Background: an optimization exercise with open tools, aiming at small area. Do not read the settings as production practice.
Only simulation tests tie the RTL to the original design; equivalence was not proved.
The series may have gaps, and a smaller design here may also do less where the tests do not look.

==> run_1/m2.png <==
Drawn at 1.5 px/µm. Cells faint in the background.
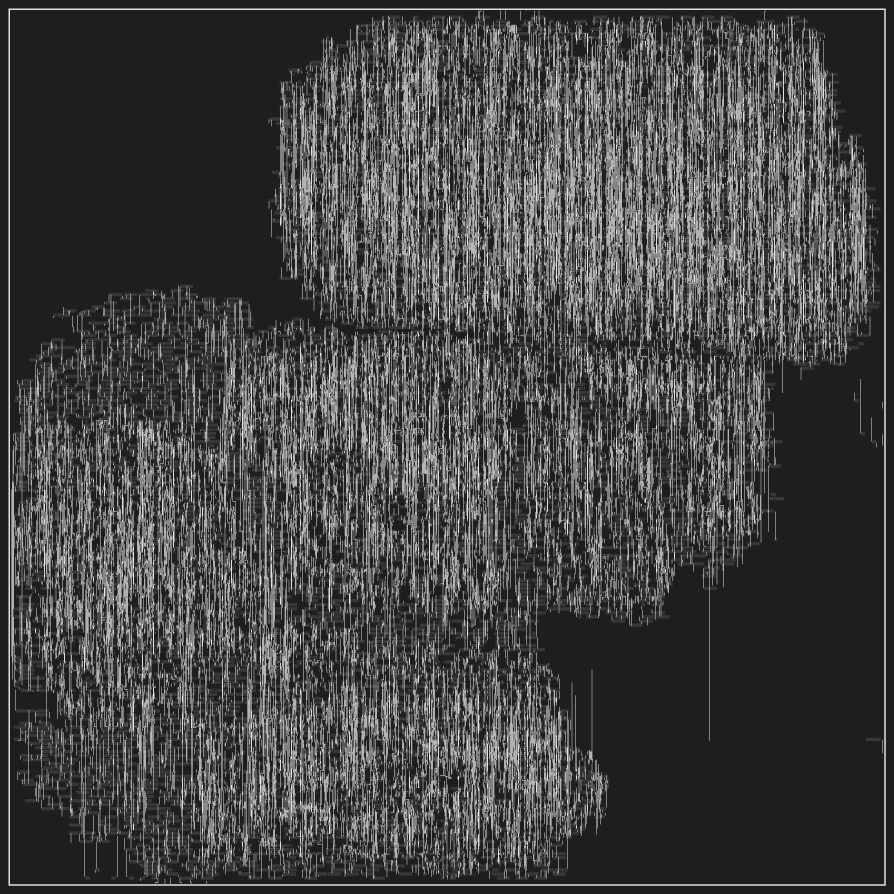
==> run_1/m3.png <==
Drawn at 1 px/µm.
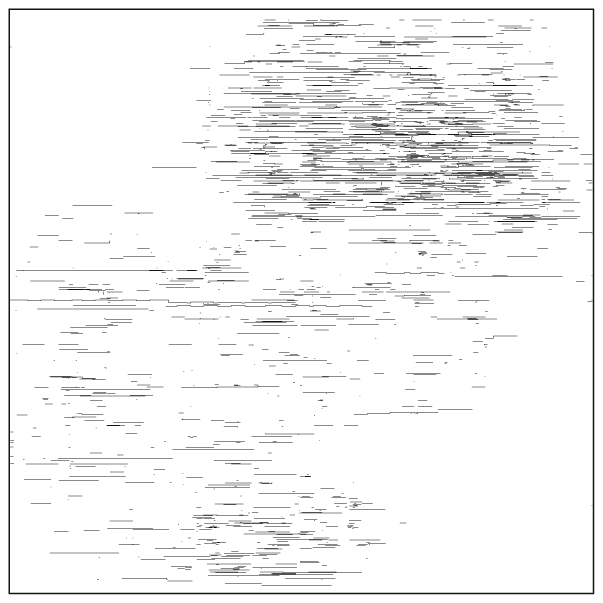
==> run_1/m1.png <==
Drawn at 1 px/µm. Supply wires on this layer in grey. Cells faint in the background.
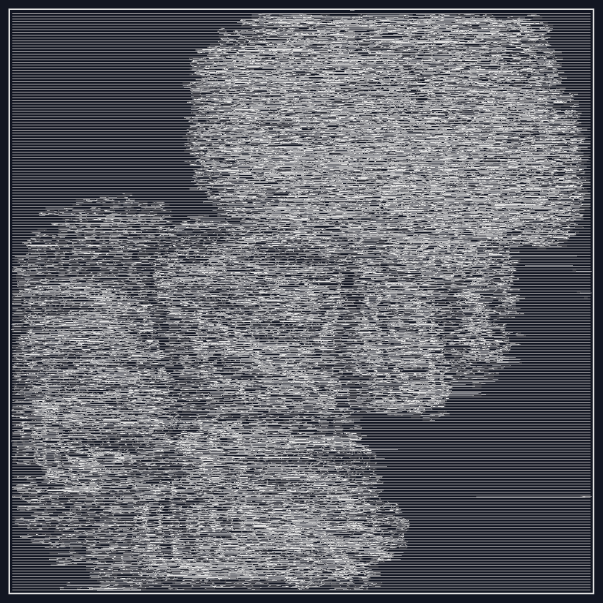
[design/flow/constraint.sdc]
create_clock -name core_clock -period 10.0 [get_ports {clk}]
set_input_delay 2.0000 -clock core_clock [delete_from_list [all_inputs] [get_ports {clk}]]
set_output_delay 2.0000 -clock core_clock [all_outputs]
set_load 0.01 [all_outputs]
[design/flow/design.v]
module SR16(
    input                   clk,
    input                   rst_n,
    input [11:0]             in_r,  
    input [11:0]             in_i,  
    output [11:0]            out_r, 
    output [11:0]            out_i  
);
                    parameter LENGTH = 16;
    integer i;
    reg [11:0] r_bus [LENGTH-1:0];
    reg [11:0] i_bus [LENGTH-1:0];
    assign out_r = r_bus[0];
    assign out_i = i_bus[0];
    always@ (posedge clk or negedge rst_n) begin
        if(!rst_n) begin
            for(i = 0; i < LENGTH; i = i+1) begin
                r_bus[i] <= 0;
                i_bus[i] <= 0;
            end
        end
        else begin
            r_bus[LENGTH-1] <= in_r;
            i_bus[LENGTH-1] <= in_i;
            for(i = 0; i < (LENGTH-1); i = i+1) begin
                r_bus[i] <= r_bus[i+1];
                i_bus[i] <= i_bus[i+1];
            end
        end
    end
endmodule
module SR8(
    input                   clk,
    input                   rst_n,
    input [14:0]            in_r,
    input [14:0]            in_i,
    output [14:0]           out_r,
    output [14:0]           out_i
);
                    parameter LENGTH = 8;
    integer i;
    reg [14:0] r_bus [LENGTH-1:0];
    reg [14:0] i_bus [LENGTH-1:0];
    assign out_r = r_bus[0];
    assign out_i = i_bus[0];
    always@ (posedge clk or negedge rst_n) begin
        if(!rst_n) begin
            for(i = 0; i < LENGTH; i = i+1) begin
                r_bus[i] <= 0;
                i_bus[i] <= 0;
            end
        end
        else begin
            r_bus[LENGTH-1] <= in_r;
            i_bus[LENGTH-1] <= in_i;
            for(i = 0; i < (LENGTH-1); i = i+1) begin
                r_bus[i] <= r_bus[i+1];
                i_bus[i] <= i_bus[i+1];
            end
        end
    end
endmodule
module SR4(
    input                   clk,
    input                   rst_n,
    input [15:0]            in_r,
    input [15:0]            in_i,
    output [15:0]           out_r,
    output [15:0]           out_i
);
                    parameter LENGTH = 4;
    integer i;
    reg [15:0] r_bus [LENGTH-1:0];
    reg [15:0] i_bus [LENGTH-1:0];
    assign out_r = r_bus[0];
    assign out_i = i_bus[0];
    always@ (posedge clk or negedge rst_n) begin
        if(!rst_n) begin
            for(i = 0; i < LENGTH; i = i+1) begin
                r_bus[i] <= 0;
                i_bus[i] <= 0;
            end
        end
        else begin
            r_bus[LENGTH-1] <= in_r;
            i_bus[LENGTH-1] <= in_i;
            for(i = 0; i < (LENGTH-1); i = i+1) begin
                r_bus[i] <= r_bus[i+1];
                i_bus[i] <= i_bus[i+1];
            end
        end
    end
endmodule
module SR2(
    input                   clk,
    input                   rst_n,
    input [16:0]            in_r,
    input [16:0]            in_i,
    output [16:0]           out_r,
    output [16:0]           out_i
);
                    parameter LENGTH = 2;
    integer i;
    reg [16:0] r_bus [LENGTH-1:0];
    reg [16:0] i_bus [LENGTH-1:0];
    assign out_r = r_bus[0];
    assign out_i = i_bus[0];
    always@ (posedge clk or negedge rst_n) begin
        if(!rst_n) begin
            for(i = 0; i < LENGTH; i = i+1) begin
                r_bus[i] <= 0;
                i_bus[i] <= 0;
            end
        end
        else begin
            r_bus[LENGTH-1] <= in_r;
            i_bus[LENGTH-1] <= in_i;
            for(i = 0; i < (LENGTH-1); i = i+1) begin
                r_bus[i] <= r_bus[i+1];
                i_bus[i] <= i_bus[i+1];
            end
        end
    end
endmodule
module SR1(
    input                   clk,
    input                   rst_n,
    input [17:0]            in_r,
    input [17:0]            in_i,
    output [17:0]           out_r,
    output [17:0]           out_i
);
                    parameter LENGTH = 1;
    integer i;
    reg [17:0] r_bus [LENGTH-1:0];
    reg [17:0] i_bus [LENGTH-1:0];
    assign out_r = r_bus[0];
    assign out_i = i_bus[0];
    always@ (posedge clk or negedge rst_n) begin
        if(!rst_n) begin
            for(i = 0; i < LENGTH; i = i+1) begin
                r_bus[i] <= 0;
                i_bus[i] <= 0;
            end
        end
        else begin
            r_bus[LENGTH-1] <= in_r;
            i_bus[LENGTH-1] <= in_i;
            for(i = 0; i < (LENGTH-1); i = i+1) begin
                r_bus[i] <= r_bus[i+1];
                i_bus[i] <= i_bus[i+1];
            end
        end
    end
endmodule
module CTRL16(
    input                       clk,
    input                       rst_n,
    input                       valid_i,
    input signed [10:0]          data_in_r,  
    input signed [10:0]          data_in_i,  
    output reg                  valid_o,         
    output reg [1:0]            state,
    output reg signed [10:0]     data_out_r,  
    output reg signed [10:0]     data_out_i,  
    output reg signed [7:0]     WN_r,
    output reg signed [7:0]     WN_i
);
    parameter IDLE      = 2'b00;
    parameter FIRST     = 2'b01;
    parameter SECOND    = 2'b10;
    parameter WAITING   = 2'b11;
    reg [8:0] count, next_count;
    reg [1:0] next_state;
    reg next_valid_o;
    always@(*) begin
        next_count = count;
        next_state = state;
        next_valid_o = valid_o;
        case(state)
            IDLE: begin
                next_count = 0;
                if(valid_i) begin
                    next_state = WAITING;
                    next_count = 1;
                end
            end
            WAITING: begin
                next_count = count + 1;
                if(count == 16) begin
                    next_state = FIRST;
                    next_valid_o = 1;
                end
            end
            FIRST: begin
                next_count = count + 1;
                if(count == 32) begin
                    next_state = SECOND;
                end
            end
            SECOND: begin
                next_count = count + 1;
                if(count == 48) begin
                    if(valid_i) begin
                        next_state = FIRST;
                        next_count = 17;
                    end
                    else begin
                        next_state = IDLE;
                        next_count = 0;
                        next_valid_o = 0;
                    end
                end
            end
        endcase
    end
    always@(*) begin
        case(count)
            33: begin
                WN_r = 8'b01000000;
                WN_i = 8'b00000000;
            end
            34: begin
                WN_r = 8'b00111110;
                WN_i = 8'b11110011;
            end
            35: begin
                WN_r = 8'b00111011;
                WN_i = 8'b11100111;
            end
            36: begin
                WN_r = 8'b00110101;
                WN_i = 8'b11011100;
            end
            37: begin
                WN_r = 8'b00101101;
                WN_i = 8'b11010010;
            end
            38: begin
                WN_r = 8'b00100011;
                WN_i = 8'b11001010;
            end
            39: begin
                WN_r = 8'b00011000;
                WN_i = 8'b11000100;
            end
            40: begin
                WN_r = 8'b00001100;
                WN_i = 8'b11000001;
            end
            41: begin
                WN_r = 8'b00000000;
                WN_i = 8'b11000000;
            end
            42: begin
                WN_r = 8'b11110011;
                WN_i = 8'b11000001;
            end
            43: begin
                WN_r = 8'b11100111;
                WN_i = 8'b11000100;
            end
            44: begin
                WN_r = 8'b11011100;
                WN_i = 8'b11001010;
            end
            45: begin
                WN_r = 8'b11010010;
                WN_i = 8'b11010010;
            end
            46: begin
                WN_r = 8'b11001010;
                WN_i = 8'b11011100;
            end
            47: begin
                WN_r = 8'b11000100;
                WN_i = 8'b11100111;
            end
            48: begin
                WN_r = 8'b11000001;
                WN_i = 8'b11110011;
            end
            default: begin
                WN_r = 8'b00000000;
                WN_i = 8'b00000000;
            end
        endcase
    end
    always@(posedge clk or negedge rst_n) begin
        if(!rst_n) begin
            state <= IDLE;
            count <= 0;
            data_out_r <= 0;
            data_out_i <= 0;
            valid_o <= 0;
        end
        else begin
            state <= next_state;
            count <= next_count;
            data_out_r <= data_in_r;
            data_out_i <= data_in_i;
            valid_o <= next_valid_o;
        end
    end
endmodule
module CTRL8(
    input                       clk,
    input                       rst_n,
    input                       valid_i,
    input signed [13:0]         data_in_r,
    input signed [13:0]         data_in_i,
    output reg                  valid_o,         
    output reg [1:0]            state,
    output reg signed [13:0]    data_out_r,
    output reg signed [13:0]    data_out_i,
    output reg signed [7:0]     WN_r,
    output reg signed [7:0]     WN_i
);
    parameter IDLE      = 2'b00;
    parameter FIRST     = 2'b01;
    parameter SECOND    = 2'b10;
    parameter WAITING   = 2'b11;
    reg [8:0] count, next_count;
    reg [1:0] next_state;
    reg next_valid_o;
    always@(*) begin
        next_count = count;
        next_state = state;
        next_valid_o = valid_o;
        case(state)
            IDLE: begin
                next_count = 0;
                if(valid_i) begin
                    next_state = WAITING;
                    next_count = 1;
                end
            end
            WAITING: begin
                next_count = count + 1;
                if(count == 8) begin
                    next_state = FIRST;
                    next_valid_o = 1;
                end
            end
            FIRST: begin
                next_count = count + 1;
                if(count == 16) begin
                    next_state = SECOND;
                end
            end
            SECOND: begin
                next_count = count + 1;
                if(count == 24) begin
                    if(valid_i) begin
                        next_state = FIRST;
                        next_count = 9;
                    end
                    else begin
                        next_state = IDLE;
                        next_count = 0;
                        next_valid_o = 0;
                    end
                end
            end
        endcase
    end
    always@(*) begin
        case(count)
            17: begin
                WN_r = 8'b01000000;
                WN_i = 8'b00000000;
            end
            18: begin
                WN_r = 8'b00111011;
                WN_i = 8'b11100111;
            end
            19: begin
                WN_r = 8'b00101101;
                WN_i = 8'b11010010;
            end
            20: begin
                WN_r = 8'b00011000;
                WN_i = 8'b11000100;
            end
            21: begin
                WN_r = 8'b00000000;
                WN_i = 8'b11000000;
            end
            22: begin
                WN_r = 8'b11100111;
                WN_i = 8'b11000100;
            end
            23: begin
                WN_r = 8'b11010010;
                WN_i = 8'b11010010;
            end
            24: begin
                WN_r = 8'b11000100;
                WN_i = 8'b11100111;
            end
            default: begin
                WN_r = 8'b00000000;
                WN_i = 8'b00000000;
            end
        endcase
    end
    always@(posedge clk or negedge rst_n) begin
        if(!rst_n) begin
            state <= IDLE;
            count <= 0;
            data_out_r <= 0;
            data_out_i <= 0;
            valid_o <= 0;
        end
        else begin
            state <= next_state;
            count <= next_count;
            data_out_r <= data_in_r;
            data_out_i <= data_in_i;
            valid_o <= next_valid_o;
        end
    end
endmodule
module CTRL4(
    input                       clk,
    input                       rst_n,
    input                       valid_i,
    input signed [14:0]         data_in_r,
    input signed [14:0]         data_in_i,
    output reg                  valid_o,         
    output reg [1:0]            state,
    output reg signed [14:0]    data_out_r,
    output reg signed [14:0]    data_out_i,
    output reg [7:0]            WN_r,
    output reg [7:0]            WN_i
);
    parameter IDLE      = 2'b00;
    parameter FIRST     = 2'b01;
    parameter SECOND    = 2'b10;
    parameter WAITING   = 2'b11;
    parameter ZERO      = 2'b00;
    parameter ONE       = 2'b01;
    parameter TWO       = 2'b10;
    parameter THREE     = 2'b11;
    reg [8:0] count, next_count;
    reg [1:0] next_state;
    reg next_valid_o;
    always@(*) begin
        next_count = count;
        next_state = state;
        next_valid_o = valid_o;
        case(state)
            IDLE: begin
                next_count = 0;
                if(valid_i) begin
                    next_state = WAITING;
                    next_count = 1;
                end
            end
            WAITING: begin
                next_count = count + 1;
                if(count == 4) begin
                    next_state = FIRST;
                    next_valid_o = 1;
                end
            end
            FIRST: begin
                next_count = count + 1;
                if(count == 8) begin
                    next_state = SECOND;
                end
            end
            SECOND: begin
                next_count = count + 1;
                if(count == 12) begin
                    if(valid_i) begin
                        next_state = FIRST;
                        next_count = 5;
                    end
                    else begin
                        next_state = IDLE;
                        next_count = 0;
                        next_valid_o = 0;
                    end
                end
            end
        endcase
    end
    always@(*) begin
        case(count)
            9: begin
                WN_r = 8'b01000000;
                WN_i = 8'b00000000;
            end
            10: begin
                WN_r = 8'b00101101;
                WN_i = 8'b11010010;
            end
            11: begin
                WN_r = 8'b00000000;
                WN_i = 8'b11000000;
            end
            12: begin
                WN_r = 8'b11010010;
                WN_i = 8'b11010010;
            end
            default: begin
                WN_r = 8'b00000000;
                WN_i = 8'b00000000;
            end
        endcase
    end
    always@(posedge clk or negedge rst_n) begin
        if(!rst_n) begin
            state <= IDLE;
            count <= 0;
            data_out_r <= 0;
            data_out_i <= 0;
            valid_o <= 0;
        end
        else begin
            state <= next_state;
            count <= next_count;
            data_out_r <= data_in_r;
            data_out_i <= data_in_i;
            valid_o <= next_valid_o;
        end
    end
endmodule
module CTRL2(
    input                       clk,
    input                       rst_n,
    input                       valid_i,
    input signed [15:0]         data_in_r,
    input signed [15:0]         data_in_i,
    output reg                  valid_o,         
    output reg [1:0]            state,
    output reg signed [15:0]    data_out_r,
    output reg signed [15:0]    data_out_i,
    output reg [1:0]            WN
);
    parameter IDLE      = 2'b00;
    parameter FIRST     = 2'b01;
    parameter SECOND    = 2'b10;
    parameter WAITING   = 2'b11;
    parameter ZERO      = 2'b00;
    parameter ONE       = 2'b01;
    parameter TWO       = 2'b10;
    parameter THREE     = 2'b11;
    reg [8:0] count, next_count;
    reg [1:0] next_state;
    reg next_valid_o;
    always@(*) begin
        next_count = count;
        next_state = state;
        next_valid_o = valid_o;
        case(state)
            IDLE: begin
                next_count = 0;
                if(valid_i) begin
                    next_state = WAITING;
                    next_count = 1;
                end
            end
            WAITING: begin
                next_count = count + 1;
                if(count == 2) begin
                    next_state = FIRST;
                    next_valid_o = 1;
                end
            end
            FIRST: begin
                next_count = count + 1;
                if(count == 4) begin
                    next_state = SECOND;
                end
            end
            SECOND: begin
                next_count = count + 1;
                if(count == 6) begin
                    if(valid_i) begin
                        next_state = FIRST;
                        next_count = 3;
                    end
                    else begin
                        next_state = IDLE;
                        next_count = 0;
                        next_valid_o = 0;
                    end
                end
            end
        endcase
    end
    always@(*) begin
        case(count)
            5:      WN = ZERO;  
            6:      WN = ONE;   
            default: WN = ZERO;
        endcase
    end
    always@(posedge clk or negedge rst_n) begin
        if(!rst_n) begin
            state <= IDLE;
            count <= 0;
            data_out_r <= 0;
            data_out_i <= 0;
            valid_o <= 0;
        end
        else begin
            state <= next_state;
            count <= next_count;
            data_out_r <= data_in_r;
            data_out_i <= data_in_i;
            valid_o <= next_valid_o;
        end
    end
endmodule
module CTRL1(
    input                       clk,
    input                       rst_n,
    input                       valid_i,
    input signed [16:0]         data_in_r,
    input signed [16:0]         data_in_i,
    output reg                  valid_o,         
    output reg [1:0]            state,
    output reg signed [16:0]    data_out_r,
    output reg signed [16:0]    data_out_i
);
    parameter IDLE      = 2'b00;
    parameter FIRST     = 2'b01;
    parameter SECOND    = 2'b10;
    parameter WAITING   = 2'b11;
    reg [8:0] count, next_count;
    reg [1:0] next_state;
    reg next_valid_o;
    always@(*) begin
        next_count = count;
        next_state = state;
        next_valid_o = valid_o;
        case(state)
            IDLE: begin
                next_count = 0;
                if(valid_i) begin
                    next_state = WAITING;
                    next_count = 1;
                end
            end
            WAITING: begin
                next_count = count + 1;
                if(count == 1) begin
                    next_state = FIRST;
                    next_valid_o = 1;
                end
            end
            FIRST: begin
                next_count = count + 1;
                if(count == 2) begin
                    next_state = SECOND;
                end
            end
            SECOND: begin
                next_count = count + 1;
                if(count == 3) begin
                    if(valid_i) begin
                        next_state = FIRST;
                        next_count = 2;
                    end
                    else begin
                        next_state = IDLE;
                        next_count = 0;
                        next_valid_o = 0;
                    end
                end
            end
        endcase
    end
    always@(posedge clk or negedge rst_n) begin
        if(!rst_n) begin
            state <= IDLE;
            count <= 0;
            data_out_r <= 0;
            data_out_i <= 0;
            valid_o <= 0;
        end
        else begin
            state <= next_state;
            count <= next_count;
            data_out_r <= data_in_r;
            data_out_i <= data_in_i;
            valid_o <= next_valid_o;
        end
    end
endmodule
module BUTTERFLY_R2_1(
    input [1:0]                 state,
    input signed [10:0]          A_r,
    input signed [10:0]          A_i,
    input signed [11:0]          B_r,
    input signed [11:0]          B_i,
    input signed [7:0]          WN_r,
    input signed [7:0]          WN_i,
    output reg signed [13:0]    out_r,
    output reg signed [13:0]    out_i,
    output reg signed [11:0]     SR_r,
    output reg signed [11:0]     SR_i
);
    parameter IDLE      = 2'b00;
    parameter FIRST     = 2'b01;
    parameter SECOND    = 2'b10;
    parameter WAITING   = 2'b11;
    wire signed [19:0] mul13, mul24, mul14, mul23;
    wire signed [20:0] tempA, tempB;
    wire signed [11:0] A_ext_r, A_ext_i;
    wire signed [12:0] ApB_r, ApB_i;
    wire signed [12:0] AmB_r, AmB_i;
    assign A_ext_r = {A_r[10], A_r};
    assign A_ext_i = {A_i[10], A_i};
    assign ApB_r = A_ext_r + B_r;
    assign ApB_i = A_ext_i + B_i;
    assign AmB_r = B_r - A_ext_r;
    assign AmB_i = B_i - A_ext_i;
    assign mul13 = B_r * WN_r;
    assign mul24 = B_i * WN_i;
    assign mul14 = B_r * WN_i;
    assign mul23 = B_i * WN_r;
    assign tempA = mul13 - mul24;
    assign tempB = mul14 + mul23;
    always@(*) begin
        case(state)          
            IDLE: begin
                out_r = 0;
                out_i = 0;
                SR_r = 0;
                SR_i = 0;
            end
            WAITING: begin
                out_r = 0;
                out_i = 0;
                SR_r = A_ext_r;
                SR_i = A_ext_i;
            end
            FIRST: begin
                out_r = {ApB_r[12:0], 1'b0};
                out_i = {ApB_i[12:0], 1'b0};
                SR_r = AmB_r[11:0];  
                SR_i = AmB_i[11:0];
            end
            SECOND: begin
                out_r = {tempA[18:5]};
                out_i = {tempB[18:5]};
                SR_r = A_ext_r;
                SR_i = A_ext_i;
            end
            default: begin
                out_r = 0;
                out_i = 0;
                SR_r = 0;
                SR_i = 0;
            end
        endcase
    end
endmodule
module BUTTERFLY_R2_2(
    input [1:0]                 state,
    input signed [13:0]         A_r,
    input signed [13:0]         A_i,
    input signed [14:0]         B_r,
    input signed [14:0]         B_i,
    input signed [7:0]          WN_r,
    input signed [7:0]          WN_i,
    output reg signed [14:0]    out_r,
    output reg signed [14:0]    out_i,
    output reg signed [14:0]    SR_r,
    output reg signed [14:0]    SR_i
);
    parameter IDLE      = 2'b00;
    parameter FIRST     = 2'b01;
    parameter SECOND    = 2'b10;
    parameter WAITING   = 2'b11;
    wire signed [22:0] mul13, mul24, mul14, mul23;
    wire signed [23:0] tempA, tempB;
    assign mul13 = B_r * WN_r;
    assign mul24 = B_i * WN_i;
    assign mul14 = B_r * WN_i;
    assign mul23 = B_i * WN_r;
    assign tempA = mul13 - mul24;
    assign tempB = mul14 + mul23;
    always@(*) begin
        case(state)          
            IDLE: begin
                out_r = 0;
                out_i = 0;
                SR_r = 0;
                SR_i = 0;
            end
            WAITING: begin
                out_r = 0;
                out_i = 0;
                SR_r = {A_r[13], A_r};
                SR_i = {A_i[13], A_i};
            end
            FIRST: begin
                out_r = $signed({A_r[13], A_r}) + B_r;
                out_i = $signed({A_i[13], A_i}) + B_i;
                SR_r = B_r - $signed({A_r[13], A_r});  
                SR_i = B_i - $signed({A_i[13], A_i});
            end
            SECOND: begin
                out_r = tempA[20:6];
                out_i = tempB[20:6];
                SR_r = {A_r[13], A_r};
                SR_i = {A_i[13], A_i};
            end
            default: begin
                out_r = 0;
                out_i = 0;
                SR_r = 0;
                SR_i = 0;
            end
        endcase
    end
endmodule
module BUTTERFLY_R2_3(
    input [1:0]                 state,
    input signed [14:0]         A_r,
    input signed [14:0]         A_i,
    input signed [15:0]         B_r,
    input signed [15:0]         B_i,
    input signed [7:0]          WN_r,
    input signed [7:0]          WN_i,
    output reg signed [15:0]    out_r,
    output reg signed [15:0]    out_i,
    output reg signed [15:0]    SR_r,
    output reg signed [15:0]    SR_i
);
    parameter IDLE      = 2'b00;
    parameter FIRST     = 2'b01;
    parameter SECOND    = 2'b10;
    parameter WAITING   = 2'b11;
    parameter ZERO      = 2'b00;
    parameter ONE       = 2'b01;
    parameter TWO       = 2'b10;
    parameter THREE     = 2'b11;
    wire signed [23:0] mul13, mul24, mul14, mul23;
    wire signed [24:0] tempA, tempB;
    assign mul13 = B_r * WN_r;
    assign mul24 = B_i * WN_i;
    assign mul14 = B_r * WN_i;
    assign mul23 = B_i * WN_r;
    assign tempA = mul13 - mul24;
    assign tempB = mul14 + mul23;
    always@(*) begin
        case(state)          
            IDLE: begin
                out_r = 0;
                out_i = 0;
                SR_r = 0;
                SR_i = 0;
            end
            WAITING: begin
                out_r = 0;
                out_i = 0;
                SR_r = {A_r[14], A_r};
                SR_i = {A_i[14], A_i};
            end
            FIRST: begin
                out_r = $signed({A_r[14], A_r}) + B_r;
                out_i = $signed({A_i[14], A_i}) + B_i;
                SR_r = B_r - $signed({A_r[14], A_r});  
                SR_i = B_i - $signed({A_i[14], A_i});
            end
            SECOND: begin
                out_r = tempA[21:6];
                out_i = tempB[21:6];
                SR_r = {A_r[14], A_r};
                SR_i = {A_i[14], A_i};
            end
            default: begin
                out_r = 0;
                out_i = 0;
                SR_r = 0;
                SR_i = 0;
            end
        endcase
    end
endmodule
module BUTTERFLY_R2_4(
    input [1:0]                 state,
    input signed [15:0]         A_r,
    input signed [15:0]         A_i,
    input signed [16:0]         B_r,
    input signed [16:0]         B_i,
    input [1:0]                 WN,
    output reg signed [16:0]    out_r,
    output reg signed [16:0]    out_i,
    output reg signed [16:0]    SR_r,
    output reg signed [16:0]    SR_i
);
    parameter IDLE      = 2'b00;
    parameter FIRST     = 2'b01;
    parameter SECOND    = 2'b10;
    parameter WAITING   = 2'b11;
    parameter ZERO      = 2'b00;
    parameter ONE       = 2'b01;
    parameter TWO       = 2'b10;
    parameter THREE     = 2'b11;
    wire [16:0] B_r_neg;
    assign B_r_neg = ~B_r + 1;
    always@(*) begin
        case(state)          
            IDLE: begin
                out_r = 0;
                out_i = 0;
                SR_r = 0;
                SR_i = 0;
            end
            WAITING: begin
                out_r = 0;
                out_i = 0;
                SR_r = {A_r[15], A_r};
                SR_i = {A_i[15], A_i};
            end
            FIRST: begin
                out_r = $signed({A_r[15], A_r}) + B_r;
                out_i = $signed({A_i[15], A_i}) + B_i;
                SR_r = B_r - $signed({A_r[15], A_r});  
                SR_i = B_i - $signed({A_i[15], A_i});
            end
            SECOND: begin
                case(WN)
                    ZERO: begin
                        out_r = B_r;
                        out_i = B_i;
                    end
                    ONE: begin
                        out_r = B_i;
                        out_i = B_r_neg;
                    end
                    default: begin
                        out_r = B_r;
                        out_i = B_i;
                    end
                endcase
                SR_r = {A_r[15], A_r};
                SR_i = {A_i[15], A_i};
            end
            default: begin
                out_r = 0;
                out_i = 0;
                SR_r = 0;
                SR_i = 0;
            end
        endcase
    end
endmodule
module BUTTERFLY_R2_5(
    input [1:0]                 state,
    input signed [16:0]         A_r,
    input signed [16:0]         A_i,
    input signed [17:0]         B_r,
    input signed [17:0]         B_i,
    output reg signed [16:0]    out_r,
    output reg signed [16:0]    out_i,
    output reg signed [17:0]    SR_r,
    output reg signed [17:0]    SR_i
);
    parameter IDLE      = 2'b00;
    parameter FIRST     = 2'b01;
    parameter SECOND    = 2'b10;
    parameter WAITING   = 2'b11;
    always@(*) begin
        case(state)          
            IDLE: begin
                out_r = 0;
                out_i = 0;
                SR_r = 0;
                SR_i = 0;
            end
            WAITING: begin
                out_r = 0;
                out_i = 0;
                SR_r = {A_r[16], A_r};
                SR_i = {A_i[16], A_i};
            end
            FIRST: begin
                out_r = $signed({A_r[16], A_r}) + B_r[17:0];
                out_i = $signed({A_i[16], A_i}) + B_i[17:0];
                SR_r = B_r - $signed({A_r[16], A_r});  
                SR_i = B_i - $signed({A_i[16], A_i});
            end
            SECOND: begin
                out_r = B_r[16:0];
                out_i = B_i[16:0];
                SR_r = {A_r[16], A_r};
                SR_i = {A_i[16], A_i};
            end
            default: begin
                out_r = 0;
                out_i = 0;
                SR_r = 0;
                SR_i = 0;
            end
        endcase
    end
endmodule
module STAGE1(
    input                   clk,
    input                   rst_n,
    input                   valid_i,
    input signed [10:0]      data_in_r,
    input signed [10:0]      data_in_i,
    output                  valid_o,
    output signed [13:0]    data_out_r,
    output signed [13:0]    data_out_i
);
    reg  [10:0] data_in_r_r, data_in_i_r;
    reg  valid_i_r;
    wire [1:0] state_bus;
    wire [7:0] WN_r_bus, WN_i_bus;
    wire [11:0] SR_r_bus, SR_i_bus;
    wire [11:0] FB_r_bus, FB_i_bus;
    wire [10:0] data_r_bus, data_i_bus;
    CTRL16 Control_unit(
        .clk(clk),
        .rst_n(rst_n),
        .valid_i(valid_i_r),
        .data_in_r(data_in_r_r),
        .data_in_i(data_in_i_r),
        .valid_o(valid_o),
        .state(state_bus),
        .data_out_r(data_r_bus),
        .data_out_i(data_i_bus),
        .WN_r(WN_r_bus),
        .WN_i(WN_i_bus)
    );
    SR16 shiftregister(
        .clk(clk),
        .rst_n(rst_n),
        .in_r(SR_r_bus),
        .in_i(SR_i_bus),
        .out_r(FB_r_bus),
        .out_i(FB_i_bus)
    );
    BUTTERFLY_R2_1 butterfly(
        .state(state_bus),
        .A_r(data_r_bus),
        .A_i(data_i_bus),
        .B_r(FB_r_bus),
        .B_i(FB_i_bus),
        .WN_r(WN_r_bus),
        .WN_i(WN_i_bus),
        .out_r(data_out_r),
        .out_i(data_out_i),
        .SR_r(SR_r_bus),
        .SR_i(SR_i_bus)
    );
    always@(posedge clk or negedge rst_n) begin
        if(!rst_n) begin
            data_in_r_r <= 0;
            data_in_i_r <= 0;
            valid_i_r <= 0;
        end
        else begin
            data_in_r_r <= data_in_r;
            data_in_i_r <= data_in_i;
            valid_i_r <= valid_i;
        end
    end
endmodule
module STAGE2(
    input                   clk,
    input                   rst_n,
    input                   valid_i,
    input signed [13:0]     data_in_r,
    input signed [13:0]     data_in_i,
    output                  valid_o,
    output signed [14:0]    data_out_r,
    output signed [14:0]    data_out_i
);
    reg  [13:0] data_in_r_r, data_in_i_r;
    reg  valid_i_r;
    wire [1:0] state_bus;
    wire [7:0] WN_r_bus, WN_i_bus;
    wire [14:0] SR_r_bus, SR_i_bus;
    wire [14:0] FB_r_bus, FB_i_bus;
    wire [13:0] data_r_bus, data_i_bus;
    CTRL8 Control_unit(
        .clk(clk),
        .rst_n(rst_n),
        .valid_i(valid_i_r),
        .data_in_r(data_in_r_r),
        .data_in_i(data_in_i_r),
        .valid_o(valid_o),
        .state(state_bus),
        .data_out_r(data_r_bus),
        .data_out_i(data_i_bus),
        .WN_r(WN_r_bus),
        .WN_i(WN_i_bus)
    );
    SR8 shiftregister(
        .clk(clk),
        .rst_n(rst_n),
        .in_r(SR_r_bus),
        .in_i(SR_i_bus),
        .out_r(FB_r_bus),
        .out_i(FB_i_bus)
    );
    BUTTERFLY_R2_2 butterfly(
        .state(state_bus),
        .A_r(data_r_bus),
        .A_i(data_i_bus),
        .B_r(FB_r_bus),
        .B_i(FB_i_bus),
        .WN_r(WN_r_bus),
        .WN_i(WN_i_bus),
        .out_r(data_out_r),
        .out_i(data_out_i),
        .SR_r(SR_r_bus),
        .SR_i(SR_i_bus)
    );
    always@(posedge clk or negedge rst_n) begin
        if(!rst_n) begin
            data_in_r_r <= 0;
            data_in_i_r <= 0;
            valid_i_r <= 0;
        end
        else begin
            data_in_r_r <= data_in_r;
            data_in_i_r <= data_in_i;
            valid_i_r <= valid_i;
        end
    end
endmodule
module STAGE3(
    input                   clk,
    input                   rst_n,
    input                   valid_i,
    input signed [14:0]     data_in_r,
    input signed [14:0]     data_in_i,
    output                  valid_o,
    output signed [15:0]    data_out_r,
    output signed [15:0]    data_out_i
);
    reg  [14:0] data_in_r_r, data_in_i_r;
    reg  valid_i_r;
    wire [1:0] state_bus;
    wire [7:0] WN_r_bus, WN_i_bus;
    wire [15:0] SR_r_bus, SR_i_bus;
    wire [15:0] FB_r_bus, FB_i_bus;
    wire [14:0] data_r_bus, data_i_bus;
    CTRL4 Control_unit(
        .clk(clk),
        .rst_n(rst_n),
        .valid_i(valid_i_r),
        .data_in_r(data_in_r_r),
        .data_in_i(data_in_i_r),
        .valid_o(valid_o),
        .state(state_bus),
        .data_out_r(data_r_bus),
        .data_out_i(data_i_bus),
        .WN_r(WN_r_bus),
        .WN_i(WN_i_bus)
    );
    SR4 shiftregister(
        .clk(clk),
        .rst_n(rst_n),
        .in_r(SR_r_bus),
        .in_i(SR_i_bus),
        .out_r(FB_r_bus),
        .out_i(FB_i_bus)
    );
    BUTTERFLY_R2_3 butterfly(
        .state(state_bus),
        .A_r(data_r_bus),
        .A_i(data_i_bus),
        .B_r(FB_r_bus),
        .B_i(FB_i_bus),
        .WN_r(WN_r_bus),
        .WN_i(WN_i_bus),
        .out_r(data_out_r),
        .out_i(data_out_i),
        .SR_r(SR_r_bus),
        .SR_i(SR_i_bus)
    );
    always@(posedge clk or negedge rst_n) begin
        if(!rst_n) begin
            data_in_r_r <= 0;
            data_in_i_r <= 0;
            valid_i_r <= 0;
        end
        else begin
            data_in_r_r <= data_in_r;
            data_in_i_r <= data_in_i;
            valid_i_r <= valid_i;
        end
    end
endmodule
module STAGE4(
    input                   clk,
    input                   rst_n,
    input                   valid_i,
    input signed [15:0]     data_in_r,
    input signed [15:0]     data_in_i,
    output                  valid_o,
    output signed [16:0]    data_out_r,
    output signed [16:0]    data_out_i
);
    reg  [15:0] data_in_r_r, data_in_i_r;
    reg  valid_i_r;
    wire [1:0] state_bus;
    wire [1:0] WN;
    wire [16:0] SR_r_bus, SR_i_bus;
    wire [16:0] FB_r_bus, FB_i_bus;
    wire [15:0] data_r_bus, data_i_bus;
    CTRL2 Control_unit(
        .clk(clk),
        .rst_n(rst_n),
        .valid_i(valid_i_r),
        .data_in_r(data_in_r_r),
        .data_in_i(data_in_i_r),
        .valid_o(valid_o),
        .state(state_bus),
        .data_out_r(data_r_bus),
        .data_out_i(data_i_bus),
        .WN(WN)
    );
    SR2 shiftregister(
        .clk(clk),
        .rst_n(rst_n),
        .in_r(SR_r_bus),
        .in_i(SR_i_bus),
        .out_r(FB_r_bus),
        .out_i(FB_i_bus)
    );
    BUTTERFLY_R2_4 butterfly(
        .state(state_bus),
        .A_r(data_r_bus),
        .A_i(data_i_bus),
        .B_r(FB_r_bus),
        .B_i(FB_i_bus),
        .WN(WN),
        .out_r(data_out_r),
        .out_i(data_out_i),
        .SR_r(SR_r_bus),
        .SR_i(SR_i_bus)
    );
    always@(posedge clk or negedge rst_n) begin
        if(!rst_n) begin
            data_in_r_r <= 0;
            data_in_i_r <= 0;
            valid_i_r <= 0;
        end
        else begin
            data_in_r_r <= data_in_r;
            data_in_i_r <= data_in_i;
            valid_i_r <= valid_i;
        end
    end
endmodule
module STAGE5(
    input                   clk,
    input                   rst_n,
    input                   valid_i,
    input signed [16:0]     data_in_r,
    input signed [16:0]     data_in_i,
    output                  valid_o,
    output signed [16:0]    data_out_r,
    output signed [16:0]    data_out_i
);
    reg  [16:0] data_in_r_r, data_in_i_r;
    reg  valid_i_r;
    wire [1:0] state_bus;
    wire [17:0] SR_r_bus, SR_i_bus;
    wire [17:0] FB_r_bus, FB_i_bus;
    wire [16:0] data_r_bus, data_i_bus;
    CTRL1 Control_unit(
        .clk(clk),
        .rst_n(rst_n),
        .valid_i(valid_i_r),
        .data_in_r(data_in_r_r),
        .data_in_i(data_in_i_r),
        .valid_o(valid_o),
        .state(state_bus),
        .data_out_r(data_r_bus),
        .data_out_i(data_i_bus)
    );
    SR1 shiftregister(
        .clk(clk),
        .rst_n(rst_n),
        .in_r(SR_r_bus),
        .in_i(SR_i_bus),
        .out_r(FB_r_bus),
        .out_i(FB_i_bus)
    );
    BUTTERFLY_R2_5 butterfly(
        .state(state_bus),
        .A_r(data_r_bus),
        .A_i(data_i_bus),
        .B_r(FB_r_bus),
        .B_i(FB_i_bus),
        .out_r(data_out_r),
        .out_i(data_out_i),
        .SR_r(SR_r_bus),
        .SR_i(SR_i_bus)
    );
    always@(posedge clk or negedge rst_n) begin
        if(!rst_n) begin
            data_in_r_r <= 0;
            data_in_i_r <= 0;
            valid_i_r <= 0;
        end
        else begin
            data_in_r_r <= data_in_r;
            data_in_i_r <= data_in_i;
            valid_i_r <= valid_i;
        end
    end
endmodule
module SORTING(
    clk,
    rst_n,
    start_sorting,
    out_r,
    out_i,
    answer,
    seq
);
input                 clk, rst_n, start_sorting;
input  [16:0]         out_r;
input  [16:0]         out_i;
output [16:0]         answer;
output reg            seq;
integer i, j;
reg [8:0] count, next_count;
reg next_finish;
reg [16:0] answer_moved;
reg start, next_start;
reg [16:0] result[0:63];
reg [16:0] next_result_r[0:31];
reg [16:0] next_result_i[0:31];
assign answer = answer_moved;
always@(*) begin
    next_count = count;
    next_finish = seq;
    next_start = start;
    if(start_sorting || start) begin
        next_count = count + 1; 
        next_start = 1;
    end
    case(count)
        32: answer_moved = result[0];
        33: answer_moved = result[1];
        34: answer_moved = result[2];
        35: answer_moved = result[3];
        36: answer_moved = result[4];
        37: answer_moved = result[5];
        38: answer_moved = result[6];
        39: answer_moved = result[7];
        40: answer_moved = result[8];
        41: answer_moved = result[9];
        42: answer_moved = result[10];
        43: answer_moved = result[11];
        44: answer_moved = result[12];
        45: answer_moved = result[13];
        46: answer_moved = result[14];
        47: answer_moved = result[15];
        48: answer_moved = result[16];
        49: answer_moved = result[17];
        50: answer_moved = result[18];
        51: answer_moved = result[19];
        52: answer_moved = result[20];
        53: answer_moved = result[21];
        54: answer_moved = result[22];
        55: answer_moved = result[23];
        56: answer_moved = result[24];
        57: answer_moved = result[25];
        58: answer_moved = result[26];
        59: answer_moved = result[27];
        60: answer_moved = result[28];
        61: answer_moved = result[29];
        62: answer_moved = result[30];
        63: answer_moved = result[31];
        64: answer_moved = result[32];
        65: answer_moved = result[33];
        66: answer_moved = result[34];
        67: answer_moved = result[35];
        68: answer_moved = result[36];
        69: answer_moved = result[37];
        70: answer_moved = result[38];
        71: answer_moved = result[39];
        72: answer_moved = result[40];
        73: answer_moved = result[41];
        74: answer_moved = result[42];
        75: answer_moved = result[43];
        76: answer_moved = result[44];
        77: answer_moved = result[45];
        78: answer_moved = result[46];
        79: answer_moved = result[47];
        80: answer_moved = result[48];
        81: answer_moved = result[49];
        82: answer_moved = result[50];
        83: answer_moved = result[51];
        84: answer_moved = result[52];
        85: answer_moved = result[53];
        86: answer_moved = result[54];
        87: answer_moved = result[55];
        88: answer_moved = result[56];
        89: answer_moved = result[57];
        90: answer_moved = result[58];
        91: answer_moved = result[59];
        92: answer_moved = result[60];
        93: answer_moved = result[61];
        94: answer_moved = result[62];
        95: answer_moved = result[63];
        default: begin
            answer_moved = 0;
        end    
    endcase
    if(count == 31) next_finish = 1;
    if(count == 95) begin
        next_finish = 0;
        next_start = 0;
        next_count = 0;
    end
end
always@(*) begin
    for (i = 0; i < 32; i = i+1) begin
        next_result_r[i] = result[i];
        next_result_i[i] = result[i+32];
    end
    case(count)
        0 : begin
            if(start_sorting) begin
                next_result_r[0] = out_r;
                next_result_i[0] = out_i;
            end
        end
        1 : begin
            next_result_r[16] = out_r;
            next_result_i[16] = out_i;
        end
        2 : begin
            next_result_r[8] = out_r;
            next_result_i[8] = out_i;
        end
        3 : begin
            next_result_r[24] = out_r;
            next_result_i[24] = out_i;
        end
        4 : begin
            next_result_r[4] = out_r;
            next_result_i[4] = out_i;
        end
        5 : begin
            next_result_r[20] = out_r;
            next_result_i[20] = out_i;
        end
        6 : begin
            next_result_r[12] = out_r;
            next_result_i[12] = out_i;
        end
        7 : begin
            next_result_r[28] = out_r;
            next_result_i[28] = out_i;
        end
        8 : begin
            next_result_r[2] = out_r;
            next_result_i[2] = out_i;
        end
        9 : begin
            next_result_r[18] = out_r;
            next_result_i[18] = out_i;
        end
        10 : begin
            next_result_r[10] = out_r;
            next_result_i[10] = out_i;
        end
        11 : begin
            next_result_r[26] = out_r;
            next_result_i[26] = out_i;
        end
        12 : begin
            next_result_r[6] = out_r;
            next_result_i[6] = out_i;
        end
        13 : begin
            next_result_r[22] = out_r;
            next_result_i[22] = out_i;
        end
        14 : begin
            next_result_r[14] = out_r;
            next_result_i[14] = out_i;
        end
        15 : begin
            next_result_r[30] = out_r;
            next_result_i[30] = out_i;
        end
        16 : begin
            next_result_r[1] = out_r;
            next_result_i[1] = out_i;
        end
        17 : begin
            next_result_r[17] = out_r;
            next_result_i[17] = out_i;
        end
        18 : begin
            next_result_r[9] = out_r;
            next_result_i[9] = out_i;
        end
        19 : begin
            next_result_r[25] = out_r;
            next_result_i[25] = out_i;
        end
        20 : begin
            next_result_r[5] = out_r;
            next_result_i[5] = out_i;
        end
        21 : begin
            next_result_r[21] = out_r;
            next_result_i[21] = out_i;
        end
        22 : begin
            next_result_r[13] = out_r;
            next_result_i[13] = out_i;
        end
        23 : begin
            next_result_r[29] = out_r;
            next_result_i[29] = out_i;
        end
        24 : begin
            next_result_r[3] = out_r;
            next_result_i[3] = out_i;
        end
        25 : begin
            next_result_r[19] = out_r;
            next_result_i[19] = out_i;
        end
        26 : begin
            next_result_r[11] = out_r;
            next_result_i[11] = out_i;
        end
        27 : begin
            next_result_r[27] = out_r;
            next_result_i[27] = out_i;
        end
        28 : begin
            next_result_r[7] = out_r;
            next_result_i[7] = out_i;
        end
        29 : begin
            next_result_r[23] = out_r;
            next_result_i[23] = out_i;
        end
        30 : begin
            next_result_r[15] = out_r;
            next_result_i[15] = out_i;
        end
        31 : begin
            next_result_r[31] = out_r;
            next_result_i[31] = out_i;
        end
        default: begin
            for (i = 0; i < 32; i = i+1) begin
                next_result_r[i] = result[i];
                next_result_i[i] = result[i+32];
            end
        end
    endcase
end
always@(posedge clk or negedge rst_n) begin
    if(!rst_n)begin
        count <= 0;
        seq <= 0;
        start <= 0;
        for (i = 0; i < 32; i = i+1) begin
            result[i] <= 0;
            result[i+32] <= 0;
        end
    end
    else begin
        count <= next_count;
        seq <= next_finish;
        start <= next_start;
        for (i = 0; i < 32; i = i+1) begin
            result[i] <= next_result_r[i];
            result[i+32] <= next_result_i[i];
        end
    end
end
endmodule
module FFT(
    input                   clk,
    input                   rst_n,
    input                   valid_i,
    input signed [10:0]      x_r,
    output                  finish,
    output signed [16:0]    answer
);
    wire [0:3] valid_o_bus;
    wire [13:0] data_r_bus_1, data_i_bus_1;
    wire [14:0] data_r_bus_2, data_i_bus_2;
    wire [15:0] data_r_bus_3, data_i_bus_3;
    wire [16:0] data_r_bus_4, data_i_bus_4;
    wire [16:0] X_r, X_i;
    wire         done;
    STAGE1 stg1(
        .clk(clk),
        .rst_n(rst_n),
        .valid_i(valid_i),
        .data_in_r(x_r),
        .data_in_i(11'd0),
        .valid_o(valid_o_bus[0]),
        .data_out_r(data_r_bus_1),
        .data_out_i(data_i_bus_1)
    );
    STAGE2 stg2(
        .clk(clk),
        .rst_n(rst_n),
        .valid_i(valid_o_bus[0]),
        .data_in_r(data_r_bus_1),
        .data_in_i(data_i_bus_1),
        .valid_o(valid_o_bus[1]),
        .data_out_r(data_r_bus_2),
        .data_out_i(data_i_bus_2)
    );
    STAGE3 stg3(
        .clk(clk),
        .rst_n(rst_n),
        .valid_i(valid_o_bus[1]),
        .data_in_r(data_r_bus_2),
        .data_in_i(data_i_bus_2),
        .valid_o(valid_o_bus[2]),
        .data_out_r(data_r_bus_3),
        .data_out_i(data_i_bus_3)
    );
    STAGE4 stg4(
        .clk(clk),
        .rst_n(rst_n),
        .valid_i(valid_o_bus[2]),
        .data_in_r(data_r_bus_3),
        .data_in_i(data_i_bus_3),
        .valid_o(valid_o_bus[3]),
        .data_out_r(data_r_bus_4),
        .data_out_i(data_i_bus_4)
    );
    STAGE5 stg5(
        .clk(clk),
        .rst_n(rst_n),
        .valid_i(valid_o_bus[3]),
        .data_in_r(data_r_bus_4),
        .data_in_i(data_i_bus_4),
        .valid_o(done),
        .data_out_r(X_r),
        .data_out_i(X_i)
    );
    SORTING sort(
        .clk(clk),
        .rst_n(rst_n),
        .start_sorting(done),
        .out_r(X_r),
        .out_i(X_i),
        .answer(answer),
        .seq(finish)
);
endmodule
[design/flow/run.sh]
#!/bin/bash
# synth_recipe.tcl (not shown) runs the flow's synth.tcl, then flattens the netlist and writes it again
# the make line also repeats each setting of config.mk as NAME=value (left out here)
make -C /OpenROAD-flow-scripts/flow DESIGN_CONFIG=/design/flow/config.mk WORK_HOME=/design/flow/orfs CLKGATE_MAP_FILE= SYNTH_SCRIPT=/design/flow/synth_recipe.tcl finish
[design/flow/config.mk]
export PLATFORM = sky130hd
export DESIGN_NAME = FFT
export DESIGN_NICKNAME = FFT
export VERILOG_FILES = /design/flow/design.v
export SDC_FILE = /design/flow/constraint.sdc
export NUM_CORES = 4
export LEC_CHECK = 0
export CAP_MARGIN = 20
export CORE_MARGIN = 2
export CORE_UTILIZATION = 40
export SLEW_MARGIN = 20
==> results.cfg, run 1 <==
[cells_and_area]
flip_flop_and_latch_count = 2288
seq_share_pct = 38.8
multi_input_area_share_pct = 46.2
layout_cell_share_with_drive_strength_beyond_1_pct = 6.23
largest_register_ffs = 1088
multi_input_gate_area_um2 = 68300
layout.cells.most_common = sky130_fd_sc_hd__dfrtp_1
non_clk_bufs = 239
stdcell_area_um2 = 148000
largest_cell_class = multi-input gates

[drt]
detailedRoute.firstPassIterationCount = 6
route.detailed.drc = 0
detail_route.wl_per_cell_um = 22.1
drt-initial-drc-count = 8231

[yosys]
part_of_the_yosys_area_used_for_sequential_elements_pct = 42.7
asyncSetResetFlopFracSynth_pct = 100
synthesized_area_fraction_occupied_by_and_or_nand_nor_cells_pct = 12.0
post_synthesis_instance_area_um2 = 134000
combinational_family_with_the_most_area_after_synthesis = adder cells
ys_warn_count = 34
synth_xor_xnor_area_share_pct = 3.11

[critical_path]
cpMaxStageDelayCell = sky130_fd_sc_hd__o21ai_0
worst_setup_path_endpoint = stg3.data_in_r_r[14]
cp-end-kind = flip-flop
crit_required_ns = 10.78
ff2ff_setup_slack_ns = 1.42
worstSetupStartpoint = stg2.Control_unit.count[2]
worst_path_dominant_cell_family = adder cells

[outcome]
outcome = no timing/DRC/antenna violations

[global_route]
grt_antenna_before_repair = 16
global_route.usage.total_pct = 23.0
wire_length_of_the_first_global_routing_pass_mm = 595

[sta]
finClkSkew_ns = 0.161
maxSlewHeadroom_pct = 20.6

[place]
placement.cell_area_um2 = 139000
post-place-ws_ns = 1.51
post-place-cells = 17049

[clock_tree]
cts_buffers = 243

[floorplan]
core_area_um2 = 333000
floorplan.die_area_um2 = 340000
-- m2.png (at the start) --
The wires run mostly vertical. The layer carries 174 mm of wire.
total wire length: 387 mm
vias after detailed routing: 93,013
met2 routing resource usage after global routing: 36.0%

-- m3.png (at the start) --
The wires run mostly horizontal. 668 nets have wire on it. The longest straight run is 183 µm.
met3 Usage GRT: 3.66%

-- m1.png (at the start) --
The layer holds 45% of the routed length. The wires run mostly horizontal. 13,822 nets have wire on it.
global routing met1 resource utilization: 32.8%

==> run 1: synth_stat cells (146+ instances only) <==
| library cell | n |
|---|---|
| sky130_fd_sc_hd__xnor2_1 | 334 |
| sky130_fd_sc_hd__dfrtp_1 | 2288 |
| sky130_fd_sc_hd__ha_1 | 744 |
| sky130_fd_sc_hd__a21oi_1 | 278 |
| sky130_fd_sc_hd__nor2_1 | 590 |
| sky130_fd_sc_hd__a22oi_1 | 338 |
| sky130_fd_sc_hd__clkbuf_1 | 696 |
| sky130_fd_sc_hd__and2_1 | 413 |
| sky130_fd_sc_hd__nor2b_1 | 146 |
| sky130_fd_sc_hd__o21ai_0 | 1240 |
| sky130_fd_sc_hd__a221oi_1 | 161 |
| sky130_fd_sc_hd__inv_1 | 1637 |
| sky130_fd_sc_hd__nand2_1 | 1825 |
| sky130_fd_sc_hd__fa_1 | 1065 |
==> run 1: per-layer routing <==
metal / GRT usage, % / part of all wire (%) / up-vias / routed length, µm
li1: - / - / 42244 / -
met1: 32.8 / 45 / 47251 / 172000
met2: 36.0 / 45 / 2855 / 174000
met3: 3.66 / 7.2 / 649 / 27700
met4: 6.79 / 3.2 / 14 / 12400
met5: 0 / 0.025 / - / 96
==> run_1/m4.png <==
Drawn at 1 px/µm. Supply wires on this layer in grey.
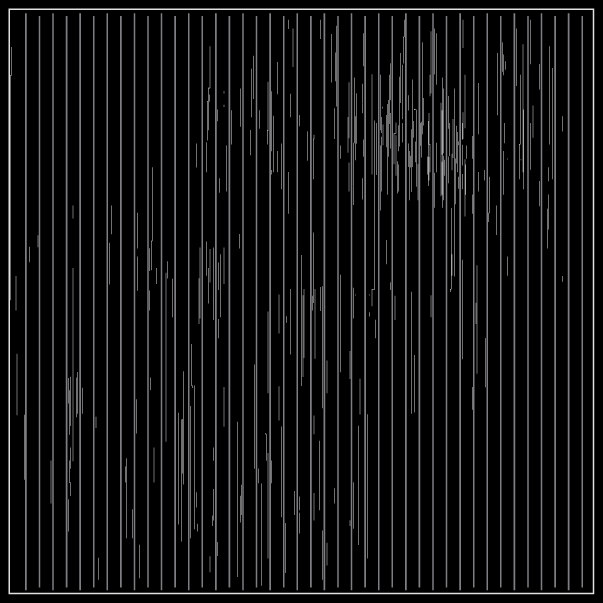

==> run 2: a larger rewrite; changed files in full <==
==> design/flow/design.v <==
module FFT(
    input                   clk,
    input                   rst_n,
    input                   valid_i,
    input signed [10:0]     x_r,
    output                  finish,
    output signed [16:0]    answer
);
    function [15:0] w32;     
        input [3:0] i;
        case (i)
            4'd0:  w32 = {8'b01000000, 8'b00000000};
            4'd1:  w32 = {8'b00111110, 8'b11110011};
            4'd2:  w32 = {8'b00111011, 8'b11100111};
            4'd3:  w32 = {8'b00110101, 8'b11011100};
            4'd4:  w32 = {8'b00101101, 8'b11010010};
            4'd5:  w32 = {8'b00100011, 8'b11001010};
            4'd6:  w32 = {8'b00011000, 8'b11000100};
            4'd7:  w32 = {8'b00001100, 8'b11000001};
            4'd8:  w32 = {8'b00000000, 8'b11000000};
            4'd9:  w32 = {8'b11110011, 8'b11000001};
            4'd10: w32 = {8'b11100111, 8'b11000100};
            4'd11: w32 = {8'b11011100, 8'b11001010};
            4'd12: w32 = {8'b11010010, 8'b11010010};
            4'd13: w32 = {8'b11001010, 8'b11011100};
            4'd14: w32 = {8'b11000100, 8'b11100111};
            default: w32 = {8'b11000001, 8'b11110011};
        endcase
    endfunction
    function [15:0] w16;     
        input [2:0] i;
        case (i)
            3'd0: w16 = {8'b01000000, 8'b00000000};
            3'd1: w16 = {8'b00111011, 8'b11100111};
            3'd2: w16 = {8'b00101101, 8'b11010010};
            3'd3: w16 = {8'b00011000, 8'b11000100};
            3'd4: w16 = {8'b00000000, 8'b11000000};
            3'd5: w16 = {8'b11100111, 8'b11000100};
            3'd6: w16 = {8'b11010010, 8'b11010010};
            default: w16 = {8'b11000100, 8'b11100111};
        endcase
    endfunction
    function [15:0] w8;      
        input [1:0] i;
        case (i)
            2'd0: w8 = {8'b01000000, 8'b00000000};
            2'd1: w8 = {8'b00101101, 8'b11010010};
            2'd2: w8 = {8'b00000000, 8'b11000000};
            default: w8 = {8'b11010010, 8'b11010010};
        endcase
    endfunction
    reg [5:0] A;         
    reg [5:0] C1;        
    reg [6:0] C2;        
    always @(posedge clk or negedge rst_n) begin
        if (!rst_n) begin
            A <= 6'd63;
        end else if (A == 6'd63) begin
            if (valid_i) A <= 6'd0;
        end else begin
            A <= A + 6'd1;
        end
    end
    always @(posedge clk) begin
        if (A == 6'd33) C1 <= 6'd63;
        else            C1 <= C1 + 6'd1;
    end
    always @(posedge clk or negedge rst_n) begin
        if (!rst_n)              C2 <= 7'd127;
        else if (A == 6'd50)     C2 <= 7'd0;
        else if (C2 != 7'd127)   C2 <= C2 + 7'd1;
    end
    assign finish = (C2 >= 7'd21) && (C2 <= 7'd84);
    reg [351:0] ring;
    wire [10:0] ring_last = ring[351:341];
    always @(posedge clk) begin
        ring <= {ring[340:0], (valid_i ? x_r : ring_last)};
    end
    wire signed [10:0] Q0 = ring[18*11 +: 11];
    wire signed [10:0] Q1 = ring[2*11 +: 11];
    wire [5:0] C1n = C1 + 6'd1;
    wire g_next = ~C1n[4];
    wire signed [12:0] s1sum = {Q0[10], Q0[10], Q0} + {Q1[10], Q1[10], Q1};
    wire signed [12:0] s1dif = {Q0[10], Q0[10], Q0} - {Q1[10], Q1[10], Q1};
    reg  signed [12:0] dreg;
    always @(posedge clk) begin
        dreg <= g_next ? s1sum : s1dif;
    end
    wire [15:0] W1 = w32(C1[3:0]);
    wire signed [11:0] d1 = dreg[11:0];
    wire signed [19:0] m1r = d1 * $signed(W1[15:8]);
    wire signed [19:0] m1i = d1 * $signed(W1[7:0]);
    wire signed [13:0] s1_r = C1[4] ? m1r[18:5] : {dreg, 1'b0};
    wire signed [13:0] s1_i = C1[4] ? m1i[18:5] : 14'sd0;
    reg  [8*30-1:0] sr2;
    wire signed [14:0] b2r = sr2[8*30-1 -: 15];
    wire signed [14:0] b2i = sr2[8*30-16 -: 15];
    wire signed [14:0] a2r = {s1_r[13], s1_r};
    wire signed [14:0] a2i = {s1_i[13], s1_i};
    wire [15:0] W2 = w16(C1[2:0]);
    wire signed [22:0] m2a = b2r * $signed(W2[15:8]);
    wire signed [22:0] m2b = b2i * $signed(W2[7:0]);
    wire signed [22:0] m2c = b2r * $signed(W2[7:0]);
    wire signed [22:0] m2d = b2i * $signed(W2[15:8]);
    wire signed [23:0] t2r = m2a - m2b;
    wire signed [23:0] t2i = m2c + m2d;
    wire first2 = C1[3];
    wire signed [14:0] s2_r = first2 ? a2r + b2r : t2r[20:6];
    wire signed [14:0] s2_i = first2 ? a2i + b2i : t2i[20:6];
    wire [14:0] in2r = first2 ? b2r - a2r : a2r;
    wire [14:0] in2i = first2 ? b2i - a2i : a2i;
    always @(posedge clk) begin
        sr2 <= {sr2[7*30-1:0], in2r, in2i};
    end
    reg  [4*32-1:0] sr3;
    wire signed [15:0] b3r = sr3[4*32-1 -: 16];
    wire signed [15:0] b3i = sr3[4*32-17 -: 16];
    wire signed [15:0] a3r = {s2_r[14], s2_r};
    wire signed [15:0] a3i = {s2_i[14], s2_i};
    wire [15:0] W3 = w8(C1[1:0]);
    wire signed [23:0] m3a = b3r * $signed(W3[15:8]);
    wire signed [23:0] m3b = b3i * $signed(W3[7:0]);
    wire signed [23:0] m3c = b3r * $signed(W3[7:0]);
    wire signed [23:0] m3d = b3i * $signed(W3[15:8]);
    wire signed [24:0] t3r = m3a - m3b;
    wire signed [24:0] t3i = m3c + m3d;
    wire first3 = C1[2];
    wire signed [15:0] s3_r = first3 ? a3r + b3r : t3r[21:6];
    wire signed [15:0] s3_i = first3 ? a3i + b3i : t3i[21:6];
    wire [15:0] in3r = first3 ? b3r - a3r : a3r;
    wire [15:0] in3i = first3 ? b3i - a3i : a3i;
    always @(posedge clk) begin
        sr3 <= {sr3[3*32-1:0], in3r, in3i};
    end
    reg  [2*34-1:0] sr4;
    wire signed [16:0] b4r = sr4[2*34-1 -: 17];
    wire signed [16:0] b4i = sr4[2*34-18 -: 17];
    wire signed [16:0] a4r = {s3_r[15], s3_r};
    wire signed [16:0] a4i = {s3_i[15], s3_i};
    wire first4 = C1[1];
    wire [5:0] e4o = C1 - 6'd14;
    wire pass2 = e4o[5];
    wire [16:0] s4_r = first4 ? a4r + b4r : (C1[0] ? b4i : b4r);
    wire [16:0] s4_i = first4 ? a4i + b4i : (C1[0] ? -b4r : b4i);
    wire [16:0] y = pass2 ? s4_i : s4_r;
    wire [16:0] in4r = first4 ? b4r - a4r : a4r;
    wire [16:0] in4i = first4 ? b4i - a4i : a4i;
    always @(posedge clk) begin
        sr4 <= {sr4[34-1:0], in4r, in4i};
    end
    reg [16:0] sr5, zreg;
    wire first5 = C1[0];
    always @(posedge clk) begin
        sr5  <= first5 ? sr5 - y : y;
        zreg <= first5 ? sr5 + y : sr5;
    end
    wire [4:0] tp1 = C2[4:0];
    wire [4:0] tp2 = C2[4:0] + 5'd17;
    wire sel1 = tp1[4] & ~tp1[0];
    wire sel2 = tp2[3] & ~tp2[1];
    reg [15*17-1:0] bf1;
    reg [6*17-1:0]  bf2;
    wire [16:0] bf1_out = bf1[15*17-1 -: 17];
    wire [16:0] bf2_out = bf2[6*17-1 -: 17];
    wire [16:0] u2 = sel1 ? zreg : bf1_out;
    always @(posedge clk) begin
        bf1 <= {bf1[14*17-1:0], (sel1 ? bf1_out : zreg)};
        bf2 <= {bf2[5*17-1:0], (sel2 ? bf2_out : u2)};
    end
    assign answer = sel2 ? u2 : bf2_out;
endmodule
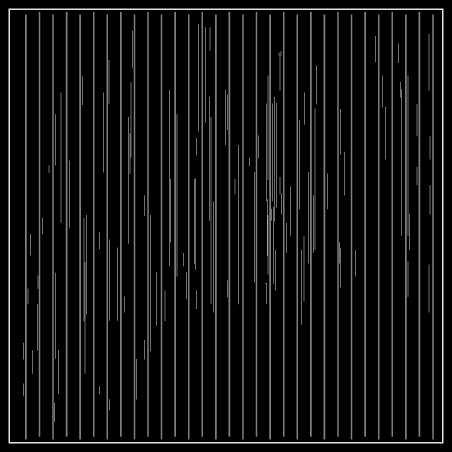
(run_2/m4.png)
Drawn at 1 px/µm. Supply wires on this layer in grey.
The layer holds 3.3% of the routed length. The layer carries 6,020 µm of wire. 72 nets have wire on it.
total wire length: 182 mm
vias after detailed routing: 50,391

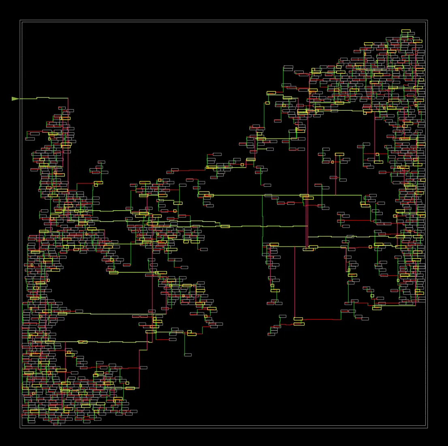
(run_2/clock_nets.png)
Max Clock Skew: 0.0637 ns
number of clock-tree buffers in the layout: 160
insertion delay of the later-clocked pin in the worst-skew pair: 0.77 ns
clk sink count: 1,225

==> results.cfg, run 2 <==
[sta]
maxSlewHeadroom_pct = 27.6
worst_slack_ns = -1.63
timing.final.hold_violations = 0
report.final.setup_viol = 26

[cells_and_area]
non_clk_bufs = 1140
area_share_nonclk_buffers_pct = 9.91
largest_cell_class = multi-input gates
seq_share_pct = 27.3
multiInputCombCellCount = 4446
area.growth.synth_to_final_pct = 23.0
layout.cells.most_common = sky130_fd_sc_hd__inv_1
multi_input_area_share_pct = 49.3
flip_flop_and_latch_count = 1225
layout_cell_share_with_drive_strength_beyond_1_pct = 20.0
stdcell_area_um2 = 90100
largest_register_ffs = 352

[yosys]
post_synthesis_instance_area_um2 = 73200
ranking_of_synthesized_cells_by_instance_count = sky130_fd_sc_hd__inv_1, sky130_fd_sc_hd__dfxtp_1, sky130_fd_sc_hd__fa_1
synth-seq-cells = 1225
asyncSetResetFlopFracSynth_pct = 1.06
ys_warn_count = 1
part_of_the_yosys_area_used_for_sequential_elements_pct = 33.6
most_instantiated_library_cell_after_synthesis = sky130_fd_sc_hd__inv_1

[critical_path]
worstSetupStartpoint = C1[0]
cpMaxStageDelayCell = sky130_fd_sc_hd__fa_1
worst_path_dominant_cell_family = adder cells
worst_setup_path_endpoint = zreg[16]
cp-end-kind = flip-flop
ff2ff_setup_slack_ns = -1.63
crit_required_ns = 10.66

[global_route]
grt-busiest-layer = met2
global_route.usage.total_pct = 19.9
wire_length_of_the_first_global_routing_pass_mm = 292
grt_antenna_before_repair = 4

[place]
post-place-ws_ns = -2.09
post-place-cells = 10479
placement.cell_area_um2 = 84400

[floorplan]
floorplan.die_area_um2 = 187000
num_tap_cells = 2385
core_area_um2 = 182000

[drt]
detailedRoute.firstPassIterationCount = 5
detail_route.wl_per_cell_um = 16.9
route.detailed.drc = 0
drt-initial-drc-count = 2234

[outcome]
layout.failed_checks = setup timing
outcome = complete, but fails checks

[clock_tree]
cts_buffers = 118
post-cts-setup-buffers = 21

[pwr]
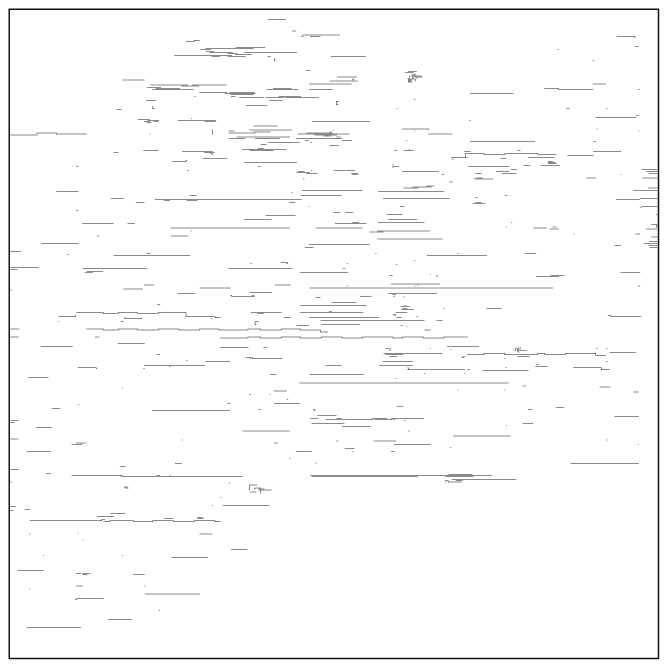
(run_2/m3.png)
Drawn at 1.5 px/µm.
The layer holds 3.5% of the routed length. The wires run mostly horizontal.
met3 Usage GRT: 2.37%

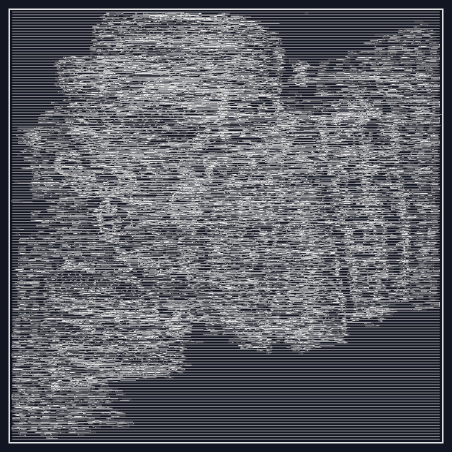
(run_2/m1.png)
Drawn at 1 px/µm. Supply wires on this layer in grey. Cells faint in the background.
global routing met1 resource utilization: 25.3%

run 2: changes by cell type after synthesis, moves of 140 or more:
cell / previous run / this run
sky130_fd_sc_hd__dfrtp_1: 2288 / 0
sky130_fd_sc_hd__fa_1: 1065 / 857
sky130_fd_sc_hd__a221oi_1: 161 / 7
sky130_fd_sc_hd__inv_1: 1637 / 1319
sky130_fd_sc_hd__nor2_1: 590 / 338
sky130_fd_sc_hd__a22oi_1: 338 / 0
sky130_fd_sc_hd__clkbuf_1: 696 / 196
sky130_fd_sc_hd__dfxtp_1: 0 / 1212
sky130_fd_sc_hd__nand2_1: 1825 / 479
sky130_fd_sc_hd__a22o_1: 142 / 2
sky130_fd_sc_hd__o21ai_0: 1240 / 211
run 2: cells by family after synthesis:
logic type | count (synthesis) | synth area share [%]
flip-flops | 1225 | 33.6
buffers and inverters | 1553 | 7.98
multiplexers | 110 | 1.60
AND/OR/NAND/NOR | 1629 | 11.1
adder cells (fa/ha/maj) | 1488 | 34.2
AO/OA/AOI/OAI | 888 | 7.55
XOR/XNOR | 331 | 4.00
run 2: layer usage:
metal  part of all wire [%]  wire length (µm)
met5                      0                 0
met4                    3.3              6020
met3                    3.5              6370
met2                     49             89600
met1                     44             79600
==> run_2/routed.png <==
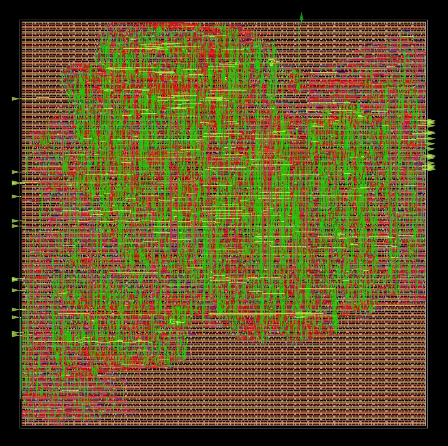

## Run 3: files that changed since run 2, shown whole
==> design/flow/design.v <==
module FFT(
    input                   clk,
    input                   rst_n,
    input                   valid_i,
    input signed [10:0]     x_r,
    output                  finish,
    output signed [16:0]    answer
);
    function [15:0] w32;     
        input [3:0] i;
        case (i)
            4'd0:  w32 = {8'b01000000, 8'b00000000};
            4'd1:  w32 = {8'b00111110, 8'b11110011};
            4'd2:  w32 = {8'b00111011, 8'b11100111};
            4'd3:  w32 = {8'b00110101, 8'b11011100};
            4'd4:  w32 = {8'b00101101, 8'b11010010};
            4'd5:  w32 = {8'b00100011, 8'b11001010};
            4'd6:  w32 = {8'b00011000, 8'b11000100};
            4'd7:  w32 = {8'b00001100, 8'b11000001};
            4'd8:  w32 = {8'b00000000, 8'b11000000};
            4'd9:  w32 = {8'b11110011, 8'b11000001};
            4'd10: w32 = {8'b11100111, 8'b11000100};
            4'd11: w32 = {8'b11011100, 8'b11001010};
            4'd12: w32 = {8'b11010010, 8'b11010010};
            4'd13: w32 = {8'b11001010, 8'b11011100};
            4'd14: w32 = {8'b11000100, 8'b11100111};
            default: w32 = {8'b11000001, 8'b11110011};
        endcase
    endfunction
    function [15:0] w16;     
        input [2:0] i;
        case (i)
            3'd0: w16 = {8'b01000000, 8'b00000000};
            3'd1: w16 = {8'b00111011, 8'b11100111};
            3'd2: w16 = {8'b00101101, 8'b11010010};
            3'd3: w16 = {8'b00011000, 8'b11000100};
            3'd4: w16 = {8'b00000000, 8'b11000000};
            3'd5: w16 = {8'b11100111, 8'b11000100};
            3'd6: w16 = {8'b11010010, 8'b11010010};
            default: w16 = {8'b11000100, 8'b11100111};
        endcase
    endfunction
    function [15:0] w8;      
        input [1:0] i;
        case (i)
            2'd0: w8 = {8'b01000000, 8'b00000000};
            2'd1: w8 = {8'b00101101, 8'b11010010};
            2'd2: w8 = {8'b00000000, 8'b11000000};
            default: w8 = {8'b11010010, 8'b11010010};
        endcase
    endfunction
    reg [5:0] A;
    reg [5:0] P;
    reg [3:0] c2;
    reg [2:0] c3;
    reg [1:0] c4;
    reg       pass2;
    reg [6:0] C2;
    always @(posedge clk or negedge rst_n) begin
        if (!rst_n) begin
            A <= 6'd63;
        end else if (A == 6'd63) begin
            if (valid_i) A <= 6'd0;
        end else begin
            A <= A + 6'd1;
        end
    end
    always @(posedge clk) begin
        if (A == 6'd31) P <= 6'd0;
        else            P <= P + 6'd1;
        c2 <= P[3:0];
        c3 <= c2[2:0];
        c4 <= c3[1:0];
        pass2 <= P[5] ^ ~P[4];
    end
    always @(posedge clk or negedge rst_n) begin
        if (!rst_n)              C2 <= 7'd127;
        else if (A == 6'd50)     C2 <= 7'd0;
        else if (C2 != 7'd127)   C2 <= C2 + 7'd1;
    end
    assign finish = (C2 >= 7'd21) && (C2 <= 7'd84);
    reg [351:0] ring;
    wire [10:0] ring_last = ring[351:341];
    always @(posedge clk) begin
        ring <= {ring[340:0], (valid_i ? x_r : ring_last)};
    end
    wire signed [10:0] Q0 = ring[16*11 +: 11];
    wire signed [10:0] Q1 = ring[0 +: 11];
    wire g1 = ~P[4];
    wire signed [12:0] s1sum = {Q0[10], Q0[10], Q0} + {Q1[10], Q1[10], Q1};
    wire signed [11:0] d1 = {Q0[10], Q0} - {Q1[10], Q1};
    wire [15:0] W1 = w32(P[3:0]);
    wire signed [19:0] m1r = d1 * $signed(W1[15:8]);
    wire signed [19:0] m1i = d1 * $signed(W1[7:0]);
    reg  signed [13:0] s1_r, s1_i;
    always @(posedge clk) begin
        s1_r <= g1 ? {s1sum, 1'b0} : m1r[18:5];
        s1_i <= g1 ? 14'sd0 : m1i[18:5];
    end
    reg  [8*30-1:0] sr2;
    wire signed [14:0] b2r = sr2[8*30-1 -: 15];
    wire signed [14:0] b2i = sr2[8*30-16 -: 15];
    wire signed [14:0] a2r = {s1_r[13], s1_r};
    wire signed [14:0] a2i = {s1_i[13], s1_i};
    wire [15:0] W2 = w16(c2[2:0]);
    wire signed [22:0] m2a = b2r * $signed(W2[15:8]);
    wire signed [22:0] m2b = b2i * $signed(W2[7:0]);
    wire signed [22:0] m2c = b2r * $signed(W2[7:0]);
    wire signed [22:0] m2d = b2i * $signed(W2[15:8]);
    wire signed [23:0] t2r = m2a - m2b;
    wire signed [23:0] t2i = m2c + m2d;
    wire first2 = c2[3];
    wire [14:0] in2r = first2 ? b2r - a2r : a2r;
    wire [14:0] in2i = first2 ? b2i - a2i : a2i;
    reg  signed [14:0] s2_r, s2_i;
    always @(posedge clk) begin
        sr2 <= {sr2[7*30-1:0], in2r, in2i};
        s2_r <= first2 ? a2r + b2r : t2r[20:6];
        s2_i <= first2 ? a2i + b2i : t2i[20:6];
    end
    reg  [4*32-1:0] sr3;
    wire signed [15:0] b3r = sr3[4*32-1 -: 16];
    wire signed [15:0] b3i = sr3[4*32-17 -: 16];
    wire signed [15:0] a3r = {s2_r[14], s2_r};
    wire signed [15:0] a3i = {s2_i[14], s2_i};
    wire q3odd = c3[0];
    wire m3 = c3[1];
    wire signed [16:0] S3 = b3r + b3i;
    wire signed [16:0] D3 = b3i - b3r;
    wire signed [16:0] N3 = -S3;
    wire signed [16:0] k1in = m3 ? D3 : S3;
    wire signed [16:0] k2in = m3 ? N3 : D3;
    wire signed [19:0] k1x5 = {{3{k1in[16]}}, k1in} + {{1{k1in[16]}}, k1in, 2'b00};
    wire signed [22:0] k1 = {{3{k1x5[19]}}, k1x5} + {k1x5, 3'b000};
    wire signed [19:0] k2x5 = {{3{k2in[16]}}, k2in} + {{1{k2in[16]}}, k2in, 2'b00};
    wire signed [22:0] k2 = {{3{k2x5[19]}}, k2x5} + {k2x5, 3'b000};
    wire signed [16:0] o1 = m3 ? D3 : {b3i[15], b3i};
    wire signed [16:0] o2 = m3 ? N3 : ~{b3r[15], b3r};
    wire signed [22:0] p3r = k1 + {{6{o1[16]}}, o1};
    wire signed [22:0] p3i = k2 + {{6{o2[16]}}, o2} + {22'd0, ~m3};
    wire signed [15:0] nb3r = -b3r;
    wire signed [15:0] t3r = q3odd ? p3r[21:6] : (m3 ? b3i : b3r);
    wire signed [15:0] t3i = q3odd ? p3i[21:6] : (m3 ? nb3r : b3i);
    wire first3 = c3[2];
    wire [15:0] in3r = first3 ? b3r - a3r : a3r;
    wire [15:0] in3i = first3 ? b3i - a3i : a3i;
    reg  signed [15:0] s3_r, s3_i;
    always @(posedge clk) begin
        sr3 <= {sr3[3*32-1:0], in3r, in3i};
        s3_r <= first3 ? a3r + b3r : t3r;
        s3_i <= first3 ? a3i + b3i : t3i;
    end
    reg  [2*34-1:0] sr4;
    wire signed [16:0] b4r = sr4[2*34-1 -: 17];
    wire signed [16:0] b4i = sr4[2*34-18 -: 17];
    wire signed [16:0] a4r = {s3_r[15], s3_r};
    wire signed [16:0] a4i = {s3_i[15], s3_i};
    wire first4 = c4[1];
    wire [16:0] y4a = pass2 ? a4i : a4r;
    wire [16:0] y4b = pass2 ? b4i : b4r;
    wire [16:0] y4s = pass2 ? (c4[0] ? -b4r : b4i) : (c4[0] ? b4i : b4r);
    wire [16:0] y = first4 ? y4a + y4b : y4s;
    wire [16:0] in4r = first4 ? b4r - a4r : a4r;
    wire [16:0] in4i = first4 ? b4i - a4i : a4i;
    always @(posedge clk) begin
        sr4 <= {sr4[34-1:0], in4r, in4i};
    end
    reg [16:0] sr5, zreg;
    wire first5 = c4[0];
    always @(posedge clk) begin
        sr5  <= first5 ? sr5 - y : y;
        zreg <= first5 ? sr5 + y : sr5;
    end
    wire [4:0] tp1 = C2[4:0];
    wire [4:0] tp2 = C2[4:0] + 5'd17;
    wire sel1 = tp1[4] & ~tp1[0];
    wire sel2 = tp2[3] & ~tp2[1];
    reg [15*17-1:0] bf1;
    reg [6*17-1:0]  bf2;
    wire [16:0] bf1_out = bf1[15*17-1 -: 17];
    wire [16:0] bf2_out = bf2[6*17-1 -: 17];
    wire [16:0] u2 = sel1 ? zreg : bf1_out;
    always @(posedge clk) begin
        bf1 <= {bf1[14*17-1:0], (sel1 ? bf1_out : zreg)};
        bf2 <= {bf2[5*17-1:0], (sel2 ? bf2_out : u2)};
    end
    assign answer = sel2 ? u2 : bf2_out;
endmodule
==> design/flow/config.mk <==
export PLATFORM = sky130hd
export DESIGN_NAME = FFT
export DESIGN_NICKNAME = FFT
export VERILOG_FILES = /design/flow/design.v
export SDC_FILE = /design/flow/constraint.sdc
export NUM_CORES = 4
export LEC_CHECK = 0
export CAP_MARGIN = 20
export CORE_MARGIN = 2
export CORE_UTILIZATION = 60
export CTS_BUF_LIST = sky130_fd_sc_hd__clkbuf_4 sky130_fd_sc_hd__clkbuf_8
export SLEW_MARGIN = 20
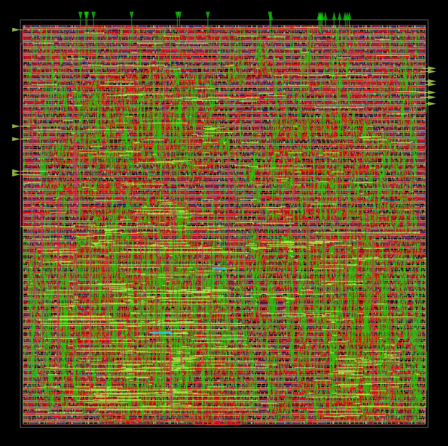
(run_3/routed.png)
Routed met3 length: 10.3 mm
total wire length: 158 mm
gr usage total: 27.4%
vias after detailed routing: 46,176

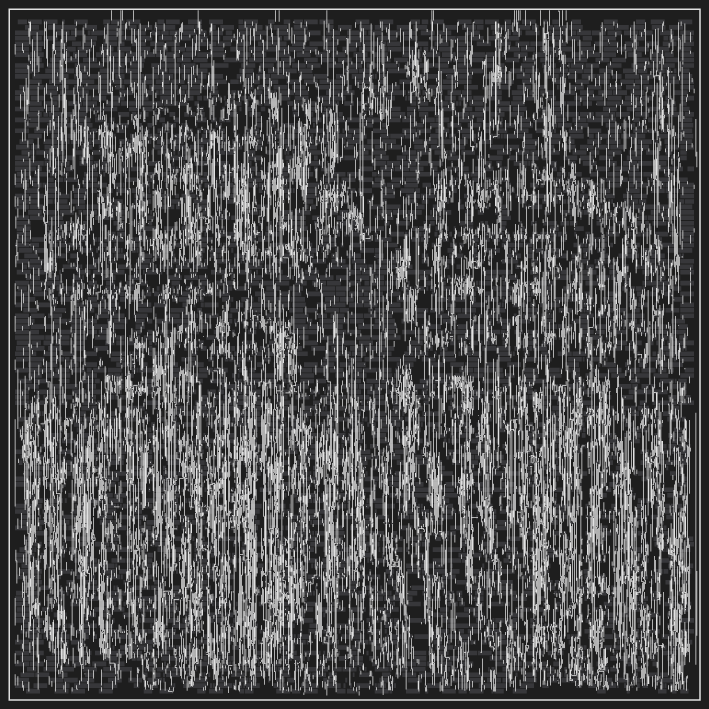
(run_3/m2.png)
Drawn at 2 px/µm. Cells faint in the background.
6,828 nets have wire on it. The layer carries 70.2 mm of wire.
met2 routing resource usage after global routing: 42.7%

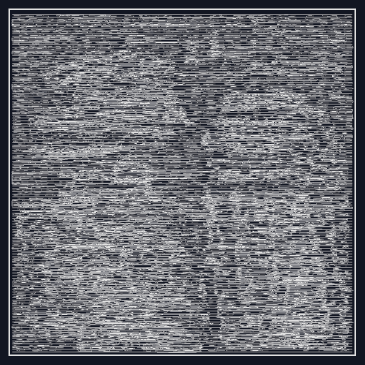
(run_3/m1.png)
Drawn at 1 px/µm. Supply wires on this layer in grey. Cells faint in the background.
The layer holds 46% of the routed length. The wires run mostly horizontal. 7,720 nets have wire on it.
global routing met1 resource utilization: 37.2%

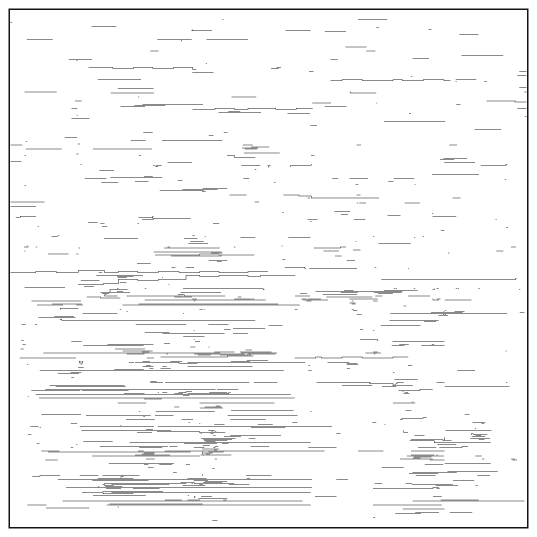
(run_3/m3.png)
Drawn at 1.5 px/µm.
349 nets have wire on it. The layer holds 6.5% of the routed length.
met3 Usage GRT: 6.37%

==> results.cfg, run 3 <==
[cells_and_area]
area.growth.synth_to_final_pct = 8.72
stdcell_area_um2 = 75700
layout.cells.most_common = sky130_fd_sc_hd__dfxtp_1
layout_cell_share_with_drive_strength_beyond_1_pct = 7.60
largest_register_ffs = 352
layout_top_registers = ring x352, bf1 x255, sr2 x240

[clock_tree]
clock_sink_count = 1313
cts_buffers = 194
post-cts-setup-buffers = 0
clk_path_buf_depth = 3
clk-insertion-delay-late_ns = 0.92

[floorplan]
die_height_um = 345
core_area_um2 = 115000
floorplan.die_area_um2 = 119000

[yosys]
synth_area_in_adders_pct = 27.2
post_synthesis_instance_area_um2 = 69600
synthesized_area_fraction_occupied_by_and_or_nand_nor_cells_pct = 11.9
most_instantiated_library_cell_after_synthesis = sky130_fd_sc_hd__dfxtp_1
asyncSetResetFlopFracSynth_pct = 0.990
ranking_of_synthesized_cells_by_instance_count = sky130_fd_sc_hd__dfxtp_1, sky130_fd_sc_hd__inv_1, sky130_fd_sc_hd__fa_1
synth-seq-cells = 1313
synth.mux.area_fraction_pct = 2.10
synth_xor_xnor_area_share_pct = 5.01
synth_compound_area_share_pct = 9.37
combinational_family_with_the_most_area_after_synthesis = adder cells
ys_warn_count = 1
part_of_the_yosys_area_used_for_sequential_elements_pct = 37.9

[place]
placement.cell_area_um2 = 71300
finalWeightedCongestion = 0.933
post-place-cells = 8316

[sta]
post-route-min-period_ns = 8.65
worst_slack_ns = 1.35
timing.final.hold_violations = 0
maxSlewHeadroom_pct = 31.2
report.final.setup_viol = 0
finClkSkew_ns = 0.0548

[critical_path]
worst_path_dominant_cell_family = adder cells
cp-end-kind = flip-flop
path_depth = 21
cpMaxStageDelayCell = sky130_fd_sc_hd__nand2_1
worst_setup_path_endpoint = s2_i[13]
crit_required_ns = 10.76

[drt]
wl_met2_mm = 70.2
top_layer_used = met5
detail_route.wirelength.met1_mm = 72.0
detailedRoute.firstPassIterationCount = 5
detail_route.wl_per_cell_um = 18.3
drt-vias-per-instance = 5.33
route.detailed.drc = 0

[global_route]
grt-busiest-layer = met2
grt_antenna_before_repair = 8
wire_length_of_the_first_global_routing_pass_mm = 253

[outcome]
outcome = no timing/DRC/antenna violations
run 3: changes by cell type after synthesis, moves of 40 or more:
cell                       delta
sky130_fd_sc_hd__o21ai_0     +48
sky130_fd_sc_hd__nand2b_1    -62
sky130_fd_sc_hd__xnor2_1     +54
sky130_fd_sc_hd__nand2_1     +40
sky130_fd_sc_hd__dfxtp_1     +88
sky130_fd_sc_hd__nor2_1      +55
sky130_fd_sc_hd__inv_1      -351
sky130_fd_sc_hd__nand3_1     +49
sky130_fd_sc_hd__fa_1       -267
sky130_fd_sc_hd__and2_1     -102
sky130_fd_sc_hd__ha_1        -64
run 3: cells by family after synthesis:
kind of cell / count (synthesis)
mux: 139
xor+xnor: 393
compound gates: 1044
fa+ha+maj: 1157
flops: 1313
buf+inv: 1213
simple gates: 1710
run 3: cell type report:
class                           instances  area [µm²]
Fill cell                            9189       39000
Tap cell                             1512        1890
Timing Repair Buffer                   76         648
Multi-Input combinational cell       4443       38800
Inverter                              972        3650
Clock inverter                         58         812
Clock buffer                          280        3530
Sequential cell                      1313       26400
Antenna cell                            3        7.51
==> run_3/clock_nets.png <==
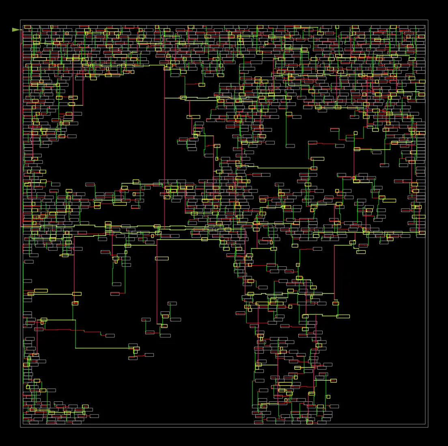

==> run 4: changes to the inputs <==
--- a/design/flow/config.mk
+++ b/design/flow/config.mk
@@ -7,6 +7,5 @@
 export LEC_CHECK = 0
 export CAP_MARGIN = 20
 export CORE_MARGIN = 2
-export CORE_UTILIZATION = 60
-export CTS_BUF_LIST = sky130_fd_sc_hd__clkbuf_4 sky130_fd_sc_hd__clkbuf_8
+export CORE_UTILIZATION = 40
 export SLEW_MARGIN = 20
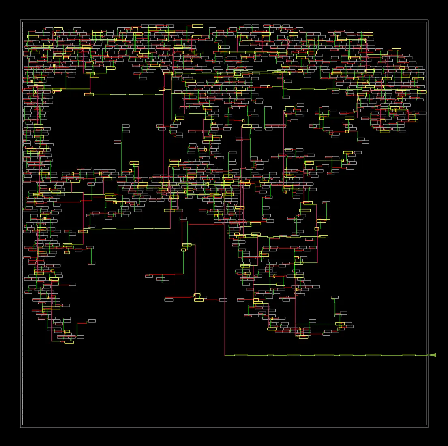
(run_4/clock_nets.png)
flip-flop and latch count: 1,313
Max Clock Skew: 0.0457 ns
insertion delay of the later-clocked pin in the worst-skew pair: 0.75 ns

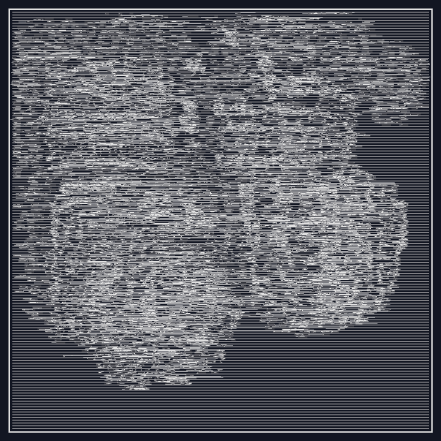
(run_4/m1.png)
Drawn at 1 px/µm. Supply wires on this layer in grey. Cells faint in the background.
total wire length: 162 mm
vias after detailed routing: 45,913
global routing met1 resource utilization: 26.0%

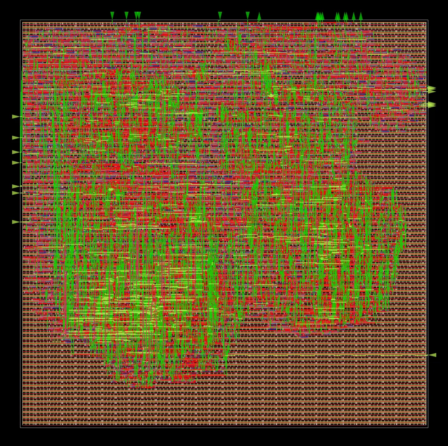
(run_4/routed.png)
Routed met3 length: 7.00 mm
top layer reached by signal wires: met4
gr usage total: 18.3%
WL/cell: 17.3 µm

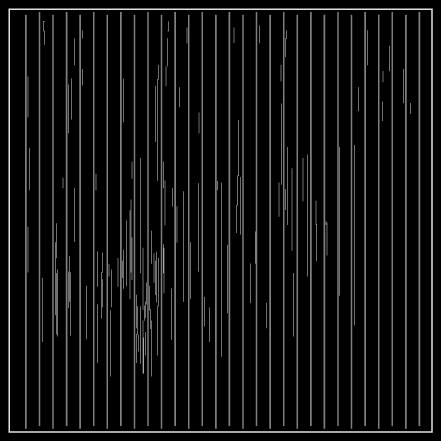
(run_4/m4.png)
Drawn at 1 px/µm. Supply wires on this layer in grey.
The longest straight run is 180 µm. The layer holds 3.1% of the routed length. The layer carries 5,000 µm of wire.

==> results.cfg, run 4 <==
[outcome]
outcome = no timing/DRC/antenna violations

[clock_tree]
post-cts-setup-buffers = 0
clock_sink_count = 1313

[sta]
timing.final.hold_violations = 0
maxSlewHeadroom_pct = 29.8
worst_slack_ns = 1.40
post-route-min-period_ns = 8.60

[global_route]
wire_length_of_the_first_global_routing_pass_mm = 258
grt.met2_usage_pct = 28.7
grt_antenna_before_repair = 2

[cells_and_area]
largest_register_ffs = 352
num-fill-cells = 16609
stdcell_area_um2 = 76500
layout_top_registers = ring x352, bf1 x255, sr2 x240
multi_input_gate_area_um2 = 38700
area.growth.synth_to_final_pct = 9.89
layout.cells.most_common = sky130_fd_sc_hd__dfxtp_1

[floorplan]
die_height_um = 421
core_area_um2 = 173000
floorplan.die_area_um2 = 177000

[drt]
detailedRoute.firstPassIterationCount = 7
wl_met2_mm = 71.8
drt-vias-per-instance = 4.91
route.detailed.drc = 0

[critical_path]
worst_path_dominant_cell_family = adder cells
cpMaxStageDelayCell = sky130_fd_sc_hd__dfxtp_1
crit_required_ns = 10.64
path_depth = 23
cp-end-kind = flip-flop

[yosys]
synth_compound_area_share_pct = 9.37
synth_xor_xnor_area_share_pct = 5.01
combinational_family_with_the_most_area_after_synthesis = adder cells
part_of_the_yosys_area_used_for_sequential_elements_pct = 37.9
most_instantiated_library_cell_after_synthesis = sky130_fd_sc_hd__dfxtp_1
synth-seq-cells = 1313
synthesized_area_fraction_occupied_by_and_or_nand_nor_cells_pct = 11.9
synth.mux.area_fraction_pct = 2.10
ys_warn_count = 1

[place]
post-place-cells = 9135
finalWeightedCongestion = 0.907
placement.cell_area_um2 = 72400
## run 4: cell count changes in the layout (fill, tap and decap cells not counted), moves of 3 or more
cell                         change
sky130_fd_sc_hd__clkinvlp_4      +3
sky130_fd_sc_hd__clkinv_2        -5
sky130_fd_sc_hd__xnor2_2         -3
sky130_fd_sc_hd__buf_4           +6
sky130_fd_sc_hd__clkbuf_8      -211
sky130_fd_sc_hd__clkbuf_16     +120
sky130_fd_sc_hd__xnor2_1         +3
sky130_fd_sc_hd__clkbuf_4       -51
sky130_fd_sc_hd__clkbuf_1       +26
sky130_fd_sc_hd__inv_16          -4
## run 4: final cells by class
type / instances / share of cell area [%]
sequential: 1313 / 34.5
tap: 2325 / 3.80
clock buffer: 164 / 4.38
multi-input combinational: 4443 / 50.6
antenna: 2 / 0.00654
timing repair buffer: 82 / 0.906
clock inverter: 57 / 1.01
inverter: 972 / 4.77
==> run_4/m3.png <==
Drawn at 1.5 px/µm.
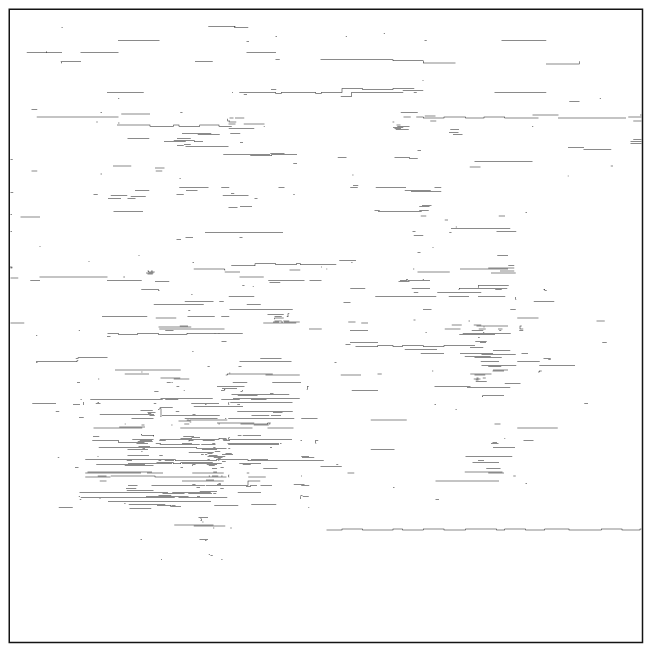

--- run 5 (changed files replaced; the others as in run 4) ---
==> design/flow/design.v <==
module FFT(
    input                   clk,
    input                   rst_n,
    input                   valid_i,
    input signed [10:0]     x_r,
    output                  finish,
    output signed [16:0]    answer
);
    function [15:0] w32;     
        input [3:0] i;
        case (i)
            4'd0:  w32 = {8'b01000000, 8'b00000000};
            4'd1:  w32 = {8'b00111110, 8'b11110011};
            4'd2:  w32 = {8'b00111011, 8'b11100111};
            4'd3:  w32 = {8'b00110101, 8'b11011100};
            4'd4:  w32 = {8'b00101101, 8'b11010010};
            4'd5:  w32 = {8'b00100011, 8'b11001010};
            4'd6:  w32 = {8'b00011000, 8'b11000100};
            4'd7:  w32 = {8'b00001100, 8'b11000001};
            4'd8:  w32 = {8'b00000000, 8'b11000000};
            4'd9:  w32 = {8'b11110011, 8'b11000001};
            4'd10: w32 = {8'b11100111, 8'b11000100};
            4'd11: w32 = {8'b11011100, 8'b11001010};
            4'd12: w32 = {8'b11010010, 8'b11010010};
            4'd13: w32 = {8'b11001010, 8'b11011100};
            4'd14: w32 = {8'b11000100, 8'b11100111};
            default: w32 = {8'b11000001, 8'b11110011};
        endcase
    endfunction
    function [15:0] w16;     
        input [2:0] i;
        case (i)
            3'd0: w16 = {8'b01000000, 8'b00000000};
            3'd1: w16 = {8'b00111011, 8'b11100111};
            3'd2: w16 = {8'b00101101, 8'b11010010};
            3'd3: w16 = {8'b00011000, 8'b11000100};
            3'd4: w16 = {8'b00000000, 8'b11000000};
            3'd5: w16 = {8'b11100111, 8'b11000100};
            3'd6: w16 = {8'b11010010, 8'b11010010};
            default: w16 = {8'b11000100, 8'b11100111};
        endcase
    endfunction
    function [15:0] w8;      
        input [1:0] i;
        case (i)
            2'd0: w8 = {8'b01000000, 8'b00000000};
            2'd1: w8 = {8'b00101101, 8'b11010010};
            2'd2: w8 = {8'b00000000, 8'b11000000};
            default: w8 = {8'b11010010, 8'b11010010};
        endcase
    endfunction
    reg [5:0] A;
    reg [5:0] P;
    reg [3:0] c2;
    reg [2:0] c3;
    reg [1:0] c4;
    reg       c5;
    reg       pass2;
    reg [6:0] C2;
    always @(posedge clk or negedge rst_n) begin
        if (!rst_n) begin
            A <= 6'd63;
        end else if (A == 6'd63) begin
            if (valid_i) A <= 6'd0;
        end else begin
            A <= A + 6'd1;
        end
    end
    always @(posedge clk) begin
        if (A == 6'd29) P <= 6'd63;
        else            P <= P + 6'd1;
        c2 <= P[3:0];
        c3 <= c2[2:0];
        c4 <= c3[1:0];
        c5 <= c4[0];
        pass2 <= P[5] ^ ~P[4];
    end
    always @(posedge clk or negedge rst_n) begin
        if (!rst_n)              C2 <= 7'd127;
        else if (A == 6'd50)     C2 <= 7'd0;
        else if (C2 != 7'd127)   C2 <= C2 + 7'd1;
    end
    assign finish = (C2 >= 7'd21) && (C2 <= 7'd84);
    reg [351:0] ring;
    wire [10:0] ring_last = ring[351:341];
    always @(posedge clk) begin
        ring <= {ring[340:0], (valid_i ? x_r : ring_last)};
    end
    wire signed [10:0] Q0 = ring[14*11 +: 11];
    wire signed [10:0] Q1 = ring[30*11 +: 11];
    wire [5:0] Pn = P + 6'd1;
    wire gn = ~Pn[4];
    wire [12:0] q0e = {Q0[10], Q0[10], Q0};
    wire [12:0] q1e = {Q1[10], Q1[10], Q1} ^ {13{~gn}};
    wire [12:0] dsum;
    rca #(13) add_d (.a(q0e), .b(q1e), .ci(~gn), .s(dsum));
    reg  [12:0] dreg;
    always @(posedge clk) dreg <= dsum;
    wire g1 = ~P[4];
    wire signed [11:0] d1 = dreg[11:0];
    wire [15:0] W1 = w32(P[3:0]);
    wire signed [19:0] m1r = d1 * $signed(W1[15:8]);
    wire signed [19:0] m1i = d1 * $signed(W1[7:0]);
    reg  signed [13:0] s1_r, s1_i;
    always @(posedge clk) begin
        s1_r <= g1 ? {dreg, 1'b0} : m1r[18:5];
        s1_i <= g1 ? 14'sd0 : m1i[18:5];
    end
    reg  [8*30-1:0] sr2;
    wire signed [14:0] b2r = sr2[8*30-1 -: 15];
    wire signed [14:0] b2i = sr2[8*30-16 -: 15];
    wire signed [14:0] a2r = {s1_r[13], s1_r};
    wire signed [14:0] a2i = {s1_i[13], s1_i};
    wire [15:0] W2 = w16(c2[2:0]);
    wire signed [22:0] m2a = b2r * $signed(W2[15:8]);
    wire signed [22:0] m2b = b2i * $signed(W2[7:0]);
    wire signed [22:0] m2c = b2r * $signed(W2[7:0]);
    wire signed [22:0] m2d = b2i * $signed(W2[15:8]);
    wire signed [23:0] t2r = m2a - m2b;
    wire signed [23:0] t2i = m2c + m2d;
    wire first2 = c2[3];
    wire [14:0] g2r, g2i, h2r, h2i;
    rca #(15) ag2r (.a(a2r), .b(b2r), .ci(1'b0), .s(g2r));
    rca #(15) ag2i (.a(a2i), .b(b2i), .ci(1'b0), .s(g2i));
    rca #(15) ah2r (.a(b2r), .b(~a2r), .ci(1'b1), .s(h2r));
    rca #(15) ah2i (.a(b2i), .b(~a2i), .ci(1'b1), .s(h2i));
    wire [14:0] in2r = first2 ? h2r : a2r;
    wire [14:0] in2i = first2 ? h2i : a2i;
    reg  signed [14:0] s2_r, s2_i;
    always @(posedge clk) begin
        sr2 <= {sr2[7*30-1:0], in2r, in2i};
        s2_r <= first2 ? g2r : t2r[20:6];
        s2_i <= first2 ? g2i : t2i[20:6];
    end
    reg  [4*32-1:0] sr3;
    wire signed [15:0] b3r = sr3[4*32-1 -: 16];
    wire signed [15:0] b3i = sr3[4*32-17 -: 16];
    wire signed [15:0] a3r = {s2_r[14], s2_r};
    wire signed [15:0] a3i = {s2_i[14], s2_i};
    wire q3odd = c3[0];
    wire m3 = c3[1];
    wire signed [16:0] S3 = b3r + b3i;
    wire signed [16:0] D3 = b3i - b3r;
    wire signed [16:0] N3 = -S3;
    wire signed [16:0] k1in = m3 ? D3 : S3;
    wire signed [16:0] k2in = m3 ? N3 : D3;
    wire signed [19:0] k1x5 = {{3{k1in[16]}}, k1in} + {{1{k1in[16]}}, k1in, 2'b00};
    wire signed [22:0] k1 = {{3{k1x5[19]}}, k1x5} + {k1x5, 3'b000};
    wire signed [19:0] k2x5 = {{3{k2in[16]}}, k2in} + {{1{k2in[16]}}, k2in, 2'b00};
    wire signed [22:0] k2 = {{3{k2x5[19]}}, k2x5} + {k2x5, 3'b000};
    wire signed [16:0] o1 = m3 ? D3 : {b3i[15], b3i};
    wire signed [16:0] o2 = m3 ? N3 : ~{b3r[15], b3r};
    wire signed [22:0] p3r = k1 + {{6{o1[16]}}, o1};
    wire signed [22:0] p3i = k2 + {{6{o2[16]}}, o2} + {22'd0, ~m3};
    wire first3 = c3[2];
    wire [15:0] g3r, g3i, h3r, h3i;
    rca #(16) ag3r (.a(a3r), .b(b3r), .ci(1'b0), .s(g3r));
    rca #(16) ag3i (.a(a3i), .b(b3i), .ci(1'b0), .s(g3i));
    rca #(16) ah3r (.a(first3 ? b3r : 16'd0), .b(first3 ? ~a3r : ~b3r), .ci(1'b1), .s(h3r));
    rca #(16) ah3i (.a(b3i), .b(~a3i), .ci(1'b1), .s(h3i));
    wire [15:0] t3r = q3odd ? p3r[21:6] : (m3 ? b3i : b3r);
    wire [15:0] t3i = q3odd ? p3i[21:6] : (m3 ? h3r : b3i);
    wire [15:0] in3r = first3 ? h3r : a3r;
    wire [15:0] in3i = first3 ? h3i : a3i;
    reg  signed [15:0] s3_r, s3_i;
    always @(posedge clk) begin
        sr3 <= {sr3[3*32-1:0], in3r, in3i};
        s3_r <= first3 ? g3r : t3r;
        s3_i <= first3 ? g3i : t3i;
    end
    reg  [2*34-1:0] sr4;
    wire signed [16:0] b4r = sr4[2*34-1 -: 17];
    wire signed [16:0] b4i = sr4[2*34-18 -: 17];
    wire signed [16:0] a4r = {s3_r[15], s3_r};
    wire signed [16:0] a4i = {s3_i[15], s3_i};
    wire first4 = c4[1];
    wire neg4 = ~first4 & pass2 & c4[0];
    wire [16:0] y4a = first4 ? (pass2 ? a4i : a4r) : 17'd0;
    wire [16:0] y4b = first4 ? (pass2 ? b4i : b4r)
                    : (pass2 ? (c4[0] ? ~b4r : b4i) : (c4[0] ? b4i : b4r));
    wire [16:0] y4, h4r, h4i;
    rca #(17) ay4  (.a(y4a), .b(y4b), .ci(neg4), .s(y4));
    reg  [16:0] y;
    always @(posedge clk) y <= y4;
    rca #(17) ah4r (.a(b4r), .b(~a4r), .ci(1'b1), .s(h4r));
    rca #(17) ah4i (.a(b4i), .b(~a4i), .ci(1'b1), .s(h4i));
    wire [16:0] in4r = first4 ? h4r : a4r;
    wire [16:0] in4i = first4 ? h4i : a4i;
    always @(posedge clk) begin
        sr4 <= {sr4[34-1:0], in4r, in4i};
    end
    reg [16:0] sr5, zreg;
    wire first5 = c5;
    wire [16:0] g5, h5;
    rca #(17) ag5 (.a(sr5), .b(y), .ci(1'b0), .s(g5));
    rca #(17) ah5 (.a(sr5), .b(~y), .ci(1'b1), .s(h5));
    always @(posedge clk) begin
        sr5  <= first5 ? h5 : y;
        zreg <= first5 ? g5 : sr5;
    end
    wire [4:0] tp1 = C2[4:0];
    wire [4:0] tp2 = C2[4:0] + 5'd17;
    wire sel1 = tp1[4] & ~tp1[0];
    wire sel2 = tp2[3] & ~tp2[1];
    reg [15*17-1:0] bf1;
    reg [6*17-1:0]  bf2;
    wire [16:0] bf1_out = bf1[15*17-1 -: 17];
    wire [16:0] bf2_out = bf2[6*17-1 -: 17];
    wire [16:0] u2 = sel1 ? zreg : bf1_out;
    always @(posedge clk) begin
        bf1 <= {bf1[14*17-1:0], (sel1 ? bf1_out : zreg)};
        bf2 <= {bf2[5*17-1:0], (sel2 ? bf2_out : u2)};
    end
    assign answer = sel2 ? u2 : bf2_out;
endmodule
module rca #(parameter W = 8) (
    input  [W-1:0] a,
    input  [W-1:0] b,
    input          ci,
    output [W-1:0] s
);
    wire [W:0] c;
    assign c[0] = ci;
    genvar k;
    generate
        for (k = 0; k < W; k = k + 1) begin : bit_
            assign s[k]   = a[k] ^ b[k] ^ c[k];
            assign c[k+1] = (a[k] & b[k]) | (a[k] & c[k]) | (b[k] & c[k]);
        end
    endgenerate
endmodule
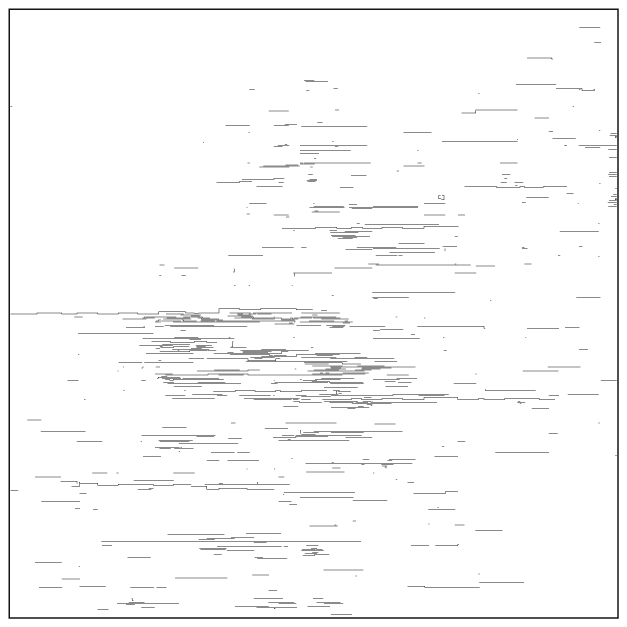
(run_5/m3.png)
Drawn at 1.5 px/µm.
total wire length: 138 mm
vias after detailed routing: 38,566
met3 Usage GRT: 3.41%

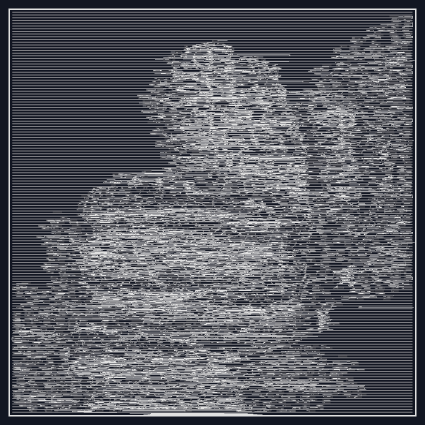
(run_5/m1.png)
Drawn at 1 px/µm. Supply wires on this layer in grey. Cells faint in the background.
The wires run mostly horizontal. 6,668 nets have wire on it. The longest straight run is 120 µm. The layer carries 65.0 mm of wire.
global routing met1 resource utilization: 24.9%

==> results.cfg, run 5 <==
[cells_and_area]
layout_top_registers = ring x352, bf1 x255, sr2 x240
antenna_cells_inserted = 3
non_clk_bufs = 69
nClkBuffers = 172
area_share_nonclk_buffers_pct = 0.834
multi_input_area_share_pct = 46.5
stdcell_area_um2 = 71500
num-fill-cells = 14933
multi_input_gate_area_um2 = 33200
largest_register_ffs = 352
area_fraction_of_clock_buffers_and_clock_inverters_pct = 6.54
seq_share_pct = 37.8
layout.cells.most_common = sky130_fd_sc_hd__dfxtp_1

[yosys]
synth_xor_xnor_area_share_pct = 3.33
combinational_family_with_the_most_area_after_synthesis = adder cells
synth.mux.area_fraction_pct = 1.71
synth-seq-cells = 1343
ys_warn_count = 1
part_of_the_yosys_area_used_for_sequential_elements_pct = 41.9
synth_compound_area_share_pct = 6.81

[drt]
detailedRoute.firstPassIterationCount = 5
wl_met2_mm = 60.7
top_layer_used = met4
route.detailed.drc = 0

[global_route]
grt.met2_usage_pct = 26.7
grt_antenna_before_repair = 8
wire_length_of_the_first_global_routing_pass_mm = 222

[sta]
worst_slack_ns = 0.962
finClkSkew_ns = 0.0597
maxSlewHeadroom_pct = 19.6
timing.final.hold_violations = 0

[outcome]
outcome = no timing/DRC/antenna violations

[floorplan]
core_area_um2 = 160000
num_tap_cells = 2086
floorplan.die_area_um2 = 164000

[clock_tree]
clock_sink_count = 1343
post-cts-setup-buffers = 0
clk-insertion-delay-late_ns = 0.79

[critical_path]
cp-end-kind = flip-flop

[place]
finalWeightedCongestion = 0.902
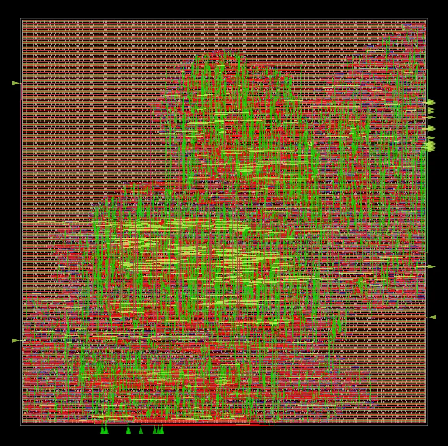
(run_5/routed.png)
gr usage total: 17.5%
WL/cell: 17.0 µm
Routed met3 length: 8.35 mm

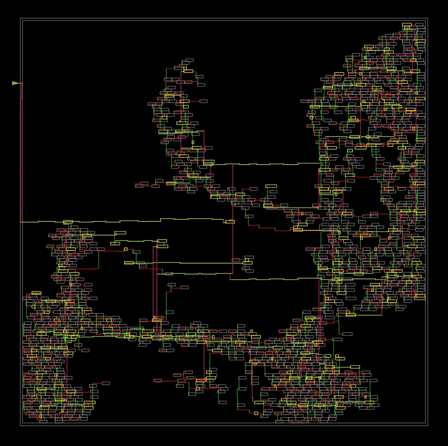
(run_5/clock_nets.png)
TritonCTS Buffers: 133
flip-flop and latch count: 1,343

-- run 5: changes by cell type after synthesis, moves of 37 or more --
cell | previous run | this run
sky130_fd_sc_hd__nor2b_1 | 105 | 26
sky130_fd_sc_hd__inv_1 | 968 | 877
sky130_fd_sc_hd__and2_1 | 208 | 133
sky130_fd_sc_hd__fa_1 | 590 | 772
sky130_fd_sc_hd__ha_1 | 567 | 358
sky130_fd_sc_hd__o21ai_0 | 259 | 167
sky130_fd_sc_hd__nand2_1 | 519 | 480
sky130_fd_sc_hd__clkbuf_1 | 218 | 179
sky130_fd_sc_hd__xnor2_1 | 299 | 157
sky130_fd_sc_hd__or2_2 | 45 | 8
sky130_fd_sc_hd__nand3_1 | 98 | 38
-- run 5: path summary, 6_finish.rpt --
kind,from,end,slack (ns),depth (start not counted)
setup reg to reg,c4[0],y[16],0.96,23
min in group asynchronous,rst_n,A[5],1.95,1
max in group asynchronous,rst_n,A[2],8.01,1
hold reg to reg,sr3[20],sr3[52],0.28,0
hold / removal,sr3[20],sr3[52],0.28,0
setup / recovery,c4[0],y[16],0.96,23
==> run_5/m2.png <==
Drawn at 2 px/µm. Cells faint in the background.
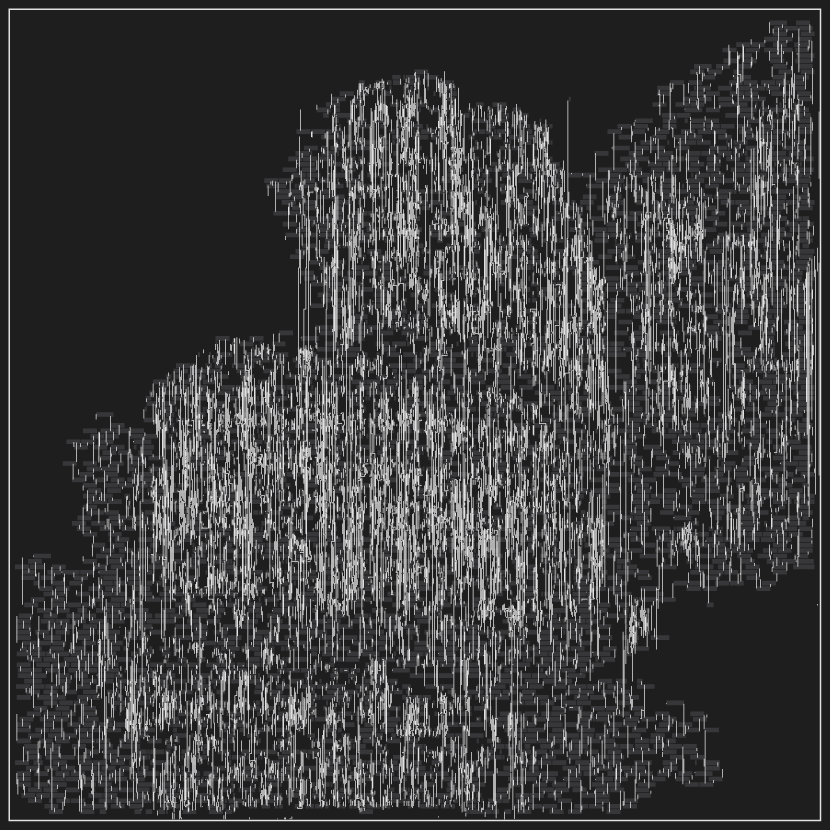

==> run 6: changes to the inputs <==
--- a/design/flow/design.v
+++ b/design/flow/design.v
@@ -109,16 +109,22 @@
     reg  [8*30-1:0] sr2;
     wire signed [14:0] b2r = sr2[8*30-1 -: 15];
     wire signed [14:0] b2i = sr2[8*30-16 -: 15];
+    wire signed [14:0] f2r = sr2[29:15];
+    wire signed [14:0] f2i = sr2[14:0];
     wire signed [14:0] a2r = {s1_r[13], s1_r};
     wire signed [14:0] a2i = {s1_i[13], s1_i};
-    wire [15:0] W2 = w16(c2[2:0]);
-    wire signed [22:0] m2a = b2r * $signed(W2[15:8]);
-    wire signed [22:0] m2b = b2i * $signed(W2[7:0]);
-    wire signed [22:0] m2c = b2r * $signed(W2[7:0]);
-    wire signed [22:0] m2d = b2i * $signed(W2[15:8]);
-    wire signed [23:0] t2r = m2a - m2b;
-    wire signed [23:0] t2i = m2c + m2d;
     wire first2 = c2[3];
+    wire imode = ~c2[3] & (c2[2:0] != 3'd0);
+    wire [2:0] widx = imode ? c2[2:0] : c2[2:0] - 3'd1;
+    wire [15:0] W2 = w16(widx);
+    wire signed [7:0] cu = imode ? W2[7:0] : W2[15:8];       
+    wire signed [7:0] cv = imode ? W2[15:8] : -W2[7:0];      
+    wire signed [14:0] ur = imode ? b2r : f2r;
+    wire signed [14:0] ui = imode ? b2i : f2i;
+    wire signed [22:0] m2a = ur * cu;
+    wire signed [22:0] m2b = ui * cv;
+    wire signed [23:0] t2 = m2a + m2b;
+    reg  [7*15-1:0] prl;
     wire [14:0] g2r, g2i, h2r, h2i;
     rca #(15) ag2r (.a(a2r), .b(b2r), .ci(1'b0), .s(g2r));
     rca #(15) ag2i (.a(a2i), .b(b2i), .ci(1'b0), .s(g2i));
@@ -129,8 +135,9 @@
     reg  signed [14:0] s2_r, s2_i;
     always @(posedge clk) begin
         sr2 <= {sr2[7*30-1:0], in2r, in2i};
-        s2_r <= first2 ? g2r : t2r[20:6];
-        s2_i <= first2 ? g2i : t2i[20:6];
+        prl <= {prl[6*15-1:0], t2[20:6]};
+        s2_r <= first2 ? g2r : prl[7*15-1 -: 15];
+        s2_i <= first2 ? g2i : (imode ? t2[20:6] : b2i);
     end
     reg  [4*32-1:0] sr3;
     wire signed [15:0] b3r = sr3[4*32-1 -: 16];
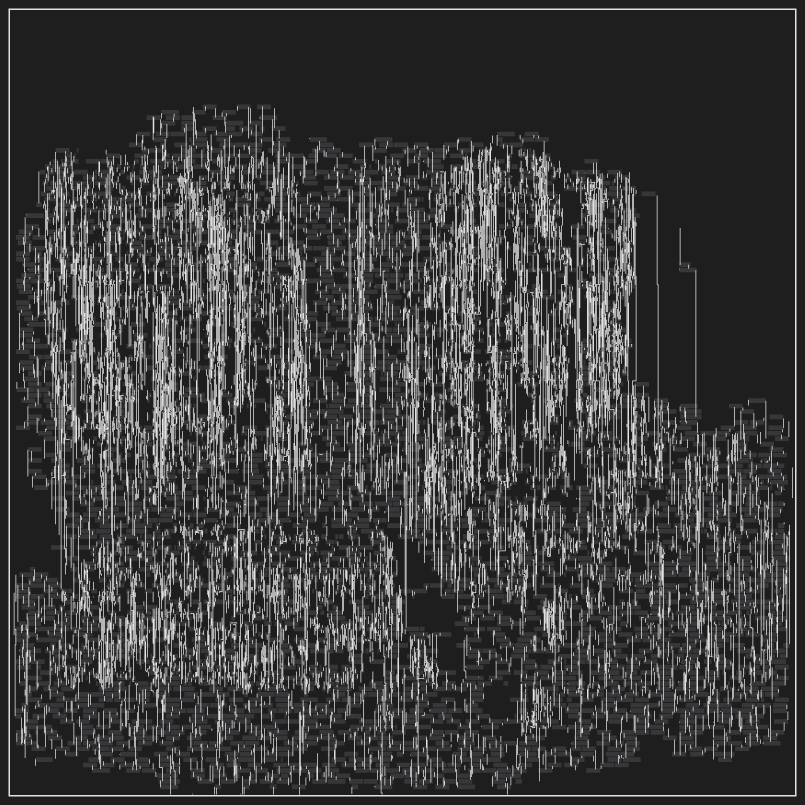
(run_6/m2.png)
Drawn at 2 px/µm. Cells faint in the background.
5,313 nets have wire on it. The wires run mostly vertical.
vias after detailed routing: 35,073
total wire length: 124 mm
met2 routing resource usage after global routing: 25.8%

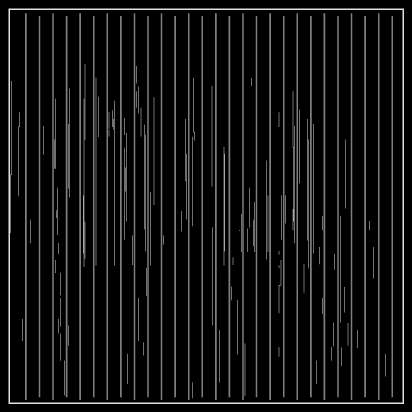
(run_6/m4.png)
Drawn at 1 px/µm. Supply wires on this layer in grey.
The longest straight run is 188 µm. The layer carries 5,050 µm of wire. The layer holds 4.1% of the routed length. 63 nets have wire on it.

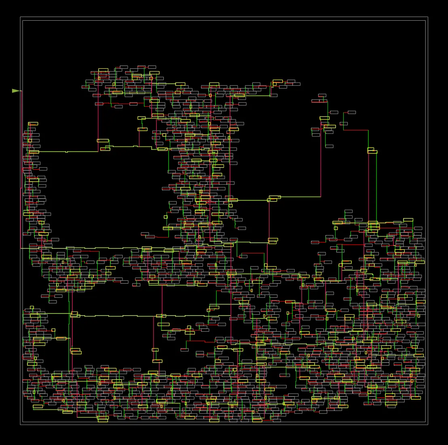
(run_6/clock_nets.png)
insertion delay of the later-clocked pin in the worst-skew pair: 0.76 ns
number of clock-tree buffers in the layout: 192
Max Clock Skew: 0.0335 ns
TritonCTS Buffers: 139
flip-flop and latch count: 1,448

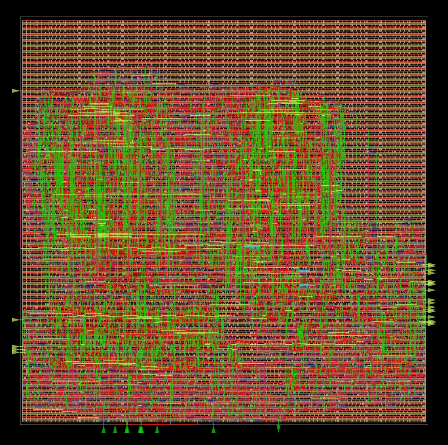
(run_6/routed.png)
gr usage total: 16.7%
top layer reached by signal wires: met5
WL/cell: 16.5 µm
total routed wire length on the met1 layer: 58.9 mm
met2 routed wirelength: 54.5 mm

==> results.cfg, run 6 <==
[floorplan]
num_tap_cells = 2016
core_area_um2 = 150000

[cells_and_area]
area_fraction_of_clock_buffers_and_clock_inverters_pct = 7.11
multiInputCombCellCount = 3087
layout.cells.most_common = sky130_fd_sc_hd__dfxtp_1
stdcell_area_um2 = 67600
non_clk_bufs = 66
multi_input_area_share_pct = 41.8
largest_register_ffs = 352
layout_top_registers = ring x352, bf1 x255, sr2 x240
area_share_nonclk_buffers_pct = 0.847
multi_input_gate_area_um2 = 28200

[yosys]
combinational_family_with_the_most_area_after_synthesis = adder cells
synth_area_leaders = sky130_fd_sc_hd__dfxtp_1, sky130_fd_sc_hd__fa_1, sky130_fd_sc_hd__ha_1
synth.mux.area_fraction_pct = 1.94
postSynth.topFlopCell = sky130_fd_sc_hd__dfxtp_1
synth-seq-cells = 1448
ys_warn_count = 1
synth_compound_area_share_pct = 7.34
part_of_the_yosys_area_used_for_sequential_elements_pct = 48.2

[clock_tree]
post-cts-setup-buffers = 0
clock_sink_count = 1448

[place]
finalWeightedCongestion = 0.893

[global_route]
globalRouteMet1Util_pct = 23.0
grt_antenna_before_repair = 5
wire_length_of_the_first_global_routing_pass_mm = 200
grtUsageMet3_pct = 2.90

[sta]
post-route-min-period_ns = 8.49
worst_slack_ns = 1.51
maxSlewHeadroom_pct = 29.7

[drt]
route.detailed.drc = 0
detailedRoute.firstPassIterationCount = 6
met3WireLength_mm = 5.38

[critical_path]
cp-end-kind = flip-flop

[outcome]
outcome = no timing/DRC/antenna violations
-- run 6: cell count changes after synthesis, sizes merged, moves of 23 or more --
cell and change:
a211oi +24, nor2 -29, or2 +23, ha -95
nand2b +23, inv -254, nand2 -106, a21oi -23
clkbuf -41, dfxtp +105, fa -177
-- run 6: worst paths after layout --
path | startpoint | to | slack, ns | cells after the start
max | c2[0] | s2_i[14] | 1.51 | 29
min | sr3[20] | sr3[52] | 0.30 | 0
max reg2reg | c2[0] | s2_i[14] | 1.51 | 29
min reg2reg | sr3[20] | sr3[52] | 0.30 | 0
max in group asynchronous | rst_n | A[3] | 7.89 | 1
min in group asynchronous | rst_n | A[4] | 2.06 | 1
-- run 6: cell families (layout without fill, tap and decap cells) --
| logic type | count (synthesis) | after routing |
|---|---|---|
| AO/OA/AOI/OAI | 722 | 722 |
| XOR/XNOR | 221 | 221 |
| adder cells (fa/ha/maj) | 860 | 860 |
| buffers and inverters | 810 | 953 |
| flip-flops | 1448 | 1448 |
| multiplexers | 106 | 106 |
| other | 0 | 2 |
| AND/OR/NAND/NOR | 1178 | 1178 |
==> run_6/m3.png <==
Drawn at 1.5 px/µm.
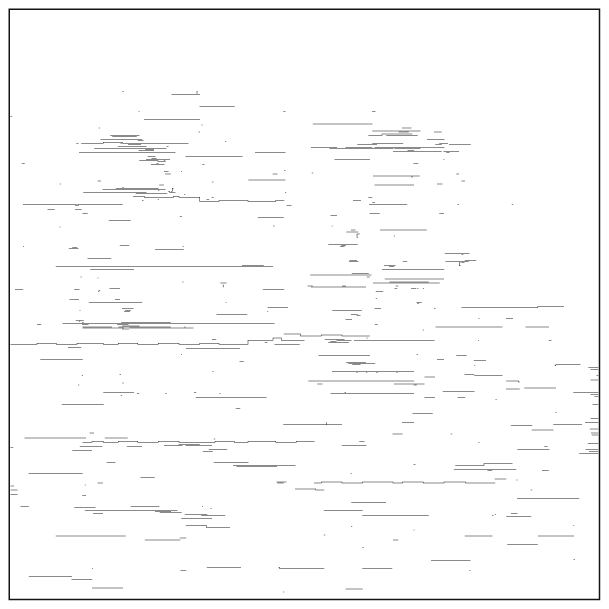

==> run 7: changes to the inputs <==
--- a/design/flow/config.mk
+++ b/design/flow/config.mk
@@ -8,4 +8,6 @@
 export CAP_MARGIN = 20
 export CORE_MARGIN = 2
 export CORE_UTILIZATION = 40
+export CTS_CLUSTER_DIAMETER = 100
+export CTS_CLUSTER_SIZE = 32
 export SLEW_MARGIN = 20
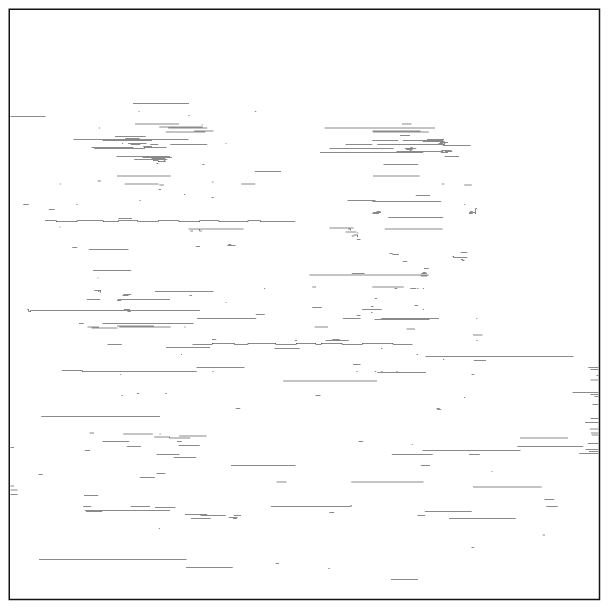
(run_7/m3.png)
Drawn at 1.5 px/µm.
met3 Usage GRT: 1.69%
total wire length: 121 mm
vias after detailed routing: 34,354

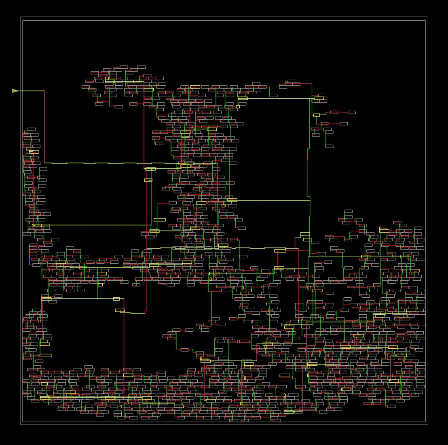
(run_7/clock_nets.png)
clk sink count: 1,448
TritonCTS Buffers: 54
Max Clock Skew: 0.0417 ns
insertion delay of the later-clocked pin in the worst-skew pair: 0.71 ns

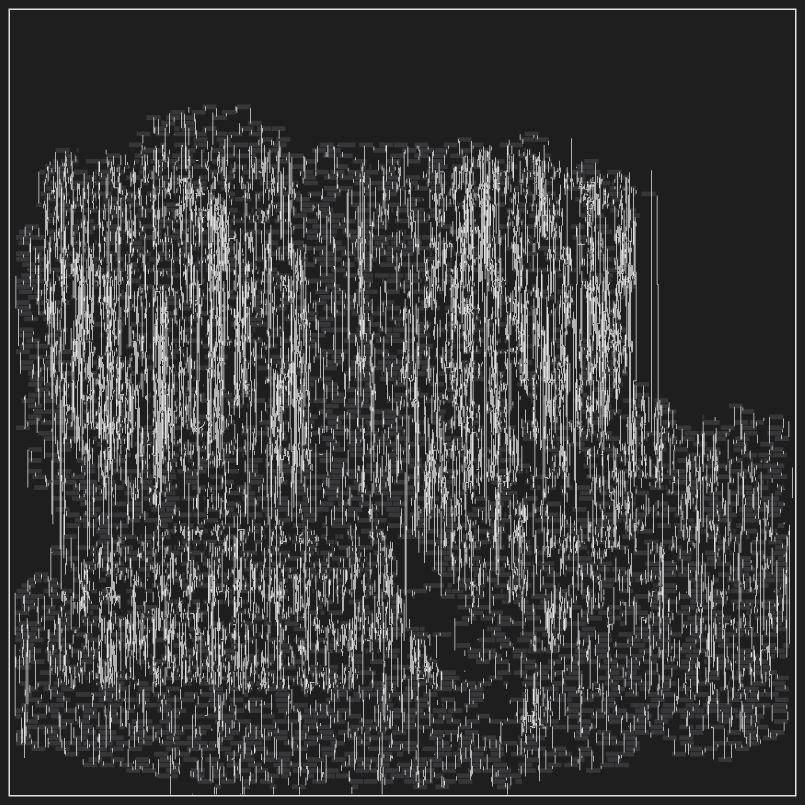
(run_7/m2.png)
Drawn at 2 px/µm. Cells faint in the background.
The layer holds 45% of the routed length. The layer carries 54.7 mm of wire. The longest straight run is 131 µm. 5,204 nets have wire on it. The wires run mostly vertical.
met2 routing resource usage after global routing: 26.1%

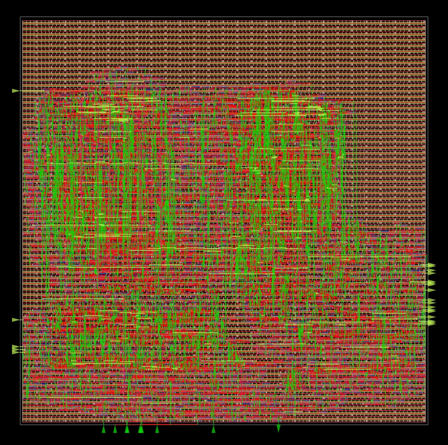
(run_7/routed.png)
met2 routed wirelength: 54.7 mm
Routed met3 length: 4.12 mm
gr usage total: 16.2%

==> results.cfg, run 7 <==
[yosys]
ys_warn_count = 1
synth_compound_area_share_pct = 7.34
synth-seq-cells = 1448
synth_area_leaders = sky130_fd_sc_hd__dfxtp_1, sky130_fd_sc_hd__fa_1, sky130_fd_sc_hd__ha_1
synth.mux.area_fraction_pct = 1.94
asyncSetResetFlopFracSynth_pct = 0.898
combinational_family_with_the_most_area_after_synthesis = adder cells
synth_area_in_adders_pct = 25.2
part_of_the_yosys_area_used_for_sequential_elements_pct = 48.2

[outcome]
outcome = no timing/DRC/antenna violations

[critical_path]
cp-end-kind = flip-flop
cp_slowest_stage_delay_ns = 0.55

[global_route]
grt_antenna_before_repair = 1
wire_length_of_the_first_global_routing_pass_mm = 196

[floorplan]
core_area_um2 = 150000

[cells_and_area]
stdcell_area_um2 = 64400
layout_top_registers = ring x352, bf1 x255, sr2 x240
largest_register_ffs = 352
post-route-util_pct = 43.0
layout.cells.most_common = sky130_fd_sc_hd__dfxtp_1

[drt]
detail_route.wirelength.met1_mm = 59.2
detail_route.wl_per_cell_um = 16.5
route.detailed.drc = 0
top_layer_used = met4
detailedRoute.firstPassIterationCount = 5

[sta]
fin_tns_setup_ns = 0
holdWs_ns = 0.303
maxSlewHeadroom_pct = 31.1
fmax_ghz = 0.116
post-route-min-period_ns = 8.60

[clock_tree]
post-cts-setup-buffers = 0
## run 7: final timing paths
| kind | from | end | slack [ns] | depth (start not counted) |
|---|---|---|---|---|
| min reg2reg | prl[77] | prl[92] | 0.30 | 0 |
| max | c2[0] | s2_i[14] | 1.40 | 29 |
| min in group asynchronous | rst_n | A[0] | 2.10 | 1 |
| min | prl[77] | prl[92] | 0.30 | 0 |
| max in group asynchronous | rst_n | C2[6] | 7.86 | 1 |
| max reg2reg | c2[0] | s2_i[14] | 1.40 | 29 |
## run 7: area by class of cell
type	instances	area, µm²	share of cell area (%)
Antenna cell	3	7.51	0.0117
Clock buffer	62	1380	2.14
Clock inverter	13	224	0.348
Inverter	635	2380	3.70
Multi-Input combinational cell	3087	28200	43.8
Sequential cell	1448	29100	45.1
Tap cell	2016	2520	3.92
Timing Repair Buffer	66	573	0.890
==> run_7/m4.png <==
Drawn at 1 px/µm. Supply wires on this layer in grey.
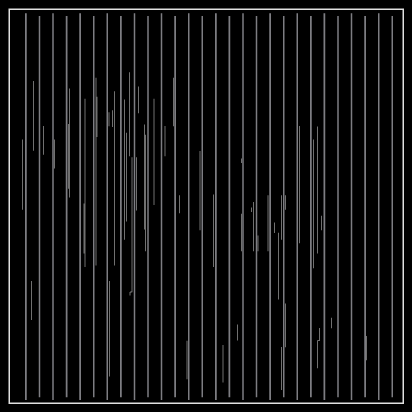

==> run 8: changes to the inputs <==
--- a/design/flow/config.mk
+++ b/design/flow/config.mk
@@ -9,5 +9,5 @@
 export CORE_MARGIN = 2
 export CORE_UTILIZATION = 40
 export CTS_CLUSTER_DIAMETER = 100
-export CTS_CLUSTER_SIZE = 32
+export CTS_CLUSTER_SIZE = 25
 export SLEW_MARGIN = 20
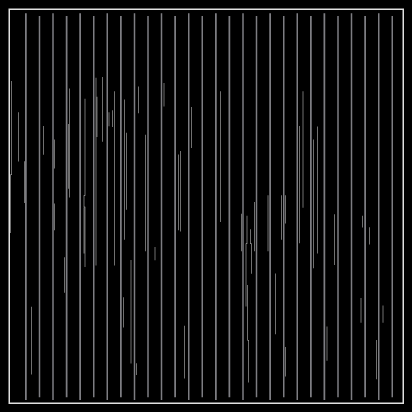
(run_8/m4.png)
Drawn at 1 px/µm. Supply wires on this layer in grey.
total wire length: 122 mm
vias after detailed routing: 34,464

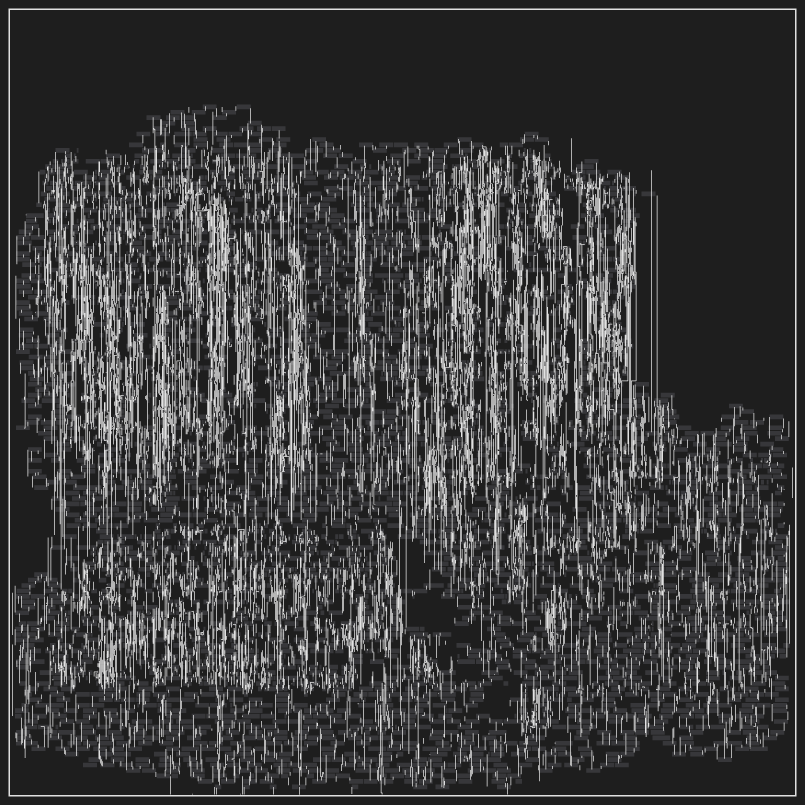
(run_8/m2.png)
Drawn at 2 px/µm. Cells faint in the background.
The layer holds 45% of the routed length. The wires run mostly vertical. 5,208 nets have wire on it.
met2 routing resource usage after global routing: 26.1%

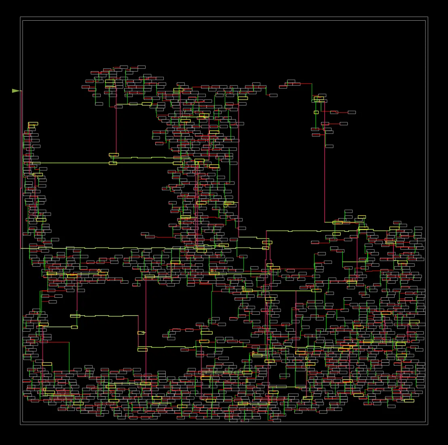
(run_8/clock_nets.png)
Max Clock Skew: 0.0420 ns

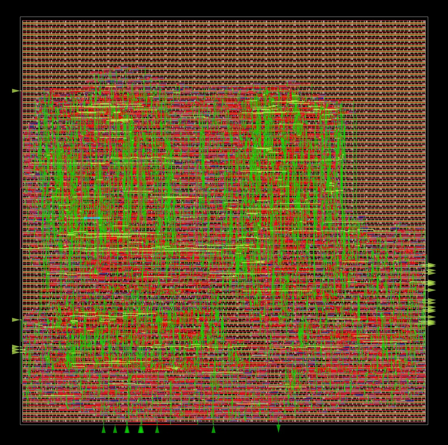
(run_8/routed.png)
Routed met3 length: 4.02 mm
met2 routed wirelength: 54.8 mm
gr usage total: 16.4%
total routed wire length on the met1 layer: 59.5 mm

==> results.cfg, run 8 <==
[clock_tree]
clock_sink_count = 1448
cts_buffers = 70
post-cts-setup-buffers = 0
clk-insertion-delay-late_ns = 0.70

[cells_and_area]
largest_cell_class = sequential cells
multiInputCombCellCount = 3087
multi_input_area_share_pct = 43.6
layout.cells.most_common = sky130_fd_sc_hd__dfxtp_1
flip_flop_and_latch_count = 1448
layout.area.seq_um2 = 29100
seq_share_pct = 44.9
final.signal_inverter_count = 635
layout_top_registers = ring x352, bf1 x255, sr2 x240
multi_input_gate_area_um2 = 28200
antenna_cells_inserted = 3
area_share_nonclk_buffers_pct = 0.884
largest_register_ffs = 352
nClkBuffers = 78

[floorplan]
num_tap_cells = 2016
core_area_um2 = 150000

[sta]
maxSlewHeadroom_pct = 29.3
grt_setup_unrepaired = no
post-route-min-period_ns = 8.50
fin_tns_setup_ns = 0
fmax_ghz = 0.118

[outcome]
outcome = no timing/DRC/antenna violations

[hold_path]
min-delay-start = sr3[27]
worst_hold_path.num_cells = 0
holdPathEnd = sr3[59]

[critical_path]
reg2reg_to = s2_i[14]
reg2reg_depth = 29
cp_slowest_stage_delay_ns = 0.55
worstSetupStartpoint = c2[0]
crit-reg2reg-launch = c2[0]

[yosys]
synth-seq-cells = 1448
part_of_the_yosys_area_used_for_sequential_elements_pct = 48.2
asyncSetResetFlopFracSynth_pct = 0.898
combinational_family_with_the_most_area_after_synthesis = adder cells
synth_compound_area_share_pct = 7.34
synth_area_leaders = sky130_fd_sc_hd__dfxtp_1, sky130_fd_sc_hd__fa_1, sky130_fd_sc_hd__ha_1
synth.mux.area_fraction_pct = 1.94
ys_warn_count = 1

[global_route]
wire_length_of_the_first_global_routing_pass_mm = 197
grt_antenna_before_repair = 2

[drt]
detail_route.wl_per_cell_um = 16.6
-- run 8: changes by cell type in the layout (fill, tap and decap cells not counted), sizes merged --
cell / before / now
clkbuf: 62 / 78
clkinv: 7 / 8
clkinvlp: 1 / 0
inv: 639 / 640
-- run 8: per-stage QoR --
stage	instance area, µm²	worst slack (ns)	util [%]	cells	hold slack [ns]
floorplan	60400	1.71	-	5345	0.310
global placement	62800	1.51	41.9	7252	0.310
detailed placement	62800	1.47	41.9	7252	0.312
CTS	64800	1.48	43.3	7344	0.293
global route	64800	1.06	43.3	7344	0.300
finish	64800	1.50	43.3	7347	0.295
-- run 8: layer usage --
layer,share of wire [%],track usage (%),up-vias
li1,-,-,16810
met1,49,23.3,17059
met2,45,26.1,464
met3,3.3,2.10,129
met4,2.8,4.73,2
met5,0.011,0,-
==> run_8/m1.png <==
Drawn at 1 px/µm. Supply wires on this layer in grey. Cells faint in the background.
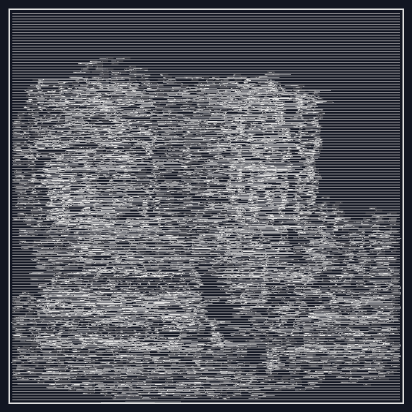

--- run 9: outline of the changes from run 8 ---
design/flow/design.v: 238 -> 666 lines; modules unchanged: 1
  FFT: edited, 222 -> 174 lines
  s1mulb: new, 202 lines
  s2mulb: new, 274 lines
==> module FFT as of run 9 <==
module FFT(
    input                   clk,
    input                   rst_n,
    input                   valid_i,
    input signed [10:0]     x_r,
    output                  finish,
    output signed [16:0]    answer
);
    reg [5:0] A;
    reg [5:0] P;
    reg [3:0] c2;
    reg [2:0] c3;
    reg [1:0] c4;
    reg       c5;
    reg       pass2;
    reg [6:0] C2;
    always @(posedge clk or negedge rst_n) begin
        if (!rst_n) begin
            A <= 6'd63;
        end else if (A == 6'd63) begin
            if (valid_i) A <= 6'd0;
        end else begin
            A <= A + 6'd1;
        end
    end
    always @(posedge clk) begin
        if (A == 6'd29) P <= 6'd63;
        else            P <= P + 6'd1;
        c2 <= P[3:0];
        c3 <= c2[2:0];
        c4 <= c3[1:0];
        c5 <= c4[0];
        pass2 <= P[5] ^ ~P[4];
    end
    always @(posedge clk or negedge rst_n) begin
        if (!rst_n)              C2 <= 7'd127;
        else if (A == 6'd50)     C2 <= 7'd0;
        else if (C2 != 7'd127)   C2 <= C2 + 7'd1;
    end
    assign finish = (C2 >= 7'd21) && (C2 <= 7'd84);
    reg [351:0] ring;
    wire [10:0] ring_last = ring[351:341];
    always @(posedge clk) begin
        ring <= {ring[340:0], (valid_i ? x_r : ring_last)};
    end
    wire signed [10:0] Q0 = ring[14*11 +: 11];
    wire signed [10:0] Q1 = ring[30*11 +: 11];
    wire [5:0] Pn = P + 6'd1;
    wire gn = ~Pn[4];
    wire [12:0] q0e = {Q0[10], Q0[10], Q0};
    wire [12:0] q1e = {Q1[10], Q1[10], Q1} ^ {13{~gn}};
    wire [12:0] dsum;
    rca #(13) add_d (.a(q0e), .b(q1e), .ci(~gn), .s(dsum));
    reg  [12:0] dreg;
    always @(posedge clk) dreg <= dsum;
    wire g1 = ~P[4];
    wire signed [11:0] d1 = dreg[11:0];
    wire [13:0] m1r, m1i;
    s1mulb mul1 (.d(d1), .idx(P[3:0]), .pr(m1r), .pi(m1i));
    reg  signed [13:0] s1_r, s1_i;
    always @(posedge clk) begin
        s1_r <= g1 ? {dreg, 1'b0} : m1r;
        s1_i <= g1 ? 14'sd0 : m1i;
    end
    reg  [8*30-1:0] sr2;
    wire signed [14:0] b2r = sr2[8*30-1 -: 15];
    wire signed [14:0] b2i = sr2[8*30-16 -: 15];
    wire signed [14:0] f2r = sr2[29:15];
    wire signed [14:0] f2i = sr2[14:0];
    wire signed [14:0] a2r = {s1_r[13], s1_r};
    wire signed [14:0] a2i = {s1_i[13], s1_i};
    wire first2 = c2[3];
    wire imode = ~c2[3] & (c2[2:0] != 3'd0);
    wire [2:0] widx = imode ? c2[2:0] : c2[2:0] - 3'd1;
    wire signed [14:0] ur = imode ? b2r : f2r;
    wire signed [14:0] ui = imode ? b2i : f2i;
    wire [14:0] t2;
    s2mulb mul2 (.u(ur), .v(ui), .imode(imode), .widx(widx), .p(t2));
    reg  [7*15-1:0] prl;
    wire [14:0] g2r, g2i, h2r, h2i;
    rca #(15) ag2r (.a(a2r), .b(b2r), .ci(1'b0), .s(g2r));
    rca #(15) ag2i (.a(a2i), .b(b2i), .ci(1'b0), .s(g2i));
    rca #(15) ah2r (.a(b2r), .b(~a2r), .ci(1'b1), .s(h2r));
    rca #(15) ah2i (.a(b2i), .b(~a2i), .ci(1'b1), .s(h2i));
    wire [14:0] in2r = first2 ? h2r : a2r;
    wire [14:0] in2i = first2 ? h2i : a2i;
    reg  signed [14:0] s2_r, s2_i;
    always @(posedge clk) begin
        sr2 <= {sr2[7*30-1:0], in2r, in2i};
        prl <= {prl[6*15-1:0], t2};
        s2_r <= first2 ? g2r : prl[7*15-1 -: 15];
        s2_i <= first2 ? g2i : (imode ? t2 : b2i);
    end
    reg  [4*32-1:0] sr3;
    wire signed [15:0] b3r = sr3[4*32-1 -: 16];
    wire signed [15:0] b3i = sr3[4*32-17 -: 16];
    wire signed [15:0] a3r = {s2_r[14], s2_r};
    wire signed [15:0] a3i = {s2_i[14], s2_i};
    wire q3odd = c3[0];
    wire m3 = c3[1];
    wire signed [16:0] S3 = b3r + b3i;
    wire signed [16:0] D3 = b3i - b3r;
    wire signed [16:0] N3 = -S3;
    wire signed [16:0] k1in = m3 ? D3 : S3;
    wire signed [16:0] k2in = m3 ? N3 : D3;
    wire signed [19:0] k1x5 = {{3{k1in[16]}}, k1in} + {{1{k1in[16]}}, k1in, 2'b00};
    wire signed [22:0] k1 = {{3{k1x5[19]}}, k1x5} + {k1x5, 3'b000};
    wire signed [19:0] k2x5 = {{3{k2in[16]}}, k2in} + {{1{k2in[16]}}, k2in, 2'b00};
    wire signed [22:0] k2 = {{3{k2x5[19]}}, k2x5} + {k2x5, 3'b000};
    wire signed [16:0] o1 = m3 ? D3 : {b3i[15], b3i};
    wire signed [16:0] o2 = m3 ? N3 : ~{b3r[15], b3r};
    wire signed [22:0] p3r = k1 + {{6{o1[16]}}, o1};
    wire signed [22:0] p3i = k2 + {{6{o2[16]}}, o2} + {22'd0, ~m3};
    wire first3 = c3[2];
    wire [15:0] g3r, g3i, h3r, h3i;
    rca #(16) ag3r (.a(a3r), .b(b3r), .ci(1'b0), .s(g3r));
    rca #(16) ag3i (.a(a3i), .b(b3i), .ci(1'b0), .s(g3i));
    rca #(16) ah3r (.a(first3 ? b3r : 16'd0), .b(first3 ? ~a3r : ~b3r), .ci(1'b1), .s(h3r));
    rca #(16) ah3i (.a(b3i), .b(~a3i), .ci(1'b1), .s(h3i));
    wire [15:0] t3r = q3odd ? p3r[21:6] : (m3 ? b3i : b3r);
    wire [15:0] t3i = q3odd ? p3i[21:6] : (m3 ? h3r : b3i);
    wire [15:0] in3r = first3 ? h3r : a3r;
    wire [15:0] in3i = first3 ? h3i : a3i;
    reg  signed [15:0] s3_r, s3_i;
    always @(posedge clk) begin
        sr3 <= {sr3[3*32-1:0], in3r, in3i};
        s3_r <= first3 ? g3r : t3r;
        s3_i <= first3 ? g3i : t3i;
    end
    reg  [2*34-1:0] sr4;
    wire signed [16:0] b4r = sr4[2*34-1 -: 17];
    wire signed [16:0] b4i = sr4[2*34-18 -: 17];
    wire signed [16:0] a4r = {s3_r[15], s3_r};
    wire signed [16:0] a4i = {s3_i[15], s3_i};
    wire first4 = c4[1];
    wire neg4 = ~first4 & pass2 & c4[0];
    wire [16:0] y4a = first4 ? (pass2 ? a4i : a4r) : 17'd0;
    wire [16:0] y4b = first4 ? (pass2 ? b4i : b4r)
                    : (pass2 ? (c4[0] ? ~b4r : b4i) : (c4[0] ? b4i : b4r));
    wire [16:0] y4, h4r, h4i;
    rca #(17) ay4  (.a(y4a), .b(y4b), .ci(neg4), .s(y4));
    reg  [16:0] y;
    always @(posedge clk) y <= y4;
    rca #(17) ah4r (.a(b4r), .b(~a4r), .ci(1'b1), .s(h4r));
    rca #(17) ah4i (.a(b4i), .b(~a4i), .ci(1'b1), .s(h4i));
    wire [16:0] in4r = first4 ? h4r : a4r;
    wire [16:0] in4i = first4 ? h4i : a4i;
    always @(posedge clk) begin
        sr4 <= {sr4[34-1:0], in4r, in4i};
    end
    reg [16:0] sr5, zreg;
    wire first5 = c5;
    wire [16:0] g5, h5;
    rca #(17) ag5 (.a(sr5), .b(y), .ci(1'b0), .s(g5));
    rca #(17) ah5 (.a(sr5), .b(~y), .ci(1'b1), .s(h5));
    always @(posedge clk) begin
        sr5  <= first5 ? h5 : y;
        zreg <= first5 ? g5 : sr5;
    end
    wire [4:0] tp1 = C2[4:0];
    wire [4:0] tp2 = C2[4:0] + 5'd17;
    wire sel1 = tp1[4] & ~tp1[0];
    wire sel2 = tp2[3] & ~tp2[1];
    reg [15*17-1:0] bf1;
    reg [6*17-1:0]  bf2;
    wire [16:0] bf1_out = bf1[15*17-1 -: 17];
    wire [16:0] bf2_out = bf2[6*17-1 -: 17];
    wire [16:0] u2 = sel1 ? zreg : bf1_out;
    always @(posedge clk) begin
        bf1 <= {bf1[14*17-1:0], (sel1 ? bf1_out : zreg)};
        bf2 <= {bf2[5*17-1:0], (sel2 ? bf2_out : u2)};
    end
    assign answer = sel2 ? u2 : bf2_out;
endmodule
--- a/design/flow/config.mk
+++ b/design/flow/config.mk
@@ -9,5 +9,5 @@
 export CORE_MARGIN = 2
 export CORE_UTILIZATION = 40
-export CTS_CLUSTER_DIAMETER = 100
-export CTS_CLUSTER_SIZE = 25
+export CTS_CLUSTER_DIAMETER = 80
+export CTS_CLUSTER_SIZE = 32
 export SLEW_MARGIN = 20
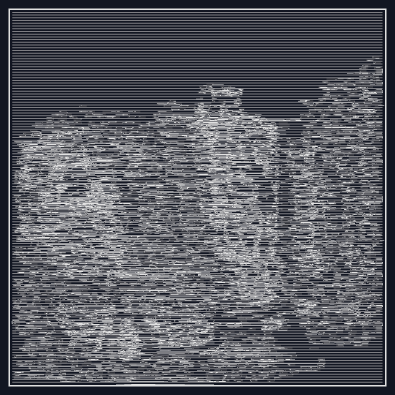
(run_9/m1.png)
Drawn at 1 px/µm. Supply wires on this layer in grey. Cells faint in the background.
vias after detailed routing: 30,985
global routing met1 resource utilization: 22.1%

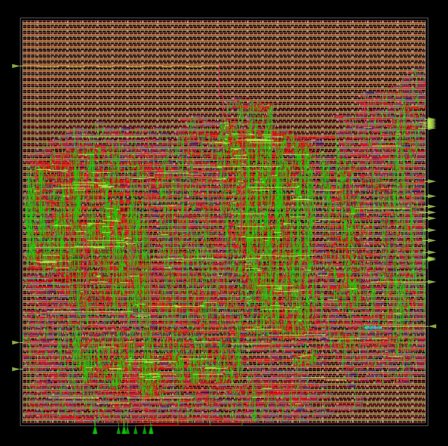
(run_9/routed.png)
met2 routed wirelength: 47.9 mm
WL/cell: 16.4 µm
Routed met3 length: 3.31 mm

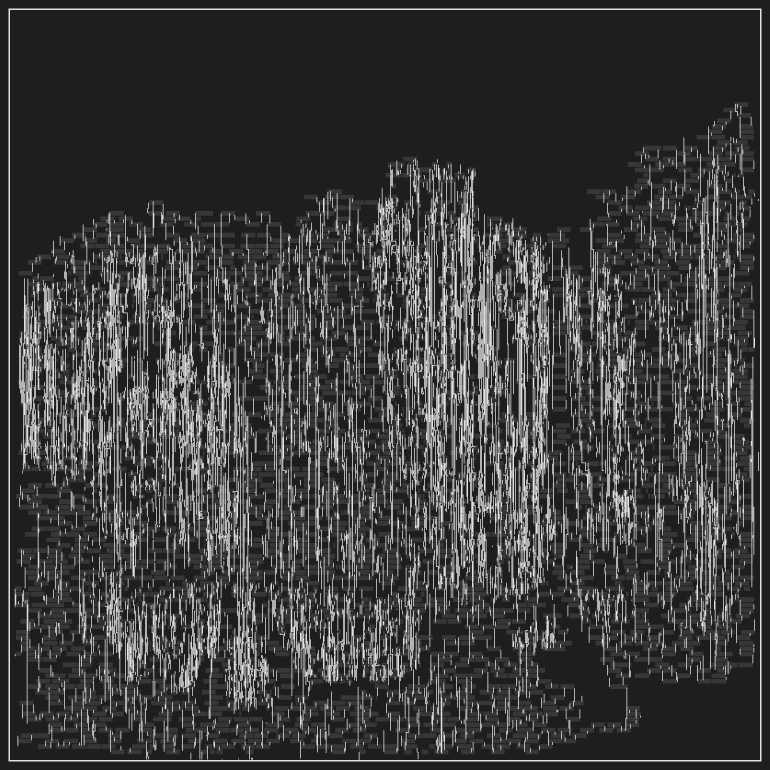
(run_9/m2.png)
Drawn at 2 px/µm. Cells faint in the background.
4,312 nets have wire on it. The layer holds 45% of the routed length. The wires run mostly vertical.
met2 routing resource usage after global routing: 24.5%
total wire length: 107 mm

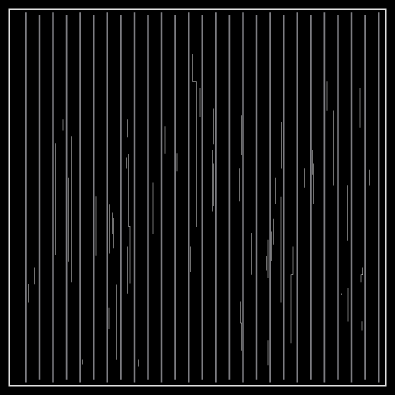
(run_9/m4.png)
Drawn at 1 px/µm. Supply wires on this layer in grey.

==> results.cfg, run 9 <==
[cells_and_area]
layout_top_registers = ring x352, bf1 x255, sr2 x240
layout.area.seq_um2 = 29200
largest_register_ffs = 352
final_cells = 6503
stdcell_area_um2 = 59000
post-route-util_pct = 43.1
multi_input_gate_area_um2 = 23700

[clock_tree]
post-cts-setup-buffers = 0
clk-insertion-delay-late_ns = 0.70
cts_buffers = 57

[yosys]
synth_compound_area_share_pct = 9.76
combinational_family_with_the_most_area_after_synthesis = adder cells
synth-seq-cells = 1454
ys_warn_count = 3

[sta]
fin_tns_setup_ns = 0
grt_setup_unrepaired = no
maxSlewHeadroom_pct = 31.6
post-route-min-period_ns = 8.49
finClkSkew_ns = 0.0449

[outcome]
outcome = no timing/DRC/antenna violations

[critical_path]
cp_slowest_stage_delay_ns = 0.48
crit-reg2reg-launch = c4[0]

[global_route]
grtUsageMet3_pct = 1.60
grt-busiest-layer = met2
global_route.usage.total_pct = 15.3
grt_antenna_before_repair = 3

[place]
post-place-ws_ns = 1.52

[drt]
top_layer_used = met5
## run 9: cell count changes after synthesis, moves of 31 or more
cell	delta
sky130_fd_sc_hd__nor2_1	-95
sky130_fd_sc_hd__o22ai_1	+84
sky130_fd_sc_hd__and2_1	-115
sky130_fd_sc_hd__inv_1	-241
sky130_fd_sc_hd__fa_1	-210
sky130_fd_sc_hd__nand2_1	-114
sky130_fd_sc_hd__ha_1	-50
sky130_fd_sc_hd__o21ai_0	+31
sky130_fd_sc_hd__nand2b_1	-34
sky130_fd_sc_hd__xor2_1	+44
sky130_fd_sc_hd__a22oi_1	+63
sky130_fd_sc_hd__xnor2_1	+77
## run 9: layout make-up
cell class	count	area share, %
Clock inverter	22	0.683
Tap cell	1794	3.80
Antenna cell	1	0.00424
Clock buffer	61	2.46
Multi-Input combinational cell	2709	40.1
Inverter	394	2.51
Sequential cell	1454	49.5
Timing Repair Buffer	68	0.996
## run 9: final timing paths
kind | endpoint | slack [ns] | depth (start not counted)
max | y[16] | 1.51 | 23
max reg2reg | y[16] | 1.51 | 23
min reg2reg | sr2[141] | 0.31 | 0
min in group asynchronous | C2[2] | 2.03 | 1
min | sr2[141] | 0.31 | 0
max in group asynchronous | C2[4] | 7.94 | 1
==> run_9/clock_nets.png <==
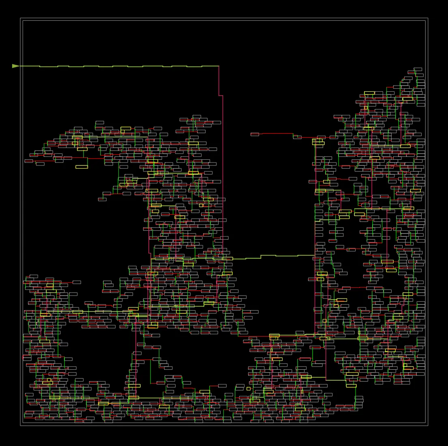

==> run 10: changes to the inputs <==
--- a/design/flow/config.mk
+++ b/design/flow/config.mk
@@ -8,6 +8,6 @@
 export CAP_MARGIN = 20
 export CORE_MARGIN = 2
 export CORE_UTILIZATION = 40
-export CTS_CLUSTER_DIAMETER = 80
-export CTS_CLUSTER_SIZE = 32
+export CTS_CLUSTER_DIAMETER = 100
+export CTS_CLUSTER_SIZE = 28
 export SLEW_MARGIN = 20
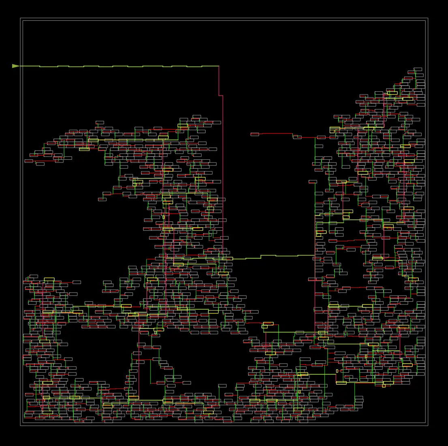
(run_10/clock_nets.png)
insertion delay of the later-clocked pin in the worst-skew pair: 0.69 ns
number of clock-tree buffers in the layout: 65
flip-flop and latch count: 1,454

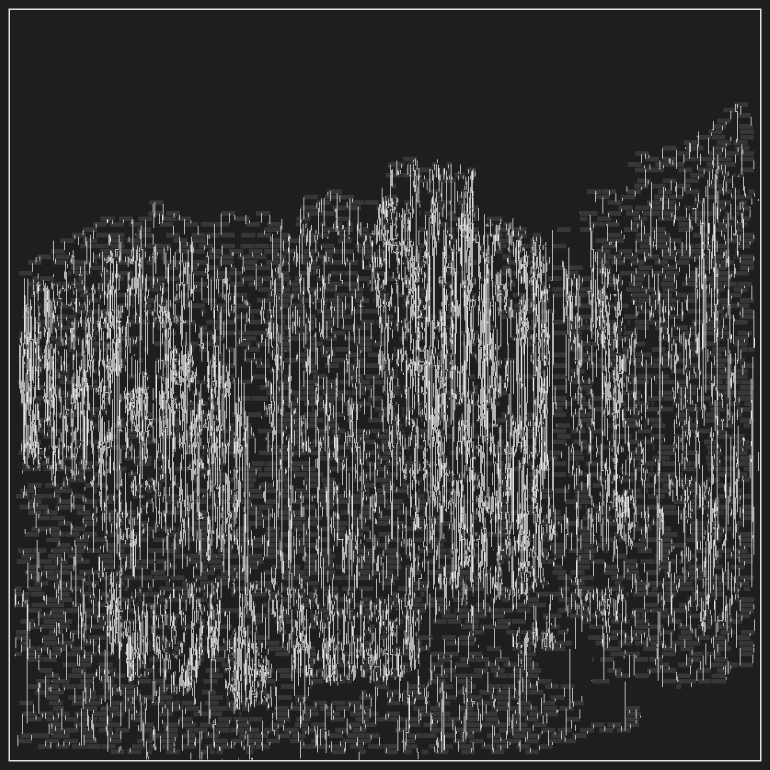
(run_10/m2.png)
Drawn at 2 px/µm. Cells faint in the background.
The wires run mostly vertical. The longest straight run is 150 µm. The layer holds 45% of the routed length.
vias after detailed routing: 31,034
total wire length: 107 mm
met2 routing resource usage after global routing: 24.4%

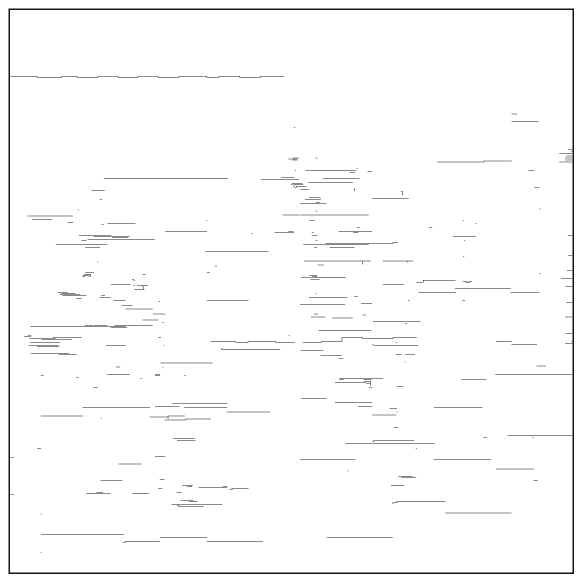
(run_10/m3.png)
Drawn at 1.5 px/µm.
174 nets have wire on it. The wires run mostly horizontal.
met3 Usage GRT: 1.72%

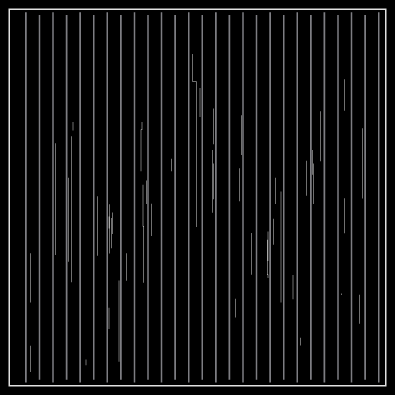
(run_10/m4.png)
Drawn at 1 px/µm. Supply wires on this layer in grey.
The layer holds 1.9% of the routed length. The layer carries 1,990 µm of wire. The longest straight run is 146 µm. 29 nets have wire on it. The wires run mostly vertical.

==> results.cfg, run 10 <==
[cells_and_area]
layout.area.seq_um2 = 29200
largest_register_ffs = 352
multi_input_gate_area_um2 = 23700
stdcell_area_um2 = 58800
antenna_cells_inserted = 0
final_cells = 6493

[critical_path]
reg2reg_depth = 23
cp_slowest_stage_delay_ns = 0.48
path_depth = 23

[yosys]
ys_warn_count = 3
synth-seq-cells = 1454

[drt]
detail_route.wl_per_cell_um = 16.4
met3WireLength_mm = 3.65

[hold_path]
worst_hold_path.num_cells = 0

[sta]
fin_tns_setup_ns = 0
finClkSkew_ns = 0.0287
maxSlewHeadroom_pct = 28.9
grt_setup_unrepaired = no

[place]
post-place-ws_ns = 1.52

[global_route]
globalRouteMet1Util_pct = 22.2
grt-busiest-layer = met2
grt_antenna_before_repair = 3

[clock_tree]
cts_buffers = 59

[outcome]
outcome = no timing/DRC/antenna violations
-- run 10: through the flow --
step | hold WS [ns]
floorplan | 0.310
global placement | 0.310
detailed placement | 0.312
CTS | 0.300
global route | 0.323
finish | 0.318
-- run 10: worst paths after layout --
path	slack (ns)	to	start
worst max-delay path	1.52	y[16]	c4[0]
worst min-delay path	0.32	prl[79]	prl[64]
worst max register to register	1.52	y[16]	c4[0]
worst min register to register	0.32	prl[79]	prl[64]
max in group asynchronous	7.92	A[5]	rst_n
min in group asynchronous	2.04	C2[2]	rst_n
-- run 10: area by class of cell --
cell class                 count  area share [%]
timing repair buffer          68            1.00
multi-input combinational   2709            40.2
inverter                     394            2.52
sequential                  1454            49.7
clock inverter                 9           0.211
tap                         1794            3.82
clock buffer                  65            2.57
-- run 10: cell families (layout without fill, tap and decap cells) --
family,count (synthesis),count (layout),synth area share (%)
XOR/XNOR,343,343,5.56
AND/OR/NAND/NOR,751,751,5.98
AO/OA/AOI/OAI,875,875,9.76
flip-flops,1454,1454,53.0
buffers and inverters,590,536,4.10
adder cells (fa/ha/maj),604,604,18.9
multiplexers,136,136,2.64
==> run_10/routed.png <==
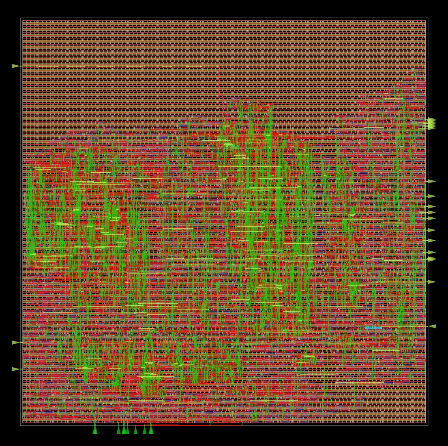

==> run 11: changes to the inputs <==
--- a/design/flow/config.mk
+++ b/design/flow/config.mk
@@ -7,7 +7,8 @@
 export LEC_CHECK = 0
 export CAP_MARGIN = 20
 export CORE_MARGIN = 2
-export CORE_UTILIZATION = 40
+export CORE_UTILIZATION = 55
 export CTS_CLUSTER_DIAMETER = 100
 export CTS_CLUSTER_SIZE = 28
+export PLACE_DENSITY = 0.75
 export SLEW_MARGIN = 20
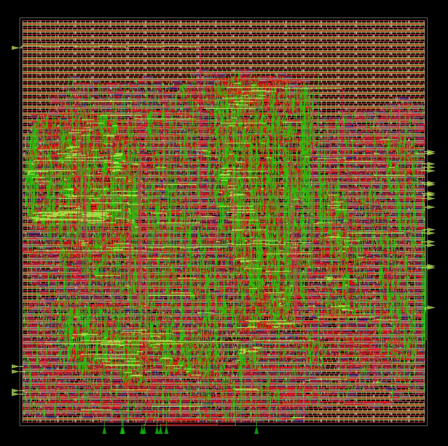
(run_11/routed.png)
gr usage total: 20.4%
total wire length: 103 mm

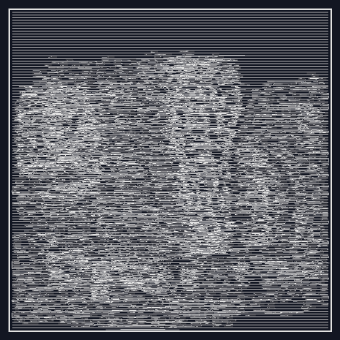
(run_11/m1.png)
Drawn at 1 px/µm. Supply wires on this layer in grey. Cells faint in the background.
The layer holds 46% of the routed length. 5,012 nets have wire on it.
global routing met1 resource utilization: 28.1%
vias after detailed routing: 31,448

==> results.cfg, run 11 <==
[sta]
timing.final.hold_violations = 0
grt_setup_unrepaired = no
maxSlewHeadroom_pct = 32.4
holdWs_ns = 0.297
finClkSkew_ns = 0.0447
fin_tns_setup_ns = 0

[cells_and_area]
multi_input_area_share_pct = 40.6
nClkBuffers = 68
antenna_cells_inserted = 0
largest_register_ffs = 352
stdcell_area_um2 = 58300
area_share_nonclk_buffers_pct = 0.992
seq_share_pct = 50.1
flip_flop_and_latch_count = 1454
final_cells = 5994
multi_input_gate_area_um2 = 23600
largest_cell_class = sequential cells
non_clk_bufs = 64
final.signal_inverter_count = 394
layout.area.seq_um2 = 29200
multiInputCombCellCount = 2709

[global_route]
grt_antenna_before_repair = 3
grtUsageMet3_pct = 2.39
grt-busiest-layer = met2

[critical_path]
reg2reg_to = y[16]
worst_setup_path_endpoint = y[16]
ff2ff_setup_slack_ns = 1.53
worstSetupStartpoint = c4[0]

[place]
post-place-ws_ns = 1.57

[drt]
met3WireLength_mm = 4.27
drt-vias-per-instance = 5.25

[yosys]
ys_warn_count = 3
synth_xor_xnor_area_share_pct = 5.56
synth_area_in_adders_pct = 18.9
synth-seq-cells = 1454
combinational_family_with_the_most_area_after_synthesis = adder cells
synth.mux.area_fraction_pct = 2.64
synth_compound_area_share_pct = 9.76

[clock_tree]
clk-insertion-delay-late_ns = 0.67
cts_buffers = 61

[hold_path]
holdPathEnd = bf1[100]
worst_hold_path.num_cells = 0
min-delay-start = bf1[83]

[outcome]
outcome = no timing/DRC/antenna violations

[floorplan]
num_tap_cells = 1298
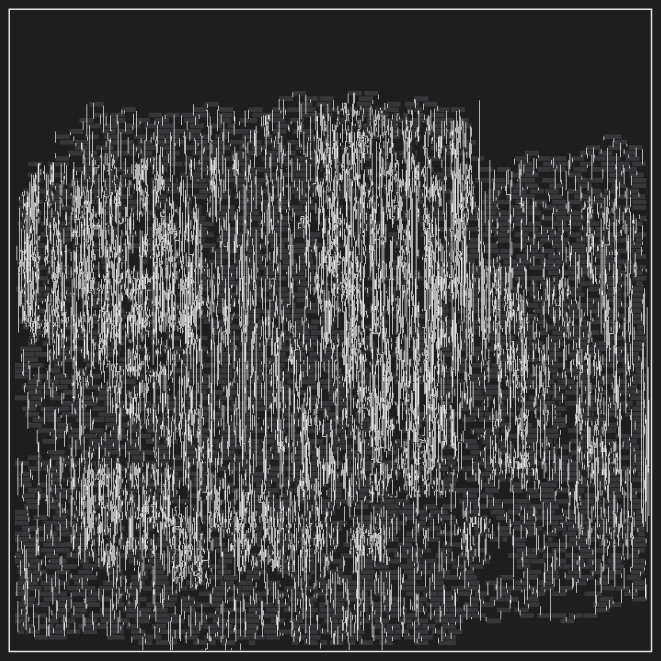
(run_11/m2.png)
Drawn at 2 px/µm. Cells faint in the background.
met2 routing resource usage after global routing: 33.7%

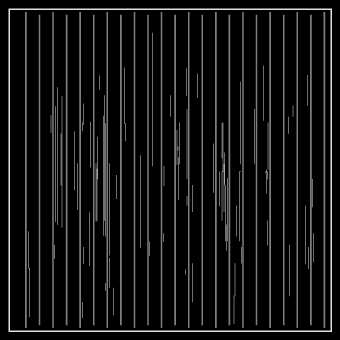
(run_11/m4.png)
Drawn at 1 px/µm. Supply wires on this layer in grey.
The layer carries 3,370 µm of wire. 51 nets have wire on it.

==> run 11: critical path: stages (launching register included) <==
cell and delay, ns:
sky130_fd_sc_hd__dfxtp_1 0.35, sky130_fd_sc_hd__nor2b_1 0.13, sky130_fd_sc_hd__buf_4 0.25, sky130_fd_sc_hd__nand2_1 0.45, sky130_fd_sc_hd__a211oi_1 0.39, sky130_fd_sc_hd__a31oi_1 0.09, sky130_fd_sc_hd__fa_1 0.45, sky130_fd_sc_hd__fa_1 0.40
sky130_fd_sc_hd__fa_1 0.39, sky130_fd_sc_hd__fa_1 0.39, sky130_fd_sc_hd__fa_1 0.40, sky130_fd_sc_hd__fa_1 0.40, sky130_fd_sc_hd__fa_1 0.40, sky130_fd_sc_hd__fa_1 0.39, sky130_fd_sc_hd__fa_1 0.40, sky130_fd_sc_hd__fa_1 0.40
sky130_fd_sc_hd__fa_1 0.39, sky130_fd_sc_hd__fa_1 0.40, sky130_fd_sc_hd__fa_1 0.39, sky130_fd_sc_hd__fa_1 0.39, sky130_fd_sc_hd__fa_1 0.39, sky130_fd_sc_hd__fa_1 0.40, sky130_fd_sc_hd__xnor2_1 0.22, sky130_fd_sc_hd__xnor2_1 0.14
==> run_11/clock_nets.png <==
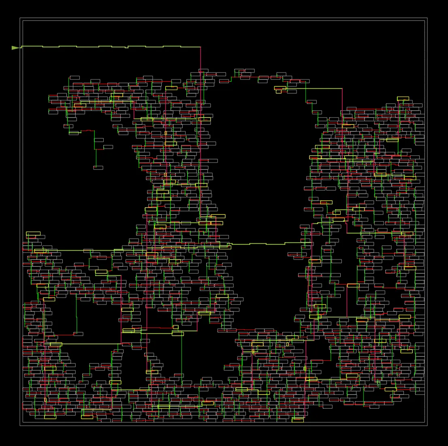

==> run 12: changes to the inputs <==
--- a/design/flow/design.v
+++ b/design/flow/design.v
@@ -23,9 +23,12 @@
             A <= A + 6'd1;
         end
     end
+    always @(posedge clk or negedge rst_n) begin
+        if (!rst_n)          P <= 6'd0;
+        else if (A == 6'd29) P <= 6'd63;
+        else                 P <= P + 6'd1;
+    end
     always @(posedge clk) begin
-        if (A == 6'd29) P <= 6'd63;
-        else            P <= P + 6'd1;
         c2 <= P[3:0];
         c3 <= c2[2:0];
         c4 <= c3[1:0];
--- a/design/flow/config.mk
+++ b/design/flow/config.mk
@@ -7,8 +7,7 @@
 export LEC_CHECK = 0
 export CAP_MARGIN = 20
 export CORE_MARGIN = 2
-export CORE_UTILIZATION = 55
+export CORE_UTILIZATION = 40
 export CTS_CLUSTER_DIAMETER = 100
 export CTS_CLUSTER_SIZE = 28
-export PLACE_DENSITY = 0.75
 export SLEW_MARGIN = 20
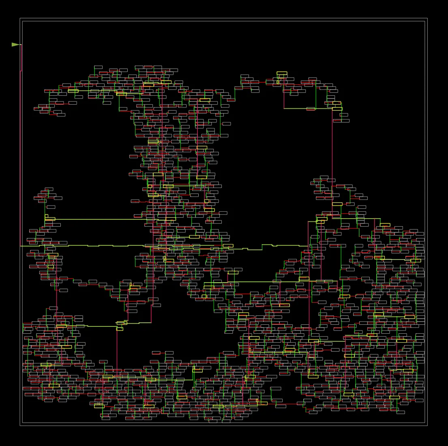
(run_12/clock_nets.png)
flip-flop and latch count: 1,433
clk sink count: 1,433
number of clock-tree buffers in the layout: 67

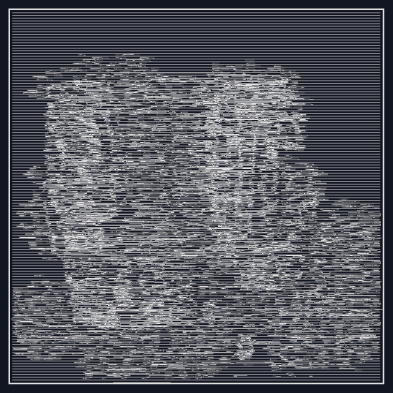
(run_12/m1.png)
Drawn at 1 px/µm. Supply wires on this layer in grey. Cells faint in the background.
The layer holds 48% of the routed length. The wires run mostly horizontal. 4,986 nets have wire on it. The longest straight run is 120 µm. The layer carries 50.9 mm of wire.
total wire length: 105 mm
global routing met1 resource utilization: 21.3%
vias after detailed routing: 30,560

==> results.cfg, run 12 <==
[sta]
holdWs_ns = 0.308
finClkSkew_ns = 0.0395
post-route-min-period_ns = 8.49
fin_tns_setup_ns = 0
timing.final.hold_violations = 0
maxSlewHeadroom_pct = 33.1

[cells_and_area]
layout.area.seq_um2 = 28800
stdcell_area_um2 = 58100
largest_register_ffs = 352
final_cells = 6461
multiInputCombCellCount = 2704
final.signal_inverter_count = 388
seq_share_pct = 49.6
multi_input_gate_area_um2 = 23400
largest_cell_class = sequential cells
area_fraction_of_clock_buffers_and_clock_inverters_pct = 2.74
non_clk_bufs = 80
area_share_nonclk_buffers_pct = 1.16
multi_input_area_share_pct = 40.2

[outcome]
outcome = no timing/DRC/antenna violations

[hold_path]
worst_hold_path.num_cells = 0
min-delay-start = bf1[21]
holdPathEnd = bf1[38]

[yosys]
part_of_the_yosys_area_used_for_sequential_elements_pct = 53.0
synth.mux.area_fraction_pct = 2.50
combinational_family_with_the_most_area_after_synthesis = adder cells
synth-seq-cells = 1433
synth_xor_xnor_area_share_pct = 5.64
asyncSetResetFlopFracSynth_pct = 1.33
synth_compound_area_share_pct = 9.31
synth_area_in_adders_pct = 19.2

[critical_path]
cp_slowest_stage_delay_ns = 0.68
worstSetupStartpoint = P[1]
classification_of_the_worst_setup_path = reg2reg
reg2reg_to = s1_i[12]
ff2ff_setup_slack_ns = 1.51
reg2reg_depth = 30
path_common_cell = sky130_fd_sc_hd__fa_1
cpMaxStageDelayCell = sky130_fd_sc_hd__a21oi_1
worst_setup_path_endpoint = s1_i[12]

[floorplan]
floorplan.die_area_um2 = 139000
initial_core_utilization_pct = 40.2
num_tap_cells = 1781

[drt]
met3WireLength_mm = 3.79
drt-initial-drc-count = 1684
drt-vias-per-instance = 4.73
antenna_left = 0

[global_route]
grt_antenna_before_repair = 2
global_route.usage.total_pct = 15.2

[place]
dpl.hpwl_mm = 79.2
post-place-ws_ns = 1.52
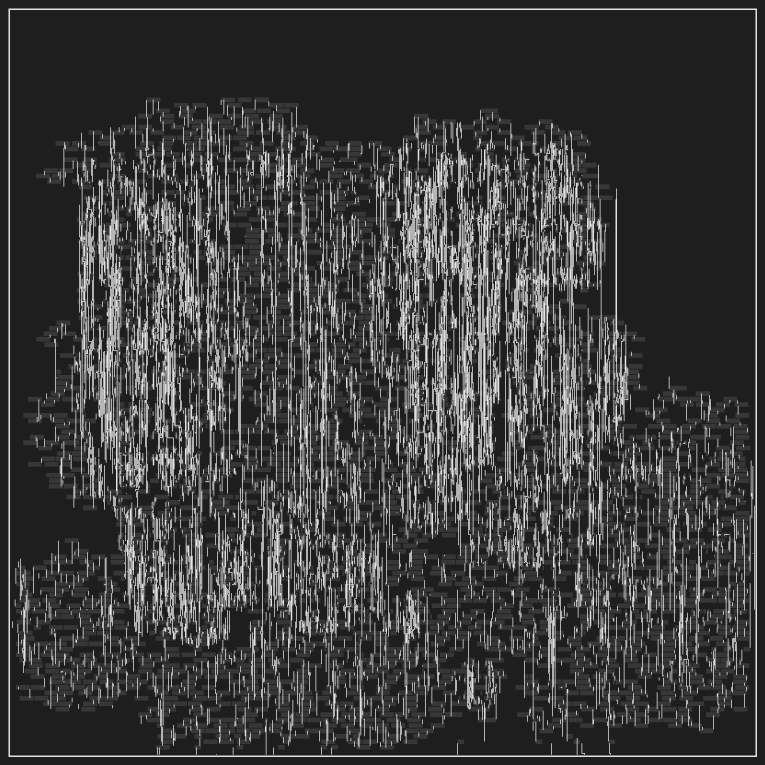
(run_12/m2.png)
Drawn at 2 px/µm. Cells faint in the background.
The wires run mostly vertical. The longest straight run is 139 µm. The layer holds 45% of the routed length. 4,302 nets have wire on it. The layer carries 47.6 mm of wire.
met2 routing resource usage after global routing: 24.8%

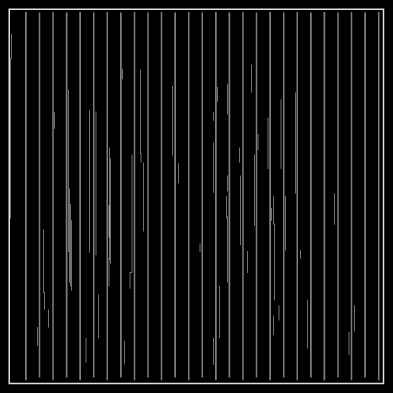
(run_12/m4.png)
Drawn at 1 px/µm. Supply wires on this layer in grey.
The wires run mostly vertical. The layer carries 2,860 µm of wire. The longest straight run is 162 µm. 30 nets have wire on it.

## run 12: cell count changes after synthesis, moves of 8 or more
cell                       change
sky130_fd_sc_hd__a31oi_1       -8
sky130_fd_sc_hd__xnor2_1      -13
sky130_fd_sc_hd__xor2_1       +22
sky130_fd_sc_hd__nor2b_1      +22
sky130_fd_sc_hd__dfxtp_1      -27
sky130_fd_sc_hd__clkbuf_1      +9
sky130_fd_sc_hd__o21a_1        -8
sky130_fd_sc_hd__nand3_1       -9
sky130_fd_sc_hd__o21ai_0      -12
sky130_fd_sc_hd__o211ai_1      +8
sky130_fd_sc_hd__mux2_2       -12
sky130_fd_sc_hd__nor2_1       +42
## run 12: metal layers
layer,track usage [%],vias up
met2,24.8,483
met1,21.3,14725
met4,4.40,0
met3,1.68,124
met5,0,-
li1,-,15228
## run 12: critical path: cells and delay by family, from the launching register on
kind,cells,cell delay [ns]
DFF,1,0.61
AOI/OAI and AO/OA,3,0.92
adders and majority gates,18,6.02
buffers and inverters,6,0.45
and+or+nand+nor,2,0.24
xor gates and xnor gates,1,0.20
==> run_12/m3.png <==
Drawn at 1.5 px/µm.
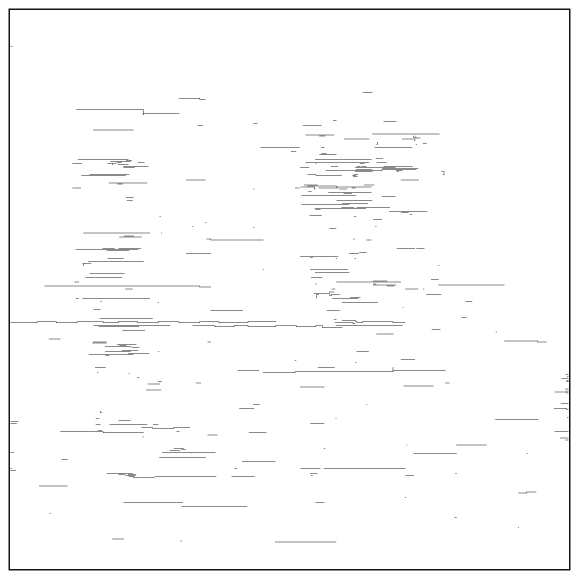

==> run 13: too many edits to list; what changed since run 12 <==
design/flow/design.v: 669 -> 905 lines; modules unchanged: 1
  FFT: edited, 177 -> 215 lines
  s1mul: new, 275 lines
  s2mul: new, 399 lines
  removed: s1mulb, s2mulb
==> module FFT as of run 13 <==
module FFT(
    input                   clk,
    input                   rst_n,
    input                   valid_i,
    input signed [10:0]     x_r,
    output                  finish,
    output signed [16:0]    answer
);
    function [15:0] w32m;    
        input [3:0] i;
        case (i)
            4'd0:  w32m = {1'b0, 7'd64, 1'b0, 7'd0};
            4'd1:  w32m = {1'b0, 7'd62, 1'b1, 7'd13};
            4'd2:  w32m = {1'b0, 7'd59, 1'b1, 7'd25};
            4'd3:  w32m = {1'b0, 7'd53, 1'b1, 7'd36};
            4'd4:  w32m = {1'b0, 7'd45, 1'b1, 7'd46};
            4'd5:  w32m = {1'b0, 7'd35, 1'b1, 7'd54};
            4'd6:  w32m = {1'b0, 7'd24, 1'b1, 7'd60};
            4'd7:  w32m = {1'b0, 7'd12, 1'b1, 7'd63};
            4'd8:  w32m = {1'b0, 7'd0,  1'b1, 7'd64};
            4'd9:  w32m = {1'b1, 7'd13, 1'b1, 7'd63};
            4'd10: w32m = {1'b1, 7'd25, 1'b1, 7'd60};
            4'd11: w32m = {1'b1, 7'd36, 1'b1, 7'd54};
            4'd12: w32m = {1'b1, 7'd46, 1'b1, 7'd46};
            4'd13: w32m = {1'b1, 7'd54, 1'b1, 7'd36};
            4'd14: w32m = {1'b1, 7'd60, 1'b1, 7'd25};
            default: w32m = {1'b1, 7'd63, 1'b1, 7'd13};
        endcase
    endfunction
    function [15:0] w16m;    
        input [2:0] i;
        case (i)
            3'd0: w16m = {1'b0, 7'd64, 1'b0, 7'd0};
            3'd1: w16m = {1'b0, 7'd59, 1'b1, 7'd25};
            3'd2: w16m = {1'b0, 7'd45, 1'b1, 7'd46};
            3'd3: w16m = {1'b0, 7'd24, 1'b1, 7'd60};
            3'd4: w16m = {1'b0, 7'd0,  1'b1, 7'd64};
            3'd5: w16m = {1'b1, 7'd25, 1'b1, 7'd60};
            3'd6: w16m = {1'b1, 7'd46, 1'b1, 7'd46};
            default: w16m = {1'b1, 7'd60, 1'b1, 7'd25};
        endcase
    endfunction
    reg [5:0] A;
    reg [5:0] P;
    reg [3:0] c2;
    reg [2:0] c3;
    reg [1:0] c4;
    reg       c5;
    reg       pass2;
    reg [6:0] C2;
    always @(posedge clk or negedge rst_n) begin
        if (!rst_n) begin
            A <= 6'd63;
        end else if (A == 6'd63) begin
            if (valid_i) A <= 6'd0;
        end else begin
            A <= A + 6'd1;
        end
    end
    always @(posedge clk) begin
        if (A == 6'd29) P <= 6'd63;
        else            P <= P + 6'd1;
        c2 <= P[3:0];
        c3 <= c2[2:0];
        c4 <= c3[1:0];
        c5 <= c4[0];
        pass2 <= P[5] ^ ~P[4];
    end
    always @(posedge clk or negedge rst_n) begin
        if (!rst_n)              C2 <= 7'd127;
        else if (A == 6'd50)     C2 <= 7'd0;
        else if (C2 != 7'd127)   C2 <= C2 + 7'd1;
    end
    assign finish = (C2 >= 7'd21) && (C2 <= 7'd84);
    reg [351:0] ring;
    wire [10:0] ring_last = ring[351:341];
    always @(posedge clk) begin
        ring <= {ring[340:0], (valid_i ? x_r : ring_last)};
    end
    wire signed [10:0] Q0 = ring[14*11 +: 11];
    wire signed [10:0] Q1 = ring[30*11 +: 11];
    wire [5:0] Pn = P + 6'd1;
    wire gn = ~Pn[4];
    wire [12:0] q0e = {Q0[10], Q0[10], Q0};
    wire [12:0] q1e = {Q1[10], Q1[10], Q1} ^ {13{~gn}};
    wire [12:0] dsum;
    rca #(13) add_d (.a(q0e), .b(q1e), .ci(~gn), .s(dsum));
    reg  [12:0] dreg;
    always @(posedge clk) dreg <= dsum;
    wire g1 = ~P[4];
    wire signed [11:0] d1 = dreg[11:0];
    wire [15:0] W1 = w32m(P[3:0]);
    wire [13:0] m1r, m1i;
    s1mul mul1 (.d(d1), .sr(W1[15]), .mr(W1[14:8]), .si(W1[7]), .mi(W1[6:0]),
                .pr(m1r), .pi(m1i));
    reg  signed [13:0] s1_r, s1_i;
    always @(posedge clk) begin
        s1_r <= g1 ? {dreg, 1'b0} : m1r;
        s1_i <= g1 ? 14'sd0 : m1i;
    end
    reg  [8*30-1:0] sr2;
    wire signed [14:0] b2r = sr2[8*30-1 -: 15];
    wire signed [14:0] b2i = sr2[8*30-16 -: 15];
    wire signed [14:0] f2r = sr2[29:15];
    wire signed [14:0] f2i = sr2[14:0];
    wire signed [14:0] a2r = {s1_r[13], s1_r};
    wire signed [14:0] a2i = {s1_i[13], s1_i};
    wire first2 = c2[3];
    wire imode = ~c2[3] & (c2[2:0] != 3'd0);
    wire [2:0] widx = imode ? c2[2:0] : c2[2:0] - 3'd1;
    wire [15:0] W2 = w16m(widx);
    wire       su = imode ? W2[7] : W2[15];
    wire [6:0] mu = imode ? W2[6:0] : W2[14:8];
    wire       sv = imode ? W2[15] : ~W2[7];
    wire [6:0] mv = imode ? W2[14:8] : W2[6:0];
    wire signed [14:0] ur = imode ? b2r : f2r;
    wire signed [14:0] ui = imode ? b2i : f2i;
    wire [14:0] t2;
    s2mul mul2 (.u(ur), .su(su), .mu(mu), .v(ui), .sv(sv), .mv(mv), .p(t2));
    reg  [7*15-1:0] prl;
    wire [14:0] g2r, g2i, h2r, h2i;
    rca #(15) ag2r (.a(a2r), .b(b2r), .ci(1'b0), .s(g2r));
    rca #(15) ag2i (.a(a2i), .b(b2i), .ci(1'b0), .s(g2i));
    rca #(15) ah2r (.a(b2r), .b(~a2r), .ci(1'b1), .s(h2r));
    rca #(15) ah2i (.a(b2i), .b(~a2i), .ci(1'b1), .s(h2i));
    wire [14:0] in2r = first2 ? h2r : a2r;
    wire [14:0] in2i = first2 ? h2i : a2i;
    reg  signed [14:0] s2_r, s2_i;
    always @(posedge clk) begin
        sr2 <= {sr2[7*30-1:0], in2r, in2i};
        prl <= {prl[6*15-1:0], t2};
        s2_r <= first2 ? g2r : prl[7*15-1 -: 15];
        s2_i <= first2 ? g2i : (imode ? t2 : b2i);
    end
    reg  [4*32-1:0] sr3;
    wire signed [15:0] b3r = sr3[4*32-1 -: 16];
    wire signed [15:0] b3i = sr3[4*32-17 -: 16];
    wire signed [15:0] a3r = {s2_r[14], s2_r};
    wire signed [15:0] a3i = {s2_i[14], s2_i};
    wire q3odd = c3[0];
    wire m3 = c3[1];
    wire signed [16:0] S3 = b3r + b3i;
    wire signed [16:0] D3 = b3i - b3r;
    wire signed [16:0] N3 = -S3;
    wire signed [16:0] k1in = m3 ? D3 : S3;
    wire signed [16:0] k2in = m3 ? N3 : D3;
    wire signed [19:0] k1x5 = {{3{k1in[16]}}, k1in} + {{1{k1in[16]}}, k1in, 2'b00};
    wire signed [22:0] k1 = {{3{k1x5[19]}}, k1x5} + {k1x5, 3'b000};
    wire signed [19:0] k2x5 = {{3{k2in[16]}}, k2in} + {{1{k2in[16]}}, k2in, 2'b00};
    wire signed [22:0] k2 = {{3{k2x5[19]}}, k2x5} + {k2x5, 3'b000};
    wire signed [16:0] o1 = m3 ? D3 : {b3i[15], b3i};
    wire signed [16:0] o2 = m3 ? N3 : ~{b3r[15], b3r};
    wire signed [22:0] p3r = k1 + {{6{o1[16]}}, o1};
    wire signed [22:0] p3i = k2 + {{6{o2[16]}}, o2} + {22'd0, ~m3};
    wire first3 = c3[2];
    wire [15:0] g3r, g3i, h3r, h3i;
    rca #(16) ag3r (.a(a3r), .b(b3r), .ci(1'b0), .s(g3r));
    rca #(16) ag3i (.a(a3i), .b(b3i), .ci(1'b0), .s(g3i));
    rca #(16) ah3r (.a(first3 ? b3r : 16'd0), .b(first3 ? ~a3r : ~b3r), .ci(1'b1), .s(h3r));
    rca #(16) ah3i (.a(b3i), .b(~a3i), .ci(1'b1), .s(h3i));
    wire [15:0] t3r = q3odd ? p3r[21:6] : (m3 ? b3i : b3r);
    wire [15:0] t3i = q3odd ? p3i[21:6] : (m3 ? h3r : b3i);
    wire [15:0] in3r = first3 ? h3r : a3r;
    wire [15:0] in3i = first3 ? h3i : a3i;
    reg  signed [15:0] s3_r, s3_i;
    always @(posedge clk) begin
        sr3 <= {sr3[3*32-1:0], in3r, in3i};
        s3_r <= first3 ? g3r : t3r;
        s3_i <= first3 ? g3i : t3i;
    end
    reg  [2*34-1:0] sr4;
    wire signed [16:0] b4r = sr4[2*34-1 -: 17];
    wire signed [16:0] b4i = sr4[2*34-18 -: 17];
    wire signed [16:0] a4r = {s3_r[15], s3_r};
    wire signed [16:0] a4i = {s3_i[15], s3_i};
    wire first4 = c4[1];
    wire neg4 = ~first4 & pass2 & c4[0];
    wire [16:0] y4a = first4 ? (pass2 ? a4i : a4r) : 17'd0;
    wire [16:0] y4b = first4 ? (pass2 ? b4i : b4r)
                    : (pass2 ? (c4[0] ? ~b4r : b4i) : (c4[0] ? b4i : b4r));
    wire [16:0] y4, h4r, h4i;
    rca #(17) ay4  (.a(y4a), .b(y4b), .ci(neg4), .s(y4));
    reg  [16:0] y;
    always @(posedge clk) y <= y4;
    rca #(17) ah4r (.a(b4r), .b(~a4r), .ci(1'b1), .s(h4r));
    rca #(17) ah4i (.a(b4i), .b(~a4i), .ci(1'b1), .s(h4i));
    wire [16:0] in4r = first4 ? h4r : a4r;
    wire [16:0] in4i = first4 ? h4i : a4i;
    always @(posedge clk) begin
        sr4 <= {sr4[34-1:0], in4r, in4i};
    end
    reg [16:0] sr5, zreg;
    wire first5 = c5;
    wire [16:0] g5, h5;
    rca #(17) ag5 (.a(sr5), .b(y), .ci(1'b0), .s(g5));
    rca #(17) ah5 (.a(sr5), .b(~y), .ci(1'b1), .s(h5));
    always @(posedge clk) begin
        sr5  <= first5 ? h5 : y;
        zreg <= first5 ? g5 : sr5;
    end
    wire [4:0] tp1 = C2[4:0];
    wire [4:0] tp2 = C2[4:0] + 5'd17;
    wire sel1 = tp1[4] & ~tp1[0];
    wire sel2 = tp2[3] & ~tp2[1];
    reg [15*17-1:0] bf1;
    reg [6*17-1:0]  bf2;
    wire [16:0] bf1_out = bf1[15*17-1 -: 17];
    wire [16:0] bf2_out = bf2[6*17-1 -: 17];
    wire [16:0] u2 = sel1 ? zreg : bf1_out;
    always @(posedge clk) begin
        bf1 <= {bf1[14*17-1:0], (sel1 ? bf1_out : zreg)};
        bf2 <= {bf2[5*17-1:0], (sel2 ? bf2_out : u2)};
    end
    assign answer = sel2 ? u2 : bf2_out;
endmodule
--- a/design/flow/config.mk
+++ b/design/flow/config.mk
@@ -10,4 +10,4 @@
 export CORE_UTILIZATION = 40
 export CTS_CLUSTER_DIAMETER = 100
-export CTS_CLUSTER_SIZE = 28
+export CTS_CLUSTER_SIZE = 25
 export SLEW_MARGIN = 20
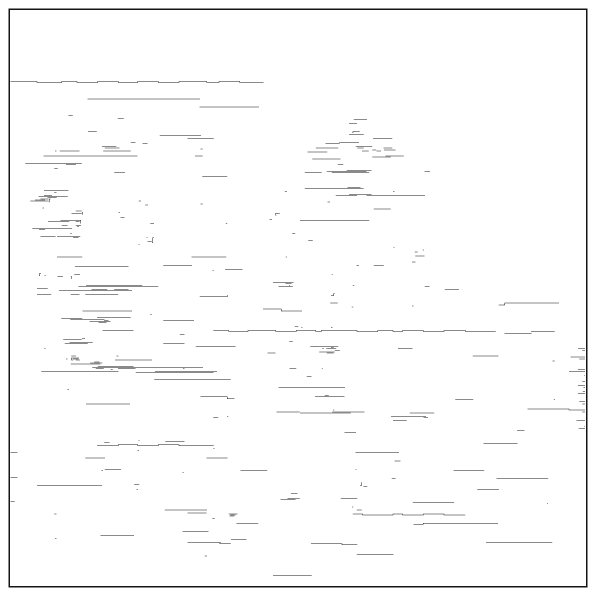
(run_13/m3.png)
Drawn at 1.5 px/µm.
The layer carries 3,770 µm of wire. The longest straight run is 74.8 µm.
total wire length: 114 mm
met3 Usage GRT: 1.92%
vias after detailed routing: 32,542

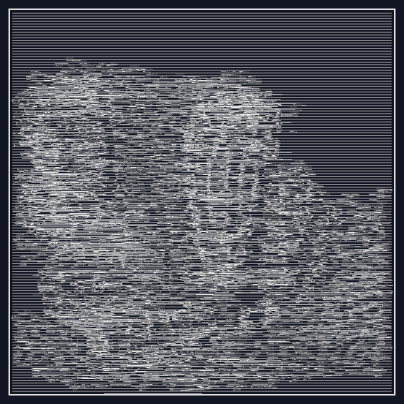
(run_13/m1.png)
Drawn at 1 px/µm. Supply wires on this layer in grey. Cells faint in the background.
The wires run mostly horizontal. The longest straight run is 98.0 µm. 5,468 nets have wire on it. The layer carries 55.3 mm of wire. The layer holds 48% of the routed length.
global routing met1 resource utilization: 22.3%

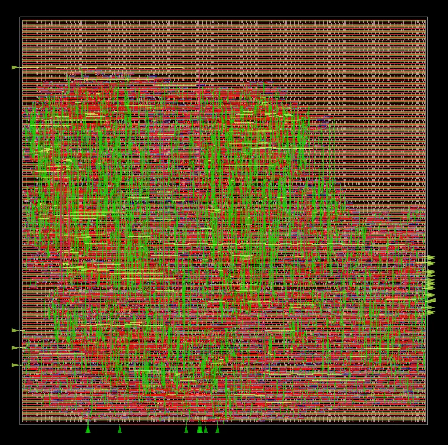
(run_13/routed.png)
Routed met3 length: 3.77 mm
total routed wire length on the met1 layer: 55.3 mm

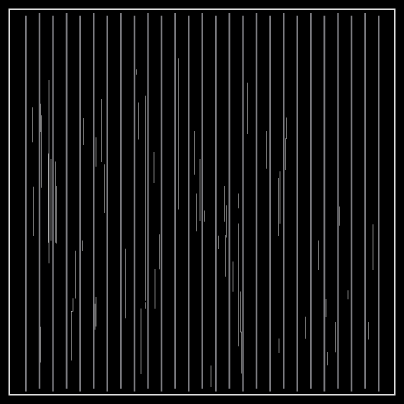
(run_13/m4.png)
Drawn at 1 px/µm. Supply wires on this layer in grey.

==> results.cfg, run 13 <==
[sta]
maxSlewHeadroom_pct = 30.0
timing.final.hold_violations = 0
fin_tns_setup_ns = 0
finClkSkew_ns = 0.0463
holdWs_ns = 0.313

[hold_path]
min-delay-start = sr3[65]
worst_hold_path.num_cells = 0
holdPathEnd = sr3[97]

[floorplan]
floorplan.die_area_um2 = 147000
initial_core_utilization_pct = 40.3
num_rows = 139

[cells_and_area]
largest_register_ffs = 352
stdcell_area_um2 = 62300

[critical_path]
path_depth = 30
cpMaxStageDelayCell = sky130_fd_sc_hd__fa_1
worst_setup_path_endpoint = s2_i[14]
reg2reg_depth = 30
reg2reg_to = s2_i[14]
worstSetupStartpoint = c2[0]
path_common_cell = sky130_fd_sc_hd__fa_1
cp_slowest_stage_delay_ns = 0.55
classification_of_the_worst_setup_path = reg2reg
worst_ep_arrival_time_ns = 9.43

[global_route]
wire_length_of_the_first_global_routing_pass_mm = 184
grt_antenna_before_repair = 1
global_route.usage.total_pct = 15.9

[yosys]
synth-seq-cells = 1448
asyncSetResetFlopFracSynth_pct = 0.898
part_of_the_yosys_area_used_for_sequential_elements_pct = 50.3

[drt]
drt-initial-drc-count = 1903
antenna_left = 0

[place]
dpl.hpwl_mm = 88.4
post-place-ws_ns = 1.16

[outcome]
outcome = no timing/DRC/antenna violations
run 13: cell types whose count changed after synthesis, sizes merged, moves of 27 or more:
cell,previous run,this run
and2,15,160
inv,388,521
fa,385,523
a22oi,66,1
clkbuf,149,122
nor2,339,380
o22ai,85,3
xnor2,204,138
nand2,258,369
run 13: metal layers:
metal	wire length, µm	vias to the layer above	GRT usage, %	share of wire, %
met5	0	-	0	0
met3	3770	135	1.92	3.3
li1	-	15959	-	-
met1	55300	15962	22.3	48
met2	52400	486	25.7	46
met4	2710	0	4.37	2.4
run 13: logic make-up after synthesis:
kind of cell    synth area share [%]
buf+inv                         4.48
other cells                  0.00649
compound gates                  6.86
fa+ha+maj                       23.1
simple gates                    8.77
xor+xnor                        4.02
flops                           50.3
mux                             2.46
run 13: cell type report:
| cell class | instances | area [µm²] |
|---|---|---|
| Clock inverter | 14 | 314 |
| Tap cell | 1903 | 2380 |
| Sequential cell | 1448 | 29100 |
| Antenna cell | 2 | 5.00 |
| Inverter | 524 | 1970 |
| Clock buffer | 77 | 1800 |
| Fill cell | 13355 | 81200 |
| Multi-Input combinational cell | 2929 | 26100 |
| Timing Repair Buffer | 67 | 621 |

==> layout pictures side by side <==
The metal 1 layer.
Drawn at 1 px/µm. Supply wires on this layer in grey. Cells faint in the background.
shot_01.png
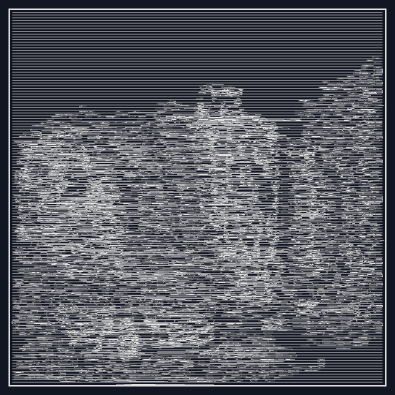
shot_02.png
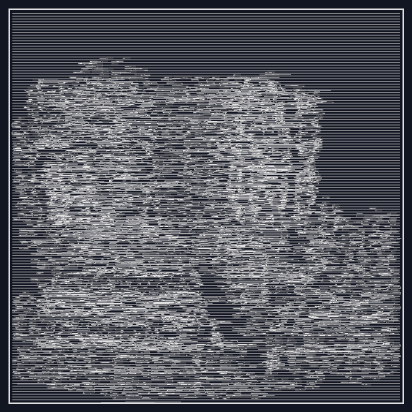
shot_01.png is run 10.
shot_02.png is run 7.


==> screenshots <==
Metal 2.
Drawn at 2 px/µm. Cells faint in the background.
(a)
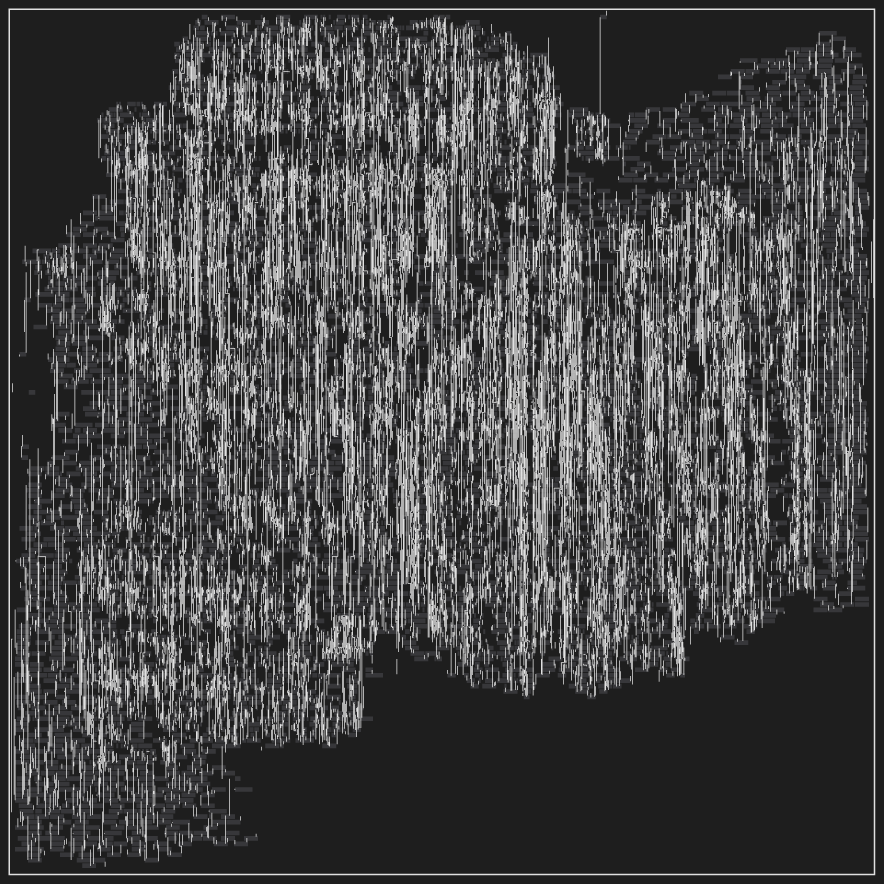
(b)
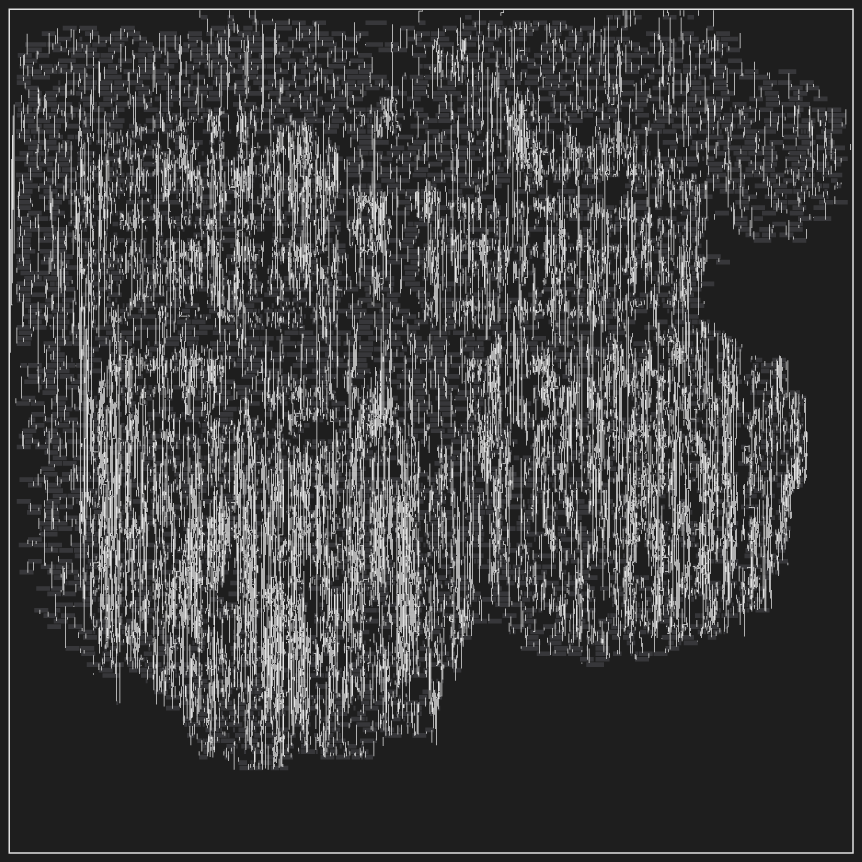
(c)
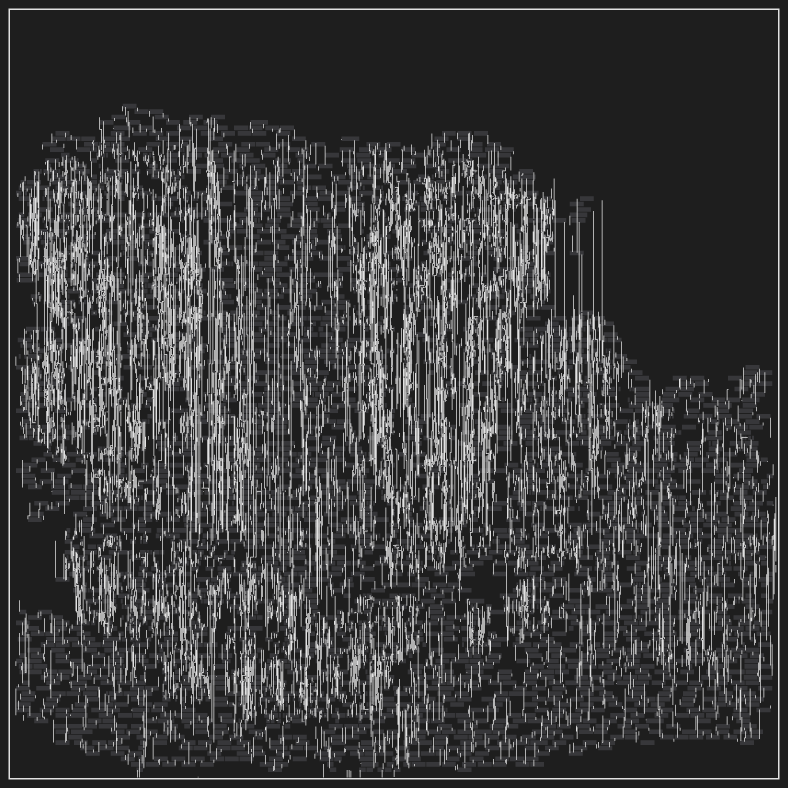
For run 4, see (b).
For run 2, see (a).
For run 13, see (c).
The one with the smallest die is (c).

-- re-timing with driven ports --
In the flow no input, the clock included, has a driving cell. The finished layouts below were timed again as built, in two steps. Step 1 (the two cells are an assumption about what drives the block):
set clk [get_ports {clk}]
set_driving_cell -lib_cell sky130_fd_sc_hd__clkbuf_16 $clk
set_driving_cell -lib_cell sky130_fd_sc_hd__buf_2 [delete_from_list [all_inputs] $clk]
Step 2 moves the port delays by t, midway between the first and last clock arrival at a register: inputs arrive t later, outputs are due t later. That takes back most of the time a late clock gives input paths. Slacks: ideal ports / drivers / drivers and shift; pairs: ideal ports / drivers.
run	t (ns)	slack for setup (ns)	worst hold slack (ns)	worst slew at a driven data input, ns
run 1	1.001	1.416 / 1.416 / 1.416	0.253 / 0.253 / 0.253	0.09
run 2	0.822	-1.630 / -1.630 / -1.630	0.278 / 0.278 / 0.278	0.08
run 3	0.958	1.352 / 1.352 / 1.352	0.298 / 0.298 / 0.298	0.07
run 4	0.808	1.402 / 1.402 / 1.402	0.296 / 0.296 / 0.296	0.10
run 5	0.838	0.962 / 0.962 / 0.962	0.276 / 0.276 / 0.276	0.15
run 6	0.817	1.512 / 1.512 / 1.512	0.295 / 0.295 / 0.295	0.06
run 7	0.770	1.397 / 1.397 / 1.397	0.303 / 0.303 / 0.303	0.06
run 8	0.753	1.504 / 1.504 / 1.504	0.295 / 0.295 / 0.295	0.06
run 9	0.754	1.509 / 1.509 / 1.509	0.311 / 0.311 / 0.311	0.09
run 10	0.752	1.518 / 1.518 / 1.518	0.318 / 0.318 / 0.318	0.10
run 11	0.720	1.529 / 1.529 / 1.529	0.297 / 0.297 / 0.297	0.06
run 12	0.754	1.507 / 1.507 / 1.507	0.308 / 0.308 / 0.308	0.05
run 13	0.750	1.155 / 1.155 / 1.155	0.313 / 0.313 / 0.313	0.12
